This design comes from an exercise in tuning for small area and a short achievable clock period on the open sky130 flow, not from production work. Only simulation tests tie the RTL to the original design; equivalence was not proved. Some runs may be left out. An edit can pass the tests and still lose a function that they never use. Power and IR drop assume default switching activity.

==> design/flow/design.v <==
module FullAdder( a, b, cin, sum, cout ) ;
  input a, b, cin ;
  output sum, cout ;
  assign sum =  a ^ b ^ cin ;
  assign cout = a & b | a & cin | b & cin ;
endmodule 
module Mux5( addout, subout, sltout, andout, orout, s, y ) ;
  input addout, subout, sltout, andout, orout ;
  input [2:0] s ;
  output y ;
  parameter AND = 3'b000;
  parameter OR  = 3'b001;
  parameter ADD = 3'b010;
  parameter SUB = 3'b110;
  parameter SLT = 3'b111;
  wire  a,b,c,d,e ;
  assign a = s == AND ? 1 : 0 ;
  assign b = s == OR ? 1 : 0 ;
  assign c = s == ADD ? 1 : 0 ;
  assign d = s == SUB ? 1 : 0 ;
  assign e = s == SLT ? 1 : 0 ;
  assign y = a ? andout : b ? orout : c ? addout : d ? subout : e ? sltout : 1'b0 ;
endmodule 
module ALUbit( ai, bi, ci, Signal, bitOut, cout, less, set );
input less ;
input ai, bi, ci ;
input [2:0] Signal ;
output bitOut, cout ;
output set ;
parameter AND = 3'b000;
parameter OR  = 3'b001;
parameter ADD = 3'b010;
parameter SUB = 3'b110;
parameter SLT = 3'b111;
wire addsubout, andout, orout, sltout ;
wire temp ;
assign sltout = less ;
assign andout = ai & bi ;
assign orout = ai | bi ;
assign set = addsubout ;
wire binvert = Signal == ADD ? 0 : 1 ;
wire binvertB = bi ^ binvert ;
FullAdder a1( ai, binvertB, ci, addsubout, cout ) ;
Mux5 m5( addsubout, addsubout, sltout, andout, orout, Signal, temp ) ;
assign bitOut = temp ;
endmodule
module alu(ctl, a, b, result, zero) ;
input [31:0] a ;
input [31:0] b ;
input [2:0] ctl ;
output [31:0] result ;
output zero ;
wire [31:0] temp ;
parameter AND = 3'b000;
parameter OR  = 3'b001;
parameter ADD = 3'b010;
parameter SUB = 3'b110;
parameter SLT = 3'b111;
wire [31:0] c ;  
assign c[0] = ctl == ADD ? 1'b0 : 1'b1 ; 
wire cout ;      
wire set  ;      
ALUbit f0( a[0], b[0],  c[0], ctl, temp[0], c[1], set, ) ;
ALUbit f1( a[1], b[1],  c[1], ctl, temp[1], c[2], 1'b0, ) ;
ALUbit f2( a[2], b[2],  c[2], ctl, temp[2], c[3], 1'b0, ) ;
ALUbit f3( a[3], b[3],  c[3], ctl, temp[3], c[4], 1'b0, ) ;
ALUbit f4( a[4], b[4],  c[4], ctl, temp[4], c[5], 1'b0, ) ;
ALUbit f5( a[5], b[5],  c[5], ctl, temp[5], c[6], 1'b0, ) ;
ALUbit f6( a[6], b[6],  c[6], ctl, temp[6], c[7], 1'b0, ) ;
ALUbit f7( a[7], b[7],  c[7], ctl, temp[7], c[8], 1'b0, ) ;
ALUbit f8( a[8], b[8],  c[8], ctl, temp[8], c[9], 1'b0, ) ;
ALUbit f9( a[9], b[9],  c[9], ctl, temp[9], c[10], 1'b0, ) ;
ALUbit f10( a[10], b[10],  c[10], ctl, temp[10], c[11], 1'b0, ) ;
ALUbit f11( a[11], b[11],  c[11], ctl, temp[11], c[12], 1'b0, ) ;
ALUbit f12( a[12], b[12],  c[12], ctl, temp[12], c[13], 1'b0, ) ;
ALUbit f13( a[13], b[13],  c[13], ctl, temp[13], c[14], 1'b0, ) ;
ALUbit f14( a[14], b[14],  c[14], ctl, temp[14], c[15], 1'b0, ) ;
ALUbit f15( a[15], b[15],  c[15], ctl, temp[15], c[16], 1'b0, ) ;
ALUbit f16( a[16], b[16],  c[16], ctl, temp[16], c[17], 1'b0, ) ;
ALUbit f17( a[17], b[17],  c[17], ctl, temp[17], c[18], 1'b0, ) ;
ALUbit f18( a[18], b[18],  c[18], ctl, temp[18], c[19], 1'b0, ) ;
ALUbit f19( a[19], b[19],  c[19], ctl, temp[19], c[20], 1'b0, ) ;
ALUbit f20( a[20], b[20],  c[20], ctl, temp[20], c[21], 1'b0, ) ;
ALUbit f21( a[21], b[21],  c[21], ctl, temp[21], c[22], 1'b0, ) ;
ALUbit f22( a[22], b[22],  c[22], ctl, temp[22], c[23], 1'b0, ) ;
ALUbit f23( a[23], b[23],  c[23], ctl, temp[23], c[24], 1'b0, ) ;
ALUbit f24( a[24], b[24],  c[24], ctl, temp[24], c[25], 1'b0, ) ;
ALUbit f25( a[25], b[25],  c[25], ctl, temp[25], c[26], 1'b0, ) ;
ALUbit f26( a[26], b[26],  c[26], ctl, temp[26], c[27], 1'b0, ) ;
ALUbit f27( a[27], b[27],  c[27], ctl, temp[27], c[28], 1'b0, ) ;
ALUbit f28( a[28], b[28],  c[28], ctl, temp[28], c[29], 1'b0, ) ;
ALUbit f29( a[29], b[29],  c[29], ctl, temp[29], c[30], 1'b0, ) ;
ALUbit f30( a[30], b[30],  c[30], ctl, temp[30], c[31], 1'b0, ) ;
ALUbit f31( a[31], b[31],  c[31], ctl, temp[31], cout, 1'b0, set ) ;
assign zero = ctl == SUB ? ( temp == 32'd0 ? 1'b1 : 1'b0 ) : 1'b0 ;  
assign result = ctl == SLT ? ( temp[0] ? 32'd1 : 32'd0 ) : temp ;
endmodule
module alu_ctl( ALUOp, Funct, ALUOperation, sllMuxDst );
    input [1:0] ALUOp;
    input [5:0] Funct;
    output [2:0] ALUOperation;
    reg    [2:0] ALUOperation;
	output sllMuxDst ;
    parameter F_add = 6'd32;
    parameter F_sub = 6'd34;
    parameter F_and = 6'd36;
    parameter F_or  = 6'd37;
    parameter F_slt = 6'd42;
    parameter F_sll = 6'd00 ;
    parameter ALU_add = 3'b010;
    parameter ALU_sub = 3'b110;
    parameter ALU_and = 3'b000;
    parameter ALU_or  = 3'b001;
    parameter ALU_slt = 3'b111;
    always @(ALUOp or Funct)
    begin
        case (ALUOp)
            2'b00 : ALUOperation = ALU_add;
            2'b01 : ALUOperation = ALU_sub;
			2'b11 : ALUOperation = ALU_or;   
            2'b10 : case (Funct)
                        F_add : ALUOperation = ALU_add;
                        F_sub : ALUOperation = ALU_sub;
                        F_and : ALUOperation = ALU_and;
                        F_or  : ALUOperation = ALU_or;
                        F_slt : ALUOperation = ALU_slt;
                        default ALUOperation = ALU_and;
                    endcase
            default ALUOperation = ALU_and;
        endcase
    end
	assign sllMuxDst = ( ALUOp == 2'b10 && Funct == F_sll ) ? 1'b1 : 1'b0 ;
endmodule
module control_single( opcode, RegDst, ALUSrc, MemtoReg, RegWrite,
					   MemRead, MemWrite, Branch, Jump, ALUOp, BneDst, ExtndDst);
    input[5:0] opcode;
    output RegDst, ALUSrc, MemtoReg, RegWrite, MemRead, MemWrite, Branch, Jump, BneDst, ExtndDst;
   output[1:0] ALUOp;
    reg RegDst, ALUSrc, MemtoReg, RegWrite, MemRead, MemWrite, Branch, Jump, BneDst, ExtndDst;
    reg[1:0] ALUOp;
    parameter R_FORMAT = 6'd0;
    parameter LW = 6'd35;
    parameter SW = 6'd43;
    parameter BEQ = 6'd4;
	parameter J = 6'd2;
    parameter BNE = 6'd5 ;
	parameter ORI = 6'd13 ;
    always @( opcode ) begin
        case ( opcode )
          R_FORMAT :
          begin
				RegDst = 1'b1; ALUSrc = 1'b0; MemtoReg = 1'b0; RegWrite = 1'b1; MemRead = 1'b0;
				MemWrite = 1'b0; Branch = 1'b0; Jump = 1'b0; ALUOp = 2'b10; BneDst = 1'b0 ; ExtndDst = 1'b0 ;
          end
          LW :
          begin
				RegDst = 1'b0; ALUSrc = 1'b1; MemtoReg = 1'b1; RegWrite = 1'b1; MemRead = 1'b1;
				MemWrite = 1'b0; Branch = 1'b0; Jump = 1'b0; ALUOp = 2'b00; BneDst = 1'b0 ; ExtndDst = 1'b0 ;
          end
          SW :
          begin
				RegDst = 1'b0; ALUSrc = 1'b1; MemtoReg = 1'b0; RegWrite = 1'b0; MemRead = 1'b0;
				MemWrite = 1'b1; Branch = 1'b0; Jump = 1'b0; ALUOp = 2'b00; BneDst = 1'b0 ; ExtndDst = 1'b0 ;
          end
          BEQ :
          begin
				RegDst = 1'b0; ALUSrc = 1'b0; MemtoReg = 1'b0; RegWrite = 1'b0; MemRead = 1'b0;
				MemWrite = 1'b0; Branch = 1'b1; Jump = 1'b0; ALUOp = 2'b01; BneDst = 1'b0 ; ExtndDst = 1'b0 ;
          end
		  J :
		  begin
				RegDst = 1'b0; ALUSrc = 1'b0; MemtoReg = 1'b0; RegWrite = 1'b0; MemRead = 1'b0;
				MemWrite = 1'b0; Branch = 1'b1; Jump = 1'b1; ALUOp = 2'b01; BneDst = 1'b0 ; ExtndDst = 1'b0 ;
		  end
		  BNE :
		  begin
				RegDst = 1'b0; ALUSrc = 1'b0; MemtoReg = 1'b0; RegWrite = 1'b0; MemRead = 1'b0;
				MemWrite = 1'b0; Branch = 1'b1; Jump = 1'b0; ALUOp = 2'b01; BneDst = 1'b1 ; ExtndDst = 1'b0 ;
		  end
		  ORI :
		  begin
				RegDst = 1'b0; ALUSrc = 1'b1; MemtoReg = 1'b0; RegWrite = 1'b1; MemRead = 1'b0;
				MemWrite = 1'b0; Branch = 1'b0; Jump = 1'b0; ALUOp = 2'b11 ; BneDst = 1'b0 ; ExtndDst = 1'b1 ;
		  end
          default
          begin
				RegDst=1'b0; ALUSrc=1'b0; MemtoReg=1'b0; RegWrite=1'b0; MemRead=1'b0;
				MemWrite=1'b0; Branch=1'b0; Jump = 1'b0; ALUOp = 2'b00; BneDst = 1'b0 ; ExtndDst = 1'b0 ;
          end
        endcase
    end
endmodule
module Shifter( in, shamt, Signal, out, reset );
input reset ;
input [31:0] in ;
input [31:0] shamt ;
input [5:0] Signal ;
output [31:0] out ;
wire [31:0] outLeft ;
wire [31:0] temp ;
parameter SLL = 6'b000000;
wire s0, s1, s2, s3, s4, s5 ;
wire [25:0] s6 ;
wire [31:0] tempOutLeft0, tempOutLeft1, tempOutLeft2, tempOutLeft3, tempOutLeft4 ;
assign s0 = shamt[0] ;
assign s1 = shamt[1] ;
assign s2 = shamt[2] ;
assign s3 = shamt[3] ;
assign s4 = shamt[4] ;
assign s5 = shamt[5] ;
assign tempOutLeft0 = s0 ? { in[30:0], 1'b0 } : in;
assign tempOutLeft1 = s1 ? { tempOutLeft0[29:0], 2'b0 } : tempOutLeft0 ;
assign tempOutLeft2 = s2 ? { tempOutLeft1[27:0], 4'b0 } : tempOutLeft1 ;
assign tempOutLeft3 = s3 ? { tempOutLeft2[23:0], 8'b0 } : tempOutLeft2 ;
assign tempOutLeft4 = s4 ? { tempOutLeft3[15:0], 16'b0 } : tempOutLeft3 ;
assign outLeft = s5 ? 32'b0 : tempOutLeft4 ;
assign temp = ( Signal == SLL ) ? outLeft : 32'b0 ;
assign out = temp ;
endmodule
module add32(a, b, result);
  input [31:0] a, b;
  output [31:0] result;
  assign result = a + b;
endmodule
module mux2( sel, a, b, y );
    parameter bitwidth=32;
    input sel;
    input  [bitwidth-1:0] a, b;
    output [bitwidth-1:0] y;
    assign y = sel ? b : a;
endmodule
module reg32 ( clk, rst, en_reg, d_in, d_out );
    input clk, rst, en_reg;
    input[31:0]	d_in;
    output[31:0] d_out;
    reg [31:0] d_out;
    always @( posedge clk ) begin
        if ( rst )
			d_out <= 32'b0;
        else if ( en_reg )
			d_out <= d_in;
    end
endmodule
module sign_extend( immed_in, ext_immed_out, extndDecide );
	input[15:0] immed_in;
	input extndDecide ;  
	output[31:0] ext_immed_out;
	assign ext_immed_out = extndDecide ? { {16{1'b0}}, immed_in } : { {16{immed_in[15]}}, immed_in };
endmodule
module reg_file( clk, RegWrite, RN1, RN2, WN, WD, RD1, RD2 );
	input clk;
	input RegWrite;
	input[4:0] RN1, RN2, WN;
	input[31:0] WD;
	output[31:0] RD1, RD2;
	reg[31:0] RD1, RD2;
	reg[31:0] file_array[31:1];
	always @( RN1 or file_array[RN1] ) begin
		if ( RN1 == 0 )
			RD1 = 32'd0;
		else
			RD1 = file_array[RN1];
	end
	always @( RN2 or file_array[RN2] ) begin
		if ( RN2 == 0 )
			RD2 = 32'd0;
		else
			RD2 = file_array[RN2];
	end
	always @( posedge clk ) begin
		if ( RegWrite && (WN != 0) ) begin
			file_array[WN] <= WD;
		end
	end
endmodule
module if_id (  clk, rst, en_reg, add32_in, add32_out, insmem_in, insmem_out, jmpaddr_in, jmpaddr_out );
    input clk, rst, en_reg;
    input[31:0]	insmem_in, add32_in;
	input[25:0] jmpaddr_in ;
	output[25:0] jmpaddr_out ;
	reg[25:0] jmpaddr_out ;
    output[31:0] insmem_out, add32_out;
    reg [31:0] insmem_out, add32_out;
    always @( posedge clk ) begin
        if ( rst )
			jmpaddr_out <= 26'b0;
        else if ( en_reg )
			jmpaddr_out <= jmpaddr_in;
    end
    always @( posedge clk ) begin
        if ( rst )
			insmem_out <= 32'b0;
        else if ( en_reg )
			insmem_out <= insmem_in;
    end
    always @( posedge clk ) begin
        if ( rst )
			add32_out <= 32'b0;
	else if ( en_reg )
			add32_out <= add32_in;
    end
endmodule 
module id_ex (  clk, rst, en_reg, add32_tin, add32_tout, rfrd_out1, rfrd_out2, rfrd_in1, rfrd_in2, 
			    extnd_out, extnd_in, rt_in, rd_in, rt_out, rd_out,
				RegDst_in, ALUSrc_in, MemtoReg_in, RegWrite_in,
				MemRead_in, MemWrite_in, Branch_in, BneDst_in, ALUOp_in, funct_in,
				RegDst_out, ALUSrc_out, MemtoReg_out, RegWrite_out, MemRead_out, MemWrite_out,
				Branch_out, BneDst_out, ALUOp_out, funct_out, Jump_in, Jump_out, jmpaddr_in, jmpaddr_out, shamt_32bits_in, shamt_32bits_out );
    input clk, rst, en_reg ;
    input[31:0]	 add32_tin ;
    output[31:0]  add32_tout ;
    output[31:0] rfrd_out1, rfrd_out2, extnd_out;
    reg [31:0] rfrd_out1, rfrd_out2, add32_tout, extnd_out;
	input[1:0] ALUOp_in;
    input RegDst_in, ALUSrc_in, MemtoReg_in, RegWrite_in, MemRead_in, MemWrite_in, Branch_in, BneDst_in, Jump_in ;
	input [5:0]funct_in;
	output[1:0] ALUOp_out;
	output RegDst_out, ALUSrc_out, MemtoReg_out, RegWrite_out, MemRead_out, MemWrite_out, Branch_out, BneDst_out, Jump_out;
    input [31:0] rfrd_in1, rfrd_in2, extnd_in;
	input [4:0] rt_in, rd_in ;
	output[4:0] rt_out, rd_out ;
	output [5:0]funct_out;
	reg[4:0] rt_out, rd_out ;
	reg RegDst_out, ALUSrc_out, MemtoReg_out, RegWrite_out, MemRead_out, MemWrite_out, Branch_out, BneDst_out, Jump_out ;
	reg[1:0] ALUOp_out;
	reg[5:0]funct_out;
	input[31:0] jmpaddr_in ;
	output[31:0] jmpaddr_out ;
	reg[31:0] jmpaddr_out ;
	input[31:0] shamt_32bits_in ;
	output[31:0] shamt_32bits_out ;
	reg[31:0] shamt_32bits_out ;
	always @( posedge clk ) begin
        if ( rst )
			shamt_32bits_out <= 31'd0;
        else if ( en_reg )
			shamt_32bits_out <= shamt_32bits_in;
    end
    always @( posedge clk ) begin
        if ( rst )
			jmpaddr_out <= 31'd0;
        else if ( en_reg )
			jmpaddr_out <= jmpaddr_in;
    end
   always @( posedge clk ) begin
        if ( rst )
			rt_out <= 32'b0;
        else if ( en_reg )
			rt_out <= rt_in;
    end
	always @( posedge clk ) begin
        if ( rst )
			rd_out <= 32'b0;
        else if ( en_reg )
			rd_out <= rd_in;
    end
    always @( posedge clk ) begin
        if ( rst )
			rfrd_out1 <= 32'b0;
        else if ( en_reg )
			rfrd_out1 <= rfrd_in1;
    end
    always @( posedge clk ) begin
        if ( rst )
			rfrd_out2 <= 32'b0;
        else if ( en_reg )
			rfrd_out2 <= rfrd_in2;
    end
    always @( posedge clk ) begin
        if ( rst )
			add32_tout <= 32'b0;
	else if ( en_reg )
			add32_tout <= add32_tin;
    end
    always @( posedge clk ) begin
        if ( rst )
			extnd_out <= 32'b0;
	else if ( en_reg )
			extnd_out <= extnd_in;
    end	
    always @( posedge clk ) begin
        if ( rst )
		    RegDst_out <= 1'd0;
		else if ( en_reg )
			RegDst_out <= RegDst_in;
    end
	always @( posedge clk ) begin
        if ( rst )
		    ALUSrc_out <= 1'd0;
		else if ( en_reg )
			ALUSrc_out <= ALUSrc_in;
    end
	always @( posedge clk ) begin
        if ( rst )
		    MemtoReg_out <= 1'd0;
		else if ( en_reg )
			MemtoReg_out <= MemtoReg_in;
    end
	always @( posedge clk ) begin
        if ( rst )
		    RegWrite_out <= 1'd0;
		else if ( en_reg )
			RegWrite_out <= RegWrite_in;
    end
	always @( posedge clk ) begin
        if ( rst )
		    MemRead_out <= 1'd0;
		else if ( en_reg )
			MemRead_out <= MemRead_in;
    end
	always @( posedge clk ) begin
        if ( rst )
		    MemWrite_out <= 1'd0;
		else if ( en_reg )
			MemWrite_out <= MemWrite_in;
    end
	always @( posedge clk ) begin
        if ( rst )
		    Branch_out <= 1'd0;
		else if ( en_reg )
			Branch_out <= Branch_in;
    end 
	always @( posedge clk ) begin
        if ( rst )
		    BneDst_out <= 1'd0;
		else if ( en_reg )
			BneDst_out <= BneDst_in;
    end
	always @( posedge clk ) begin
        if ( rst )
		    ALUOp_out <= 2'd0;
		else if ( en_reg )
			ALUOp_out <= ALUOp_in;
    end
	always @( posedge clk ) begin
        if ( rst )
		    funct_out <= 5'd0;
		else if ( en_reg )
			funct_out <= funct_in;
    end
	always @( posedge clk ) begin
        if ( rst )
		    Jump_out <= 1'd0;
		else if ( en_reg )
			Jump_out <= Jump_in;
    end
endmodule  
module ex_mem (  clk, rst, en_reg, add32three_in, add32three_out, zero_in, zero_out, alu_in, alu_out,EMrd_out2, EMrd_in2, rfile_wn_in, rfile_wn_out, 
                 in_shiftCtl, out_shiftCtl, 
                 in_wb_regwrite, in_wb_memtoreg, in_m_branch, in_m_memread, in_m_mem,
                 out_wb_regwrite, out_wb_memtoreg, out_m_branch, Jump_in, Jump_out, out_m_memread, out_m_mem, jmpaddr_in, jmpaddr_out,
                 shifter_dataout_in, shifter_dataout_out );
    input clk, rst, en_reg, zero_in;
	input[4:0] rfile_wn_in ;
    input[31:0] add32three_in, alu_in, EMrd_in2;
    output[31:0] alu_out, add32three_out , EMrd_out2;
	output[4:0]  rfile_wn_out ;
	output zero_out ;
    reg [31:0] alu_out, add32three_out, EMrd_out2;
    reg[4:0]  rfile_wn_out ;
	reg zero_out ;
	input[31:0] jmpaddr_in ;
	output[31:0] jmpaddr_out ;
	reg[31:0] jmpaddr_out ;
	input[31:0] shifter_dataout_in ;
	output[31:0] shifter_dataout_out ;
	reg[31:0] shifter_dataout_out ;
	input in_wb_regwrite, in_wb_memtoreg, in_m_branch, in_m_memread, in_m_mem, Jump_in, in_shiftCtl ;
	output out_wb_regwrite, out_wb_memtoreg, out_m_branch, out_m_memread, out_m_mem, Jump_out, out_shiftCtl;
	reg out_wb_regwrite, out_wb_memtoreg, out_m_branch, out_m_memread, out_m_mem, Jump_out, out_shiftCtl ;
	always @( posedge clk ) begin
        if ( rst )
			shifter_dataout_out <= 32'b0;
        else if ( en_reg )
			shifter_dataout_out <= shifter_dataout_in;
    end
	always @( posedge clk ) begin
        if ( rst )
			jmpaddr_out <= 31'b0;
        else if ( en_reg )
			jmpaddr_out <= jmpaddr_in;
    end
    always @( posedge clk ) begin
        if ( rst )
			zero_out <= 32'b0;
        else if ( en_reg )
			zero_out <= zero_in;
    end
	always @( posedge clk ) begin
        if ( rst )
			rfile_wn_out <= 32'b0;
        else if ( en_reg )
			rfile_wn_out <= rfile_wn_in;
    end
    always @( posedge clk ) begin
        if ( rst )
			alu_out <= 32'b0;
        else if ( en_reg )
			alu_out <= alu_in;
    end
    always @( posedge clk ) begin
        if ( rst )
			add32three_out <= 32'b0;
	else if ( en_reg )
			add32three_out <= add32three_in;
    end
    always @( posedge clk ) begin
        if ( rst )
			EMrd_out2 <= 32'b0;
        else if ( en_reg )
			EMrd_out2 <= EMrd_in2;
    end
	always @( posedge clk ) begin
        if ( rst )
			out_wb_regwrite <= 1'b0;
        else if ( en_reg )
			out_wb_regwrite <= in_wb_regwrite;
    end
	always @( posedge clk ) begin
        if ( rst )
			out_wb_memtoreg <= 1'b0;
        else if ( en_reg )
			out_wb_memtoreg <= in_wb_memtoreg;
    end
	always @( posedge clk ) begin
        if ( rst )
			out_m_branch <= 1'b0;
        else if ( en_reg )
			out_m_branch <= in_m_branch;
    end
	always @( posedge clk ) begin
        if ( rst )
			out_m_memread <= 1'b0;
        else if ( en_reg )
			out_m_memread <= in_m_memread;
    end
	always @( posedge clk ) begin
        if ( rst )
			out_m_mem <= 1'b0;
        else if ( en_reg )
			out_m_mem <= in_m_mem;
    end	
	always @( posedge clk ) begin
        if ( rst )
			Jump_out <= 1'b0;
        else if ( en_reg )
			Jump_out <= Jump_in;
    end	
	always @( posedge clk ) begin
        if ( rst )
			out_shiftCtl <= 1'b0;
        else if ( en_reg )
			out_shiftCtl <= in_shiftCtl;
    end	
endmodule  
module mem_wb (  clk, rst, en_reg, alutwo_in, alutwo_out,DataMemoryRd_out, DataMemoryRd_in, rfile_wn_in, rfile_wn_out, in_shiftCtl, out_shiftCtl, 
                 MW_MemtoReg_in, MW_RegWrite_in, MW_MemtoReg_out, MW_RegWrite_out, shifter_dataout_in, shifter_dataout_out );
    input clk, rst, en_reg;
	input[4:0] rfile_wn_in ;
    input[31:0]	alutwo_in, DataMemoryRd_in;
    output[31:0] alutwo_out, DataMemoryRd_out;
	output[4:0]  rfile_wn_out ;
    reg [31:0] alutwo_out, DataMemoryRd_out;
	reg[4:0]  rfile_wn_out ;
    input MW_MemtoReg_in, MW_RegWrite_in, in_shiftCtl;
	output MW_MemtoReg_out, MW_RegWrite_out, out_shiftCtl;
	reg MW_MemtoReg_out, MW_RegWrite_out, out_shiftCtl;
	input[31:0] shifter_dataout_in ;
	output[31:0] shifter_dataout_out ;
	reg[31:0] shifter_dataout_out ;
	always @( posedge clk ) begin
        if ( rst )
			shifter_dataout_out <= 32'b0;
        else if ( en_reg )
			shifter_dataout_out <= shifter_dataout_in;
    end
    always @( posedge clk ) begin
        if ( rst )
			rfile_wn_out <= 32'b0;
        else if ( en_reg )
			rfile_wn_out <= rfile_wn_in;
    end
    always @( posedge clk ) begin
        if ( rst )
			alutwo_out <= 32'b0;
        else if ( en_reg )
			alutwo_out <= alutwo_in;
    end
    always @( posedge clk ) begin
        if ( rst )
			DataMemoryRd_out <= 32'b0;
        else if ( en_reg )
			DataMemoryRd_out <= DataMemoryRd_in;
    end
	always @( posedge clk ) begin
        if ( rst )
		    MW_MemtoReg_out <= 1'd0;
		else if ( en_reg )
		    MW_MemtoReg_out <= MW_MemtoReg_in;
    end
	always @( posedge clk ) begin
        if ( rst )
		    MW_RegWrite_out <= 1'd0;
		else if ( en_reg )
			MW_RegWrite_out <= MW_RegWrite_in;
    end
	always @( posedge clk ) begin
        if ( rst )
		    out_shiftCtl <= 1'd0;
		else if ( en_reg )
			out_shiftCtl <= in_shiftCtl;
    end
endmodule  
module mips_single( clk, rst, imem_addr, imem_rdata, dmem_addr, dmem_wdata, dmem_re, dmem_we, dmem_rdata,
                    rf_we, rf_waddr, rf_wdata );
	input clk, rst;
	output [31:0] imem_addr;
	input  [31:0] imem_rdata;
	output [31:0] dmem_addr, dmem_wdata;
	output dmem_re, dmem_we;
	input  [31:0] dmem_rdata;
	output rf_we;
	output [4:0] rf_waddr;
	output [31:0] rf_wdata;
	wire[31:0] right_instr_from_IFID_to_IDEX, right_instr_from_IFID_to_IDEX_to_IFID;
	wire [5:0] opcode, funct;
    wire [4:0] rs, rt, rt_from_IDEX_to_EXMEM, rd, rd_from_IDEX_to_EXMEM, shamt;
    wire [15:0] immed;
    wire [31:0] extend_immed, extend_immed_from_IDEX_to_EXMEM, b_offset;
    wire [25:0] jumpoffset, jumpoffset_to_IFID;
    wire [4:0] rfile_wn, rfile_wn_from_EXMEM_to_MEMWB, rfile_wn_from_MEMWB ;
    wire [31:0] rfile_rd1, rfile_rd1_from_IDEX_to_EXMEM, rfile_rd2, rfile_rd2_from_IDEX_to_EXMEM, rfile_rd2_from_EXMEM_to_MEMWB, WRMUX_out, rfile_wd, alu_b, alu_out, alu_out_from_EXMEM_to_MEMWB, alu_out_from_MEMWB, b_tgt, b_tgt_from_EXMEM_to_MEMWB, pc_next,
                pc, pc_incr_to_IFID, pc_incr_form_IFID_to_IDEX, pc_incr_form_IDEX_to_EXMEM, dmem_rdata_from_MEMWB, jump_addr, jump_addr_from_IDEX_to_EXMEM, jump_addr_from_EXMEM_to_MEMWB, branch_addr;
    wire RegWrite, Branch, PCSrc, RegDst, MemtoReg, MemRead, MemWrite, ALUSrc, Zero, zero_from_EXMEM_to_MEMWB, Jump;
    wire [1:0] ALUOp;
    wire [2:0] Operation;
	wire ControlToIDEX_RegWrite, ControlToIDEX_MemtoReg, ControlToIDEX_MemRead, ControlToIDEX_MemWrite, ControlToIDEX_Branch, ControlToIDEX_Jump ;
    wire ControlToIDEX_RegDst  ;
    wire [1:0]ControlToIDEX_ALUOp;
	wire ControlToIDEX_ALUSrc, ControlToIDEX_BneDst ;
    wire IDEXtoEXMEM_RegWrite, 	IDEXtoEXMEM_MemtoReg, IDEXtoEXMEM_MemRead, IDEXtoEXMEM_MemWrite, IDEXtoEXMEM_Branch;
	wire IDEXtoEXMEM_Jump ;
	wire EXMEMtoMEMWB_RegWrite, EXMEMtoMEMWB_MemtoReg ;
	wire [31:0] shamt_32bits, shamt_32bits_from_IDEX_to_EXMEM , shifter_dataout, shifter_dataout_from_EXMEM_to_MEMWB, shifter_dataout_from_MEMWB ;
	wire srlDst_toEXMEM, EXMEMtoMEMWB_srlDst, shiftDst ;
	wire ExtndDst, BneDst, ZeroSrc ;
    assign opcode = right_instr_from_IFID_to_IDEX[31:26];
    assign rs = right_instr_from_IFID_to_IDEX[25:21];
    assign rt = right_instr_from_IFID_to_IDEX[20:16];
    assign rd = right_instr_from_IFID_to_IDEX[15:11];
    assign shamt = right_instr_from_IFID_to_IDEX[10:6];
	assign shamt_32bits = { 27'b000_0000_0000_0000_0000_0000_0000, shamt } ;
    assign immed = right_instr_from_IFID_to_IDEX[15:0];
    assign jumpoffset = right_instr_from_IFID_to_IDEX_to_IFID[25:0];
    assign b_offset = extend_immed_from_IDEX_to_EXMEM << 2;
	assign jump_addr = { pc_incr_form_IFID_to_IDEX[31:28], jumpoffset_to_IFID, 2'b00 };
	assign imem_addr = pc;
	assign right_instr_from_IFID_to_IDEX_to_IFID = imem_rdata;
	assign dmem_addr = alu_out_from_EXMEM_to_MEMWB;
	assign dmem_wdata = rfile_rd2_from_EXMEM_to_MEMWB;
	assign dmem_re = MemRead;
	assign dmem_we = MemWrite;
	assign rf_we = RegWrite && ( rfile_wn_from_MEMWB != 5'd0 );
	assign rf_waddr = rfile_wn_from_MEMWB;
	assign rf_wdata = rfile_wd;
	reg32 PC( .clk(clk), .rst(rst), .en_reg(1'b1), .d_in(pc_next), .d_out(pc) );
	sign_extend SignExt( .immed_in(immed), .ext_immed_out(extend_immed), .extndDecide(ExtndDst)  );
	add32 PCADD( .a(pc), .b(32'd4), .result(pc_incr_to_IFID) );
	if_id if_id_complement(  .clk(clk), .rst(rst), .en_reg(1'b1), .add32_in(pc_incr_to_IFID), .add32_out(pc_incr_form_IFID_to_IDEX),
	                         .insmem_in(right_instr_from_IFID_to_IDEX_to_IFID), .insmem_out(right_instr_from_IFID_to_IDEX) , .jmpaddr_in(jumpoffset), .jmpaddr_out(jumpoffset_to_IFID));
	id_ex id_ex_complement(  .clk(clk), .rst(rst), .en_reg(1'b1), .add32_tin(pc_incr_form_IFID_to_IDEX), .add32_tout(pc_incr_form_IDEX_to_EXMEM),
	                         .rfrd_out1( rfile_rd1_from_IDEX_to_EXMEM ), .rfrd_out2( rfile_rd2_from_IDEX_to_EXMEM ), .rfrd_in1(rfile_rd1),
							 .rfrd_in2(rfile_rd2), .extnd_out( extend_immed_from_IDEX_to_EXMEM ), .extnd_in(extend_immed), .rt_in(rt), .rd_in(rd),
							 .rt_out(rt_from_IDEX_to_EXMEM), .rd_out(rd_from_IDEX_to_EXMEM ),
							 .RegDst_in(ControlToIDEX_RegDst), .ALUSrc_in(ControlToIDEX_ALUSrc), .MemtoReg_in(ControlToIDEX_MemtoReg),
							 .RegWrite_in(ControlToIDEX_RegWrite), .MemRead_in(ControlToIDEX_MemRead), .MemWrite_in(ControlToIDEX_MemWrite),
							 .Branch_in(ControlToIDEX_Branch), .BneDst_in(ControlToIDEX_BneDst), .ALUOp_in(ControlToIDEX_ALUOp), .funct_in(right_instr_from_IFID_to_IDEX[5:0]),
							 .RegDst_out(RegDst), .ALUSrc_out(ALUSrc), .MemtoReg_out(IDEXtoEXMEM_MemtoReg),
							 .RegWrite_out(IDEXtoEXMEM_RegWrite), .MemRead_out(IDEXtoEXMEM_MemRead), .MemWrite_out(IDEXtoEXMEM_MemWrite),
							 .Branch_out(IDEXtoEXMEM_Branch), .BneDst_out(BneDst), .ALUOp_out(ALUOp), .funct_out(funct), .Jump_in(ControlToIDEX_Jump), .Jump_out( IDEXtoEXMEM_Jump ),
							 .jmpaddr_in(jump_addr), .jmpaddr_out(jump_addr_from_IDEX_to_EXMEM) , .shamt_32bits_in(shamt_32bits), .shamt_32bits_out(shamt_32bits_from_IDEX_to_EXMEM) );
	ex_mem ex_mem_complement(  .clk(clk), .rst(rst), .en_reg(1'b1), .add32three_in(b_tgt), .add32three_out( b_tgt_from_EXMEM_to_MEMWB ),
							   .zero_in(ZeroSrc), .zero_out(zero_from_EXMEM_to_MEMWB), .alu_in(alu_out),
							   .alu_out( alu_out_from_EXMEM_to_MEMWB ), .EMrd_out2( rfile_rd2_from_EXMEM_to_MEMWB ),
							   .EMrd_in2( rfile_rd2_from_IDEX_to_EXMEM ), .rfile_wn_in( rfile_wn), .rfile_wn_out( rfile_wn_from_EXMEM_to_MEMWB),
							   .in_shiftCtl(srlDst_toEXMEM), .out_shiftCtl(EXMEMtoMEMWB_srlDst),
							   .in_wb_regwrite(IDEXtoEXMEM_RegWrite), .in_wb_memtoreg(IDEXtoEXMEM_MemtoReg), .in_m_branch(IDEXtoEXMEM_Branch),
							   .in_m_memread(IDEXtoEXMEM_MemRead), .in_m_mem(IDEXtoEXMEM_MemWrite),
							   .out_wb_regwrite(EXMEMtoMEMWB_RegWrite), .out_wb_memtoreg(EXMEMtoMEMWB_MemtoReg), .out_m_branch(Branch), .Jump_in( IDEXtoEXMEM_Jump ), .Jump_out( Jump ),
							   .out_m_memread(MemRead), .out_m_mem(MemWrite), .jmpaddr_in(jump_addr_from_IDEX_to_EXMEM), .jmpaddr_out(jump_addr_from_EXMEM_to_MEMWB),
                               .shifter_dataout_in(shifter_dataout), .shifter_dataout_out(shifter_dataout_from_EXMEM_to_MEMWB)  );
	mem_wb mem_wb_complement(  .clk(clk), .rst(rst), .en_reg(1'b1), .alutwo_in( alu_out_from_EXMEM_to_MEMWB ),
							  .alutwo_out( alu_out_from_MEMWB ) , .DataMemoryRd_out( dmem_rdata_from_MEMWB ),
							  .DataMemoryRd_in( dmem_rdata ),.rfile_wn_in( rfile_wn_from_EXMEM_to_MEMWB),
							  .rfile_wn_out( rfile_wn_from_MEMWB ) ,
                              .in_shiftCtl(EXMEMtoMEMWB_srlDst), .out_shiftCtl(shiftDst),
							  .MW_MemtoReg_in(EXMEMtoMEMWB_MemtoReg), .MW_RegWrite_in(EXMEMtoMEMWB_RegWrite),
	                          .MW_MemtoReg_out(MemtoReg), .MW_RegWrite_out(RegWrite), .shifter_dataout_in(shifter_dataout_from_EXMEM_to_MEMWB), .shifter_dataout_out(shifter_dataout_from_MEMWB) );
    add32 BRADD( .a(pc_incr_form_IDEX_to_EXMEM), .b(b_offset), .result(b_tgt) );
    alu ALU( .ctl(Operation), .a(rfile_rd1_from_IDEX_to_EXMEM), .b(alu_b), .result(alu_out), .zero(Zero) );
    and BR_AND(PCSrc, Branch, zero_from_EXMEM_to_MEMWB);
    mux2 #(32) SHIFTER_MUX( .sel(shiftDst), .a(WRMUX_out), .b(shifter_dataout_from_MEMWB), .y(rfile_wd) ) ;
	mux2 #(1) BENMUX( .sel(BneDst), .a(Zero), .b(~Zero), .y(ZeroSrc) ) ;
    mux2 #(5) RFMUX( .sel(RegDst), .a(rt_from_IDEX_to_EXMEM), .b(rd_from_IDEX_to_EXMEM), .y(rfile_wn) );
    mux2 #(32) PCMUX( .sel(PCSrc), .a(pc_incr_to_IFID), .b(b_tgt_from_EXMEM_to_MEMWB), .y(branch_addr) );
	mux2 #(32) JMUX( .sel(Jump), .a(branch_addr), .b(jump_addr_from_EXMEM_to_MEMWB), .y(pc_next) );
    mux2 #(32) ALUMUX( .sel(ALUSrc), .a(rfile_rd2_from_IDEX_to_EXMEM), .b(extend_immed_from_IDEX_to_EXMEM), .y(alu_b) );
    mux2 #(32) WRMUX( .sel(MemtoReg), .a(alu_out_from_MEMWB), .b(dmem_rdata_from_MEMWB), .y(WRMUX_out) );
    control_single CTL(.opcode(opcode), .RegDst(ControlToIDEX_RegDst), .ALUSrc(ControlToIDEX_ALUSrc), .MemtoReg(ControlToIDEX_MemtoReg),
                       .RegWrite(ControlToIDEX_RegWrite), .MemRead(ControlToIDEX_MemRead), .MemWrite(ControlToIDEX_MemWrite), .Branch(ControlToIDEX_Branch),
                       .Jump(ControlToIDEX_Jump), .ALUOp(ControlToIDEX_ALUOp), .BneDst(ControlToIDEX_BneDst), .ExtndDst(ExtndDst) );
    alu_ctl ALUCTL( .ALUOp(ALUOp), .Funct(funct), .ALUOperation(Operation), .sllMuxDst(srlDst_toEXMEM));
	reg_file RegFile( .clk(clk), .RegWrite(RegWrite), .RN1(rs), .RN2(rt), .WN(rfile_wn_from_MEMWB),
					  .WD(rfile_wd), .RD1(rfile_rd1), .RD2(rfile_rd2) );
    Shifter shifter_complement( .in(rfile_rd2_from_IDEX_to_EXMEM), .shamt(shamt_32bits_from_IDEX_to_EXMEM), .Signal(funct), .out(shifter_dataout), .reset(rst) ) ;
endmodule
==> design/flow/run.sh <==
#!/bin/bash
# synth_recipe.tcl (not shown) runs the flow's synth.tcl, then flattens the netlist and writes it again
# the make line also repeats each setting of config.mk as NAME=value (left out here)
make -C /OpenROAD-flow-scripts/flow DESIGN_CONFIG=/design/flow/config.mk WORK_HOME=/design/flow/orfs CLKGATE_MAP_FILE= SYNTH_SCRIPT=/design/flow/synth_recipe.tcl finish
==> design/flow/config.mk <==
export PLATFORM = sky130hd
export DESIGN_NAME = mips_single
export DESIGN_NICKNAME = mips_single
export VERILOG_FILES = /design/flow/design.v
export SDC_FILE = /design/flow/constraint.sdc
export NUM_CORES = 4
export LEC_CHECK = 0
export CAP_MARGIN = 20
export CORE_MARGIN = 2
export CORE_UTILIZATION = 40
export PLACE_DENSITY = 0.6
export SLEW_MARGIN = 20
==> design/flow/constraint.sdc <==
create_clock -name core_clock -period 15.0 [get_ports {clk}]
set_input_delay 3.0000 -clock core_clock [delete_from_list [all_inputs] [get_ports {clk}]]
set_output_delay 3.0000 -clock core_clock [all_outputs]
set_load 0.01 [all_outputs]
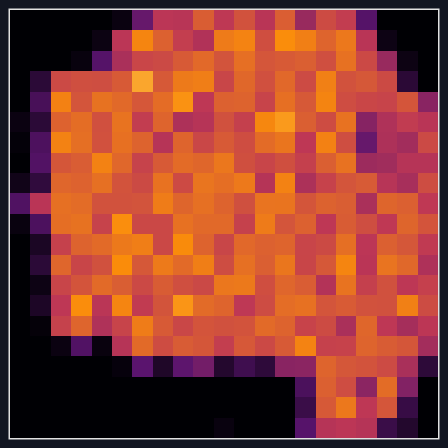
*Cell area per tile, run 1*
21 x 21 tiles, from black (low) to pale yellow (high), 0 to 100% covered.
emptiest ninth of the die: lower left
tiles over 75% full: 1.6%
mean over tiles: 44%

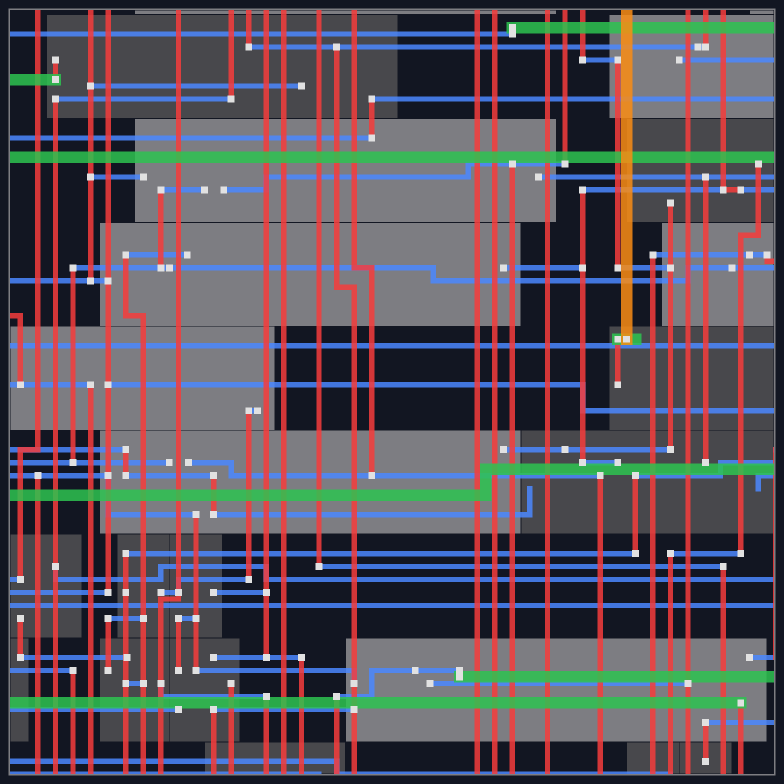
*Layout detail, run 1*
Region (195, 195) to (215, 215) µm. Cells in gray, sequential cells in the stronger gray; small squares are vias.
[blue] M1
[red] M2
[orange] M4
[green] M3
sequential cells in the window: 5
most frequent: edfxtp_1 (5), nor2_1 (2), a21oi_1 (2)
cells with their middle in the window: 11
netlist names of flops here include: RegFile.file_array (5)

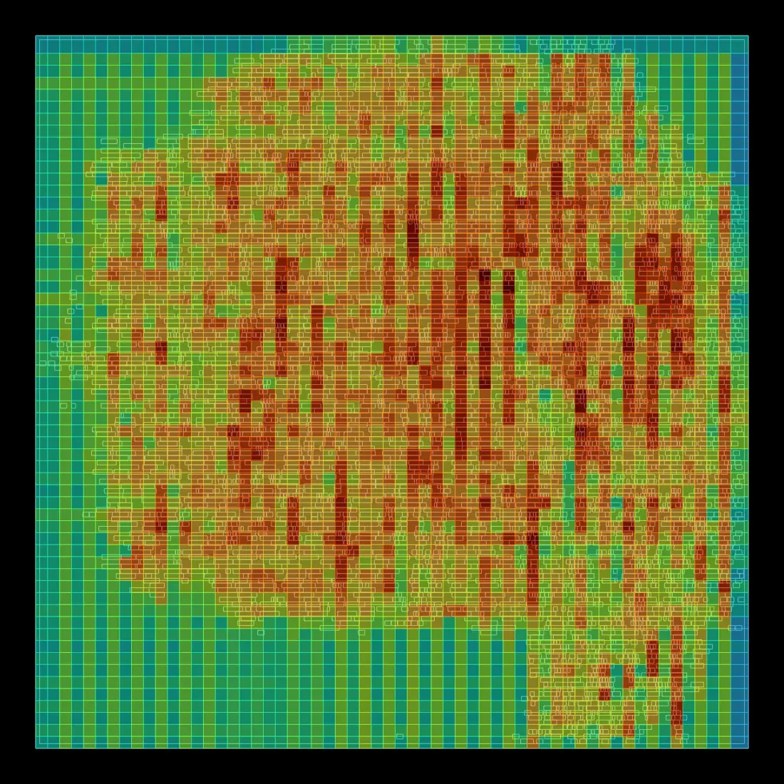
*Track usage over the die, run 1*
met2 Track Usage GR: 0.384
gr busiest metal: met2
All-Layer GR Usage: 0.238

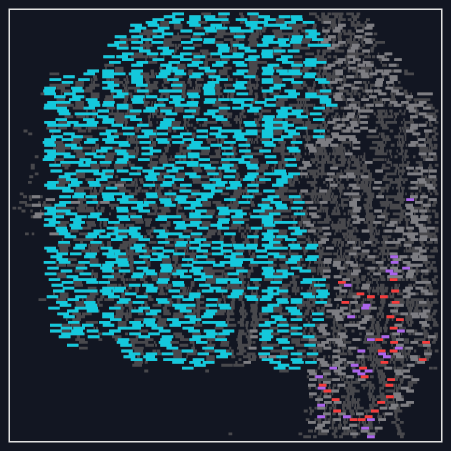
*Where the registers sit, run 1*
Other sequential cells in the stronger gray, the rest of the logic in the fainter gray.
[red] ex_mem_complement.add32three_out | placed flops: 32 | where: lower right
[cyan] RegFile.file_array | placed flops: 992
[purple] ex_mem_complement.jmpaddr_out | placed flops: 30 | where: lower right
not colored: 441

[run 1: how the worst min path moves through the flow]
| stage | slack, ps | endpoint | cells past startpoint | start |
|---|---|---|---|---|
| after floorplan | 410 | ex_mem_complement.Jump_out | 1 | id_ex_complement.Jump_out |
| after global placement | 420 | mem_wb_complement.out_shiftCtl | 1 | ex_mem_complement.out_shiftCtl |
| after detailed placement | 420 | mem_wb_complement.out_shiftCtl | 1 | ex_mem_complement.out_shiftCtl |
| after CTS | 440 | id_ex_complement.add32_tout[2] | 1 | if_id_complement.add32_out[2] |
| after global routing | 450 | mem_wb_complement.shifter_dataout_out[27] | 1 | ex_mem_complement.shifter_dataout_out[27] |
| final | 430 | ex_mem_complement.jmpaddr_out[25] | 1 | id_ex_complement.jmpaddr_out[25] |
[run 1: synth_stat cells, types with 4 or more instances]
library cell  count
edfxtp_1        992
dfxtp_1         503
nor2_1          421
mux4_2          403
mux2i_1         396
a21oi_1         307
nor2b_1         287
nand2_1         286
clkbuf_1        236
o21ai_0         143
buf_1            79
o211ai_1         70
a221oi_1         64
a22oi_1          64
xor2_1           58
a211oi_1         35
fa_1             31
ha_1             30
and3_1           28
nor3_1           24
nand3_1          22
inv_1            21
a21o_1           20
o21a_1           18
xnor2_1          18
nand4_1          11
buf_2            10
mux2_2            7
nand2b_1          7
a21boi_0          6
and4_1            6
a31oi_1           5
nand3b_1          5
a211o_1           4
and2_1            4
o22ai_1           4
o31a_1            4
o31ai_1           4
or4_1             4
[run 1: critical path: cells and delay by family, from the launching register on]
family / cells / cell delay, ps
AO/OA/AOI/OAI: 4 / 930
flip-flops: 1 / 320
XOR/XNOR: 1 / 100
adder cells (fa/ha/maj): 29 / 11030
multiplexers: 1 / 320
AND/OR/NAND/NOR: 4 / 1750
[run 1: area by class of cell]
class,count,share of cell area
Clock buffer,209,0.0575
Clock inverter,82,0.0101
Inverter,22,0.00108
Multi-Input combinational cell,2839,0.332
Sequential cell,1495,0.522
Tap cell,2189,0.0359
Timing Repair Buffer,342,0.0407
[run 1: power groups by stage]
stage / logic (mW) / registers, mW / clock network, mW
after floorplan: 0.613 / 4.64 / 0
after global placement: 0.990 / 4.68 / 0
after detailed placement: 1.00 / 4.68 / 0
after CTS: 1.01 / 4.60 / 3.96
after global routing: 1.09 / 4.60 / 4.11
final: 1.02 / 4.60 / 3.90
==> impl_metrics.yaml, run 1 <==
status:
  outcome: "finished clean"
worst_setup_path:
  crit_type: "flop to flop"
  reg2reg_depth: 39
  critPathLaunchType: "flop"
  slowest_delay_ps: 550
  timing.rr.start: "id_ex_complement.jmpaddr_out[2]"
  crit_required_ps: 15680
detailed_routing:
  vias: 42200
  vias_per_cell: 5.88
  ant_nets: 0
  wl_per_cell_um: 28.2
  wl_met2_mm: 95.9
  topRoutingLayerUsed: "met5"
  wirelength_mm: 202
global_routing:
  grt.met1_usage: 0.317
  grt_overflow: 0
  grt.met3_usage: 0.0466
  antenna_found_initial: 12
place:
  hpwl_mm: 122
  place_area_um2: 71100
  port_buffers: 201
yosys:
  synth_cell_types: 70
  synth-edff-count: 992
  avgSynthCellArea_um2: 14.1
  synthDominantAreaCellType: "edfxtp_1"
  synthCells: 4684
  synth_top_family_by_area: "multiplexers"
  synthAdderAreaFrac: 0.0151
die:
  die_w_um: 410
  rows: 149
  die-area_um2: 168000
run:
  cap_violations: 0
pwr:
  p_clk_frac: 0.410
  p_leak_nw: 25.4
  pwr-share-comb: 0.107
  power_switching_mw: 2.38
final_layout:
  area_growth_pct: 15.7
  instances_no_fill: 7178
  largest_reg_flops: 992
  regArea_um2: 39900
  fin_area_um2: 76400
  fill_cells: 14300
  drive_gt1_frac: 0.181
  multiInputGateArea_um2: 25400
cts:
  clockBufferDepth: 3
  clk_pin_slew_ps: 60
timing:
  whs_ps: 434
  relSlewSlack: 0.101
  slew_violations: 0
### Signal wires by layer, run 1

Scale bar: 100 µm. Two of the layers only.
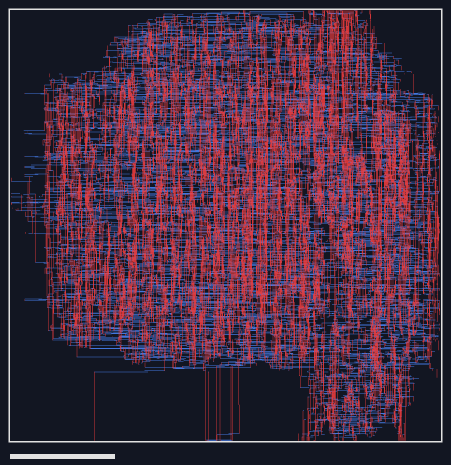

==> run 2: a larger rewrite; changed files in full <==
==> design/flow/design.v <==
module rf_2r1w( clk, we, wn, wd, rn1, rn2, rd1, rd2 );
	input clk, we;
	input [4:0] wn, rn1, rn2;
	input [31:0] wd;
	output [31:0] rd1, rd2;
	reg [31:0] r [31:1];
	always @( posedge clk ) begin
		if ( we )
			r[wn] <= wd;
	end
	reg [31:0] a1, a2;
	integer i;
	always @* begin
		a1 = 32'd0;
		a2 = 32'd0;
		for ( i = 1; i < 32; i = i + 1 ) begin
			a1 = a1 | ( r[i] & {32{rn1 == i}} );
			a2 = a2 | ( r[i] & {32{rn2 == i}} );
		end
	end
	assign rd1 = a1;
	assign rd2 = a2;
endmodule
module mips_single( clk, rst, imem_addr, imem_rdata, dmem_addr, dmem_wdata, dmem_re, dmem_we, dmem_rdata,
                    rf_we, rf_waddr, rf_wdata );
	input clk, rst;
	output [31:0] imem_addr;
	input  [31:0] imem_rdata;
	output [31:0] dmem_addr, dmem_wdata;
	output dmem_re, dmem_we;
	input  [31:0] dmem_rdata;
	output rf_we;
	output [4:0] rf_waddr;
	output [31:0] rf_wdata;
	reg  [31:2] pc;
	wire [31:2] pc4 = pc + 30'd1;
	wire        m_taken;
	reg  [31:2] m_target;
	always @( posedge clk ) begin
		if ( rst )
			pc <= 30'd0;
		else
			pc <= m_taken ? m_target : pc4;
	end
	assign imem_addr = { pc, 2'b00 };
	reg [31:0] d_ins;
	reg [31:2] d_pc4;
	reg        d_v;
	always @( posedge clk ) begin
		d_ins <= imem_rdata;
		d_pc4 <= pc4;
		d_v   <= ~rst;
	end
	wire [5:0]  op  = d_ins[31:26];
	wire [4:0]  rs  = d_ins[25:21];
	wire [4:0]  rt  = d_ins[20:16];
	wire [4:0]  rd  = d_ins[15:11];
	wire [15:0] imm = d_ins[15:0];
	wire [5:0]  fn  = d_ins[5:0];
	wire i_r   = ~( op[5] | op[3] | op[2] | op[1] );   
	wire i_lw  = op[5] & ~op[3];                       
	wire i_sw  = op[5] &  op[3];                       
	wire i_ori = op[3] & ~op[5];                       
	wire i_br  = op[2] & ~op[3];                       
	wire i_j   = op[1] & ~op[5];                       
	wire [4:0] wn   = i_r ? rd : rt;
	wire       wr   = d_v & ( i_r | i_ori | i_lw ) & ( wn != 5'd0 );
	wire c_sll = i_r & ~fn[5];
	wire c_log = ( i_r & fn[2] ) | i_ori;
	wire c_or  = fn[0] | i_ori;
	wire c_slt = i_r & fn[3];
	wire c_sub = ( i_r & fn[1] ) | i_br;
	wire c_imm = i_ori | op[5];
	wire c_ext = imm[15] & ~i_ori;
	wire k1 = d_v & i_br;
	wire k0 = d_v & ( i_j | ( i_br & op[0] ) );
	wire [31:2] b_tgt  = d_pc4 + { {14{imm[15]}}, imm };
	wire [31:2] target = i_j ? { d_pc4[31:28], d_ins[25:0] } : b_tgt;
	wire [31:0] rd1, rd2;
	reg         w_we;
	reg  [4:0]  w_n;
	reg  [31:0] w_data;
	rf_2r1w RF( .clk(clk), .we(w_we), .wn(w_n), .wd(w_data), .rn1(rs), .rn2(rt), .rd1(rd1), .rd2(rd2) );
	reg [31:0] e_a, e_b;
	reg [15:0] e_imm;
	reg        e_ext, e_sll, e_log, e_or, e_slt, e_sub, e_imsel;
	reg [31:2] e_target;
	reg [4:0]  e_wn;
	reg        e_we, e_lw, e_sw, e_k1, e_k0;
	always @( posedge clk ) begin
		e_a <= rd1;
		e_b <= rd2;
		e_imm <= imm;
		e_ext <= c_ext;
		e_sll <= c_sll;
		e_log <= c_log;
		e_or  <= c_or;
		e_slt <= c_slt;
		e_sub <= c_sub;
		e_imsel <= c_imm;
		e_target <= target;
		e_wn <= wn;
		if ( rst ) begin
			e_we <= 1'b0; e_lw <= 1'b0; e_sw <= 1'b0; e_k1 <= 1'b0; e_k0 <= 1'b0;
		end else begin
			e_we <= wr; e_lw <= d_v & i_lw; e_sw <= d_v & i_sw; e_k1 <= k1; e_k0 <= k0;
		end
	end
	wire [31:0] bop  = e_imsel ? { {16{e_ext}}, e_imm } : e_b;
	wire [31:0] sum  = e_sub ? ( e_a - bop ) : ( e_a + bop );
	wire [31:0] shl  = e_b << e_imm[10:6];
	wire [31:0] logv = e_or ? ( e_a | bop ) : ( e_a & bop );
	wire [31:0] res  = e_sll ? shl : e_log ? logv : e_slt ? { 31'd0, sum[31] } : sum;
	reg [31:0] m_alu, m_sd;
	reg [4:0]  m_wn;
	reg        m_we, m_lw, m_sw, m_k1, m_k0;
	always @( posedge clk ) begin
		m_alu <= res;
		m_sd  <= e_b;
		m_target <= e_target;
		m_wn <= e_wn;
		if ( rst ) begin
			m_we <= 1'b0; m_lw <= 1'b0; m_sw <= 1'b0; m_k1 <= 1'b0; m_k0 <= 1'b0;
		end else begin
			m_we <= e_we; m_lw <= e_lw; m_sw <= e_sw; m_k1 <= e_k1; m_k0 <= e_k0;
		end
	end
	assign dmem_addr  = m_alu;
	assign dmem_wdata = m_sd;
	assign dmem_re    = m_lw;
	assign dmem_we    = m_sw;
	wire m_zero = ( m_alu == 32'd0 );
	assign m_taken = m_k1 ? ( m_k0 ^ m_zero ) : m_k0;
	always @( posedge clk ) begin
		w_data <= m_lw ? dmem_rdata : m_alu;
		w_n <= m_wn;
		if ( rst )
			w_we <= 1'b0;
		else
			w_we <= m_we;
	end
	assign rf_we    = w_we;
	assign rf_waddr = w_n;
	assign rf_wdata = w_data;
endmodule
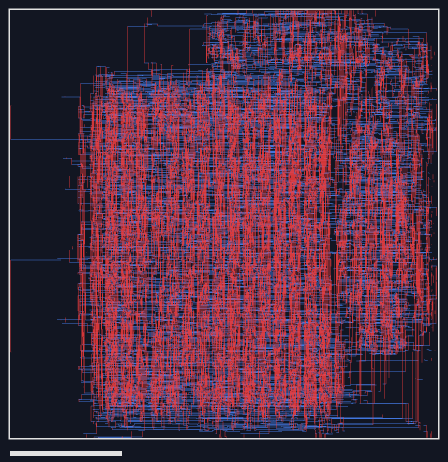
*Signal wires by layer, run 2*
Scale bar: 100 µm. Two of the layers only.
[blue] M1 | wire length: 85.8 mm
[red] M2 | wire length: 106 mm
Vias: 45900
All-Layer GR Usage: 0.339

==> run 2 against run 1 <==
  * Still clean
  * Die area fell by 14%
  * Combinational power increased by 32%
  * Non-clock buffer count fell by 19
  * Worst hold slack got worse by 120 ps
  * Wire length grew 26%
  * Utilization increased by 0.59 points
  * Synthesized cell count decreased by 10%
  * Worst setup slack improved by 7900 ps
  * Design area is 13% lower
  * Critical path type unchanged
  * Largest cell class unchanged
  * Highest routed layer unchanged
==> impl_metrics.yaml, run 2 <==
yosys:
  async_flop_share: 0
  synthCells: 4197
  yosys.cell_count.top_type: "edfxtp_1"
  avgSynthCellArea_um2: 13.5
  synthFlopType: "edfxtp_1"
  synthesis.area_um2: 56700
  yosys.area.top_type_share: 0.525
  synth.area.top_cells: "edfxtp_1 53%, dfxtp_1 13%, a22oi_1 7.5%"
  synth-edff-count: 992
  synth_cell_types: 88
  synth_seq_area_share: 0.653
  synthDominantAreaCellType: "edfxtp_1"
  synth_seq_cells: 1353
  ys_top_cells_by_count: "992 x edfxtp_1, 569 x a22oi_1, 361 x dfxtp_1"
worst_setup_path:
  path_buf_inv: 1
  cp-startpoint: "e_imsel"
  crit_type: "flop to flop"
  reg2reg_depth: 18
  slowest_delay_ps: 720
  crit_required_ps: 15630
  crit_arrival_ps: 7290
  timing.rr.start: "e_imsel"
  cpMaxStageDelayCell: "nor4_1"
  path_max_fanout: 78
  crit_cells: 18
  path_cells: "buf_4, mux2i_1, ha_1, o221ai_1, nor4_1, and3_1, nor3_1, o21ai_1, o21a_1, ha_1, a21oi_1, nor2_1, a2111o_1, nor3b_1, a2bb2oi_1, a31o_1, xnor2_1, o21ai_1"
  critPathTopFamily: "compound AO/OA/AOI/OAI gates"
  critPathLaunchType: "flop"
status:
  outcome: "finished clean"
global_routing:
  grt_pass1_wl_mm: 343
  grt.met3_usage: 0.148
  grt_start_max_net_pins: 79
  grt.met1_usage: 0.412
  grt.busiest_layer: "met2"
  antenna_found_initial: 20
  grt_overflow: 0
  grt_pass1_vias: 42500
  use_met2: 0.494
timing:
  hold_viol: 0
  setup_tns_ps: 0
  post-route-period-util: 0.444
  rsz0062_at_grt: "false"
  skew_ps: 35.6
  slew_violations: 0
  fmax_mhz: 150
  min_period_ps: 6660
  final-setup-viol-count: 0
  relSlewSlack: 0.228
  worst_pin_slew_ps: 1160
cts:
  clock_sinks: 1353
  clk_pin_slew_ps: 60
  clockBufferDepth: 3
  cts_root_buffer: "clkbuf_16"
  h-tree-depth: 4
  cts_tree: "built"
  clock_latency_ps: 810
  post_cts_buffers: 0
pwr:
  seq_power_share: 0.503
  peakVddDrop_uv: 119
  p_leak_nw: 22.3
  power_switching_mw: 2.78
  switching_share: 0.281
  p_clk_frac: 0.361
  powerDensity_nw_per_um2: 149
  power.internal_mw: 7.09
  pwr-share-comb: 0.137
run:
  cap_violations: 0
place:
  port_buffers: 198
  place_area_um2: 61600
  hpwl_mm: 132
  place_congestion: 0.923
final_layout:
  area_growth_pct: 17.0
  regArea_um2: 37000
  drive_gt1_frac: 0.120
  multiInputGateArea_um2: 19200
  fin_area_um2: 66400
  fill_cells: 12300
  largest_reg_flops: 992
  fin_nets: 4520
die:
  rows: 138
  die_y_um: 381
  die-area_um2: 145000
  die_w_um: 381
  ios: 202
  core_um2: 141000
  initial_core_util: 0.402
detailed_routing:
  vias_per_cell: 7.15
  wl_met1_mm: 85.8
  drt-pass1-iter-count: 9
  wl_met2_mm: 106
  ant_nets: 0
  wirelength_mm: 255
  drc_errors: 0
  wl_met3_mm: 42.2
  wl_per_cell_um: 39.7
  topRoutingLayerUsed: "met5"
min_path:
  hp-class: "flop to flop"
  holdPathStages: 0
  min_from: "e_target[18]"
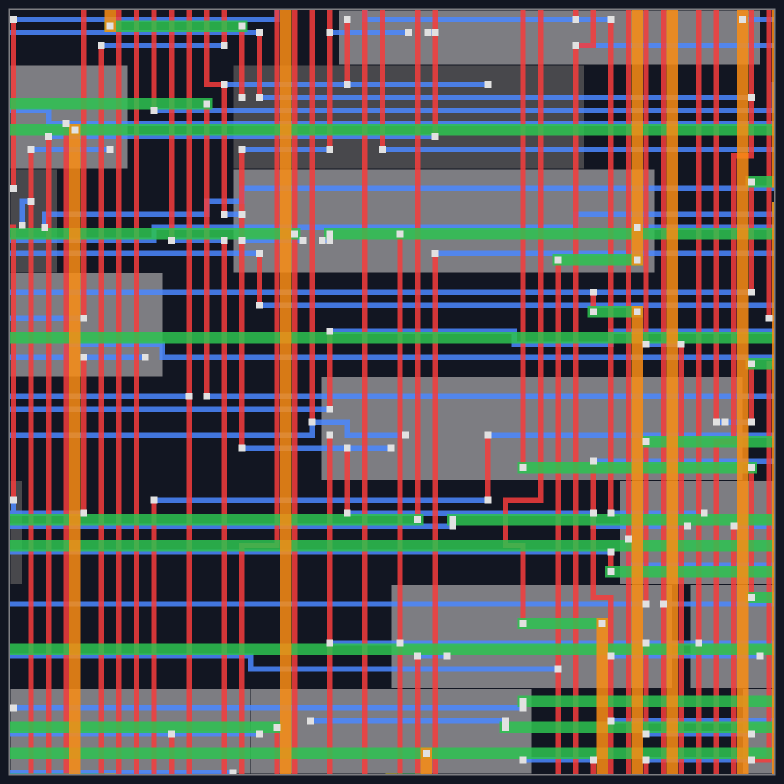
*Layout detail, run 2*
Region (180, 180) to (200, 200) µm. Cells in gray, sequential cells in the stronger gray; small squares are vias.
[green] M3
[blue] M1
[red] M2
[orange] M4
most frequent: edfxtp_1 (4), dfxtp_1 (2), clkbuf_16 (1)
cells with their middle in the window: 7
netlist names of flops here include: RF.r (4)
sequential cells in the window: 6

==> run 2: cell count changes in the layout (fill, tap and decap cells not counted), sizes merged, moves of 142 or more <==
cell,before,now
a22oi,64,569
mux4,403,24
nor2,421,232
a21oi,307,104
a22o,1,171
nor2b,287,28
nand2,286,95
dfxtp,503,361
mux2i,396,81
==> run 2: cells by family (layout without fill, tap and decap cells) <==
| kind of cell | after synthesis | after routing | share of synthesized area |
|---|---|---|---|
| adder cells (fa/ha/maj) | 81 | 81 | 0.0175 |
| multiplexers | 156 | 156 | 0.0340 |
| AO/OA/AOI/OAI | 1341 | 1341 | 0.180 |
| buffers and inverters | 319 | 626 | 0.0218 |
| XOR/XNOR | 96 | 96 | 0.0148 |
| AND/OR/NAND/NOR | 850 | 850 | 0.0788 |
| other | 1 | 21 | 0.0000661 |
| flip-flops | 1353 | 1353 | 0.653 |
==> run 2: final cells by class <==
class / count / area share
tap: 1890 / 0.0356
sequential: 1353 / 0.558
clock inverter: 67 / 0.0114
clock buffer: 190 / 0.0587
inverter: 46 / 0.00260
multi-input combinational: 2526 / 0.289
antenna: 19 / 0.000717
timing repair buffer: 323 / 0.0440
==> run 2: power by group through the flow <==
| stage | Sequential (mW) | Clock, mW | Combinational (mW) |
|---|---|---|---|
| after global routing | 4.99 | 3.71 | 1.40 |
| after detailed placement | 5.04 | 0 | 1.29 |
| after floorplan | 4.95 | 0 | 0.527 |
| after global placement | 5.03 | 0 | 1.29 |
| after CTS | 4.96 | 3.57 | 1.29 |
| final | 4.96 | 3.56 | 1.35 |
==> run 2: final timing paths <==
kind                                      to  slack, ps
worst max-delay path                m_alu[0]       8340
worst min-delay path            m_target[18]        320
worst max register to register      m_alu[0]       8340
worst min register to register  m_target[18]        320
==> run 2: per-stage QoR <==
stage | setup slack (ps) | power [mW] | util | cells | hold WS, ps
2_1_floorplan | 9530 | 5.48 | - | 4198 | 310
3_3_place_gp | 8570 | 6.31 | 0.437 | 6138 | 310
3_5_place_dp | 8500 | 6.33 | 0.437 | 6138 | 312
4_1_cts | 8470 | 9.82 | 0.470 | 6395 | 307
5_1_grt | 8140 | 10.1 | 0.470 | 6396 | 319
6_report | 8340 | 9.86 | 0.470 | 6414 | 315
### Where the registers sit, run 2

Other sequential cells in the stronger gray, the rest of the logic in the fainter gray.
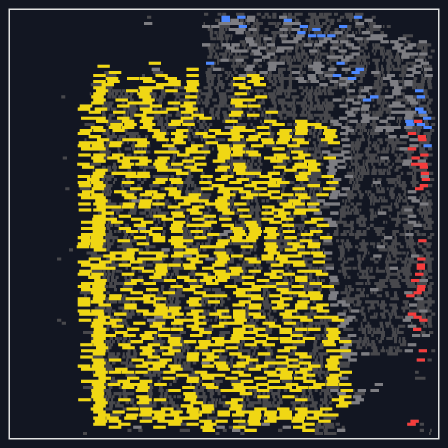

--- run 3 (diff from run 2) ---
--- a/design/flow/design.v
+++ b/design/flow/design.v
@@ -81,23 +81,24 @@
 	reg  [4:0]  w_n;
 	reg  [31:0] w_data;
 	rf_2r1w RF( .clk(clk), .we(w_we), .wn(w_n), .wd(w_data), .rn1(rs), .rn2(rt), .rd1(rd1), .rd2(rd2) );
-	reg [31:0] e_a, e_b;
-	reg [15:0] e_imm;
-	reg        e_ext, e_sll, e_log, e_or, e_slt, e_sub, e_imsel;
+	wire [31:0] bsel = c_imm ? { {16{c_ext}}, imm } : rd2;
+	wire [31:0] bop  = bsel ^ {32{c_sub}};
+	reg [31:0] e_a, e_b, e_bop;
+	reg [4:0]  e_sh;
+	reg        e_cin, e_sll, e_or, e_arith, e_slt;
 	reg [31:2] e_target;
 	reg [4:0]  e_wn;
 	reg        e_we, e_lw, e_sw, e_k1, e_k0;
 	always @( posedge clk ) begin
 		e_a <= rd1;
 		e_b <= rd2;
-		e_imm <= imm;
-		e_ext <= c_ext;
+		e_bop <= bop;
+		e_sh <= imm[10:6];
+		e_cin <= c_sub;
 		e_sll <= c_sll;
-		e_log <= c_log;
 		e_or  <= c_or;
+		e_arith <= ~( c_sll | c_log | c_slt );
 		e_slt <= c_slt;
-		e_sub <= c_sub;
-		e_imsel <= c_imm;
 		e_target <= target;
 		e_wn <= wn;
 		if ( rst ) begin
@@ -106,11 +107,12 @@
 			e_we <= wr; e_lw <= d_v & i_lw; e_sw <= d_v & i_sw; e_k1 <= k1; e_k0 <= k0;
 		end
 	end
-	wire [31:0] bop  = e_imsel ? { {16{e_ext}}, e_imm } : e_b;
-	wire [31:0] sum  = e_sub ? ( e_a - bop ) : ( e_a + bop );
-	wire [31:0] shl  = e_b << e_imm[10:6];
-	wire [31:0] logv = e_or ? ( e_a | bop ) : ( e_a & bop );
-	wire [31:0] res  = e_sll ? shl : e_log ? logv : e_slt ? { 31'd0, sum[31] } : sum;
+	wire [32:0] sum33 = { e_a, 1'b1 } + { e_bop, e_cin };
+	wire [31:0] sum   = sum33[32:1];
+	wire [31:0] shl   = e_b << e_sh;
+	wire [31:0] logv  = e_or ? ( e_a | e_bop ) : ( e_a & e_bop );
+	wire [31:0] other = e_sll ? shl : e_slt ? 32'd0 : logv;
+	wire [31:0] res   = e_arith ? sum : { other[31:1], other[0] | ( e_slt & sum[31] ) };
 	reg [31:0] m_alu, m_sd;
 	reg [4:0]  m_wn;
 	reg        m_we, m_lw, m_sw, m_k1, m_k0;
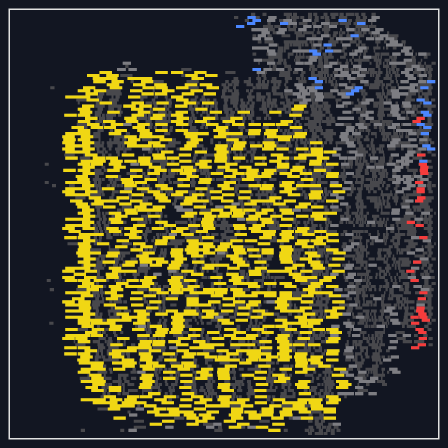
*Where the registers sit, run 3*
Other sequential cells in the stronger gray, the rest of the logic in the fainter gray.
Seq. cell area: 37400 µm²
final core utilization: 0.471
sequential cell area share: 0.562
P_seq: 4.98 mW

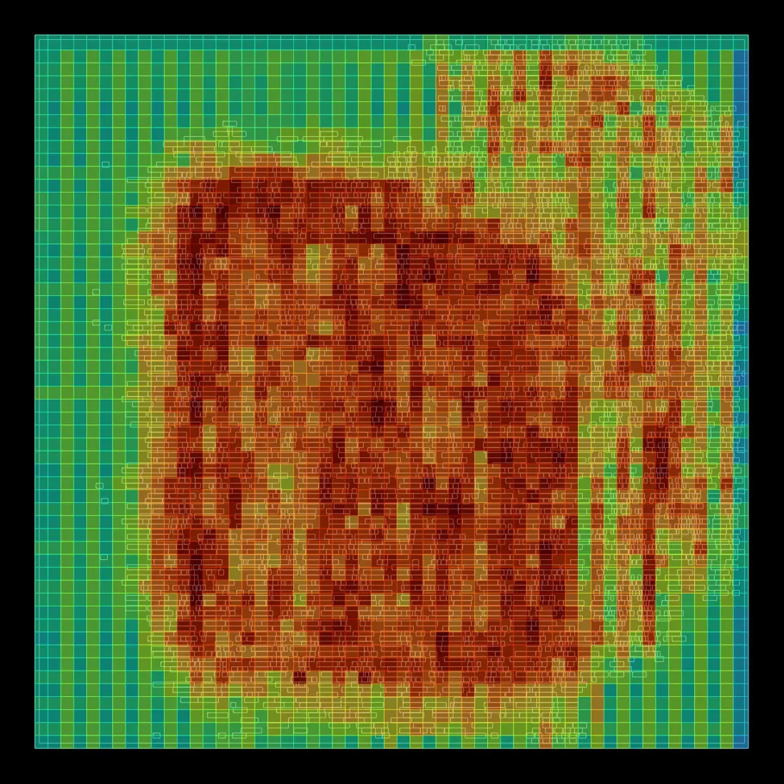
*Track usage over the die, run 3*
All-Layer GR Usage: 0.335
GR Layer Usage met1: 0.403
met2 Track Usage GR: 0.486

==> run 3 against run 2 <==
  * Via count fell by 1.2%
  * Critical endpoint is now rf_wdata[6]
  * Utilization is 0.053 points higher
  * Still clean on timing, DRC and antenna
  * Synthesized cell count increased by 0.38%
  * Final cell count grew 0.19%
  * Critical path type is now flop to output pin
  * Sequential share of layout area up 0.44 points
  * Combinational power is 8% lower
==> impl_metrics.yaml, run 3 <==
status:
  outcome: "finished clean"
yosys:
  synthesis.area_um2: 56700
  synthDominantAreaCellType: "edfxtp_1"
  synth_seq_cells: 1372
  synth_cell_types: 71
  yosys.cell_count.top_type: "edfxtp_1"
  async_flop_share: 0
  yosys.area.top_type_share: 0.525
  avgSynthCellArea_um2: 13.5
  synthCells: 4213
  synth.area.top_cells: "edfxtp_1 53%, dfxtp_1 13%, a22oi_1 8.1%"
  synth_seq_area_share: 0.659
  synthFlopType: "edfxtp_1"
  ys_top_cells_by_count: "992 x edfxtp_1, 614 x a22oi_1, 380 x dfxtp_1"
  synth-edff-count: 992
detailed_routing:
  ant_nets: 0
  wl_per_cell_um: 39.0
  vias: 45300
  drt-pass1-iter-count: 10
  drc_errors: 0
  vias_per_cell: 7.05
worst_setup_path:
  slowest_delay_ps: 1030
  worstSetupEndpointType: "output pin"
  crit_cells: 1
  critPathTopFamily: "flip-flops"
  crit_arrival_ps: 2710
  crit_required_ps: 12000
  path_cells: "clkdlybuf4s50_1"
  critPathLaunchType: "flop"
  cpMaxStageDelayCell: "dfxtp_1"
  path_buf_inv: 1
  path_max_fanout: 32
  crit_type: "flop to output pin"
  reg2reg_depth: 9
final_layout:
  fin_area_um2: 66500
  fill_cells: 12400
  multiInputGateArea_um2: 18700
  fin_nets: 4573
  area_growth_pct: 17.2
  drive_gt1_frac: 0.117
timing:
  hold_viol: 0
  slew_violations: 0
  worst_pin_slew_ps: 1230
  final-setup-viol-count: 0
  setup_tns_ps: 0
  min_period_ps: 5710
  fmax_mhz: 175
  relSlewSlack: 0.176
  skew_ps: 33.0
  rsz0062_at_grt: "false"
pwr:
  peakVddDrop_uv: 105
  power_switching_mw: 2.70
  seq_power_share: 0.504
  p_leak_nw: 22.6
  power.internal_mw: 7.19
  powerDensity_nw_per_um2: 149
  p_clk_frac: 0.370
  pwr-share-comb: 0.126
  switching_share: 0.273
die:
  die_w_um: 381
  die-area_um2: 145000
  die_y_um: 381
  initial_core_util: 0.402
  ios: 202
  rows: 138
  core_um2: 141000
cts:
  clk_pin_slew_ps: 60
  cts_root_buffer: "clkbuf_16"
  clock_latency_ps: 810
  cts_tree: "built"
  clockBufferDepth: 3
  h-tree-depth: 4
  clock_sinks: 1372
  post_cts_buffers: 0
global_routing:
  grt_pass1_vias: 42600
  grt_overflow: 0
  grt_pass1_wl_mm: 339
  antenna_found_initial: 7
  grt_start_max_net_pins: 68
run:
  cap_violations: 0
place:
  place_congestion: 0.942
  port_buffers: 198
  hpwl_mm: 131
  place_area_um2: 61700
min_path:
  holdPathStages: 0
  hp-class: "flop to flop"
==> run 3: cell count changes after synthesis, moves of 20 or more <==
cell and change:
inv_1 +45, a21oi_1 +42, ha_1 +30, nand4_1 -24, a22oi_1 +45, clkbuf_1 -29, a22o_1 -29, nand2_1 +20
or3_1 -23, nand3_1 +46
==> run 3: cells by family (layout without fill, tap and decap cells) <==
kind of cell	Yosys count	in the layout	synth area share
AND/OR/NAND/NOR	814	814	0.0723
AO/OA/AOI/OAI	1317	1317	0.175
flip-flops	1372	1372	0.659
adder cells (fa/ha/maj)	96	96	0.0214
multiplexers	138	138	0.0297
buffers and inverters	362	671	0.0247
XOR/XNOR	113	113	0.0174
other	1	15	0.0000661
==> run 3: power groups by stage <==
stage | Clock (mW) | Combinational, mW | Sequential (mW)
6_report | 3.66 | 1.24 | 4.98
5_1_grt | 3.81 | 1.31 | 5.02
4_1_cts | 3.66 | 1.21 | 4.98
3_5_place_dp | 0 | 1.20 | 5.06
3_3_place_gp | 0 | 1.20 | 5.04
2_1_floorplan | 0 | 0.492 | 4.99
==> run 3: final timing paths <==
check	startpoint	endpoint	slack (ps)
worst max-delay path	w_data[6]	rf_wdata[6]	9290
worst min-delay path	e_target[7]	m_target[7]	330
worst max register to register	d_ins[17]	e_bop[8]	10830
worst min register to register	e_target[7]	m_target[7]	330
==> run 3: routing by layer <==
layer,vias up,global-route usage,wire (µm)
li1,17400,-,-
met1,21900,0.403,84800
met2,4527,0.486,103000
met3,1392,0.162,42900
met4,14,0.197,19600
met5,-,0.00331,158
==> run 3: layout make-up <==
cell class                      instances  area share
Antenna cell                           13    0.000489
Clock buffer                          196      0.0609
Clock inverter                         58      0.0108
Inverter                               94     0.00530
Multi-Input combinational cell       2480       0.281
Sequential cell                      1372       0.562
Tap cell                             1890      0.0356
Timing Repair Buffer                  323      0.0439
==> run 3: through the flow <==
stage / total power [mW] / cells / setup slack (ps) / hold slack, ps
2_1_floorplan: 5.48 / 4214 / 11270 / 310
3_3_place_gp: 6.24 / 6159 / 10180 / 310
3_5_place_dp: 6.26 / 6159 / 10120 / 312
4_1_cts: 9.85 / 6413 / 9310 / 317
5_1_grt: 10.1 / 6414 / 9190 / 329
6_report: 9.89 / 6426 / 9290 / 325
### Layout detail, run 3

Region (180, 180) to (200, 200) µm. Cells in gray, sequential cells in the stronger gray; small squares are vias.
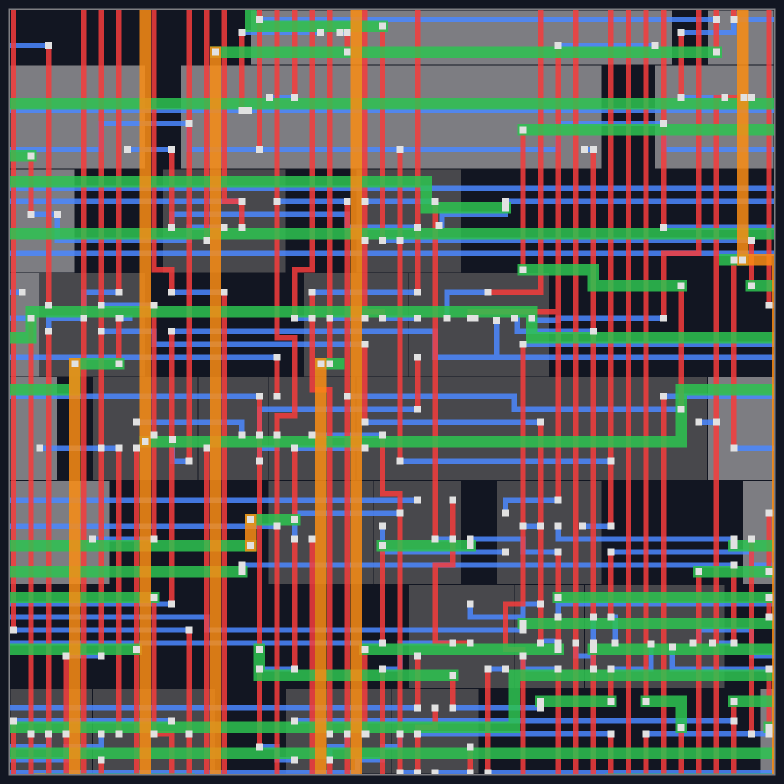

--- run 4 (diff from run 3) ---
==> design/flow/flow/run.sh (new file) <==
#!/bin/bash
# Standard ORFS layout (standard.sh, synthesis unchanged), with:
#  - timing repair aimed below the 15 ns clock (setup margin), so the achieved
#    period is pushed towards what the design's IO paths allow;
#  - port buffers made from buf_2 cells instead of the default choice.
# Each make step's full output is in orfs/logs; the make output is in flow_make.log.
set -euo pipefail
bash standard.sh \
  SETUP_SLACK_MARGIN=10.7 \
  "BUFFER_PORTS_ARGS=-buffer_cell sky130_fd_sc_hd__buf_2" \
  finish > flow_make.log 2>&1
==> design/flow/standard.sh (new file) <==
#!/bin/bash
# synth_recipe.tcl (not shown) runs the flow's synth.tcl, then flattens the netlist and writes it again
# the make line also repeats each setting of config.mk as NAME=value (left out here)
make -C /OpenROAD-flow-scripts/flow DESIGN_CONFIG=/design/flow/config.mk WORK_HOME=/design/flow/orfs CLKGATE_MAP_FILE= SYNTH_SCRIPT=/design/flow/synth_recipe.tcl "${@:-finish}"
removed: design/flow/run.sh
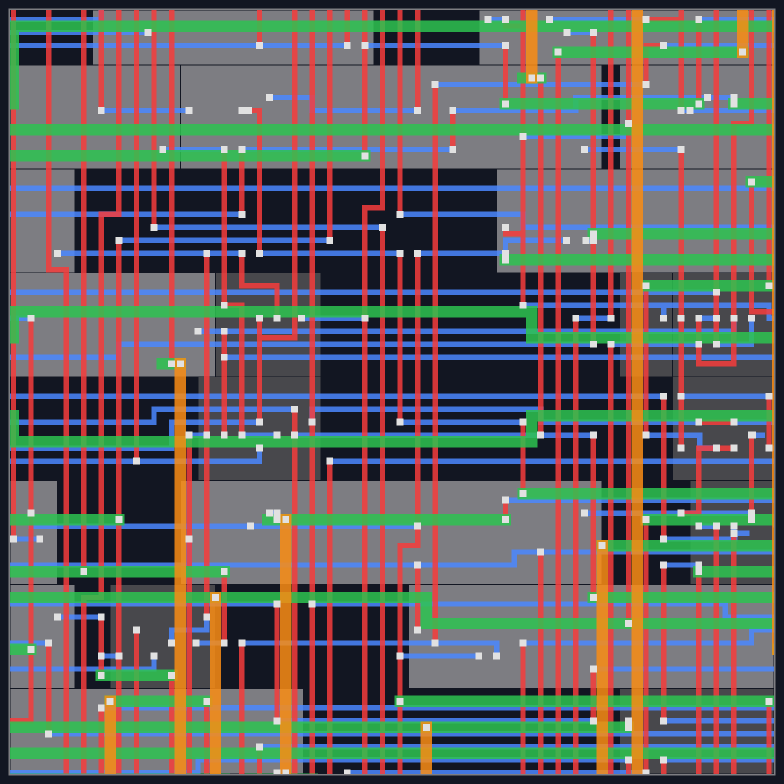
*Layout detail, run 4*
Region (180, 180) to (200, 200) µm. Cells in gray, sequential cells in the stronger gray; small squares are vias.
[orange] M4
[green] M3
[red] M2
[blue] M1
netlist names of flops here include: RF.r (6), e_a (1)
sequential cells in the window: 7
most frequent: edfxtp_1 (6), a22oi_1 (4)
cells with their middle in the window: 14

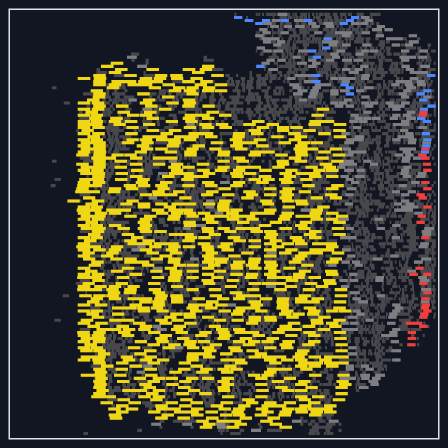
*Where the registers sit, run 4*
Other sequential cells in the stronger gray, the rest of the logic in the fainter gray.
[blue] d_ins | placed flops: 31 | where: upper right
[yellow] RF.r | placed flops: 992
[red] m_sd | placed flops: 32
not colored: 317

==> run 4 against run 3 <==
  * Design area is 1.8% higher
  * First-iteration DRC count is 9.4% higher
  * Die area unchanged
  * Final cell count grew 2.0%
  * Worst hold slack got worse by 2.5 ps
==> impl_metrics.yaml, run 4 <==
die:
  die_y_um: 381
  die-area_um2: 145000
  core_um2: 141000
  rows: 138
  initial_core_util: 0.402
  die_w_um: 381
  ios: 202
min_path:
  hp-class: "flop to flop"
place:
  port_buffers: 198
  pre_cts_slack_ps: 10580
  hpwl_mm: 130
global_routing:
  grt_start_max_net_pins: 68
  grt_util_all_layers: 0.344
  grt_pass1_wl_mm: 348
  grt_pass1_vias: 43300
  antenna_found_initial: 16
worst_setup_path:
  path_max_fanout: 5
  critPathLaunchType: "flop"
  cpMaxStageDelayCell: "dfxtp_4"
  crit_type: "flop to output pin"
  crit_required_ps: 12000
  worstSetupEndpointType: "output pin"
detailed_routing:
  vias: 46300
  drt-pass1-iter-count: 11
  ant_nets: 0
  vias_per_cell: 7.06
timing:
  fin_ws_ps: 10570
  final-setup-viol-count: 0
  min_period_ps: 4430
  rsz0062_at_grt: "true"
  hold_viol: 0
pwr:
  p_leak_nw: 23.7
  powerDensity_nw_per_um2: 153
  peakVddDrop_uv: 129
yosys:
  ys_top_cells_by_count: "992 x edfxtp_1, 614 x a22oi_1, 380 x dfxtp_1"
  synthesis.area_um2: 56700
  avgSynthCellArea_um2: 13.5
  synth_seq_cells: 1372
  yosys.area.top_type_share: 0.525
  synth_cell_types: 71
  synthDominantAreaCellType: "edfxtp_1"
  synthCells: 4213
cts:
  clock_sinks: 1372
  clockBufferDepth: 3
  clk_pin_slew_ps: 70
  h-tree-depth: 4
  clock_latency_ps: 820
final_layout:
  drive_gt1_frac: 0.205
  fin_nets: 4700
status:
  outcome: "finished clean"
-- run 4: cell counts after synthesis --
No cell type changed its count.
-- run 4: layer usage --
layer / track usage / vias up / wire length, µm
li1: - / 17700 / -
met1: 0.409 / 22200 / 85100
met2: 0.498 / 4934 / 106000
met3: 0.167 / 1436 / 45200
met4: 0.212 / 20 / 20700
met5: 0.0155 / - / 432
-- run 4: where the power goes --
| part | switching (mW) | leakage, nW | internal, mW | total [mW] |
|---|---|---|---|---|
| logic | 1.15 | 9.30 | 0.771 | 1.92 |
| registers | 0.184 | 12.1 | 4.64 | 4.82 |
| clock network | 1.56 | 2.31 | 2.06 | 3.62 |
-- run 4: layout make-up --
type                    instances  area, µm²
diodes                         11       27.5
clock buffers                 177       3860
clock inverters                77        852
fillers                     12200      73500
inverters                      94        353
multi-input cells            2480      18700
flip-flops and latches       1372      37700
well taps                    1890       2360
repair buffers                451       3900
-- run 4: metrics by stage --
step,hold slack (ps),cell area [µm²],util,instances,total power [mW]
after global routing,323,67700,0.479,6545,10.6
final,323,67700,0.479,6552,10.4
after CTS,321,67600,0.479,6539,10.3
after floorplan,310,56700,-,4214,5.48
after global placement,310,60700,0.430,6157,6.14
after detailed placement,312,60700,0.430,6158,6.15
-- run 4: repair_timing --
action                                  CTS  global route
cloned                                   14             0
resized for setup                       297             9
buffers inserted                        113             2
endpoints found under the setup margin   99            36
-- run 4: cell families (layout without fill, tap and decap cells) --
kind of cell | Yosys count | after routing | synth area share
and+or+nand+nor | 814 | 814 | 0.0723
buffers and inverters | 362 | 799 | 0.0247
muxes | 138 | 138 | 0.0297
adders and majority gates | 96 | 96 | 0.0214
xor gates and xnor gates | 113 | 113 | 0.0174
AOI/OAI and AO/OA | 1317 | 1317 | 0.175
DFF | 1372 | 1372 | 0.659
other | 1 | 13 | 0.0000661
-- run 4: critical path, delay by kind of cell (launching register included) --
family / cells / cell delay [ps]
flip-flops: 1 / 350
buffers and inverters: 2 / 280
-- run 4: worst paths after layout --
check | start | to | slack [ps] | depth (start not counted)
worst max-delay path | w_data[14] | rf_wdata[14] | 10570 | 2
worst min-delay path | e_target[18] | m_target[18] | 320 | 0
worst max register to register | d_ins[16] | e_bop[29] | 10950 | 9
worst min register to register | e_target[18] | m_target[18] | 320 | 0
### Signal wires by layer, run 4

Scale bar: 100 µm. Two of the layers only.
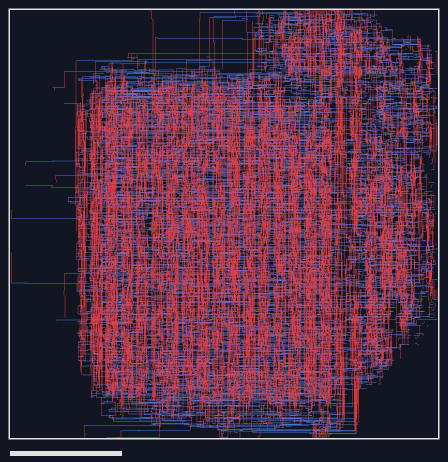

## Run 5: files that changed since run 4, shown whole
==> design/flow/design.v <==
module rf_aoi3( a1, a2, b1, b2, c1, c2, y );
	input a1, a2, b1, b2, c1, c2;
	output y;
	assign y = ~( ( a1 & a2 ) | ( b1 & b2 ) | ( c1 & c2 ) );
endmodule
module rf_rdbit( d, s, y );
	input [31:1] d, s;
	output y;
	wire [10:0] t;
	genvar k;
	generate
		for ( k = 0; k < 10; k = k + 1 ) begin : g
			rf_aoi3 u( .a1(d[3*k+1]), .a2(s[3*k+1]), .b1(d[3*k+2]), .b2(s[3*k+2]), .c1(d[3*k+3]), .c2(s[3*k+3]), .y(t[k]) );
		end
	endgenerate
	assign t[10] = ~( d[31] & s[31] );
	assign y = ~&t;
endmodule
module rf_2r1w( clk, we, wn, wd, rn1, rn2, rd1, rd2 );
	input clk, we;
	input [4:0] wn, rn1, rn2;
	input [31:0] wd;
	output [31:0] rd1, rd2;
	reg [31:0] r [31:1];
	always @( posedge clk ) begin
		if ( we )
			r[wn] <= wd;
	end
	reg [31:1] s1, s2;
	integer i;
	always @* begin
		for ( i = 1; i < 32; i = i + 1 ) begin
			s1[i] = ( rn1 == i );
			s2[i] = ( rn2 == i );
		end
	end
	genvar b, j;
	generate
		for ( b = 0; b < 32; b = b + 1 ) begin : gb
			wire [31:1] col;
			for ( j = 1; j < 32; j = j + 1 ) begin : c
				assign col[j] = r[j][b];
			end
			rf_rdbit p1( .d(col), .s(s1), .y(rd1[b]) );
			rf_rdbit p2( .d(col), .s(s2), .y(rd2[b]) );
		end
	endgenerate
endmodule
module mips_single( clk, rst, imem_addr, imem_rdata, dmem_addr, dmem_wdata, dmem_re, dmem_we, dmem_rdata,
                    rf_we, rf_waddr, rf_wdata );
	input clk, rst;
	output [31:0] imem_addr;
	input  [31:0] imem_rdata;
	output [31:0] dmem_addr, dmem_wdata;
	output dmem_re, dmem_we;
	input  [31:0] dmem_rdata;
	output rf_we;
	output [4:0] rf_waddr;
	output [31:0] rf_wdata;
	reg  [31:2] pc;
	wire [31:2] pc4 = pc + 30'd1;
	reg         m_taken;
	reg  [31:0] m_alu;
	always @( posedge clk ) begin
		if ( rst )
			pc <= 30'd0;
		else
			pc <= m_taken ? m_alu[31:2] : pc4;
	end
	assign imem_addr = { pc, 2'b00 };
	reg [31:0] d_ins;
	reg [31:2] d_pc4;
	reg        d_v;
	always @( posedge clk ) begin
		d_ins <= imem_rdata;
		d_pc4 <= pc4;
		d_v   <= ~rst;
	end
	wire [5:0]  op  = d_ins[31:26];
	wire [4:0]  rs  = d_ins[25:21];
	wire [4:0]  rt  = d_ins[20:16];
	wire [4:0]  rd  = d_ins[15:11];
	wire [15:0] imm = d_ins[15:0];
	wire [5:0]  fn  = d_ins[5:0];
	wire i_r   = ~( op[5] | op[3] | op[2] | op[1] );   
	wire i_lw  = op[5] & ~op[3];                       
	wire i_sw  = op[5] &  op[3];                       
	wire i_ori = op[3] & ~op[5];                       
	wire i_br  = op[2] & ~op[3];                       
	wire i_j   = op[1] & ~op[5];                       
	wire [4:0] wn   = i_r ? rd : rt;
	wire       wr   = d_v & ( i_r | i_ori | i_lw ) & ( wn != 5'd0 );
	wire c_sll = i_r & ~fn[5];
	wire c_log = ( i_r & fn[2] ) | i_ori;
	wire c_or  = fn[0] | i_ori;
	wire c_slt = i_r & fn[3];
	wire c_sub = ( i_r & fn[1] ) | i_br;
	wire c_imm = i_ori | op[5];
	wire c_ext = imm[15] & ~i_ori;
	wire c_jb  = i_br | i_j;
	wire [31:2] b_tgt  = d_pc4 + { {14{imm[15]}}, imm };
	wire [31:2] target = i_j ? { d_pc4[31:28], d_ins[25:0] } : b_tgt;
	wire [31:0] rd1, rd2;
	reg         w_we;
	reg  [4:0]  w_n;
	reg  [31:0] w_data;
	rf_2r1w RF( .clk(clk), .we(w_we), .wn(w_n), .wd(w_data), .rn1(rs), .rn2(rt), .rd1(rd1), .rd2(rd2) );
	wire [31:0] bsel = c_imm ? { {16{c_ext}}, imm } : rd2;
	wire [31:0] bop  = bsel ^ {32{c_sub}};
	reg [31:0] e_a, e_b, e_bop;
	reg [4:0]  e_sh;
	reg        e_cin, e_sll, e_or, e_arith, e_slt, e_jb, e_bne;
	reg [31:2] e_target;
	reg [4:0]  e_wn;
	reg        e_we, e_lw, e_sw, e_br, e_j;
	always @( posedge clk ) begin
		e_a <= rd1;
		e_b <= rd2;
		e_bop <= bop;
		e_sh <= imm[10:6];
		e_cin <= c_sub;
		e_sll <= c_sll;
		e_or  <= c_or;
		e_arith <= ~( c_sll | c_log | c_slt | c_jb );
		e_slt <= c_slt;
		e_jb  <= c_jb;
		e_bne <= op[0];
		e_target <= target;
		e_wn <= wn;
		if ( rst ) begin
			e_we <= 1'b0; e_lw <= 1'b0; e_sw <= 1'b0; e_br <= 1'b0; e_j <= 1'b0;
		end else begin
			e_we <= wr; e_lw <= d_v & i_lw; e_sw <= d_v & i_sw; e_br <= d_v & i_br; e_j <= d_v & i_j;
		end
	end
	wire [32:0] sum33 = { e_a, 1'b1 } + { e_bop, e_cin };
	wire [31:0] sum   = sum33[32:1];
	wire [31:0] shl   = e_b << e_sh;
	wire [31:0] logv  = e_or ? ( e_a | e_bop ) : ( e_a & e_bop );
	wire [31:0] other = e_jb ? { e_target, 2'b00 } : e_sll ? shl : e_slt ? 32'd0 : logv;
	wire        eq    = &( e_a ^ e_bop );
	wire        taken = e_j | ( e_br & ( eq ^ e_bne ) );
	wire [31:0] res   = e_arith ? sum : { other[31:1], other[0] | ( e_slt & sum[31] ) };
	reg [31:0] m_sd;
	reg [4:0]  m_wn;
	reg        m_we, m_lw, m_sw;
	always @( posedge clk ) begin
		m_alu <= res;
		m_sd  <= e_b;
		m_wn <= e_wn;
		if ( rst ) begin
			m_we <= 1'b0; m_lw <= 1'b0; m_sw <= 1'b0; m_taken <= 1'b0;
		end else begin
			m_we <= e_we; m_lw <= e_lw; m_sw <= e_sw; m_taken <= taken;
		end
	end
	assign dmem_addr  = m_alu;
	assign dmem_wdata = m_sd;
	assign dmem_re    = m_lw;
	assign dmem_we    = m_sw;
	always @( posedge clk ) begin
		w_data <= m_lw ? dmem_rdata : m_alu;
		w_n <= m_wn;
		if ( rst )
			w_we <= 1'b0;
		else
			w_we <= m_we;
	end
	assign rf_we    = w_we;
	assign rf_waddr = w_n;
	assign rf_wdata = w_data;
endmodule
==> design/flow/flow/run.sh <==
#!/bin/bash
# Standard ORFS layout (standard.sh, synthesis unchanged), with:
#  - timing repair aimed below the 15 ns clock (setup margin), so the achieved
#    period is pushed towards what the design's IO paths allow;
#  - port buffers made from buf_2 cells instead of the default choice.
# Each make step's full output is in orfs/logs; the make output is in flow_make.log.
set -euo pipefail
bash standard.sh \
  SETUP_SLACK_MARGIN=10.85 \
  "BUFFER_PORTS_ARGS=-buffer_cell sky130_fd_sc_hd__buf_2" \
  finish > flow_make.log 2>&1
==> design/flow/config.mk <==
export PLATFORM = sky130hd
export DESIGN_NAME = mips_single
export DESIGN_NICKNAME = mips_single
export VERILOG_FILES = /design/flow/design.v
export SDC_FILE = /design/flow/constraint.sdc
export NUM_CORES = 4
export LEC_CHECK = 0
export CAP_MARGIN = 20
export CORE_MARGIN = 2
export CORE_UTILIZATION = 50
export CTS_CLUSTER_DIAMETER = 80
export CTS_CLUSTER_SIZE = 20
export PLACE_DENSITY = 0.6
export SLEW_MARGIN = 20
export SYNTH_HIERARCHICAL = 1
export SYNTH_MINIMUM_KEEP_SIZE = 0
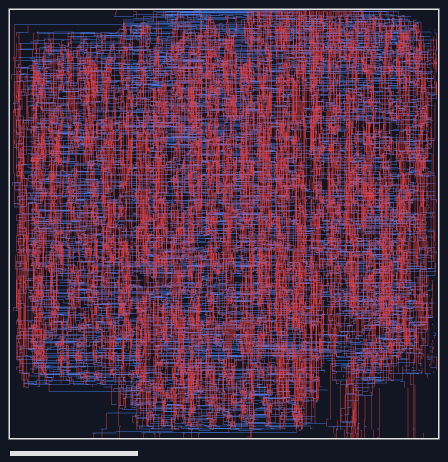
*Signal wires by layer, run 5*
Scale bar: 100 µm. Two of the layers only.
[red] M2 | wire length: 97.9 mm
[blue] M1 | wire length: 75.2 mm

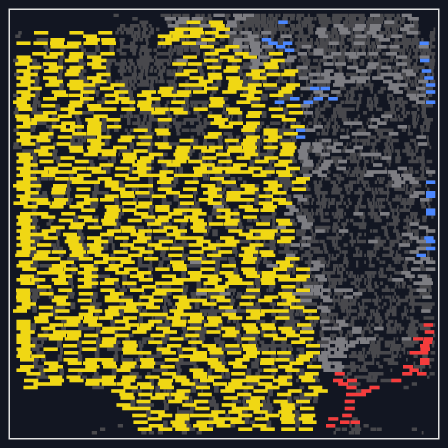
*Where the registers sit, run 5*
Other sequential cells in the stronger gray, the rest of the logic in the fainter gray.
[yellow] RF.r | placed flops: 992
[blue] d_ins | placed flops: 31
[red] m_sd | placed flops: 32 | where: lower right
not colored: 288
Seq. cell area: 37200 µm²
P_seq: 4.53 mW
final core utilization: 0.591
sequential cell area share: 0.578

==> run 5 against run 4 <==
  * Still clean
  * Critical path depth did not move
  * Clock power fell by 37%
  * Sequential power fell by 6.0%
  * Design area fell by 5.1%
  * Sequential share of layout area rose by 2.1 points
  * Worst hold slack improved by 5.2 ps
  * Final cell count fell by 14%
  * Synthesized cell count fell by 12%
  * Utilization rose by 11 points
  * Non-clock buffer count rose by 43
  * Fmax rose by 2.1%
  * Register-to-register slack improved by 330 ps
  * Largest power group unchanged
==> impl_metrics.yaml, run 5 <==
pwr:
  peakVddDrop_uv: 111
  powerDensity_nw_per_um2: 135
  totalPowerFinal_mw: 8.67
  p_leak_nw: 22.6
worst_setup_path:
  path_max_fanout: 2
  worstSetupEndpointType: "output pin"
  critPathLaunchType: "flop"
  crit_type: "flop to output pin"
  crit_required_ps: 12000
cts:
  h-tree-depth: 3
  clock_sinks: 1343
  clock_latency_ps: 710
  cts_root_buffer: "clkbuf_16"
  clk_pin_slew_ps: 90
  clockBufferDepth: 3
final_layout:
  multiInputGateArea_um2: 17600
  instances_no_fill: 5661
  drive_gt1_frac: 0.216
  fin_nets: 4352
  fill_cells: 8546
  fin_area_um2: 64300
global_routing:
  grt_overflow: 0
  grt.busiest_layer: "met2"
  antenna_found_initial: 17
  grt_start_max_net_pins: 61
  grt_pass1_vias: 39400
  use_met2: 0.589
  grt.met3_usage: 0.123
  grt_pass1_wl_mm: 301
  grt.met1_usage: 0.476
  grt_util_all_layers: 0.385
yosys:
  ys_top_cells_by_count: "992 x edfxtp_1, 640 x a222oi_1, 351 x dfxtp_1"
  avgSynthCellArea_um2: 14.8
  synthFlopType: "edfxtp_1"
  yosys.area.top_type_share: 0.545
  async_flop_share: 0
  yosys.cell_count.top_type: "edfxtp_1"
  synth_cell_types: 79
  synthesis.area_um2: 54700
  synth_seq_cells: 1343
  synthDominantAreaCellType: "edfxtp_1"
  yosys_warnings: 8
  synthCells: 3706
  synth.area.top_cells: "edfxtp_1 54%, dfxtp_1 13%, a222oi_1 12%"
  synth_seq_area_share: 0.673
die:
  die-area_um2: 112000
  die_y_um: 335
  die_w_um: 335
  core_um2: 109000
  ios: 202
  initial_core_util: 0.503
  rows: 121
place:
  pre_cts_slack_ps: 10590
  port_buffers: 198
  place_area_um2: 58600
  place_congestion: 0.955
  dp.cells: 5358
  hpwl_mm: 128
detailed_routing:
  vias: 41800
  drc_errors: 0
  vias_per_cell: 7.39
  wl_per_cell_um: 38.9
  drt-pass1-iter-count: 14
  ant_nets: 0
timing:
  whs_ps: 328
  worst_pin_slew_ps: 1070
  fin_ws_ps: 10660
  hold_viol: 0
  min_period_ps: 4340
  rsz0062_at_grt: "true"
  fmax_mhz: 230
  final-setup-viol-count: 0
min_path:
  hp-class: "flop to flop"
status:
  outcome: "finished clean"
[run 5: cell count changes after synthesis, moves of 23 or more]
cell,change
nand2_1,+76
nand4_1,+60
xnor2_1,-28
or4_1,-57
xor2_1,+23
a22o_1,-142
dfxtp_1,-29
a222oi_1,+576
clkbuf_1,-137
a221oi_1,-148
nand3_1,-175
a22oi_1,-612
a2111o_1,+64
[run 5: layer usage]
layer	up-vias	wire, µm
met5	-	111
li1	17000	-
met4	18	16700
met2	3294	97900
met3	723	30600
met1	20800	75200
[run 5: kinds of logic (layout without fill, tap and decap cells)]
group | after synthesis | in the layout | share of synthesized area
flip-flops | 1343 | 1343 | 0.673
AO/OA/AOI/OAI | 1074 | 1074 | 0.173
AND/OR/NAND/NOR | 745 | 745 | 0.0668
buffers and inverters | 195 | 726 | 0.0137
multiplexers | 144 | 144 | 0.0336
XOR/XNOR | 108 | 108 | 0.0173
adder cells (fa/ha/maj) | 96 | 96 | 0.0222
other | 1 | 11 | 0.0000686
[run 5: final cells by class]
class | instances | share of cell area
antenna | 9 | 0.000350
clock buffer | 118 | 0.0347
clock inverter | 12 | 0.00193
inverter | 102 | 0.00596
multi-input combinational | 2169 | 0.275
sequential | 1343 | 0.578
tap | 1414 | 0.0275
timing repair buffer | 494 | 0.0768
[run 5: timing repair]
item | 4_1_cts | 5_1_grt
hold buffers | 0 | 0
endpoints found under the hold margin | 0 | 0
setup buffers | 128 | 10
cloned | 25 | 0
endpoints found under the setup margin | 119 | 124
gates resized for setup | 387 | 11
[run 5: critical path, stage by stage (launching register included)]
cell,delay (ps)
dfxtp_4,360
buf_12,150
buf_6,120
[run 5: path summary, 6_finish.rpt]
check | endpoint | from | slack [ps] | cells after the start
setup / recovery | rf_wdata[23] | w_data[23] | 10660 | 2
hold / removal | w_n[0] | m_wn[0] | 330 | 0
setup reg to reg | e_bop[8] | d_ins[17] | 11280 | 8
hold reg to reg | w_n[0] | m_wn[0] | 330 | 0
[run 5: Yosys stat by module (local to each module, per instance)]
module	copies in the design	cells inside	flops+latches
mips_single	1	1680	351
rf_2r1w	1	1130	992
rf_aoi3	640	1	0
rf_rdbit	64	4	0
[run 5: power by group]
| group | switching (mW) | leakage [nW] | internal (mW) | total (mW) |
|---|---|---|---|---|
| registers | 0.155 | 11.9 | 4.38 | 4.53 |
| logic | 1.09 | 9.56 | 0.753 | 1.85 |
| clock network | 1.25 | 1.14 | 1.04 | 2.29 |
### Cell area per tile, run 5

33 x 33 tiles, from black (low) to pale yellow (high), 0 to 100% covered.
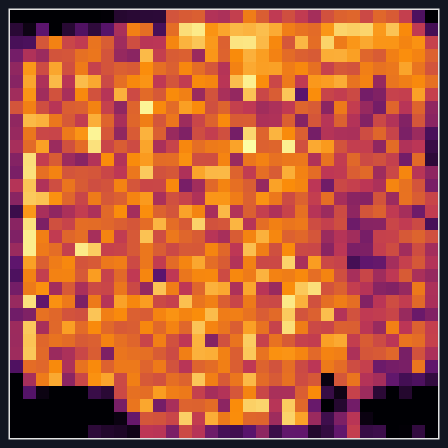

--- run 6 (diff from run 5) ---
==> design/flow/flow/run.sh (replaced) <==
#!/bin/bash
# Standard ORFS layout (standard.sh, synthesis unchanged), with:
#  - timing repair aimed below the 15 ns clock (setup margin), so the achieved
#    period is pushed towards what the design's IO paths allow;
#  - port buffers made from buf_2 cells instead of the default choice;
#  - clock tree with larger sink clusters and no dummy balancing loads.
# Each make step's full output is in orfs/logs; the make output is in flow_make.log.
set -euo pipefail
bash standard.sh \
  SETUP_SLACK_MARGIN=10.85 \
  "BUFFER_PORTS_ARGS=-buffer_cell sky130_fd_sc_hd__buf_2" \
  "CTS_ARGS=-sink_clustering_enable -repair_clock_nets -sink_clustering_size 20 -sink_clustering_max_diameter 80 -dont_use_dummy_load" \
  finish > flow_make.log 2>&1
--- a/design/flow/config.mk
+++ b/design/flow/config.mk
@@ -7,10 +7,8 @@
 export LEC_CHECK = 0
 export CAP_MARGIN = 20
 export CORE_MARGIN = 2
-export CORE_UTILIZATION = 50
-export CTS_CLUSTER_DIAMETER = 80
-export CTS_CLUSTER_SIZE = 20
-export PLACE_DENSITY = 0.6
+export CORE_UTILIZATION = 60
+export PLACE_DENSITY = 0.65
 export SLEW_MARGIN = 20
 export SYNTH_HIERARCHICAL = 1
 export SYNTH_MINIMUM_KEEP_SIZE = 0
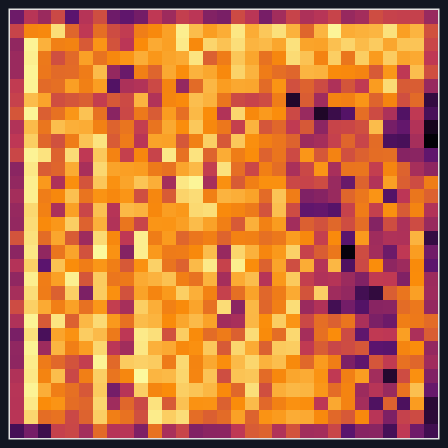
*Cell area per tile, run 6*
31 x 31 tiles, from black (low) to pale yellow (high), 0 to 100% covered.
tiles over 75% full: 37%
nearly empty tiles: 0.10%
mean over tiles: 66%

==> run 6 against run 5 <==
  * Via count increased by 2.5%
  * Critical path type unchanged
  * Combinational power fell by 4%
  * Total power down 3.0%
  * Sequential share of layout area up 1.2 points
  * Final cell count fell by 5.5%
  * Sequential power hardly changed
==> impl_metrics.yaml, run 6 <==
detailed_routing:
  vias: 42900
  wl_per_cell_um: 40.6
  drc_errors: 0
  vias_per_cell: 8.02
  ant_nets: 0
final_layout:
  regMostFlops: "RF.r"
  multiInputGateArea_um2: 17500
  fin_util: 0.697
  layout_commonest_cell: "edfxtp_1"
  regArea_um2: 37100
  fin_nets: 4329
  drive_gt1_frac: 0.206
  fill_cells: 6035
  instances_no_fill: 5349
global_routing:
  antenna_found_initial: 27
  grt_overflow: 0
  grt_pass1_vias: 40600
  grt_pass1_wl_mm: 298
  grt_start_max_net_pins: 61
worst_setup_path:
  critPathLaunchType: "flop"
  path_max_fanout: 2
  timing.rr.start: "e_sh[1]"
  worstSetupEndpointType: "output pin"
  crit_type: "flop to output pin"
  cp-startpoint: "w_data[26]"
  crit_arrival_ps: 1320
yosys:
  synth_seq_area_share: 0.673
  synth.area.top_cells: "edfxtp_1 54%, dfxtp_1 13%, a222oi_1 12%"
  synth_seq_cells: 1343
  synth-xor-area-share: 0.0173
  synthCells: 3706
  avgSynthCellArea_um2: 14.8
  synthDominantAreaCellType: "edfxtp_1"
  yosys.area_share.simple: 0.0668
  synthAdderAreaFrac: 0.0222
  yosys.cell_count.top_type: "edfxtp_1"
  synthesis.area_um2: 54700
  synth_top_family_by_area: "compound AO/OA/AOI/OAI gates"
  async_flop_share: 0
  ys_top_cells_by_count: "992 x edfxtp_1, 640 x a222oi_1, 351 x dfxtp_1"
  yosys_warnings: 8
  synthFlopType: "edfxtp_1"
  synth_compound_area_frac: 0.173
  yosys.area.top_type_share: 0.545
  synth_cell_types: 79
min_path:
  min_from: "m_wn[0]"
  hp-class: "flop to flop"
die:
  initial_core_util: 0.607
  ios: 202
  core_um2: 90100
  rows: 110
  die_w_um: 306
  die_y_um: 306
  die-area_um2: 93600
timing:
  min_period_ps: 4320
  worst_pin_slew_ps: 1310
  rsz0062_at_grt: "true"
  fmax_mhz: 231
  fin_ws_ps: 10680
  hold_viol: 0
  setup_tns_ps: 0
  final-setup-viol-count: 0
cts:
  clock_latency_ps: 710
  clockBufferDepth: 3
  clk_pin_slew_ps: 80
  h-tree-depth: 3
  clock_sinks: 1343
  cts_root_buffer: "clkbuf_16"
  hold_buffers: 0
place:
  port_buffers: 198
  pre_cts_slack_ps: 10540
  dp.cells: 5112
  hpwl_mm: 126
  place_congestion: 0.955
pwr:
  p_leak_nw: 22.2
  powerDensity_nw_per_um2: 134
  totalPowerFinal_mw: 8.41
  peakVddDrop_uv: 105
status:
  outcome: "finished clean"
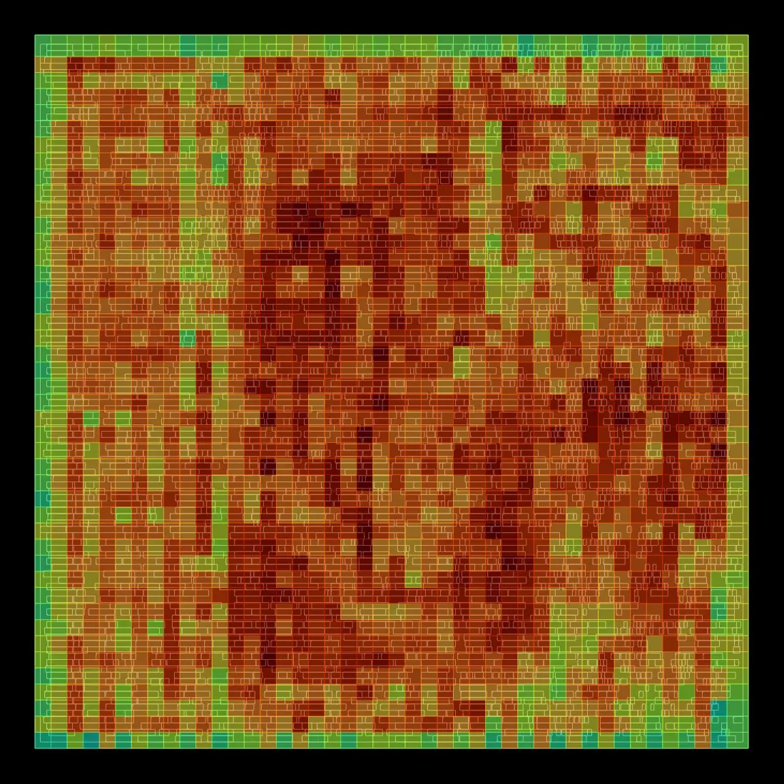
*Track usage over the die, run 6*
met2 Track Usage GR: 0.691
GR Layer Usage met1: 0.538
All-Layer GR Usage: 0.453

run 6: cell families after synthesis:
kind of cell,Yosys count
AOI/OAI and AO/OA,1074
other,1
xor gates and xnor gates,108
and+or+nand+nor,745
buffers and inverters,195
muxes,144
adders and majority gates,96
DFF,1343
run 6: repair_timing:
action / in CTS / in global routing
gates resized for setup: 296 / 22
buffers inserted: 121 / 8
setup endpoints to repair: 98 / 82
gates cloned: 20 / 0
run 6: metal layers:
metal	vias up	global-route usage	wire length [µm]
met2	4313	0.691	95300
li1	16900	-	-
met3	1029	0.176	36300
met1	20600	0.538	66300
met5	-	0.0109	272
met4	24	0.291	19100
run 6: final timing paths:
| check | endpoint | slack, ps | depth (start not counted) |
|---|---|---|---|
| setup / recovery | rf_wdata[26] | 10680 | 2 |
| setup reg to reg | m_alu[6] | 11110 | 6 |
| hold reg to reg | w_n[0] | 330 | 0 |
| hold / removal | w_n[0] | 330 | 0 |
run 6: worst max-delay path, cell delays in order, from the launching register on:
cell	delay (ps)
dfxtp_4	370
buf_12	130
buf_6	110
run 6: per-stage QoR:
| step | hold WS [ps] | cell area (µm²) |
|---|---|---|
| floorplan | 310 | 54700 |
| global placement | 314 | 58100 |
| detailed placement | 313 | 58100 |
| CTS | 330 | 62600 |
| global route | 336 | 62800 |
| finish | 329 | 62900 |
run 6: final cells by class:
type                       instances  share of cell area
clock buffer                      79              0.0315
sequential                      1343               0.590
antenna                            8            0.000318
inverter                         102             0.00609
timing repair buffer             472              0.0696
multi-input combinational       2169               0.279
tap                             1176              0.0234
run 6: Yosys stat by module, one instance, submodules excluded:
module,flops+latches,times used,area (µm²),cells
mips_single,351,1,16100,1680
rf_2r1w,992,1,30400,1130
rf_aoi3,0,640,10.0,1
rf_rdbit,0,64,27.5,4
run 6: power breakdown:
part           switching [mW]  total (mW)  internal (mW)
clock                    1.16        2.09          0.936
combinational            1.09        1.77          0.688
sequential              0.162        4.54           4.37
total                    2.41        8.41           6.00
### Signal wires by layer, run 6

Scale bar: 100 µm. Two of the layers only.
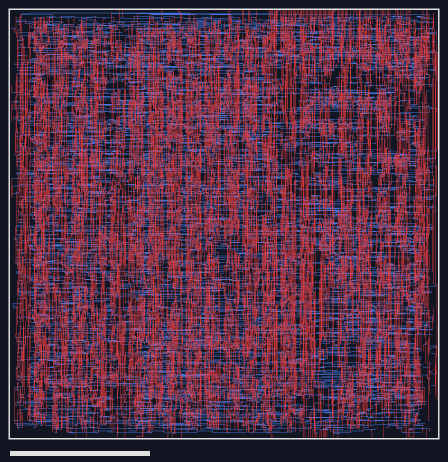

==> run 7: a larger rewrite; changed files in full <==
==> design/flow/design.v <==
module rf_cell( clk, d, s, h, q );
	input clk, d, s, h;
	output reg q;
	always @( posedge clk )
		q <= ( d & s ) | ( q & h );
endmodule
module rf_aoi3( a1, a2, b1, b2, c1, c2, y );
	input a1, a2, b1, b2, c1, c2;
	output y;
	assign y = ~( ( a1 & a2 ) | ( b1 & b2 ) | ( c1 & c2 ) );
endmodule
module rf_rdbit( d, s, y );
	input [31:1] d, s;
	output y;
	wire [10:0] t;
	genvar k;
	generate
		for ( k = 0; k < 10; k = k + 1 ) begin : g
			rf_aoi3 u( .a1(d[3*k+1]), .a2(s[3*k+1]), .b1(d[3*k+2]), .b2(s[3*k+2]), .c1(d[3*k+3]), .c2(s[3*k+3]), .y(t[k]) );
		end
	endgenerate
	assign t[10] = ~( d[31] & s[31] );
	assign y = ~&t;
endmodule
module rf_2r1w( clk, we, wn, wd, rn1, rn2, rd1, rd2 );
	input clk, we;
	input [4:0] wn, rn1, rn2;
	input [31:0] wd;
	output [31:0] rd1, rd2;
	reg [31:1] ws, wh, s1, s2;
	integer i;
	always @* begin
		for ( i = 1; i < 32; i = i + 1 ) begin
			ws[i] = we & ( wn == i );
			wh[i] = ~ws[i];
			s1[i] = ( rn1 == i );
			s2[i] = ( rn2 == i );
		end
	end
	genvar b, j;
	generate
		for ( b = 0; b < 32; b = b + 1 ) begin : gb
			wire [31:1] col;
			for ( j = 1; j < 32; j = j + 1 ) begin : r
				rf_cell u( .clk(clk), .d(wd[b]), .s(ws[j]), .h(wh[j]), .q(col[j]) );
			end
			rf_rdbit p1( .d(col), .s(s1), .y(rd1[b]) );
			rf_rdbit p2( .d(col), .s(s2), .y(rd2[b]) );
		end
	endgenerate
endmodule
module mips_single( clk, rst, imem_addr, imem_rdata, dmem_addr, dmem_wdata, dmem_re, dmem_we, dmem_rdata,
                    rf_we, rf_waddr, rf_wdata );
	input clk, rst;
	output [31:0] imem_addr;
	input  [31:0] imem_rdata;
	output [31:0] dmem_addr, dmem_wdata;
	output dmem_re, dmem_we;
	input  [31:0] dmem_rdata;
	output rf_we;
	output [4:0] rf_waddr;
	output [31:0] rf_wdata;
	reg  [31:2] pc;
	wire [31:2] pc4 = pc + 30'd1;
	reg         m_taken;
	reg  [31:0] m_alu;
	always @( posedge clk ) begin
		if ( rst )
			pc <= 30'd0;
		else
			pc <= m_taken ? m_alu[31:2] : pc4;
	end
	assign imem_addr = { pc, 2'b00 };
	reg [31:0] d_ins;
	reg [31:2] d_pc4;
	reg        d_v;
	always @( posedge clk ) begin
		d_ins <= imem_rdata;
		d_pc4 <= pc4;
		d_v   <= ~rst;
	end
	wire [5:0]  op  = d_ins[31:26];
	wire [4:0]  rs  = d_ins[25:21];
	wire [4:0]  rt  = d_ins[20:16];
	wire [4:0]  rd  = d_ins[15:11];
	wire [15:0] imm = d_ins[15:0];
	wire [5:0]  fn  = d_ins[5:0];
	wire i_r   = ~( op[5] | op[3] | op[2] | op[1] );   
	wire i_lw  = op[5] & ~op[3];                       
	wire i_sw  = op[5] &  op[3];                       
	wire i_ori = op[3] & ~op[5];                       
	wire i_br  = op[2] & ~op[3];                       
	wire i_j   = op[1] & ~op[5];                       
	wire [4:0] wn   = i_r ? rd : rt;
	wire       wr   = d_v & ( i_r | i_ori | i_lw ) & ( wn != 5'd0 );
	wire c_sll = i_r & ~fn[5];
	wire c_log = ( i_r & fn[2] ) | i_ori;
	wire c_or  = fn[0] | i_ori;
	wire c_slt = i_r & fn[3];
	wire c_sub = i_r & fn[1];
	wire c_imm = i_ori | op[5] | i_br | i_j;
	wire c_ext = imm[15] & ~i_ori;
	wire c_jb  = i_br | i_j;
	wire [31:0] a_pc = { d_pc4[31:28], i_j ? 26'd0 : d_pc4[27:2], 2'b00 };
	wire [31:0] immv = i_j ? { 4'd0, d_ins[25:0], 2'b00 } :
	                   i_br ? { {14{imm[15]}}, imm, 2'b00 } : { {16{c_ext}}, imm };
	wire [31:0] rd1, rd2;
	reg         w_we;
	reg  [4:0]  w_n;
	reg  [31:0] w_data, rw_data_n;
	rf_2r1w RF( .clk(clk), .we(w_we), .wn(w_n), .wd(~rw_data_n), .rn1(rs), .rn2(rt), .rd1(rd1), .rd2(rd2) );
	wire [31:0] bsel = c_imm ? immv : rd2;
	wire        eq   = ( rd1 == rd2 );
	wire [31:0] bop  = bsel ^ {32{c_sub}};
	reg [31:0] e_a, e_b, e_bop;
	reg [4:0]  e_sh;
	reg        e_cin, e_sll, e_or, e_arith, e_slt, e_eq, e_bne;
	reg [4:0]  e_wn;
	reg        e_we, e_lw, e_sw, e_br, e_j;
	always @( posedge clk ) begin
		e_a <= c_jb ? a_pc : rd1;
		e_b <= rd2;
		e_bop <= bop;
		e_sh <= imm[10:6];
		e_cin <= c_sub;
		e_sll <= c_sll;
		e_or  <= c_or;
		e_arith <= ~( c_sll | c_log | c_slt );
		e_slt <= c_slt;
		e_eq  <= eq;
		e_bne <= op[0];
		e_wn <= wn;
		if ( rst ) begin
			e_we <= 1'b0; e_lw <= 1'b0; e_sw <= 1'b0; e_br <= 1'b0; e_j <= 1'b0;
		end else begin
			e_we <= wr; e_lw <= d_v & i_lw; e_sw <= d_v & i_sw; e_br <= d_v & i_br; e_j <= d_v & i_j;
		end
	end
	wire [32:0] sum33 = { e_a, 1'b1 } + { e_bop, e_cin };
	wire [31:0] sum   = sum33[32:1];
	wire [31:0] shl   = e_b << e_sh;
	wire [31:0] logv  = e_or ? ( e_a | e_bop ) : ( e_a & e_bop );
	wire [31:0] other = e_sll ? shl : e_slt ? 32'd0 : logv;
	wire        taken = e_j | ( e_br & ( e_eq ^ e_bne ) );
	wire [31:0] res   = e_arith ? sum : { other[31:1], other[0] | ( e_slt & sum[31] ) };
	reg [31:0] m_sd;
	reg [4:0]  m_wn;
	reg        m_we, m_lw, m_sw;
	reg        m_ld_n;   
	wire       m_ld = ~m_ld_n;
	always @( posedge clk ) begin
		m_alu <= res;
		m_sd  <= e_b;
		m_wn <= e_wn;
		if ( rst ) begin
			m_we <= 1'b0; m_lw <= 1'b0; m_sw <= 1'b0; m_taken <= 1'b0; m_ld_n <= 1'b1;
		end else begin
			m_we <= e_we; m_lw <= e_lw; m_sw <= e_sw; m_taken <= taken; m_ld_n <= ~e_lw;
		end
	end
	assign dmem_addr  = m_alu;
	assign dmem_wdata = m_sd;
	assign dmem_re    = m_lw;
	assign dmem_we    = m_sw;
	wire [31:0] wdata = m_ld ? dmem_rdata : m_alu;
	always @( posedge clk ) begin
		w_data <= wdata;
		rw_data_n <= ~wdata;
		w_n <= m_wn;
		if ( rst )
			w_we <= 1'b0;
		else
			w_we <= m_we;
	end
	assign rf_we    = w_we;
	assign rf_waddr = w_n;
	assign rf_wdata = w_data;
endmodule
==> design/flow/flow/run.sh <==
#!/bin/bash
# Standard ORFS layout (standard.sh, synthesis unchanged), with:
#  - timing repair aimed below the 15 ns clock (setup margin), so the achieved
#    period is pushed towards what the design's IO paths allow;
#  - port buffers made from buf_2 cells instead of the default choice.
# Each make step's full output is in orfs/logs; the make output is in flow_make.log.
set -euo pipefail
bash standard.sh \
  SETUP_SLACK_MARGIN=10.7 \
  "BUFFER_PORTS_ARGS=-buffer_cell sky130_fd_sc_hd__buf_2" \
  finish > flow_make.log 2>&1
==> design/flow/config.mk <==
export PLATFORM = sky130hd
export DESIGN_NAME = mips_single
export DESIGN_NICKNAME = mips_single
export VERILOG_FILES = /design/flow/design.v
export SDC_FILE = /design/flow/constraint.sdc
export NUM_CORES = 4
export LEC_CHECK = 0
export CAP_MARGIN = 20
export CORE_MARGIN = 2
export CORE_UTILIZATION = 50
export CTS_CLUSTER_DIAMETER = 80
export CTS_CLUSTER_SIZE = 20
export PLACE_DENSITY = 0.6
export SLEW_MARGIN = 20
export SYNTH_HIERARCHICAL = 1
export SYNTH_MINIMUM_KEEP_SIZE = 0
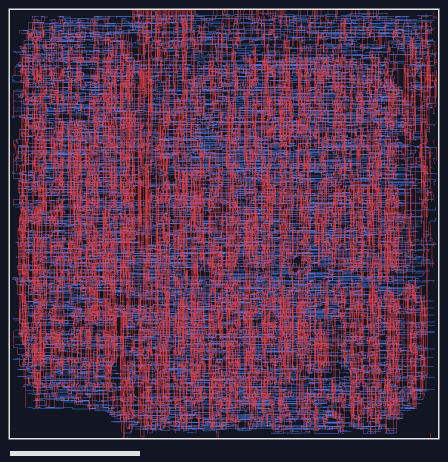
*Signal wires by layer, run 7*
Scale bar: 100 µm. Two of the layers only.
All-Layer GR Usage: 0.425
WL final: 240 mm
Vias: 49600
post-DR wirelength/cell: 37.0 µm

==> run 7 against run 6 <==
  * Final cell count rose by 21%
  * Still clean
  * Total power fell by 18%
  * Critical path type is now flop to flop
  * Sequential cell count rose by 3
  * Fmax fell by 5.4%
  * Sequential share of layout area fell by 14 points
  * Non-clock buffer count fell by 109
  * Worst hold slack got worse by 2.5 ps
  * Die area rose by 16%
  * Critical endpoint is now e_eq
  * Sequential power fell by 14%
==> impl_metrics.yaml, run 7 <==
worst_setup_path:
  r2r_slack_ps: 10430
  crit_type: "flop to flop"
  timing.rr.start: "d_ins[22]"
  path_cells: "nand2b_4, nor2_2, buf_4, a222oi_1, nand4_1, a2111o_1, xor2_1, nor4_1, nand4_1, nor2_1"
  crit_arrival_ps: 5140
  worstSetupEndpointType: "flop"
  path_max_fanout: 32
  crit_top_cell: "nand4_1"
  crit_required_ps: 15570
  cpMaxStageDelayCell: "a2111o_1"
  r2r-end: "e_eq"
  critPathLaunchType: "flop"
  reg2reg_depth: 10
  cp-startpoint: "d_ins[22]"
  slowest_delay_ps: 740
final_layout:
  regMostFlops: "RF.gb.r.u.q"
  fin_nets: 5225
  final_cell_mix: "1302 x dfxtp_1, 992 x a22o_1, 640 x a222oi_1"
  largest_reg_flops: 992
  drive_gt1_frac: 0.127
  layout_commonest_cell: "dfxtp_1"
  fin_util: 0.566
  fin_area_um2: 59500
  area_growth_pct: 12.3
  fill_cells: 9094
yosys:
  synth.area.top_cells: "dfxtp_1 51%, a22o_1 16%, a222oi_1 12%"
  synth-edff-count: 0
  synth_seq_cells: 1346
  yosys.area.top_type_share: 0.508
  synth_seq_area_share: 0.508
  ys_top_cells_by_count: "1346 x dfxtp_1, 992 x a22o_1, 640 x a222oi_1"
  synthFlopType: "dfxtp_1"
  synthesis.area_um2: 53000
  synth_cell_types: 74
  avgSynthCellArea_um2: 11.2
  yosys_warnings: 9
  synthDominantAreaCellType: "dfxtp_1"
  yosys.cell_count.top_type: "dfxtp_1"
  synthCells: 4753
  async_flop_share: 0
global_routing:
  grt_pass1_vias: 45900
  antenna_found_initial: 18
  grt_pass1_wl_mm: 337
  grt_overflow: 0
  grt_start_max_net_pins: 68
timing:
  worst_pin_slew_ps: 1350
  relSlewSlack: 0.0992
  final-setup-viol-count: 0
  fmax_mhz: 219
  min_period_ps: 4570
  post-route-period-util: 0.304
  slew_violations: 0
  skew_ps: 41.2
  hold_viol: 0
  fin_ws_ps: 10430
  rsz0062_at_grt: "true"
  setup_tns_ps: 0
die:
  core_um2: 105000
  die_y_um: 330
  initial_core_util: 0.504
  die_w_um: 330
  ios: 202
  rows: 119
  die-area_um2: 109000
detailed_routing:
  drt-pass1-iter-count: 14
  drt-initial-drc-count: 9970
  drc_errors: 0
  vias_per_cell: 7.64
  ant_nets: 0
cts:
  clk_pin_slew_ps: 90
  hold_buffers: 0
  numCtsBuffers: 77
  clock_latency_ps: 710
  cts_tree: "built"
  clock_sinks: 1346
  cts_root_buffer: "clkbuf_16"
  h-tree-depth: 3
  clockBufferDepth: 3
pwr:
  powerDensity_nw_per_um2: 115
  peakVddDrop_uv: 142
  p_leak_nw: 23.5
  totalPowerFinal_mw: 6.86
run:
  cap_violations: 0
min_path:
  min_to: "w_n[3]"
  min_from: "m_wn[3]"
  holdPathStages: 0
  hp-class: "flop to flop"
place:
  place_area_um2: 57100
  pre_cts_slack_ps: 10460
  hpwl_mm: 143
  place_congestion: 0.983
  port_buffers: 198
status:
  outcome: "finished clean"
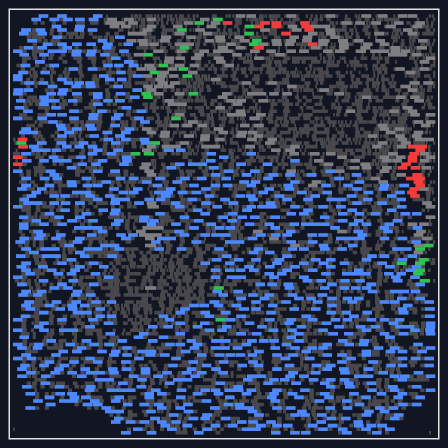
*Where the registers sit, run 7*
Other sequential cells in the stronger gray, the rest of the logic in the fainter gray.
[blue] RF.gb.r.u.q | placed flops: 992 | where: spread over the die
[green] d_ins | placed flops: 31
[red] m_sd | placed flops: 32

[run 7: report_power, final]
part | total, mW | internal, mW | leakage, nW | switching (mW)
Clock | 2.20 | 0.958 | 1.02 | 1.25
Combinational | 0.747 | 0.227 | 11.5 | 0.520
Sequential | 3.91 | 3.75 | 11.0 | 0.155
Total | 6.86 | 4.94 | 23.5 | 1.92
[run 7: kinds of logic after synthesis]
family | share of synthesized area
AO/OA/AOI/OAI | 0.340
multiplexers | 0.0252
other | 0.0000707
AND/OR/NAND/NOR | 0.0717
buffers and inverters | 0.0191
flip-flops | 0.508
XOR/XNOR | 0.0197
adder cells (fa/ha/maj) | 0.0157
[run 7: worst max-delay path by stage]
stage	to	slack [ps]	cells after the start
after floorplan	pc[25]	11230	4
after global placement	e_eq	10380	10
after detailed placement	e_eq	10460	10
after CTS	imem_addr[21]	10700	1
after global routing	e_eq	10690	10
final	e_eq	10430	10
[run 7: through the flow]
step,hold WS (ps),std cells
6_report,327,6496
5_1_grt,340,6493
4_1_cts,328,6485
3_5_place_dp,312,6389
3_3_place_gp,314,6384
2_1_floorplan,310,4754
[run 7: per-module statistics from Yosys, one instance, submodules excluded]
module / flip-flops and latches / copies in the design
mips_single: 354 / 1
rf_2r1w: 0 / 1
rf_aoi3: 0 / 640
rf_cell: 1 / 992
rf_rdbit: 0 / 64
[run 7: critical path, delay by kind of cell, from the launching register on]
kind | cells | cell delay (ps)
compound gates | 2 | 1330
xor+xnor | 1 | 270
buf+inv | 1 | 330
flops | 1 | 580
simple gates | 6 | 1890
[run 7: what timing repair did]
item,in CTS,in global routing
hold endpoints to repair,0,0
setup endpoints to repair,22,10
pin swaps,6,5
buffers inserted,4,0
resized for setup,40,20
cloned,5,0
[run 7: layer usage]
layer	vias up	routed length (µm)	GRT usage
li1	20700	-	-
met1	24200	90700	0.553
met2	3918	97600	0.601
met3	827	34700	0.152
met4	18	17000	0.256
met5	-	135	0.00217
[run 7: area by class of cell]
cell class / instances / area [µm²] / area share
flip-flops and latches: 1346 / 27000 / 0.454
multi-input cells: 3153 / 25700 / 0.432
repair buffers: 363 / 2420 / 0.0407
clock buffers: 82 / 2010 / 0.0337
well taps: 1391 / 1740 / 0.0292
inverters: 152 / 571 / 0.00958
clock inverters: 5 / 66.3 / 0.00111
diodes: 4 / 10.0 / 0.000168
### Track usage over the die, run 7

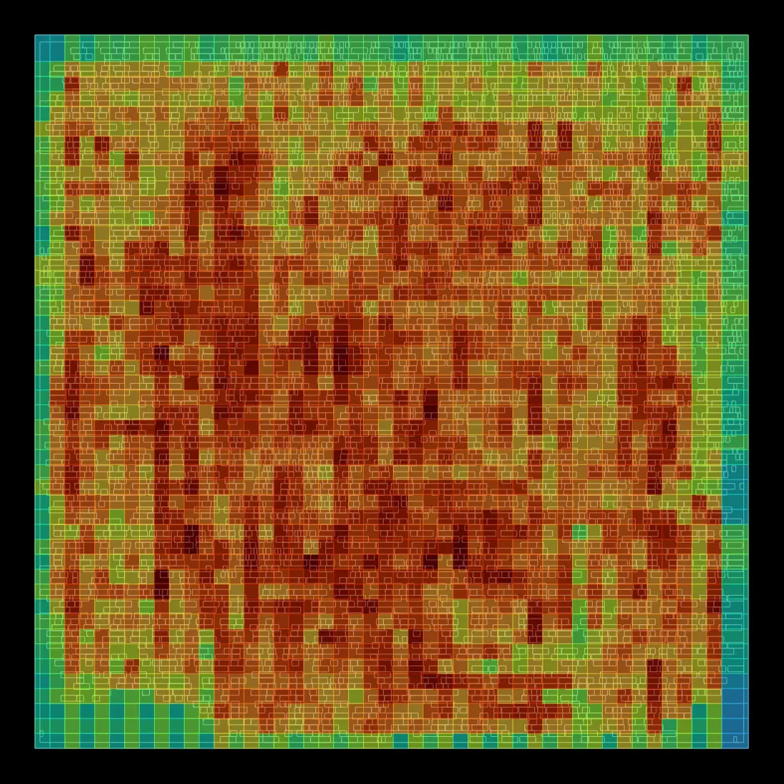

--- run 8 (diff from run 7) ---
==> design/flow/flow/run.sh (replaced) <==
#!/bin/bash
# Standard ORFS layout (standard.sh, synthesis unchanged), with:
#  - timing repair aimed below the 15 ns clock (setup margin), so the achieved
#    period is pushed towards what the design's IO paths allow;
#  - port buffers made from buf_1 cells instead of the default choice;
#  - clock tree with larger sink clusters and no dummy balancing loads.
# Each make step's full output is in orfs/logs; the make output is in flow_make.log.
set -euo pipefail
bash standard.sh \
  SETUP_SLACK_MARGIN=10.7 \
  "BUFFER_PORTS_ARGS=-buffer_cell sky130_fd_sc_hd__buf_1" \
  "CTS_ARGS=-sink_clustering_enable -repair_clock_nets -sink_clustering_size 20 -sink_clustering_max_diameter 80 -dont_use_dummy_load" \
  finish > flow_make.log 2>&1
--- a/design/flow/config.mk
+++ b/design/flow/config.mk
@@ -7,10 +7,8 @@
 export LEC_CHECK = 0
 export CAP_MARGIN = 20
 export CORE_MARGIN = 2
-export CORE_UTILIZATION = 50
-export CTS_CLUSTER_DIAMETER = 80
-export CTS_CLUSTER_SIZE = 20
-export PLACE_DENSITY = 0.6
+export CORE_UTILIZATION = 60
+export PLACE_DENSITY = 0.65
 export SLEW_MARGIN = 20
 export SYNTH_HIERARCHICAL = 1
 export SYNTH_MINIMUM_KEEP_SIZE = 0
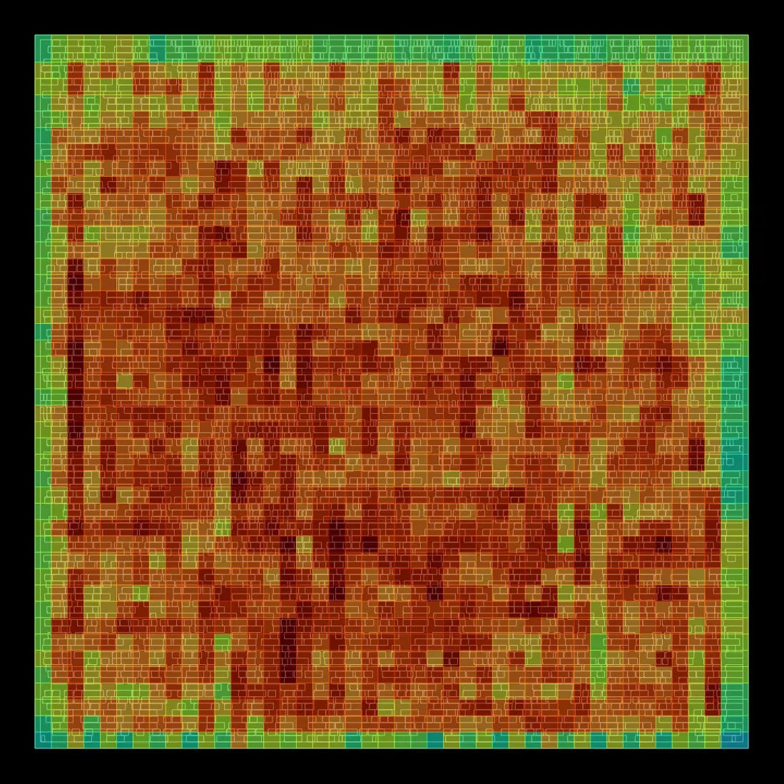
*Track usage over the die, run 8*
met2 Track Usage GR: 0.670
met3 Usage GRT: 0.187
GR Layer Usage met1: 0.615
post-DR wirelength/cell: 36.3 µm

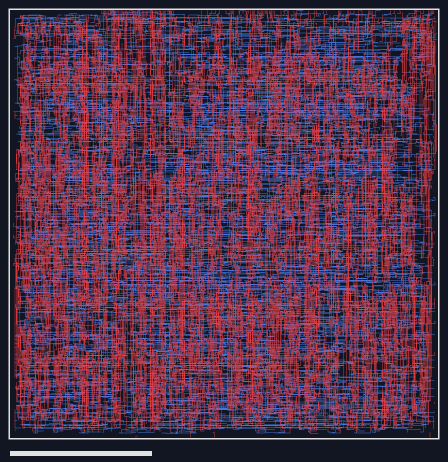
*Signal wires by layer, run 8*
Scale bar: 100 µm. Two of the layers only.
[red] M2 | wire length: 91.4 mm
[blue] M1 | wire length: 80.3 mm

==> run 8 against run 7 <==
  * Combinational power is 2% lower
  * Sequential cell count stayed put
  * Worst hold slack better by 3.9 ps
  * Global-route usage is 5.3 points higher
  * Clock power is 4% lower
  * Synthesized cell count stayed put
  * Synthesized area stayed put
  * Worst setup slack better by 84 ps
  * Fmax is 1.9% higher
==> impl_metrics.yaml, run 8 <==
status:
  outcome: "finished clean"
cts:
  clock_sinks: 1346
  cts_root_buffer: "clkbuf_16"
  clk_pin_slew_ps: 80
  h-tree-depth: 3
  hold_buffers: 0
  numCtsBuffers: 77
  clock_latency_ps: 680
  cts_tree: "built"
yosys:
  synth_seq_cells: 1346
  synth_top_family_by_area: "compound AO/OA/AOI/OAI gates"
  synth.area.top_cells: "dfxtp_1 51%, a22o_1 16%, a222oi_1 12%"
  async_flop_share: 0
  synth_mux_area_frac: 0.0252
  synthesis.area_um2: 53000
  synth-xor-area-share: 0.0197
  synth-edff-count: 0
  yosys.cell_count.top_type: "dfxtp_1"
  synthAdderAreaFrac: 0.0157
  yosys.area_share.simple: 0.0717
  synth_compound_area_frac: 0.340
  synth_cell_types: 74
  ys_top_cells_by_count: "1346 x dfxtp_1, 992 x a22o_1, 640 x a222oi_1"
  synthDominantAreaCellType: "dfxtp_1"
  synth_seq_area_share: 0.508
  synthCells: 4753
  yosys.area.top_type_share: 0.508
timing:
  fmax_mhz: 223
  final-setup-viol-count: 0
  skew_ps: 49.5
  whs_ps: 331
  hold_viol: 0
  min_period_ps: 4480
  worst_pin_slew_ps: 1250
  relSlewSlack: 0.162
  rsz0062_at_grt: "true"
  setup_tns_ps: 0
  slew_violations: 0
global_routing:
  grt_pass1_wl_mm: 321
  grt_util_all_layers: 0.478
  antenna_found_initial: 17
  grt_pass1_vias: 46100
  grt.busiest_layer: "met2"
  grt_overflow: 0
  grt_start_max_net_pins: 68
worst_setup_path:
  timing.rr.start: "d_ins[23]"
  worstSetupEndpointType: "flop"
  cp-startpoint: "d_ins[23]"
  critPathLaunchType: "flop"
  path_max_fanout: 32
  crit_required_ps: 15560
  crit_type: "flop to flop"
die:
  core_um2: 88000
  ios: 202
  die_w_um: 301
  die_y_um: 301
  initial_core_util: 0.603
  rows: 109
pwr:
  powerDensity_nw_per_um2: 115
  p_leak_nw: 22.8
  peakVddDrop_uv: 119
final_layout:
  drive_gt1_frac: 0.0843
  final_cell_mix: "1321 x dfxtp_1, 992 x a22o_1, 640 x a222oi_1"
  fin_util: 0.668
  largest_reg_flops: 992
  regMostFlops: "RF.gb.r.u.q"
  fin_nets: 5225
  fill_cells: 7014
  layout_commonest_cell: "dfxtp_1"
place:
  place_congestion: 0.987
  port_buffers: 198
  hpwl_mm: 137
detailed_routing:
  ant_nets: 0
  vias_per_cell: 8.02
  drt-initial-drc-count: 11400
  vias: 50200
  wirelength_mm: 227
  drt-pass1-iter-count: 14
run:
  cap_violations: 0
run 8: worst paths after layout:
path | cells past startpoint | to | slack [ps]
setup reg to reg | 10 | e_eq | 10520
hold / removal | 0 | m_wn[2] | 330
setup / recovery | 10 | e_eq | 10520
hold reg to reg | 0 | m_wn[2] | 330
run 8: worst max-delay path: stages, from the launching register on:
cell      delay, ps
dfxtp_1         700
or3b_1          400
nor2_4           40
buf_4           330
a222oi_1        560
nand4_1         490
a2111o_1        610
xor2_1          280
nor4_1          510
nand4_1         150
nor2_1          270
run 8: timing repair:
action,4_1_cts,5_1_grt
endpoints found under the setup margin,12,7
gates resized for setup,28,14
gates cloned,0,0
buffers inserted,3,5
pin swaps,0,6
run 8: area by class of cell:
| class | count | area (µm²) | area share |
|---|---|---|---|
| repair buffers | 368 | 2250 | 0.0382 |
| flip-flops and latches | 1346 | 27000 | 0.459 |
| multi-input cells | 3148 | 25600 | 0.435 |
| well taps | 1165 | 1460 | 0.0248 |
| diodes | 6 | 15.0 | 0.000255 |
| clock buffers | 77 | 1930 | 0.0328 |
| inverters | 152 | 571 | 0.00970 |
run 8: layer usage:
layer,vias to the layer above,share of wire
li1,20700,-
met5,-,0.00091
met4,24,0.076
met3,1001,0.17
met1,24000,0.35
met2,4506,0.40
run 8: Yosys stat by module (local to each module, per instance):
module,cells inside,flops+latches,times used
rf_aoi3,1,0,640
rf_2r1w,188,0,1
mips_single,1685,354,1
rf_rdbit,4,0,64
rf_cell,2,1,992
run 8: metrics by stage:
| step | power [mW] | cell area [µm²] | setup slack (ps) | instances |
|---|---|---|---|---|
| 6_report | 6.74 | 58800 | 10520 | 6262 |
| 4_1_cts | 6.67 | 58500 | 10650 | 6240 |
| 2_1_floorplan | 4.33 | 53000 | 11230 | 4754 |
| 3_3_place_gp | 4.65 | 56400 | 10680 | 6157 |
| 3_5_place_dp | 4.66 | 56500 | 10650 | 6160 |
| 5_1_grt | 6.89 | 58800 | 10700 | 6258 |
run 8: power by group:
part	switching [mW]	internal, mW
registers	0.152	3.75
logic	0.515	0.215
clock network	1.19	0.916
total	1.86	4.88
run 8: cell families (layout without fill, tap and decap cells):
group / after synthesis / count (layout)
buffers and inverters: 260 / 597
DFF: 1346 / 1346
xor gates and xnor gates: 119 / 119
AOI/OAI and AO/OA: 2049 / 2049
muxes: 115 / 115
and+or+nand+nor: 797 / 797
adders and majority gates: 66 / 66
other: 1 / 8
### Layout detail, run 8

Region (141, 141) to (161, 161) µm. Cells in gray, sequential cells in the stronger gray; small squares are vias.
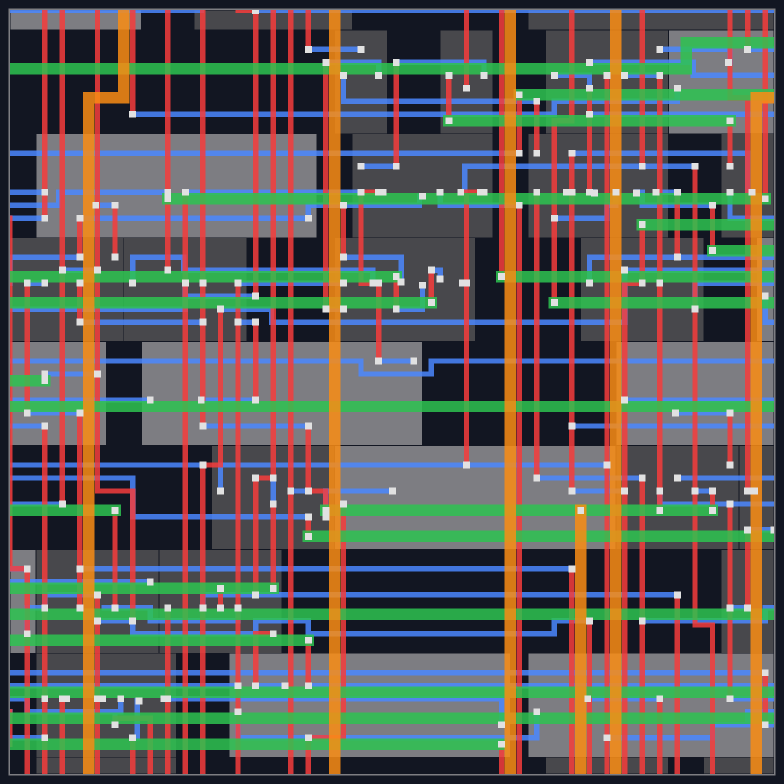

--- run 9 (diff from run 8) ---
--- a/design/flow/design.v
+++ b/design/flow/design.v
@@ -1,3 +1,23 @@
+module add32_sk( a, b, cin, sum );
+	input  [31:0] a, b;
+	input         cin;
+	output [31:0] sum;
+	reg [31:0] g, p, c;
+	integer l, i;
+	always @* begin
+		g = a & b;
+		p = a ^ b;
+		g[0] = g[0] | ( p[0] & cin );
+		for ( l = 1; l < 32; l = l * 2 )
+			for ( i = 0; i < 32; i = i + 1 )
+				if ( ( i / l ) % 2 == 1 ) begin
+					g[i] = g[i] | ( p[i] & g[( i / l ) * l - 1] );
+					p[i] = p[i] & p[( i / l ) * l - 1];
+				end
+		c = { g[30:0], cin };
+	end
+	assign sum = a ^ b ^ c;
+endmodule
 module rf_cell( clk, d, s, h, q );
 	input clk, d, s, h;
 	output reg q;
@@ -110,11 +130,17 @@
 	reg  [31:0] w_data, rw_data_n;
 	rf_2r1w RF( .clk(clk), .we(w_we), .wn(w_n), .wd(~rw_data_n), .rn1(rs), .rn2(rt), .rd1(rd1), .rd2(rd2) );
 	wire [31:0] bsel = c_imm ? immv : rd2;
-	wire        eq   = ( rd1 == rd2 );
+	reg  [7:0]  eqp;
+	integer q;
+	always @* begin
+		for ( q = 0; q < 8; q = q + 1 )
+			eqp[q] = ( rd1[4*q +: 4] == rd2[4*q +: 4] );
+	end
 	wire [31:0] bop  = bsel ^ {32{c_sub}};
 	reg [31:0] e_a, e_b, e_bop;
 	reg [4:0]  e_sh;
-	reg        e_cin, e_sll, e_or, e_arith, e_slt, e_eq, e_bne;
+	reg        e_cin, e_sll, e_or, e_arith, e_slt, e_bne;
+	reg [7:0]  e_eqp;
 	reg [4:0]  e_wn;
 	reg        e_we, e_lw, e_sw, e_br, e_j;
 	always @( posedge clk ) begin
@@ -127,7 +153,7 @@
 		e_or  <= c_or;
 		e_arith <= ~( c_sll | c_log | c_slt );
 		e_slt <= c_slt;
-		e_eq  <= eq;
+		e_eqp <= eqp;
 		e_bne <= op[0];
 		e_wn <= wn;
 		if ( rst ) begin
@@ -136,12 +162,12 @@
 			e_we <= wr; e_lw <= d_v & i_lw; e_sw <= d_v & i_sw; e_br <= d_v & i_br; e_j <= d_v & i_j;
 		end
 	end
-	wire [32:0] sum33 = { e_a, 1'b1 } + { e_bop, e_cin };
-	wire [31:0] sum   = sum33[32:1];
+	wire [31:0] sum;
+	add32_sk ADD( .a(e_a), .b(e_bop), .cin(e_cin), .sum(sum) );
 	wire [31:0] shl   = e_b << e_sh;
 	wire [31:0] logv  = e_or ? ( e_a | e_bop ) : ( e_a & e_bop );
 	wire [31:0] other = e_sll ? shl : e_slt ? 32'd0 : logv;
-	wire        taken = e_j | ( e_br & ( e_eq ^ e_bne ) );
+	wire        taken = e_j | ( e_br & ( ( &e_eqp ) ^ e_bne ) );
 	wire [31:0] res   = e_arith ? sum : { other[31:1], other[0] | ( e_slt & sum[31] ) };
 	reg [31:0] m_sd;
 	reg [4:0]  m_wn;
--- a/design/flow/flow/run.sh
+++ b/design/flow/flow/run.sh
@@ -7,7 +7,7 @@
 # Each make step's full output is in orfs/logs; the make output is in flow_make.log.
 set -euo pipefail
 bash standard.sh \
-  SETUP_SLACK_MARGIN=10.7 \
+  SETUP_SLACK_MARGIN=10.8 \
   "BUFFER_PORTS_ARGS=-buffer_cell sky130_fd_sc_hd__buf_1" \
   "CTS_ARGS=-sink_clustering_enable -repair_clock_nets -sink_clustering_size 20 -sink_clustering_max_diameter 80 -dont_use_dummy_load" \
   finish > flow_make.log 2>&1
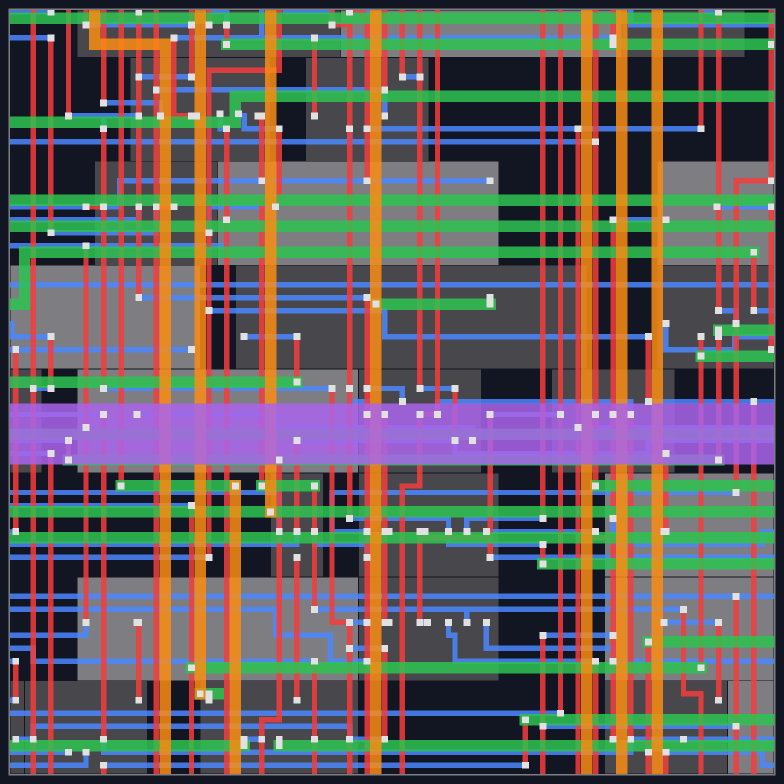
*Layout detail, run 9*
Region (139, 139) to (159, 159) µm. Cells in gray, sequential cells in the stronger gray; small squares are vias.
[red] M2
[green] M3
[purple] M5
[blue] M1
[orange] M4
cells with their middle in the window: 19
most frequent: a22o_1 (7), dfxtp_1 (6), a222oi_1 (3)
netlist names of flops here include: RF.gb.r.u.q (6)
sequential cells in the window: 6

==> run 9 against run 8 <==
  * Worst hold slack improved by 4.4 ps
  * Non-clock buffer count increased by 7
  * Total power decreased by 0.68%
  * Synthesized area decreased by 1.8%
  * Synthesized cell count decreased by 5.6%
  * Sequential share of layout area increased by 0.99 points
  * Global-route usage decreased by 0.39 points
  * Fmax increased by 2.7%
  * Design area decreased by 1.3%
  * Critical endpoint is now e_eqp[3]
==> impl_metrics.yaml, run 9 <==
yosys:
  synth_mux_area_frac: 0.0244
  synth_top_family_by_area: "compound AO/OA/AOI/OAI gates"
  synthesis.area_um2: 52100
  synth-edff-count: 0
  synthAdderAreaFrac: 0.0157
  synth_cell_types: 83
  yosys.cell_count.top_type: "dfxtp_1"
  synthDominantAreaCellType: "dfxtp_1"
  synth_seq_area_share: 0.520
  synth_compound_area_frac: 0.339
  yosys.area.top_type_share: 0.520
final_layout:
  largest_reg_flops: 992
  fill_cells: 6710
  fin_area_um2: 58000
  layout_commonest_cell: "dfxtp_1"
  final_cell_mix: "1293 x dfxtp_1, 993 x a22o_1, 641 x a222oi_1"
  drive_gt1_frac: 0.111
timing:
  hold_viol: 0
  slew_violations: 0
  rsz0062_at_grt: "true"
  worst_pin_slew_ps: 1250
  fmax_mhz: 229
  fin_ws_ps: 10630
  final-setup-viol-count: 0
  min_period_ps: 4370
  whs_ps: 335
  setup_tns_ps: 0
die:
  initial_core_util: 0.603
  ios: 202
  core_um2: 86300
  die_w_um: 299
status:
  outcome: "finished clean"
worst_setup_path:
  r2r_slack_ps: 10630
  timing.rr.start: "d_ins[20]"
  r2r-end: "e_eqp[3]"
  crit_type: "flop to flop"
  reg2reg_depth: 8
  crit_required_ps: 15500
  worstSetupEndpointType: "flop"
  path_max_fanout: 32
detailed_routing:
  drt-initial-drc-count: 10100
  wl_met3_mm: 35.3
  wl_per_cell_um: 36.8
  wl_met1_mm: 78.1
  vias_per_cell: 8.07
  wl_met2_mm: 91.0
  wirelength_mm: 221
cts:
  cts_tree: "built"
  numCtsBuffers: 77
  hold_buffers: 0
  h-tree-depth: 3
  clock_latency_ps: 680
  clock_sinks: 1353
min_path:
  holdPathStages: 0
  min_to: "e_bne"
global_routing:
  antenna_found_initial: 15
  grt_pass1_wl_mm: 314
  grt_util_all_layers: 0.474
  grt_start_max_net_pins: 61
  grt_pass1_vias: 45700
place:
  port_buffers: 198
  place_congestion: 0.999
  pre_cts_slack_ps: 9810
run:
  cap_violations: 0
pwr:
  powerDensity_nw_per_um2: 115
  peakVddDrop_uv: 116
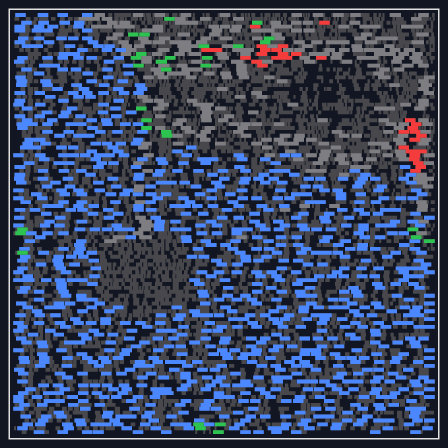
*Where the registers sit, run 9*
Other sequential cells in the stronger gray, the rest of the logic in the fainter gray.
Seq. cell area: 27200 µm²
sequential cell area share: 0.469
final core utilization: 0.672
P_seq: 3.92 mW

-- run 9: cell count changes after synthesis, moves of 24 or more --
| cell | change |
|---|---|
| ha_1 | -35 |
| a21oi_1 | -61 |
| o21ai_0 | -34 |
| maj3_1 | +32 |
| o21a_1 | +24 |
| mux2i_1 | -39 |
| inv_1 | -47 |
| nor2_1 | -78 |
-- run 9: critical path: stages, from the launching register on --
cell and delay [ps]:
dfxtp_1 830, nand2b_1 610, nor2_2 90, buf_4 330, a222oi_1 380, nand4_1 620
a2111o_1 670, xor2_1 190, nor4_1 430
-- run 9: worst max path at each step --
stage	startpoint	end	slack [ps]	cells after the start
finish	d_ins[20]	e_eqp[3]	10630	8
detailed placement	rst	e_sw	9810	3
global route	w_n[3]	rf_waddr[3]	10790	1
global placement	rst	e_sw	9870	3
CTS	w_n[3]	rf_waddr[3]	10520	1
floorplan	rst	pc[18]	11330	4
-- run 9: layout make-up --
type                    count  area share
flip-flops and latches   1353       0.469
multi-input cells        2936       0.424
repair buffers            375      0.0414
clock buffers              77      0.0332
well taps                1155      0.0249
inverters                 108     0.00701
diodes                      5    0.000216
-- run 9: Yosys stat by module, one instance, submodules excluded --
| module | copies in the design | cells | cell area (µm²) | flip-flops and latches |
|---|---|---|---|---|
| rf_rdbit | 64 | 4 | 27.5 | 0 |
| add32_sk | 1 | 155 | 1280 | 0 |
| mips_single | 1 | 1262 | 13200 | 361 |
| rf_2r1w | 1 | 188 | 912 | 0 |
| rf_aoi3 | 640 | 1 | 10.0 | 0 |
| rf_cell | 992 | 2 | 28.8 | 1 |
-- run 9: logic make-up (layout without fill, tap and decap cells) --
family                   count (synthesis)  after routing
multiplexers                            90             90
AND/OR/NAND/NOR                        701            701
AO/OA/AOI/OAI                         1959           1959
adder cells (fa/ha/maj)                 68             68
flip-flops                            1353           1353
other                                    1              7
XOR/XNOR                               116            116
buffers and inverters                  197            560
-- run 9: where the power goes --
group          internal [mW]  switching, mW  total (mW)  leakage (nW)
clock                  0.916           1.19        2.10         0.949
sequential              3.77          0.149        3.92          11.0
combinational          0.207          0.469       0.676          10.6
-- run 9: timing repair --
action,CTS,global route
gates resized for setup,91,46
pin swaps,0,1
endpoints found under the setup margin,82,45
buffers inserted,6,8
-- run 9: per-layer routing --
layer / track usage / up-vias
met1: 0.599 / 23400
met3: 0.183 / 978
met5: 0.0153 / -
met4: 0.303 / 22
met2: 0.674 / 4197
li1: - / 19900
### Cell area per tile, run 9

30 x 30 tiles, from black (low) to pale yellow (high), 0 to 100% covered.
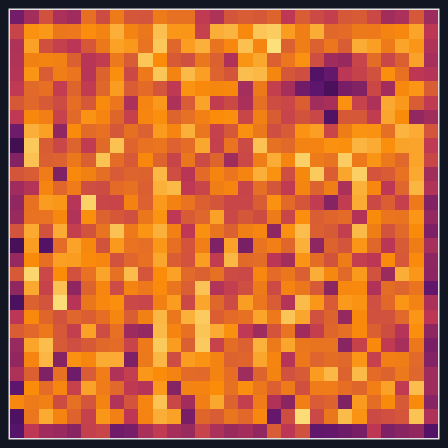

--- run 10 (diff from run 9) ---
--- a/design/flow/design.v
+++ b/design/flow/design.v
@@ -125,10 +125,10 @@
 	wire [31:0] immv = i_j ? { 4'd0, d_ins[25:0], 2'b00 } :
 	                   i_br ? { {14{imm[15]}}, imm, 2'b00 } : { {16{c_ext}}, imm };
 	wire [31:0] rd1, rd2;
-	reg         w_we;
-	reg  [4:0]  w_n;
+	reg         w_we, rw_we_n;
+	reg  [4:0]  w_n, rw_n_n;
 	reg  [31:0] w_data, rw_data_n;
-	rf_2r1w RF( .clk(clk), .we(w_we), .wn(w_n), .wd(~rw_data_n), .rn1(rs), .rn2(rt), .rd1(rd1), .rd2(rd2) );
+	rf_2r1w RF( .clk(clk), .we(~rw_we_n), .wn(~rw_n_n), .wd(~rw_data_n), .rn1(rs), .rn2(rt), .rd1(rd1), .rd2(rd2) );
 	wire [31:0] bsel = c_imm ? immv : rd2;
 	reg  [7:0]  eqp;
 	integer q;
@@ -193,10 +193,14 @@
 		w_data <= wdata;
 		rw_data_n <= ~wdata;
 		w_n <= m_wn;
-		if ( rst )
+		rw_n_n <= ~m_wn;
+		if ( rst ) begin
 			w_we <= 1'b0;
-		else
+			rw_we_n <= 1'b1;
+		end else begin
 			w_we <= m_we;
+			rw_we_n <= ~m_we;
+		end
 	end
 	assign rf_we    = w_we;
 	assign rf_waddr = w_n;
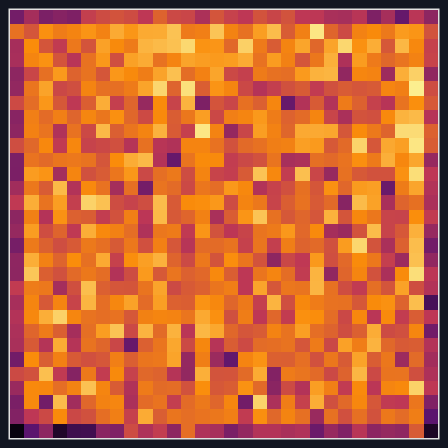
*Cell area per tile, run 10*
30 x 30 tiles, from black (low) to pale yellow (high), 0 to 100% covered.
tiles over 75% full: 20%
mean over tiles: 63%
fullest tile: 96%

==> run 10 against run 9 <==
  * Largest cell class unchanged
  * Clock skew increased by 6.7 ps
  * Global-route usage is 0.63 points higher
  * Sequential power about the same
==> impl_metrics.yaml, run 10 <==
timing:
  fin_ws_ps: 10790
  hold_viol: 0
  min_period_ps: 4210
  setup_tns_ps: 0
  slew_violations: 0
place:
  pre_cts_slack_ps: 9820
  place_congestion: 0.973
die:
  initial_core_util: 0.605
  core_um2: 86800
  die_w_um: 300
status:
  outcome: "finished clean"
detailed_routing:
  drt-initial-drc-count: 10800
  wirelength_mm: 225
  vias_per_cell: 8.14
  wl_per_cell_um: 37.2
final_layout:
  layout_commonest_cell: "dfxtp_1"
  drive_gt1_frac: 0.110
  fill_cells: 6800
  final_cell_mix: "1300 x dfxtp_1, 992 x a22o_1, 641 x a222oi_1"
cts:
  hold_buffers: 0
  h-tree-depth: 3
  clock_latency_ps: 690
  numCtsBuffers: 78
  cts_tree: "built"
pwr:
  peakVddDrop_uv: 111
  powerDensity_nw_per_um2: 116
yosys:
  yosys.cell_count.top_type: "dfxtp_1"
  synth_compound_area_frac: 0.336
  synth-edff-count: 0
  yosys.area.top_type_share: 0.519
  synthAdderAreaFrac: 0.0154
  synth_top_family_by_area: "compound AO/OA/AOI/OAI gates"
  synthesis.area_um2: 52400
  synth_mux_area_frac: 0.0275
  synthDominantAreaCellType: "dfxtp_1"
global_routing:
  grt_start_max_net_pins: 59
  grt.busiest_layer: "met2"
  use_met2: 0.681
  grt_pass1_vias: 45900
  grt_pass1_wl_mm: 319
run:
  cap_violations: 0
worst_setup_path:
  path_max_fanout: 32
  path_cells: "nand2b_1, nor2_2, buf_4, a222oi_1, nand4_1, a2111o_1, xor2_1, nor4_1"
  cpMaxStageDelayCell: "dfxtp_1"
  crit_type: "flop to flop"
  crit_required_ps: 15540
  cp-startpoint: "d_ins[17]"
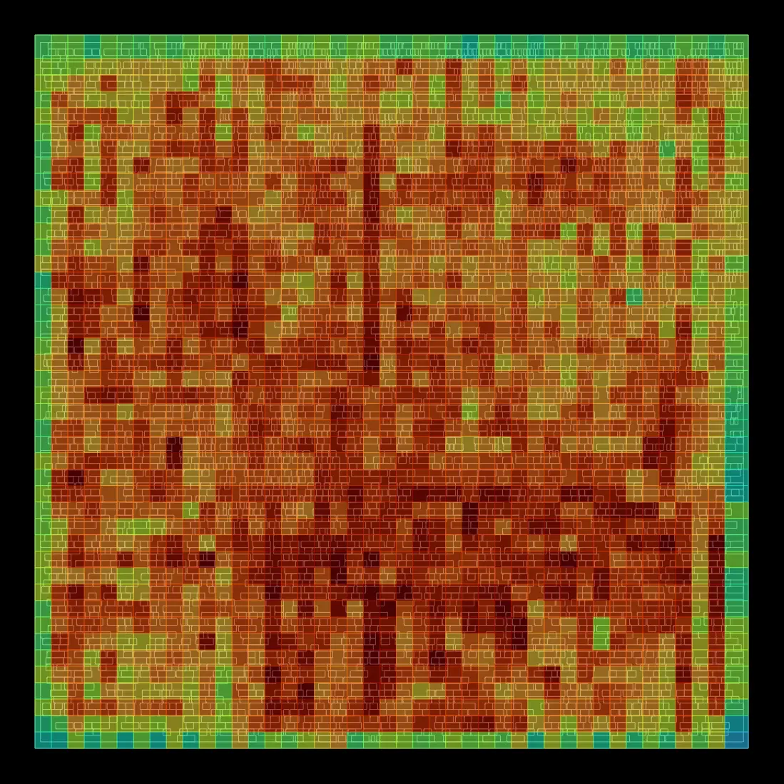
*Track usage over the die, run 10*
All-Layer GR Usage: 0.480
GR Layer Usage met1: 0.608

run 10: final cells by class:
| type | count | area [µm²] | share of cell area |
|---|---|---|---|
| clock buffer | 78 | 1950 | 0.0335 |
| inverter | 118 | 445 | 0.00764 |
| sequential | 1359 | 27300 | 0.468 |
| antenna | 4 | 10.0 | 0.000172 |
| tap | 1155 | 1450 | 0.0248 |
| timing repair buffer | 370 | 2330 | 0.0399 |
| multi-input combinational | 2972 | 24800 | 0.426 |
run 10: worst paths after layout:
check	endpoint	slack [ps]	cells past startpoint
max	e_eqp[3]	10790	8
min	e_bne	330	0
max reg2reg	e_eqp[3]	10790	8
min reg2reg	e_bne	330	0
run 10: cell families (layout without fill, tap and decap cells):
group                      after synthesis  count (layout)
AOI/OAI and AO/OA                     1972            1972
xor gates and xnor gates               116             116
adders and majority gates               67              67
buffers and inverters                  210             566
DFF                                   1359            1359
muxes                                  107             107
other                                    1               6
and+or+nand+nor                        708             708
run 10: layer usage:
| layer | share of wire | vias to the layer above |
|---|---|---|
| met1 | 0.35 | 23600 |
| met4 | 0.080 | 24 |
| met5 | 0.0013 | - |
| met2 | 0.41 | 4537 |
| met3 | 0.16 | 1113 |
| li1 | - | 20000 |
run 10: worst max-delay path: cells and delay by family, from the launching register on:
family	cells	cell delay, ps
XOR/XNOR	1	180
AO/OA/AOI/OAI	2	1200
buffers and inverters	1	320
AND/OR/NAND/NOR	4	1620
flip-flops	1	690
run 10: repair_timing:
item,in CTS,in global routing
setup endpoints to repair,88,35
gates resized for setup,121,29
buffers inserted,11,6
run 10: where the power goes:
part | total, mW | internal (mW) | switching, mW | leakage, nW
clock | 2.12 | 0.927 | 1.19 | 0.961
combinational | 0.695 | 0.218 | 0.478 | 10.7
sequential | 3.93 | 3.79 | 0.147 | 11.1
total | 6.75 | 4.93 | 1.82 | 22.8
run 10: metrics by stage:
stage	hold WS [ps]	instance area, µm²	utilization
floorplan	310	52500	-
global placement	312	55800	0.643
detailed placement	313	55900	0.644
CTS	330	58100	0.670
global route	337	58300	0.672
finish	331	58300	0.672
run 10: Yosys stat by module, one instance, submodules excluded:
module,cells inside,flip-flops and latches,copies in the design,cell area [µm²]
rf_aoi3,1,0,640,10.0
mips_single,1317,367,1,13500
rf_2r1w,188,0,1,912
rf_rdbit,4,0,64,27.5
rf_cell,2,1,992,28.8
add32_sk,155,0,1,1280
### Layout detail, run 10

Region (140, 140) to (160, 160) µm. Cells in gray, sequential cells in the stronger gray; small squares are vias.
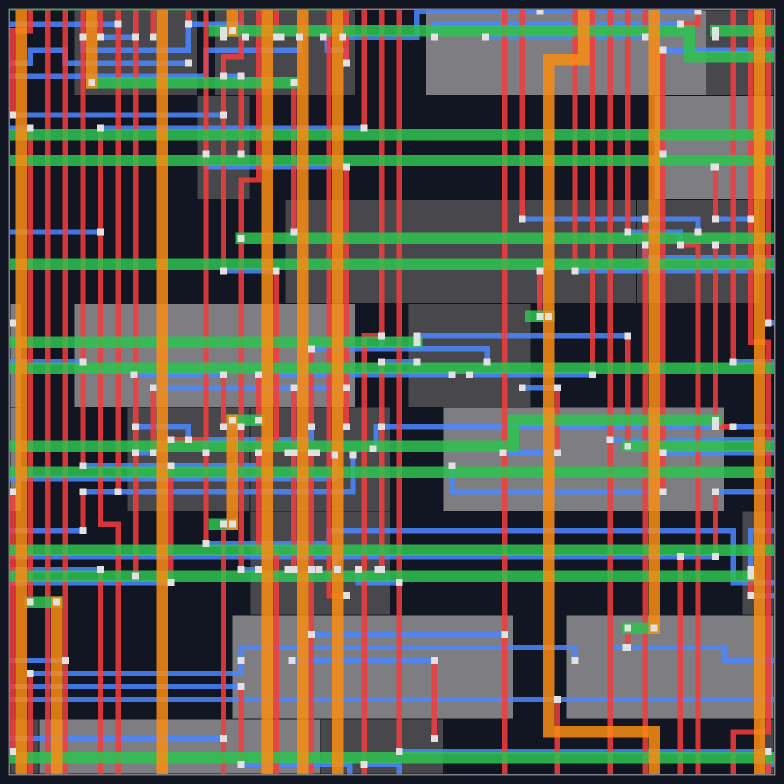

--- run 11 (diff from run 10) ---
--- a/design/flow/flow/run.sh
+++ b/design/flow/flow/run.sh
@@ -7,7 +7,7 @@
 # Each make step's full output is in orfs/logs; the make output is in flow_make.log.
 set -euo pipefail
 bash standard.sh \
-  SETUP_SLACK_MARGIN=10.8 \
+  SETUP_SLACK_MARGIN=11.05 \
   "BUFFER_PORTS_ARGS=-buffer_cell sky130_fd_sc_hd__buf_1" \
   "CTS_ARGS=-sink_clustering_enable -repair_clock_nets -sink_clustering_size 20 -sink_clustering_max_diameter 80 -dont_use_dummy_load" \
   finish > flow_make.log 2>&1
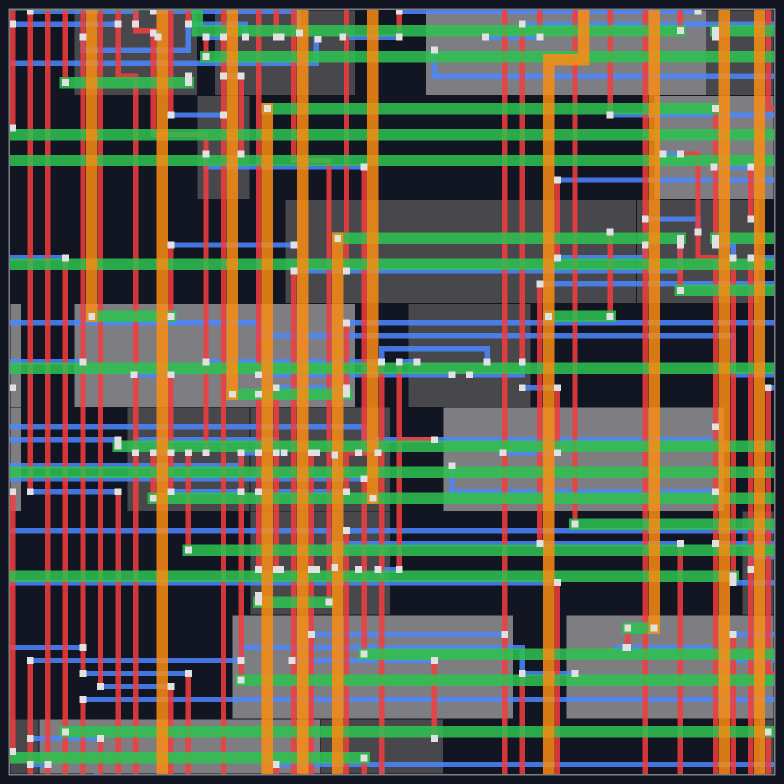
*Layout detail, run 11*
Region (140, 140) to (160, 160) µm. Cells in gray, sequential cells in the stronger gray; small squares are vias.

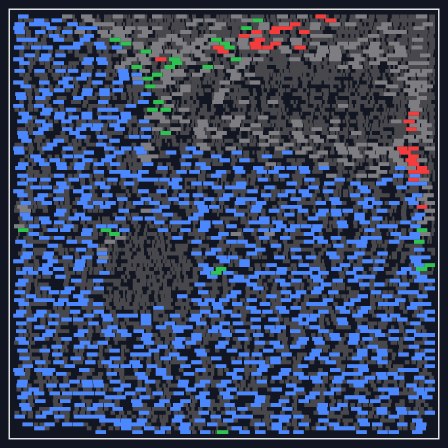
*Where the registers sit, run 11*
Other sequential cells in the stronger gray, the rest of the logic in the fainter gray.
Seq. cell area: 27400 µm²
final core utilization: 0.683

==> run 11 against run 10 <==
  * Clock-buffer cell count stayed put
  * Sequential power hardly changed
  * Fmax is 0.19% higher
  * Largest cell class unchanged
  * Die area stayed put
  * Still clean on timing, DRC and antenna
==> impl_metrics.yaml, run 11 <==
cts:
  post_cts_buffers: 52
  numCtsBuffers: 78
  clock_latency_ps: 700
  hold_buffers: 0
  h-tree-depth: 3
  post_cts_resized: 307
  clock_sinks: 1359
  cts_root_buffer: "clkbuf_16"
  clk_pin_slew_ps: 90
  clockBufferDepth: 3
  cts_tree: "built"
yosys:
  synthDominantAreaCellType: "dfxtp_1"
  yosys.area.top_type_share: 0.519
  yosys.cell_count.top_type: "dfxtp_1"
  synthesis.area_um2: 52400
  synthFlopType: "dfxtp_1"
  async_flop_share: 0
  yosys_warnings: 10
  synth_seq_area_share: 0.519
  synthCells: 4540
  synth_seq_cells: 1359
  synth-edff-count: 0
  synth.area.top_cells: "dfxtp_1 52%, a22o_1 17%, a222oi_1 12%"
  avgSynthCellArea_um2: 11.6
  ys_top_cells_by_count: "1359 x dfxtp_1, 992 x a22o_1, 641 x a222oi_1"
  synth_cell_types: 83
detailed_routing:
  vias: 49600
  drt-initial-drc-count: 10900
  drc_errors: 0
  wl_met2_mm: 92.7
  drt-pass1-iter-count: 15
  ant_nets: 0
  wl_met3_mm: 36.8
  wl_per_cell_um: 37.3
  topRoutingLayerUsed: "met5"
  vias_per_cell: 8.12
  wirelength_mm: 227
  wl_met1_mm: 79.5
worst_setup_path:
  critPathTopFamily: "flip-flops"
  reg2reg_depth: 8
  path_max_fanout: 3
  critPathLaunchType: "flop"
  crit_required_ps: 12000
  crit_arrival_ps: 1200
  slowest_delay_ps: 390
  path_cells: "buf_6"
  r2r-end: "e_eqp[3]"
  crit_cells: 1
  path_buf_inv: 1
  crit_type: "flop to output pin"
  worstSetupEndpointType: "output pin"
  r2r_slack_ps: 10930
  cpMaxStageDelayCell: "dfxtp_4"
  timing.rr.start: "d_ins[17]"
status:
  outcome: "finished clean"
min_path:
  min_from: "d_ins[26]"
  holdPathStages: 0
  min_to: "e_bne"
  hp-class: "flop to flop"
timing:
  relSlewSlack: 0.160
  rsz0062_at_grt: "true"
  post-route-period-util: 0.280
  fin_ws_ps: 10800
  skew_ps: 72.1
  worst_pin_slew_ps: 1260
  min_period_ps: 4200
  hold_viol: 0
  setup_tns_ps: 0
  final-setup-viol-count: 0
  slew_violations: 0
  fmax_mhz: 238
die:
  die-area_um2: 89800
  die_w_um: 300
  initial_core_util: 0.605
  rows: 108
  ios: 202
  die_y_um: 300
  core_um2: 86800
global_routing:
  grt_start_max_net_pins: 59
  antenna_found_initial: 17
  grt_pass1_wl_mm: 321
  grt_util_all_layers: 0.484
  grt_overflow: 0
  grt_pass1_vias: 46300
pwr:
  peakVddDrop_uv: 111
  p_leak_nw: 23.3
  powerDensity_nw_per_um2: 115
final_layout:
  regMostFlops: "RF.gb.r.u.q"
  largest_reg_flops: 992
  final_cell_mix: "1269 x dfxtp_1, 992 x a22o_1, 641 x a222oi_1"
  drive_gt1_frac: 0.139
  layout_commonest_cell: "dfxtp_1"
  area_growth_pct: 13.0
  fin_nets: 5045
place:
  place_congestion: 0.973
  hpwl_mm: 131
  pre_cts_slack_ps: 9820
  port_buffers: 198
run:
  cap_violations: 0
-- run 11: cell count changes in the layout (fill, tap and decap cells not counted), sizes merged --
cell,before,now
diode,4,6
clkinv,2,3
buf,359,413
inv,116,115
clkbuf,89,79
-- run 11: area by class of cell --
| cell class | instances | area [µm²] |
|---|---|---|
| Inverter | 118 | 448 |
| Fill cell | 6602 | 27500 |
| Antenna cell | 6 | 15.0 |
| Clock buffer | 78 | 1950 |
| Tap cell | 1155 | 1450 |
| Multi-Input combinational cell | 2972 | 24800 |
| Sequential cell | 1359 | 27400 |
| Timing Repair Buffer | 414 | 3200 |
-- run 11: logic make-up (layout without fill, tap and decap cells) --
logic type      after synthesis  after routing  share of synthesized area
simple gates                708            708                     0.0666
xor+xnor                    116            116                     0.0194
other cells                   1              8                  0.0000715
mux                         107            107                     0.0275
buf+inv                     210            610                     0.0162
flops                      1359           1359                      0.519
fa+ha+maj                    67             67                     0.0154
compound gates             1972           1972                      0.336
-- run 11: how the worst max path moves through the flow --
stage	startpoint	to	slack [ps]
floorplan	rst	pc[17]	11330
detailed placement	rst	e_sw	9820
global route	m_alu[4]	dmem_addr[4]	10790
global placement	rst	e_sw	9830
CTS	m_alu[4]	dmem_addr[4]	10800
finish	m_alu[4]	dmem_addr[4]	10800
-- run 11: per-layer routing --
layer / global-route usage / vias up
met4: 0.304 / 26
met5: 0.0132 / -
met3: 0.186 / 1128
met2: 0.688 / 4622
met1: 0.614 / 23700
li1: - / 20100
-- run 11: power breakdown --
part / leakage (nW) / internal, mW / switching (mW)
combinational: 11.3 / 0.254 / 0.491
clock: 0.961 / 0.927 / 1.19
sequential: 11.1 / 3.79 / 0.147
-- run 11: stage by stage --
stage	hold WS (ps)	utilization	total power, mW	area, µm²	std cells
after global placement	312	0.643	4.63	55800	5948
after CTS	330	0.680	6.73	59000	6083
final	331	0.683	6.80	59300	6102
after floorplan	310	-	4.33	52500	4541
after detailed placement	313	0.644	4.65	55900	5953
after global routing	336	0.683	6.94	59300	6097
-- run 11: Yosys stat by module (local to each module, per instance) --
| module | cells | flip-flops and latches | area [µm²] |
|---|---|---|---|
| rf_aoi3 | 1 | 0 | 10.0 |
| mips_single | 1317 | 367 | 13500 |
| rf_cell | 2 | 1 | 28.8 |
| add32_sk | 155 | 0 | 1280 |
| rf_rdbit | 4 | 0 | 27.5 |
| rf_2r1w | 188 | 0 | 912 |
### Track usage over the die, run 11

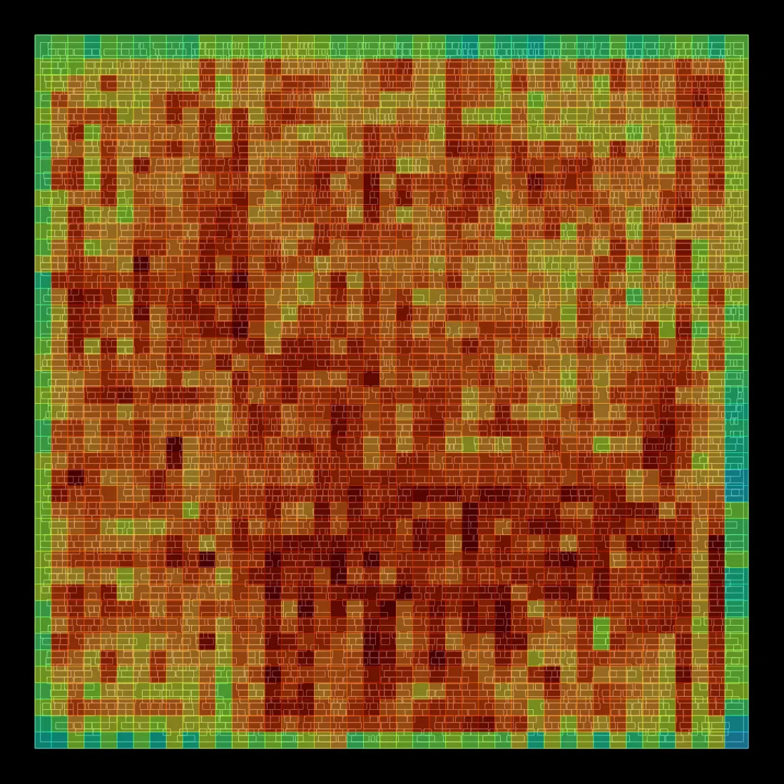

--- run 12 (diff from run 11) ---
--- a/design/flow/design.v
+++ b/design/flow/design.v
@@ -42,9 +42,11 @@
 	assign t[10] = ~( d[31] & s[31] );
 	assign y = ~&t;
 endmodule
-module rf_2r1w( clk, we, wn, wd, rn1, rn2, rd1, rd2 );
+module rf_2r1w( clk, we, wn, wd, rs_l, rs_h, rt_l, rt_h, rd1, rd2 );
 	input clk, we;
-	input [4:0] wn, rn1, rn2;
+	input [4:0] wn;
+	input [3:0] rs_l, rt_l;    
+	input [7:0] rs_h, rt_h;    
 	input [31:0] wd;
 	output [31:0] rd1, rd2;
 	reg [31:1] ws, wh, s1, s2;
@@ -53,8 +55,8 @@
 		for ( i = 1; i < 32; i = i + 1 ) begin
 			ws[i] = we & ( wn == i );
 			wh[i] = ~ws[i];
-			s1[i] = ( rn1 == i );
-			s2[i] = ( rn2 == i );
+			s1[i] = rs_l[i%4] & rs_h[i/4];
+			s2[i] = rt_l[i%4] & rt_h[i/4];
 		end
 	end
 	genvar b, j;
@@ -91,17 +93,28 @@
 			pc <= m_taken ? m_alu[31:2] : pc4;
 	end
 	assign imem_addr = { pc, 2'b00 };
-	reg [31:0] d_ins;
+	reg [31:26] d_op;
+	reg [15:0]  d_lo;
+	reg [3:0]   d_rs_l, d_rt_l;
+	reg [7:0]   d_rs_h, d_rt_h;
 	reg [31:2] d_pc4;
 	reg        d_v;
 	always @( posedge clk ) begin
-		d_ins <= imem_rdata;
+		d_op <= imem_rdata[31:26];
+		d_lo <= imem_rdata[15:0];
+		d_rs_l <= 4'd1 << imem_rdata[22:21];
+		d_rs_h <= 8'd1 << imem_rdata[25:23];
+		d_rt_l <= 4'd1 << imem_rdata[17:16];
+		d_rt_h <= 8'd1 << imem_rdata[20:18];
 		d_pc4 <= pc4;
 		d_v   <= ~rst;
 	end
+	wire [4:0]  rs  = { d_rs_h[4] | d_rs_h[5] | d_rs_h[6] | d_rs_h[7], d_rs_h[2] | d_rs_h[3] | d_rs_h[6] | d_rs_h[7],
+	                    d_rs_h[1] | d_rs_h[3] | d_rs_h[5] | d_rs_h[7], d_rs_l[2] | d_rs_l[3], d_rs_l[1] | d_rs_l[3] };
+	wire [4:0]  rt  = { d_rt_h[4] | d_rt_h[5] | d_rt_h[6] | d_rt_h[7], d_rt_h[2] | d_rt_h[3] | d_rt_h[6] | d_rt_h[7],
+	                    d_rt_h[1] | d_rt_h[3] | d_rt_h[5] | d_rt_h[7], d_rt_l[2] | d_rt_l[3], d_rt_l[1] | d_rt_l[3] };
+	wire [31:0] d_ins = { d_op, rs, rt, d_lo };
 	wire [5:0]  op  = d_ins[31:26];
-	wire [4:0]  rs  = d_ins[25:21];
-	wire [4:0]  rt  = d_ins[20:16];
 	wire [4:0]  rd  = d_ins[15:11];
 	wire [15:0] imm = d_ins[15:0];
 	wire [5:0]  fn  = d_ins[5:0];
@@ -128,7 +141,7 @@
 	reg         w_we, rw_we_n;
 	reg  [4:0]  w_n, rw_n_n;
 	reg  [31:0] w_data, rw_data_n;
-	rf_2r1w RF( .clk(clk), .we(~rw_we_n), .wn(~rw_n_n), .wd(~rw_data_n), .rn1(rs), .rn2(rt), .rd1(rd1), .rd2(rd2) );
+	rf_2r1w RF( .clk(clk), .we(~rw_we_n), .wn(~rw_n_n), .wd(~rw_data_n), .rs_l(d_rs_l), .rs_h(d_rs_h), .rt_l(d_rt_l), .rt_h(d_rt_h), .rd1(rd1), .rd2(rd2) );
 	wire [31:0] bsel = c_imm ? immv : rd2;
 	reg  [7:0]  eqp;
 	integer q;
--- a/design/flow/flow/run.sh
+++ b/design/flow/flow/run.sh
@@ -7,7 +7,7 @@
 # Each make step's full output is in orfs/logs; the make output is in flow_make.log.
 set -euo pipefail
 bash standard.sh \
-  SETUP_SLACK_MARGIN=11.05 \
+  SETUP_SLACK_MARGIN=10.8 \
   "BUFFER_PORTS_ARGS=-buffer_cell sky130_fd_sc_hd__buf_1" \
   "CTS_ARGS=-sink_clustering_enable -repair_clock_nets -sink_clustering_size 20 -sink_clustering_max_diameter 80 -dont_use_dummy_load" \
   finish > flow_make.log 2>&1
--- a/design/flow/config.mk
+++ b/design/flow/config.mk
@@ -7,8 +7,8 @@
 export LEC_CHECK = 0
 export CAP_MARGIN = 20
 export CORE_MARGIN = 2
-export CORE_UTILIZATION = 60
-export PLACE_DENSITY = 0.65
+export CORE_UTILIZATION = 65
+export PLACE_DENSITY = 0.7
 export SLEW_MARGIN = 20
 export SYNTH_HIERARCHICAL = 1
 export SYNTH_MINIMUM_KEEP_SIZE = 0
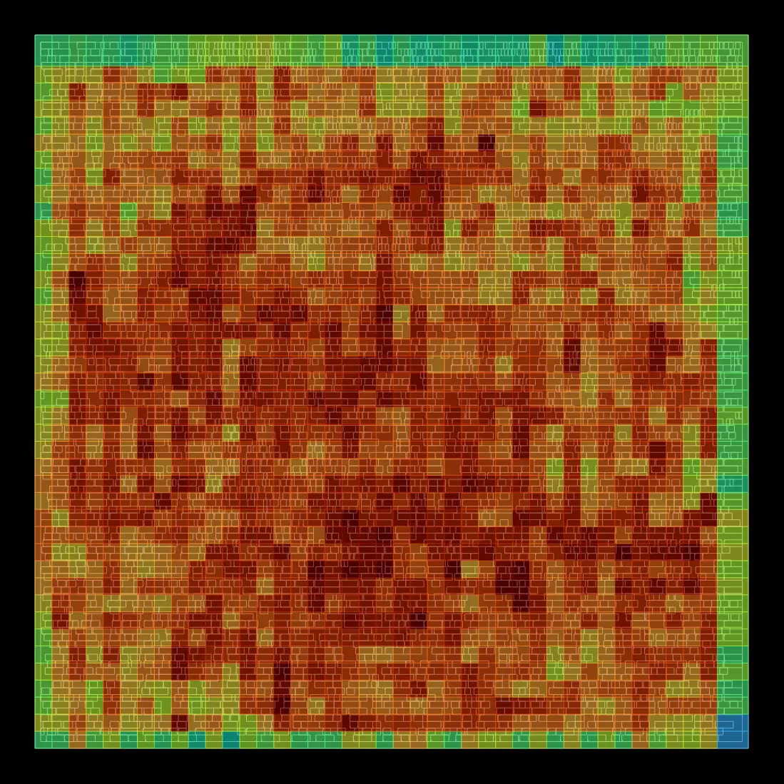
*Track usage over the die, run 12*
GR Layer Usage met1: 0.638
met2 Track Usage GR: 0.697
met3 Usage GRT: 0.203

==> run 12 against run 11 <==
  * Final cell count down 2.7%
  * Global-route usage up 1.7 points
  * Clock skew decreased by 15 ps
  * Synthesized area rose by 0.33%
  * First-iteration DRC count is 3.5% higher
  * Total power increased by 1.2%
  * Still clean
  * Clock-buffer cell count up 1
  * Utilization increased by 4.0 points
  * Clock power about the same
  * Largest cell class unchanged
  * Sequential power grew 3%
  * Sequential cell count increased by 14
==> impl_metrics.yaml, run 12 <==
status:
  outcome: "finished clean"
final_layout:
  final_cell_mix: "1321 x dfxtp_1, 992 x a22o_1, 640 x a222oi_1"
  layout_commonest_cell: "dfxtp_1"
  drive_gt1_frac: 0.0962
  largest_reg_flops: 992
  regArea_um2: 27600
  fin_nets: 4969
  multiInputGateArea_um2: 24500
worst_setup_path:
  timing.rr.start: "d_rt_l[1]"
  worstSetupEndpointType: "output pin"
  path_max_fanout: 3
  path_buf_inv: 1
  crit_arrival_ps: 1200
  critPathLaunchType: "flop"
  crit_required_ps: 12000
cts:
  h-tree-depth: 3
  clk_pin_slew_ps: 90
  clock_latency_ps: 680
  post_cts_resized: 81
  clock_sinks: 1373
  numCtsBuffers: 79
detailed_routing:
  vias: 49600
  vias_per_cell: 8.34
  ant_nets: 0
  wl_met1_mm: 75.9
  drc_errors: 0
  drt-initial-drc-count: 11300
timing:
  rsz0062_at_grt: "false"
  fin_ws_ps: 10800
  post-route-period-util: 0.280
  skew_ps: 56.9
  slew_violations: 0
  setup_tns_ps: 0
yosys:
  ys_top_cells_by_count: "1373 x dfxtp_1, 992 x a22o_1, 640 x a222oi_1"
  avgSynthCellArea_um2: 11.7
  yosys.cell_count.top_type: "dfxtp_1"
  async_flop_share: 0
  synth_seq_area_share: 0.522
  synthesis.area_um2: 52600
  synth.area.top_cells: "dfxtp_1 52%, a22o_1 17%, a222oi_1 12%"
  synthFlopType: "dfxtp_1"
  yosys.area.top_type_share: 0.522
global_routing:
  grt_start_max_net_pins: 59
  grt_pass1_vias: 45200
  antenna_found_initial: 27
  grt_pass1_wl_mm: 308
place:
  dp.cells: 5834
  port_buffers: 198
  hpwl_mm: 130
pwr:
  seq_power_share: 0.585
  peakVddDrop_uv: 113
  power.internal_mw: 5.02
  pwr-share-comb: 0.104
die:
  rows: 104
  die-area_um2: 83200
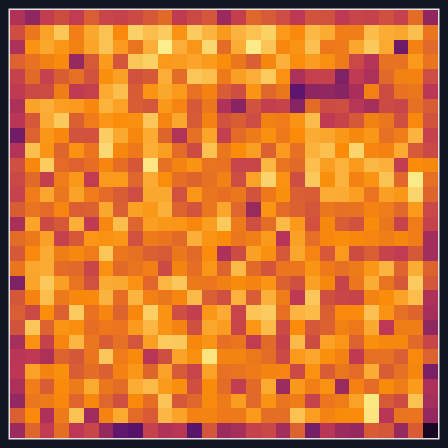
*Cell area per tile, run 12*
29 x 29 tiles, from black (low) to pale yellow (high), 0 to 100% covered.
fullest tile: 96%
mean over tiles: 68%
tiles over 75% full: 33%
Starting Density: 0.655
total core area: 80300 µm²

==> run 12: cell types whose count changed in the layout (fill, tap and decap cells not counted), moves of 18 or more <==
| cell | before | now |
|---|---|---|
| buf_6 | 84 | 0 |
| buf_1 | 63 | 144 |
| buf_4 | 207 | 148 |
| dfxtp_1 | 1269 | 1321 |
| nor2_2 | 64 | 21 |
| and2_1 | 15 | 56 |
| dfxtp_2 | 68 | 41 |
| mux2i_1 | 61 | 41 |
| nor2_4 | 30 | 11 |
| a21oi_1 | 108 | 90 |
==> run 12: stage by stage <==
stage,instance area [µm²],total power [mW]
after CTS,57700,6.81
after global placement,55600,4.74
final,58000,6.88
after detailed placement,55600,4.76
after floorplan,52600,4.44
after global routing,58000,7.01
==> run 12: final timing paths <==
| kind | end | cells past startpoint | slack [ps] |
|---|---|---|---|
| worst max-delay path | dmem_addr[5] | 1 | 10800 |
| worst min-delay path | m_wn[1] | 0 | 330 |
| worst max register to register | e_eqp[1] | 7 | 11150 |
| worst min register to register | m_wn[1] | 0 | 330 |
==> run 12: cell families (layout without fill, tap and decap cells) <==
logic type / after synthesis / after routing / synth area share
flops: 1373 / 1373 / 0.522
xor+xnor: 116 / 116 / 0.0193
buf+inv: 197 / 550 / 0.0153
other cells: 1 / 15 / 0.0000713
mux: 90 / 90 / 0.0251
compound gates: 1951 / 1951 / 0.333
fa+ha+maj: 68 / 68 / 0.0155
simple gates: 715 / 715 / 0.0694
==> run 12: power groups by stage <==
stage          Sequential [mW]  Clock, mW  Combinational, mW
2_1_floorplan             4.05          0              0.385
5_1_grt                   4.05       2.23              0.735
4_1_cts                   4.02       2.12              0.673
3_3_place_gp              4.09          0              0.652
6_report                  4.03       2.14              0.717
3_5_place_dp              4.10          0              0.667
==> run 12: final cells by class <==
| class | count | share of cell area |
|---|---|---|
| diodes | 13 | 0.000561 |
| inverters | 115 | 0.00750 |
| well taps | 1060 | 0.0229 |
| repair buffers | 355 | 0.0373 |
| flip-flops and latches | 1373 | 0.475 |
| multi-input cells | 2942 | 0.422 |
| repair inverters | 1 | 0.000129 |
| clock buffers | 79 | 0.0341 |
==> run 12: per-module statistics from Yosys, one instance, submodules excluded <==
module	cell area [µm²]	flops+latches
rf_cell	28.8	1
add32_sk	1280	0
rf_aoi3	10.0	0
mips_single	13800	381
rf_2r1w	880	0
rf_rdbit	27.5	0
### Signal wires by layer, run 12

Scale bar: 100 µm. Two of the layers only.
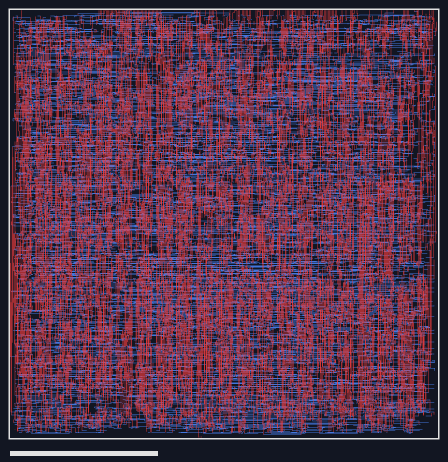

--- run 13 (diff from run 12) ---
==> design/flow/config.mk (replaced) <==
export PLATFORM = sky130hd
export DESIGN_NAME = mips_single
export DESIGN_NICKNAME = mips_single
export VERILOG_FILES = /design/flow/design.v
export SDC_FILE = /design/flow/constraint.sdc
export NUM_CORES = 4
export LEC_CHECK = 0
export CAP_MARGIN = 30
export CORE_MARGIN = 2
export CORE_UTILIZATION = 70
export PLACE_DENSITY = 0.75
export SLEW_MARGIN = 30
export SYNTH_HIERARCHICAL = 1
export SYNTH_MINIMUM_KEEP_SIZE = 0
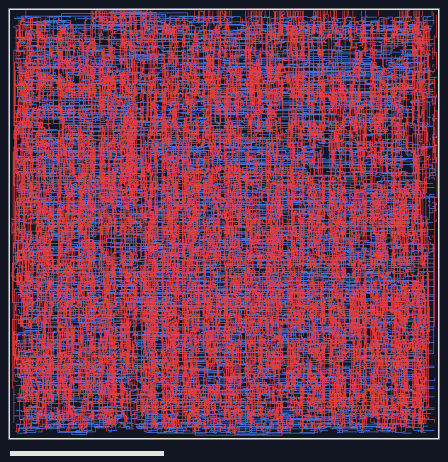
*Signal wires by layer, run 13*
Scale bar: 100 µm. Two of the layers only.
[red] M2 | wire length: 85.2 mm
[blue] M1 | wire length: 70.6 mm
Vias: 50300
post-DR wirelength/cell: 37.2 µm
All-Layer GR Usage: 0.536
WL final: 217 mm

==> run 13 against run 12 <==
  * Still clean
  * Clock skew decreased by 14 ps
  * Die area decreased by 7.0%
  * First-iteration DRC count increased by 12%
  * Critical path type unchanged
  * Critical endpoint is now dmem_addr[4]
  * Largest power group unchanged
  * Highest routed layer unchanged
==> impl_metrics.yaml, run 13 <==
status:
  outcome: "finished clean"
timing:
  hold_viol: 0
  skew_ps: 43.0
  setup_tns_ps: 0
  relSlewSlack: 0.259
  final-setup-viol-count: 0
  worst_pin_slew_ps: 1090
  post-route-period-util: 0.280
  fmax_mhz: 238
  slew_violations: 0
  min_period_ps: 4190
  rsz0062_at_grt: "false"
worst_setup_path:
  cp-startpoint: "m_alu[4]"
  crit_type: "flop to output pin"
  worstSetupEndpointType: "output pin"
  timing.rr.start: "e_a[0]"
  critPathTopFamily: "flip-flops"
  crit_arrival_ps: 1190
  cpMaxStageDelayCell: "dfxtp_2"
  path_buf_inv: 1
  critPathLaunchType: "flop"
  crit_required_ps: 12000
  path_cells: "buf_2"
  slowest_delay_ps: 390
  path_max_fanout: 3
pwr:
  seq_power_share: 0.587
  p_leak_nw: 22.8
  power_switching_mw: 1.86
  totalPowerFinal_mw: 6.86
  pwr-share-comb: 0.104
  peakVddDrop_uv: 90.8
  p_clk_frac: 0.309
  powerDensity_nw_per_um2: 118
  power.internal_mw: 5.00
  switching_share: 0.271
die:
  rows: 100
  die-area_um2: 77400
  die_w_um: 278
  ios: 202
  die_y_um: 278
cts:
  h-tree-depth: 3
  numCtsBuffers: 78
  clock_latency_ps: 680
  hold_buffers: 0
  clock_sinks: 1373
  cts_tree: "built"
  clk_pin_slew_ps: 90
  clockBufferDepth: 3
  cts_root_buffer: "clkbuf_16"
global_routing:
  grt_start_max_net_pins: 62
  grt_overflow: 0
  grt_pass1_vias: 47900
  grt_pass1_wl_mm: 311
  antenna_found_initial: 21
yosys:
  synth_cell_types: 84
  synthesis.area_um2: 52600
  synth.area.top_cells: "dfxtp_1 52%, a22o_1 17%, a222oi_1 12%"
  yosys.area.top_type_share: 0.522
  ys_top_cells_by_count: "1373 x dfxtp_1, 992 x a22o_1, 640 x a222oi_1"
  synthDominantAreaCellType: "dfxtp_1"
  synth_seq_area_share: 0.522
  async_flop_share: 0
  yosys.cell_count.top_type: "dfxtp_1"
  synthFlopType: "dfxtp_1"
  yosys_warnings: 10
  synthCells: 4511
  avgSynthCellArea_um2: 11.7
  synth_seq_cells: 1373
detailed_routing:
  wl_met1_mm: 70.6
  vias_per_cell: 8.61
  drc_errors: 0
  wl_met3_mm: 40.3
  topRoutingLayerUsed: "met5"
  drt-pass1-iter-count: 17
  wl_met2_mm: 85.2
  drt-initial-drc-count: 12700
  ant_nets: 0
place:
  port_buffers: 198
  place_congestion: 1.02
  hpwl_mm: 131
final_layout:
  regMostFlops: "RF.gb.r.u.q"
  layout_commonest_cell: "dfxtp_1"
  fin_nets: 4971
  largest_reg_flops: 992
  drive_gt1_frac: 0.0945
  final_cell_mix: "1324 x dfxtp_1, 992 x a22o_1, 640 x a222oi_1"
min_path:
  min_from: "e_wn[4]"
  hp-class: "flop to flop"
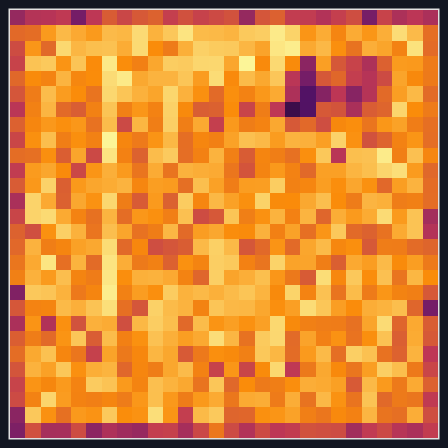
*Cell area per tile, run 13*
28 x 28 tiles, from black (low) to pale yellow (high), 0 to 100% covered.
total core area: 74400 µm²
Starting Density: 0.707
final core utilization: 0.779

## run 13: final cells by class
cell class	count	area, µm²	share of cell area
Timing Repair Buffer	358	2290	0.0395
Timing Repair inverter	1	7.51	0.000129
Multi-Input combinational cell	2942	24500	0.422
Tap cell	969	1210	0.0209
Inverter	115	435	0.00751
Sequential cell	1373	27600	0.475
Clock buffer	78	1950	0.0337
Antenna cell	10	25.0	0.000431
## run 13: worst paths after layout
| kind | cells past startpoint | slack, ps | end |
|---|---|---|---|
| worst max-delay path | 1 | 10810 | dmem_addr[4] |
| worst min register to register | 0 | 330 | m_wn[4] |
| worst min-delay path | 0 | 330 | m_wn[4] |
| worst max register to register | 15 | 11220 | m_alu[0] |
## run 13: cells by family after synthesis
kind of cell / count (synthesis) / synth area share
AOI/OAI and AO/OA: 1951 / 0.333
xor gates and xnor gates: 116 / 0.0193
adders and majority gates: 68 / 0.0155
buffers and inverters: 197 / 0.0153
DFF: 1373 / 0.522
muxes: 90 / 0.0251
other: 1 / 0.0000713
and+or+nand+nor: 715 / 0.0694
## run 13: timing repair
item / in CTS / in global routing
resized for setup: 71 / 34
gates cloned: 0 / 1
setup endpoints to repair: 46 / 49
buffers inserted: 0 / 2
## run 13: stage by stage
step | hold WS, ps | instance area (µm²) | utilization | worst slack, ps | std cells
6_report | 332 | 58000 | 0.779 | 10810 | 5846
5_1_grt | 338 | 58000 | 0.779 | 10780 | 5838
4_1_cts | 335 | 57900 | 0.778 | 10780 | 5833
3_5_place_dp | 317 | 55900 | 0.750 | 10150 | 5755
3_3_place_gp | 315 | 55400 | 0.745 | 10170 | 5738
2_1_floorplan | 310 | 52600 | - | 11160 | 4512
## run 13: power groups by stage
stage	registers [mW]	clock network [mW]	logic (mW)
final	4.03	2.12	0.715
after floorplan	4.05	0	0.385
after CTS	4.01	2.09	0.668
after global routing	4.04	2.21	0.729
after global placement	4.09	0	0.644
after detailed placement	4.09	0	0.663
## run 13: per-layer routing
metal  vias up  GRT usage
li1      19900          -
met1     23600      0.650
met2      5202      0.737
met3      1523      0.257
met4        22      0.387
met5         -    0.00438
## run 13: modules after synthesis (local to each module, per instance)
module	copies in the design	cell area [µm²]	flip-flops and latches	cells inside
add32_sk	1	1280	0	155
mips_single	1	13800	381	1318
rf_2r1w	1	880	0	158
rf_aoi3	640	10.0	0	1
rf_cell	992	28.8	1	2
rf_rdbit	64	27.5	0	4
### Track usage over the die, run 13

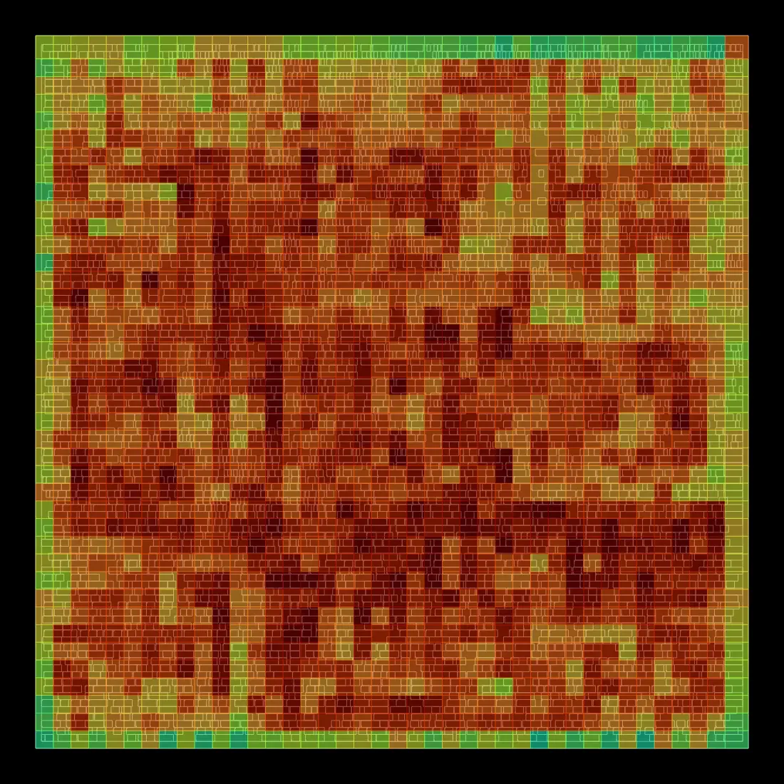

--- run 14 (diff from run 13) ---
--- a/design/flow/flow/run.sh
+++ b/design/flow/flow/run.sh
@@ -9,5 +9,5 @@
 bash standard.sh \
   SETUP_SLACK_MARGIN=10.8 \
   "BUFFER_PORTS_ARGS=-buffer_cell sky130_fd_sc_hd__buf_1" \
-  "CTS_ARGS=-sink_clustering_enable -repair_clock_nets -sink_clustering_size 20 -sink_clustering_max_diameter 80 -dont_use_dummy_load" \
+  "CTS_ARGS=-sink_clustering_enable -repair_clock_nets -sink_clustering_size 24 -sink_clustering_max_diameter 70 -dont_use_dummy_load" \
   finish > flow_make.log 2>&1
==> design/flow/config.mk (replaced) <==
export PLATFORM = sky130hd
export DESIGN_NAME = mips_single
export DESIGN_NICKNAME = mips_single
export VERILOG_FILES = /design/flow/design.v
export SDC_FILE = /design/flow/constraint.sdc
export NUM_CORES = 4
export LEC_CHECK = 0
export CAP_MARGIN = 20
export CORE_MARGIN = 2
export CORE_UTILIZATION = 65
export PLACE_DENSITY = 0.7
export SLEW_MARGIN = 20
export SYNTH_HIERARCHICAL = 1
export SYNTH_MINIMUM_KEEP_SIZE = 0
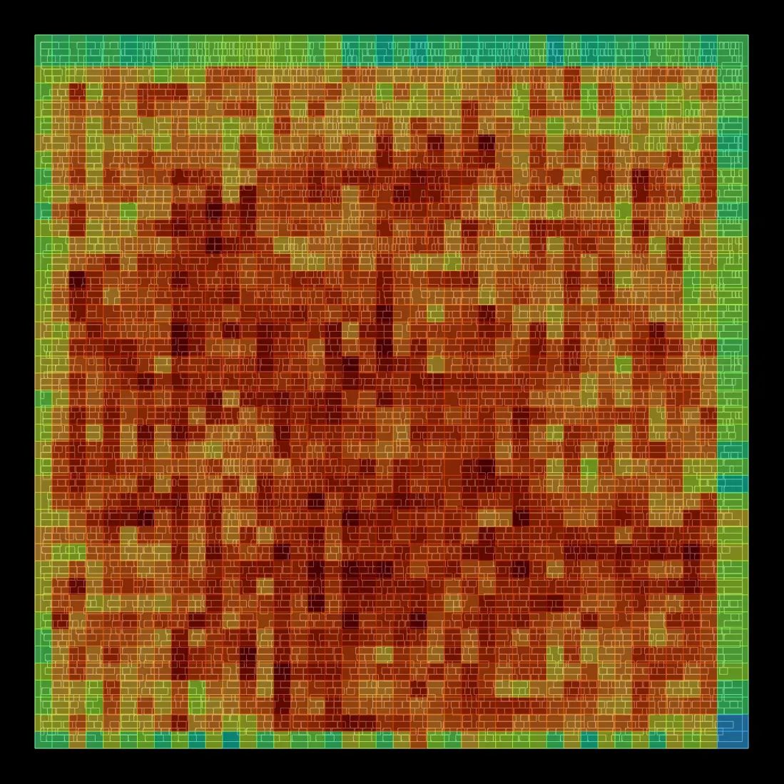
*Track usage over the die, run 14*
met2 Track Usage GR: 0.690
post-DR wirelength/cell: 36.8 µm
met3 Usage GRT: 0.215
GR Layer Usage met1: 0.634

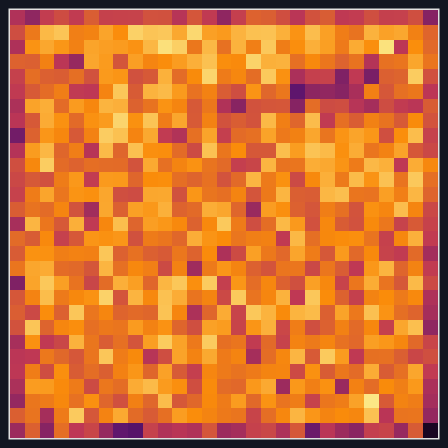
*Cell area per tile, run 14*
29 x 29 tiles, from black (low) to pale yellow (high), 0 to 100% covered.
total core area: 80300 µm²
Starting Density: 0.655
final core utilization: 0.719

==> run 14 against run 13 <==
  * Sequential cell count unchanged
  * Fmax increased by 0.24%
  * Final cell count increased by 1.4%
  * Register-to-register slack about the same
  * Combinational power barely moved
  * Sequential share of layout area grew 0.23 points
  * Synthesized cell count unchanged
  * Non-clock buffer count decreased by 7
==> impl_metrics.yaml, run 14 <==
yosys:
  synth.area.top_cells: "dfxtp_1 52%, a22o_1 17%, a222oi_1 12%"
  async_flop_share: 0
  synthFlopType: "dfxtp_1"
  ys_top_cells_by_count: "1373 x dfxtp_1, 992 x a22o_1, 640 x a222oi_1"
  synthDominantAreaCellType: "dfxtp_1"
  yosys.cell_count.top_type: "dfxtp_1"
  yosys.area.top_type_share: 0.522
  synth_seq_area_share: 0.522
  synth_mux_area_frac: 0.0251
  synth_compound_area_frac: 0.333
  synthAdderAreaFrac: 0.0155
  yosys.area_share.simple: 0.0694
worst_setup_path:
  crit_cells: 1
  critPathCapture: "imem_addr[2]"
  path_buf_inv: 1
  crit_required_ps: 12000
  critPathTopFamily: "flip-flops"
  crit_arrival_ps: 1180
  path_max_fanout: 6
  reg2reg_depth: 15
  r2r-end: "m_alu[0]"
  cpMaxStageDelayCell: "dfxtp_2"
  timing.rr.start: "e_a[0]"
  crit_type: "flop to output pin"
  path_cells: "buf_2"
  r2r_slack_ps: 11210
cts:
  hold_buffers: 0
  numCtsBuffers: 69
  clk_pin_slew_ps: 100
  cts_root_buffer: "clkbuf_16"
  clock_sinks: 1373
global_routing:
  grt_overflow: 0
  grt_pass1_vias: 45000
  grt_util_all_layers: 0.501
  antenna_found_initial: 29
die:
  die_w_um: 289
  rows: 104
  ios: 202
final_layout:
  largest_reg_flops: 992
  drive_gt1_frac: 0.0913
  layout_commonest_cell: "dfxtp_1"
  regMostFlops: "RF.gb.r.u.q"
  final_cell_mix: "1321 x dfxtp_1, 992 x a22o_1, 640 x a222oi_1"
detailed_routing:
  drt-pass1-iter-count: 15
  drt-initial-drc-count: 11800
  wl_met3_mm: 37.6
  topRoutingLayerUsed: "met5"
  wl_met1_mm: 74.8
  vias: 49300
pwr:
  seq_power_share: 0.597
  peakVddDrop_uv: 110
  power.internal_mw: 4.91
  switching_share: 0.273
  p_leak_nw: 22.6
  p_clk_frac: 0.297
place:
  port_buffers: 198
  place_congestion: 1.03
  hpwl_mm: 130
timing:
  skew_ps: 61.0
  relSlewSlack: 0.118
  min_period_ps: 4180
  final-setup-viol-count: 0
  slew_violations: 0
status:
  outcome: "finished clean"
==> run 14: changes by cell type in the layout (fill, tap and decap cells not counted), moves of 4 or more <==
cell	before	now
buf_2	30	18
clkbuf_16	78	69
diode_2	10	18
buf_1	148	155
and2_1	62	56
and2_2	5	11
clkbuf_2	19	25
inv_1	104	110
inv_2	9	3
buf_16	12	7
dfxtp_2	40	45
buf_8	4	0
==> run 14: per-module statistics from Yosys (local to each module, per instance) <==
module / times used / flip-flops and latches / cell area (µm²)
rf_rdbit: 64 / 0 / 27.5
rf_2r1w: 1 / 0 / 880
rf_cell: 992 / 1 / 28.8
add32_sk: 1 / 0 / 1280
mips_single: 1 / 381 / 13800
rf_aoi3: 640 / 0 / 10.0
==> run 14: area by class of cell <==
cell class,instances,area [µm²]
Fill cell,6039,22600
Tap cell,1060,1330
Multi-Input combinational cell,2942,24500
Clock buffer,69,1730
Timing Repair inverter,1,7.51
Timing Repair Buffer,351,2090
Antenna cell,18,45.0
Sequential cell,1373,27600
Inverter,115,435
==> run 14: routing by layer <==
layer  global-route usage  up-vias
met5               0.0239        -
met1                0.634    23500
li1                     -    19900
met3                0.215     1178
met4                0.333       28
met2                0.690     4683
==> run 14: power groups by stage <==
stage                     sequential, mW  clock [mW]  combinational, mW
after CTS                           4.02        1.98              0.670
after global routing                4.05        2.10              0.733
after global placement              4.09           0              0.652
after detailed placement            4.10           0              0.667
after floorplan                     4.05           0              0.385
final                               4.03        2.00              0.712
==> run 14: worst min path at each step <==
stage	from	end	slack (ps)	depth (start not counted)
after floorplan	d_op[26]	e_bne	310	0
after global placement	e_wn[4]	m_wn[4]	310	0
after detailed placement	d_op[26]	e_bne	310	0
after CTS	e_wn[0]	m_wn[0]	310	0
after global routing	e_wn[0]	m_wn[0]	330	0
final	e_wn[0]	m_wn[0]	320	0
==> run 14: through the flow <==
step	worst slack, ps	instances	area [µm²]	hold slack [ps]
after floorplan	11160	4512	52600	310
after global placement	10170	5833	55600	313
after detailed placement	10180	5834	55600	314
after CTS	10760	5903	57400	315
after global routing	10800	5919	57700	326
final	10820	5929	57700	315
==> run 14: what timing repair did <==
action / in CTS / in global routing
gates cloned: 0 / 1
buffers inserted: 0 / 1
setup endpoints to repair: 43 / 57
resized for setup: 57 / 43

what the ideal ports hide:
The results above use ideal ports. As a check the final layouts listed here were re-extracted and re-timed, cells and wires unchanged. Step 1 assumes that a clkbuf_16 drives the clock port and a buf_2 every other input. Step 2, shift: input delay + t, output delay - t, t = (earliest + latest rising clock arrival at the registers) / 2. This alone moves slack from input paths to output paths. Slacks: ideal / step 1 / step 2; pairs: ideal / step 1.
| run | shift t [ns] | setup slack, ns | clock arrival spread, ns |
|---|---|---|---|
| run 1 | 0.875 | 0.402 / 0.402 / 0.402 | 0.035 / 0.035 |
| run 2 | 0.866 | 8.340 / 8.340 / 8.340 | 0.042 / 0.042 |
| run 3 | 0.866 | 9.289 / 9.209 / 10.075 | 0.039 / 0.038 |
| run 4 | 0.881 | 10.566 / 10.485 / 10.749 | 0.045 / 0.045 |
| run 5 | 0.776 | 10.658 / 10.578 / 10.840 | 0.035 / 0.035 |
| run 6 | 0.740 | 10.678 / 10.601 / 10.695 | 0.099 / 0.099 |
| run 7 | 0.774 | 10.434 / 10.434 / 10.434 | 0.045 / 0.046 |
| run 8 | 0.730 | 10.518 / 10.518 / 10.518 | 0.064 / 0.064 |
| run 9 | 0.726 | 10.635 / 10.635 / 10.212 | 0.064 / 0.063 |
| run 10 | 0.730 | 10.794 / 10.739 / 10.599 | 0.069 / 0.070 |
| run 11 | 0.736 | 10.802 / 10.725 / 10.809 | 0.072 / 0.072 |
| run 12 | 0.730 | 10.800 / 10.723 / 10.577 | 0.058 / 0.058 |
| run 13 | 0.728 | 10.806 / 10.732 / 10.555 | 0.046 / 0.046 |
| run 14 | 0.717 | 10.816 / 10.739 / 10.603 | 0.063 / 0.064 |
After both steps setup and hold are still met in every run listed. For run 9, which loses most, drivers alone change the setup slack by 0.000 ns; drivers and shift together by -0.423 ns.
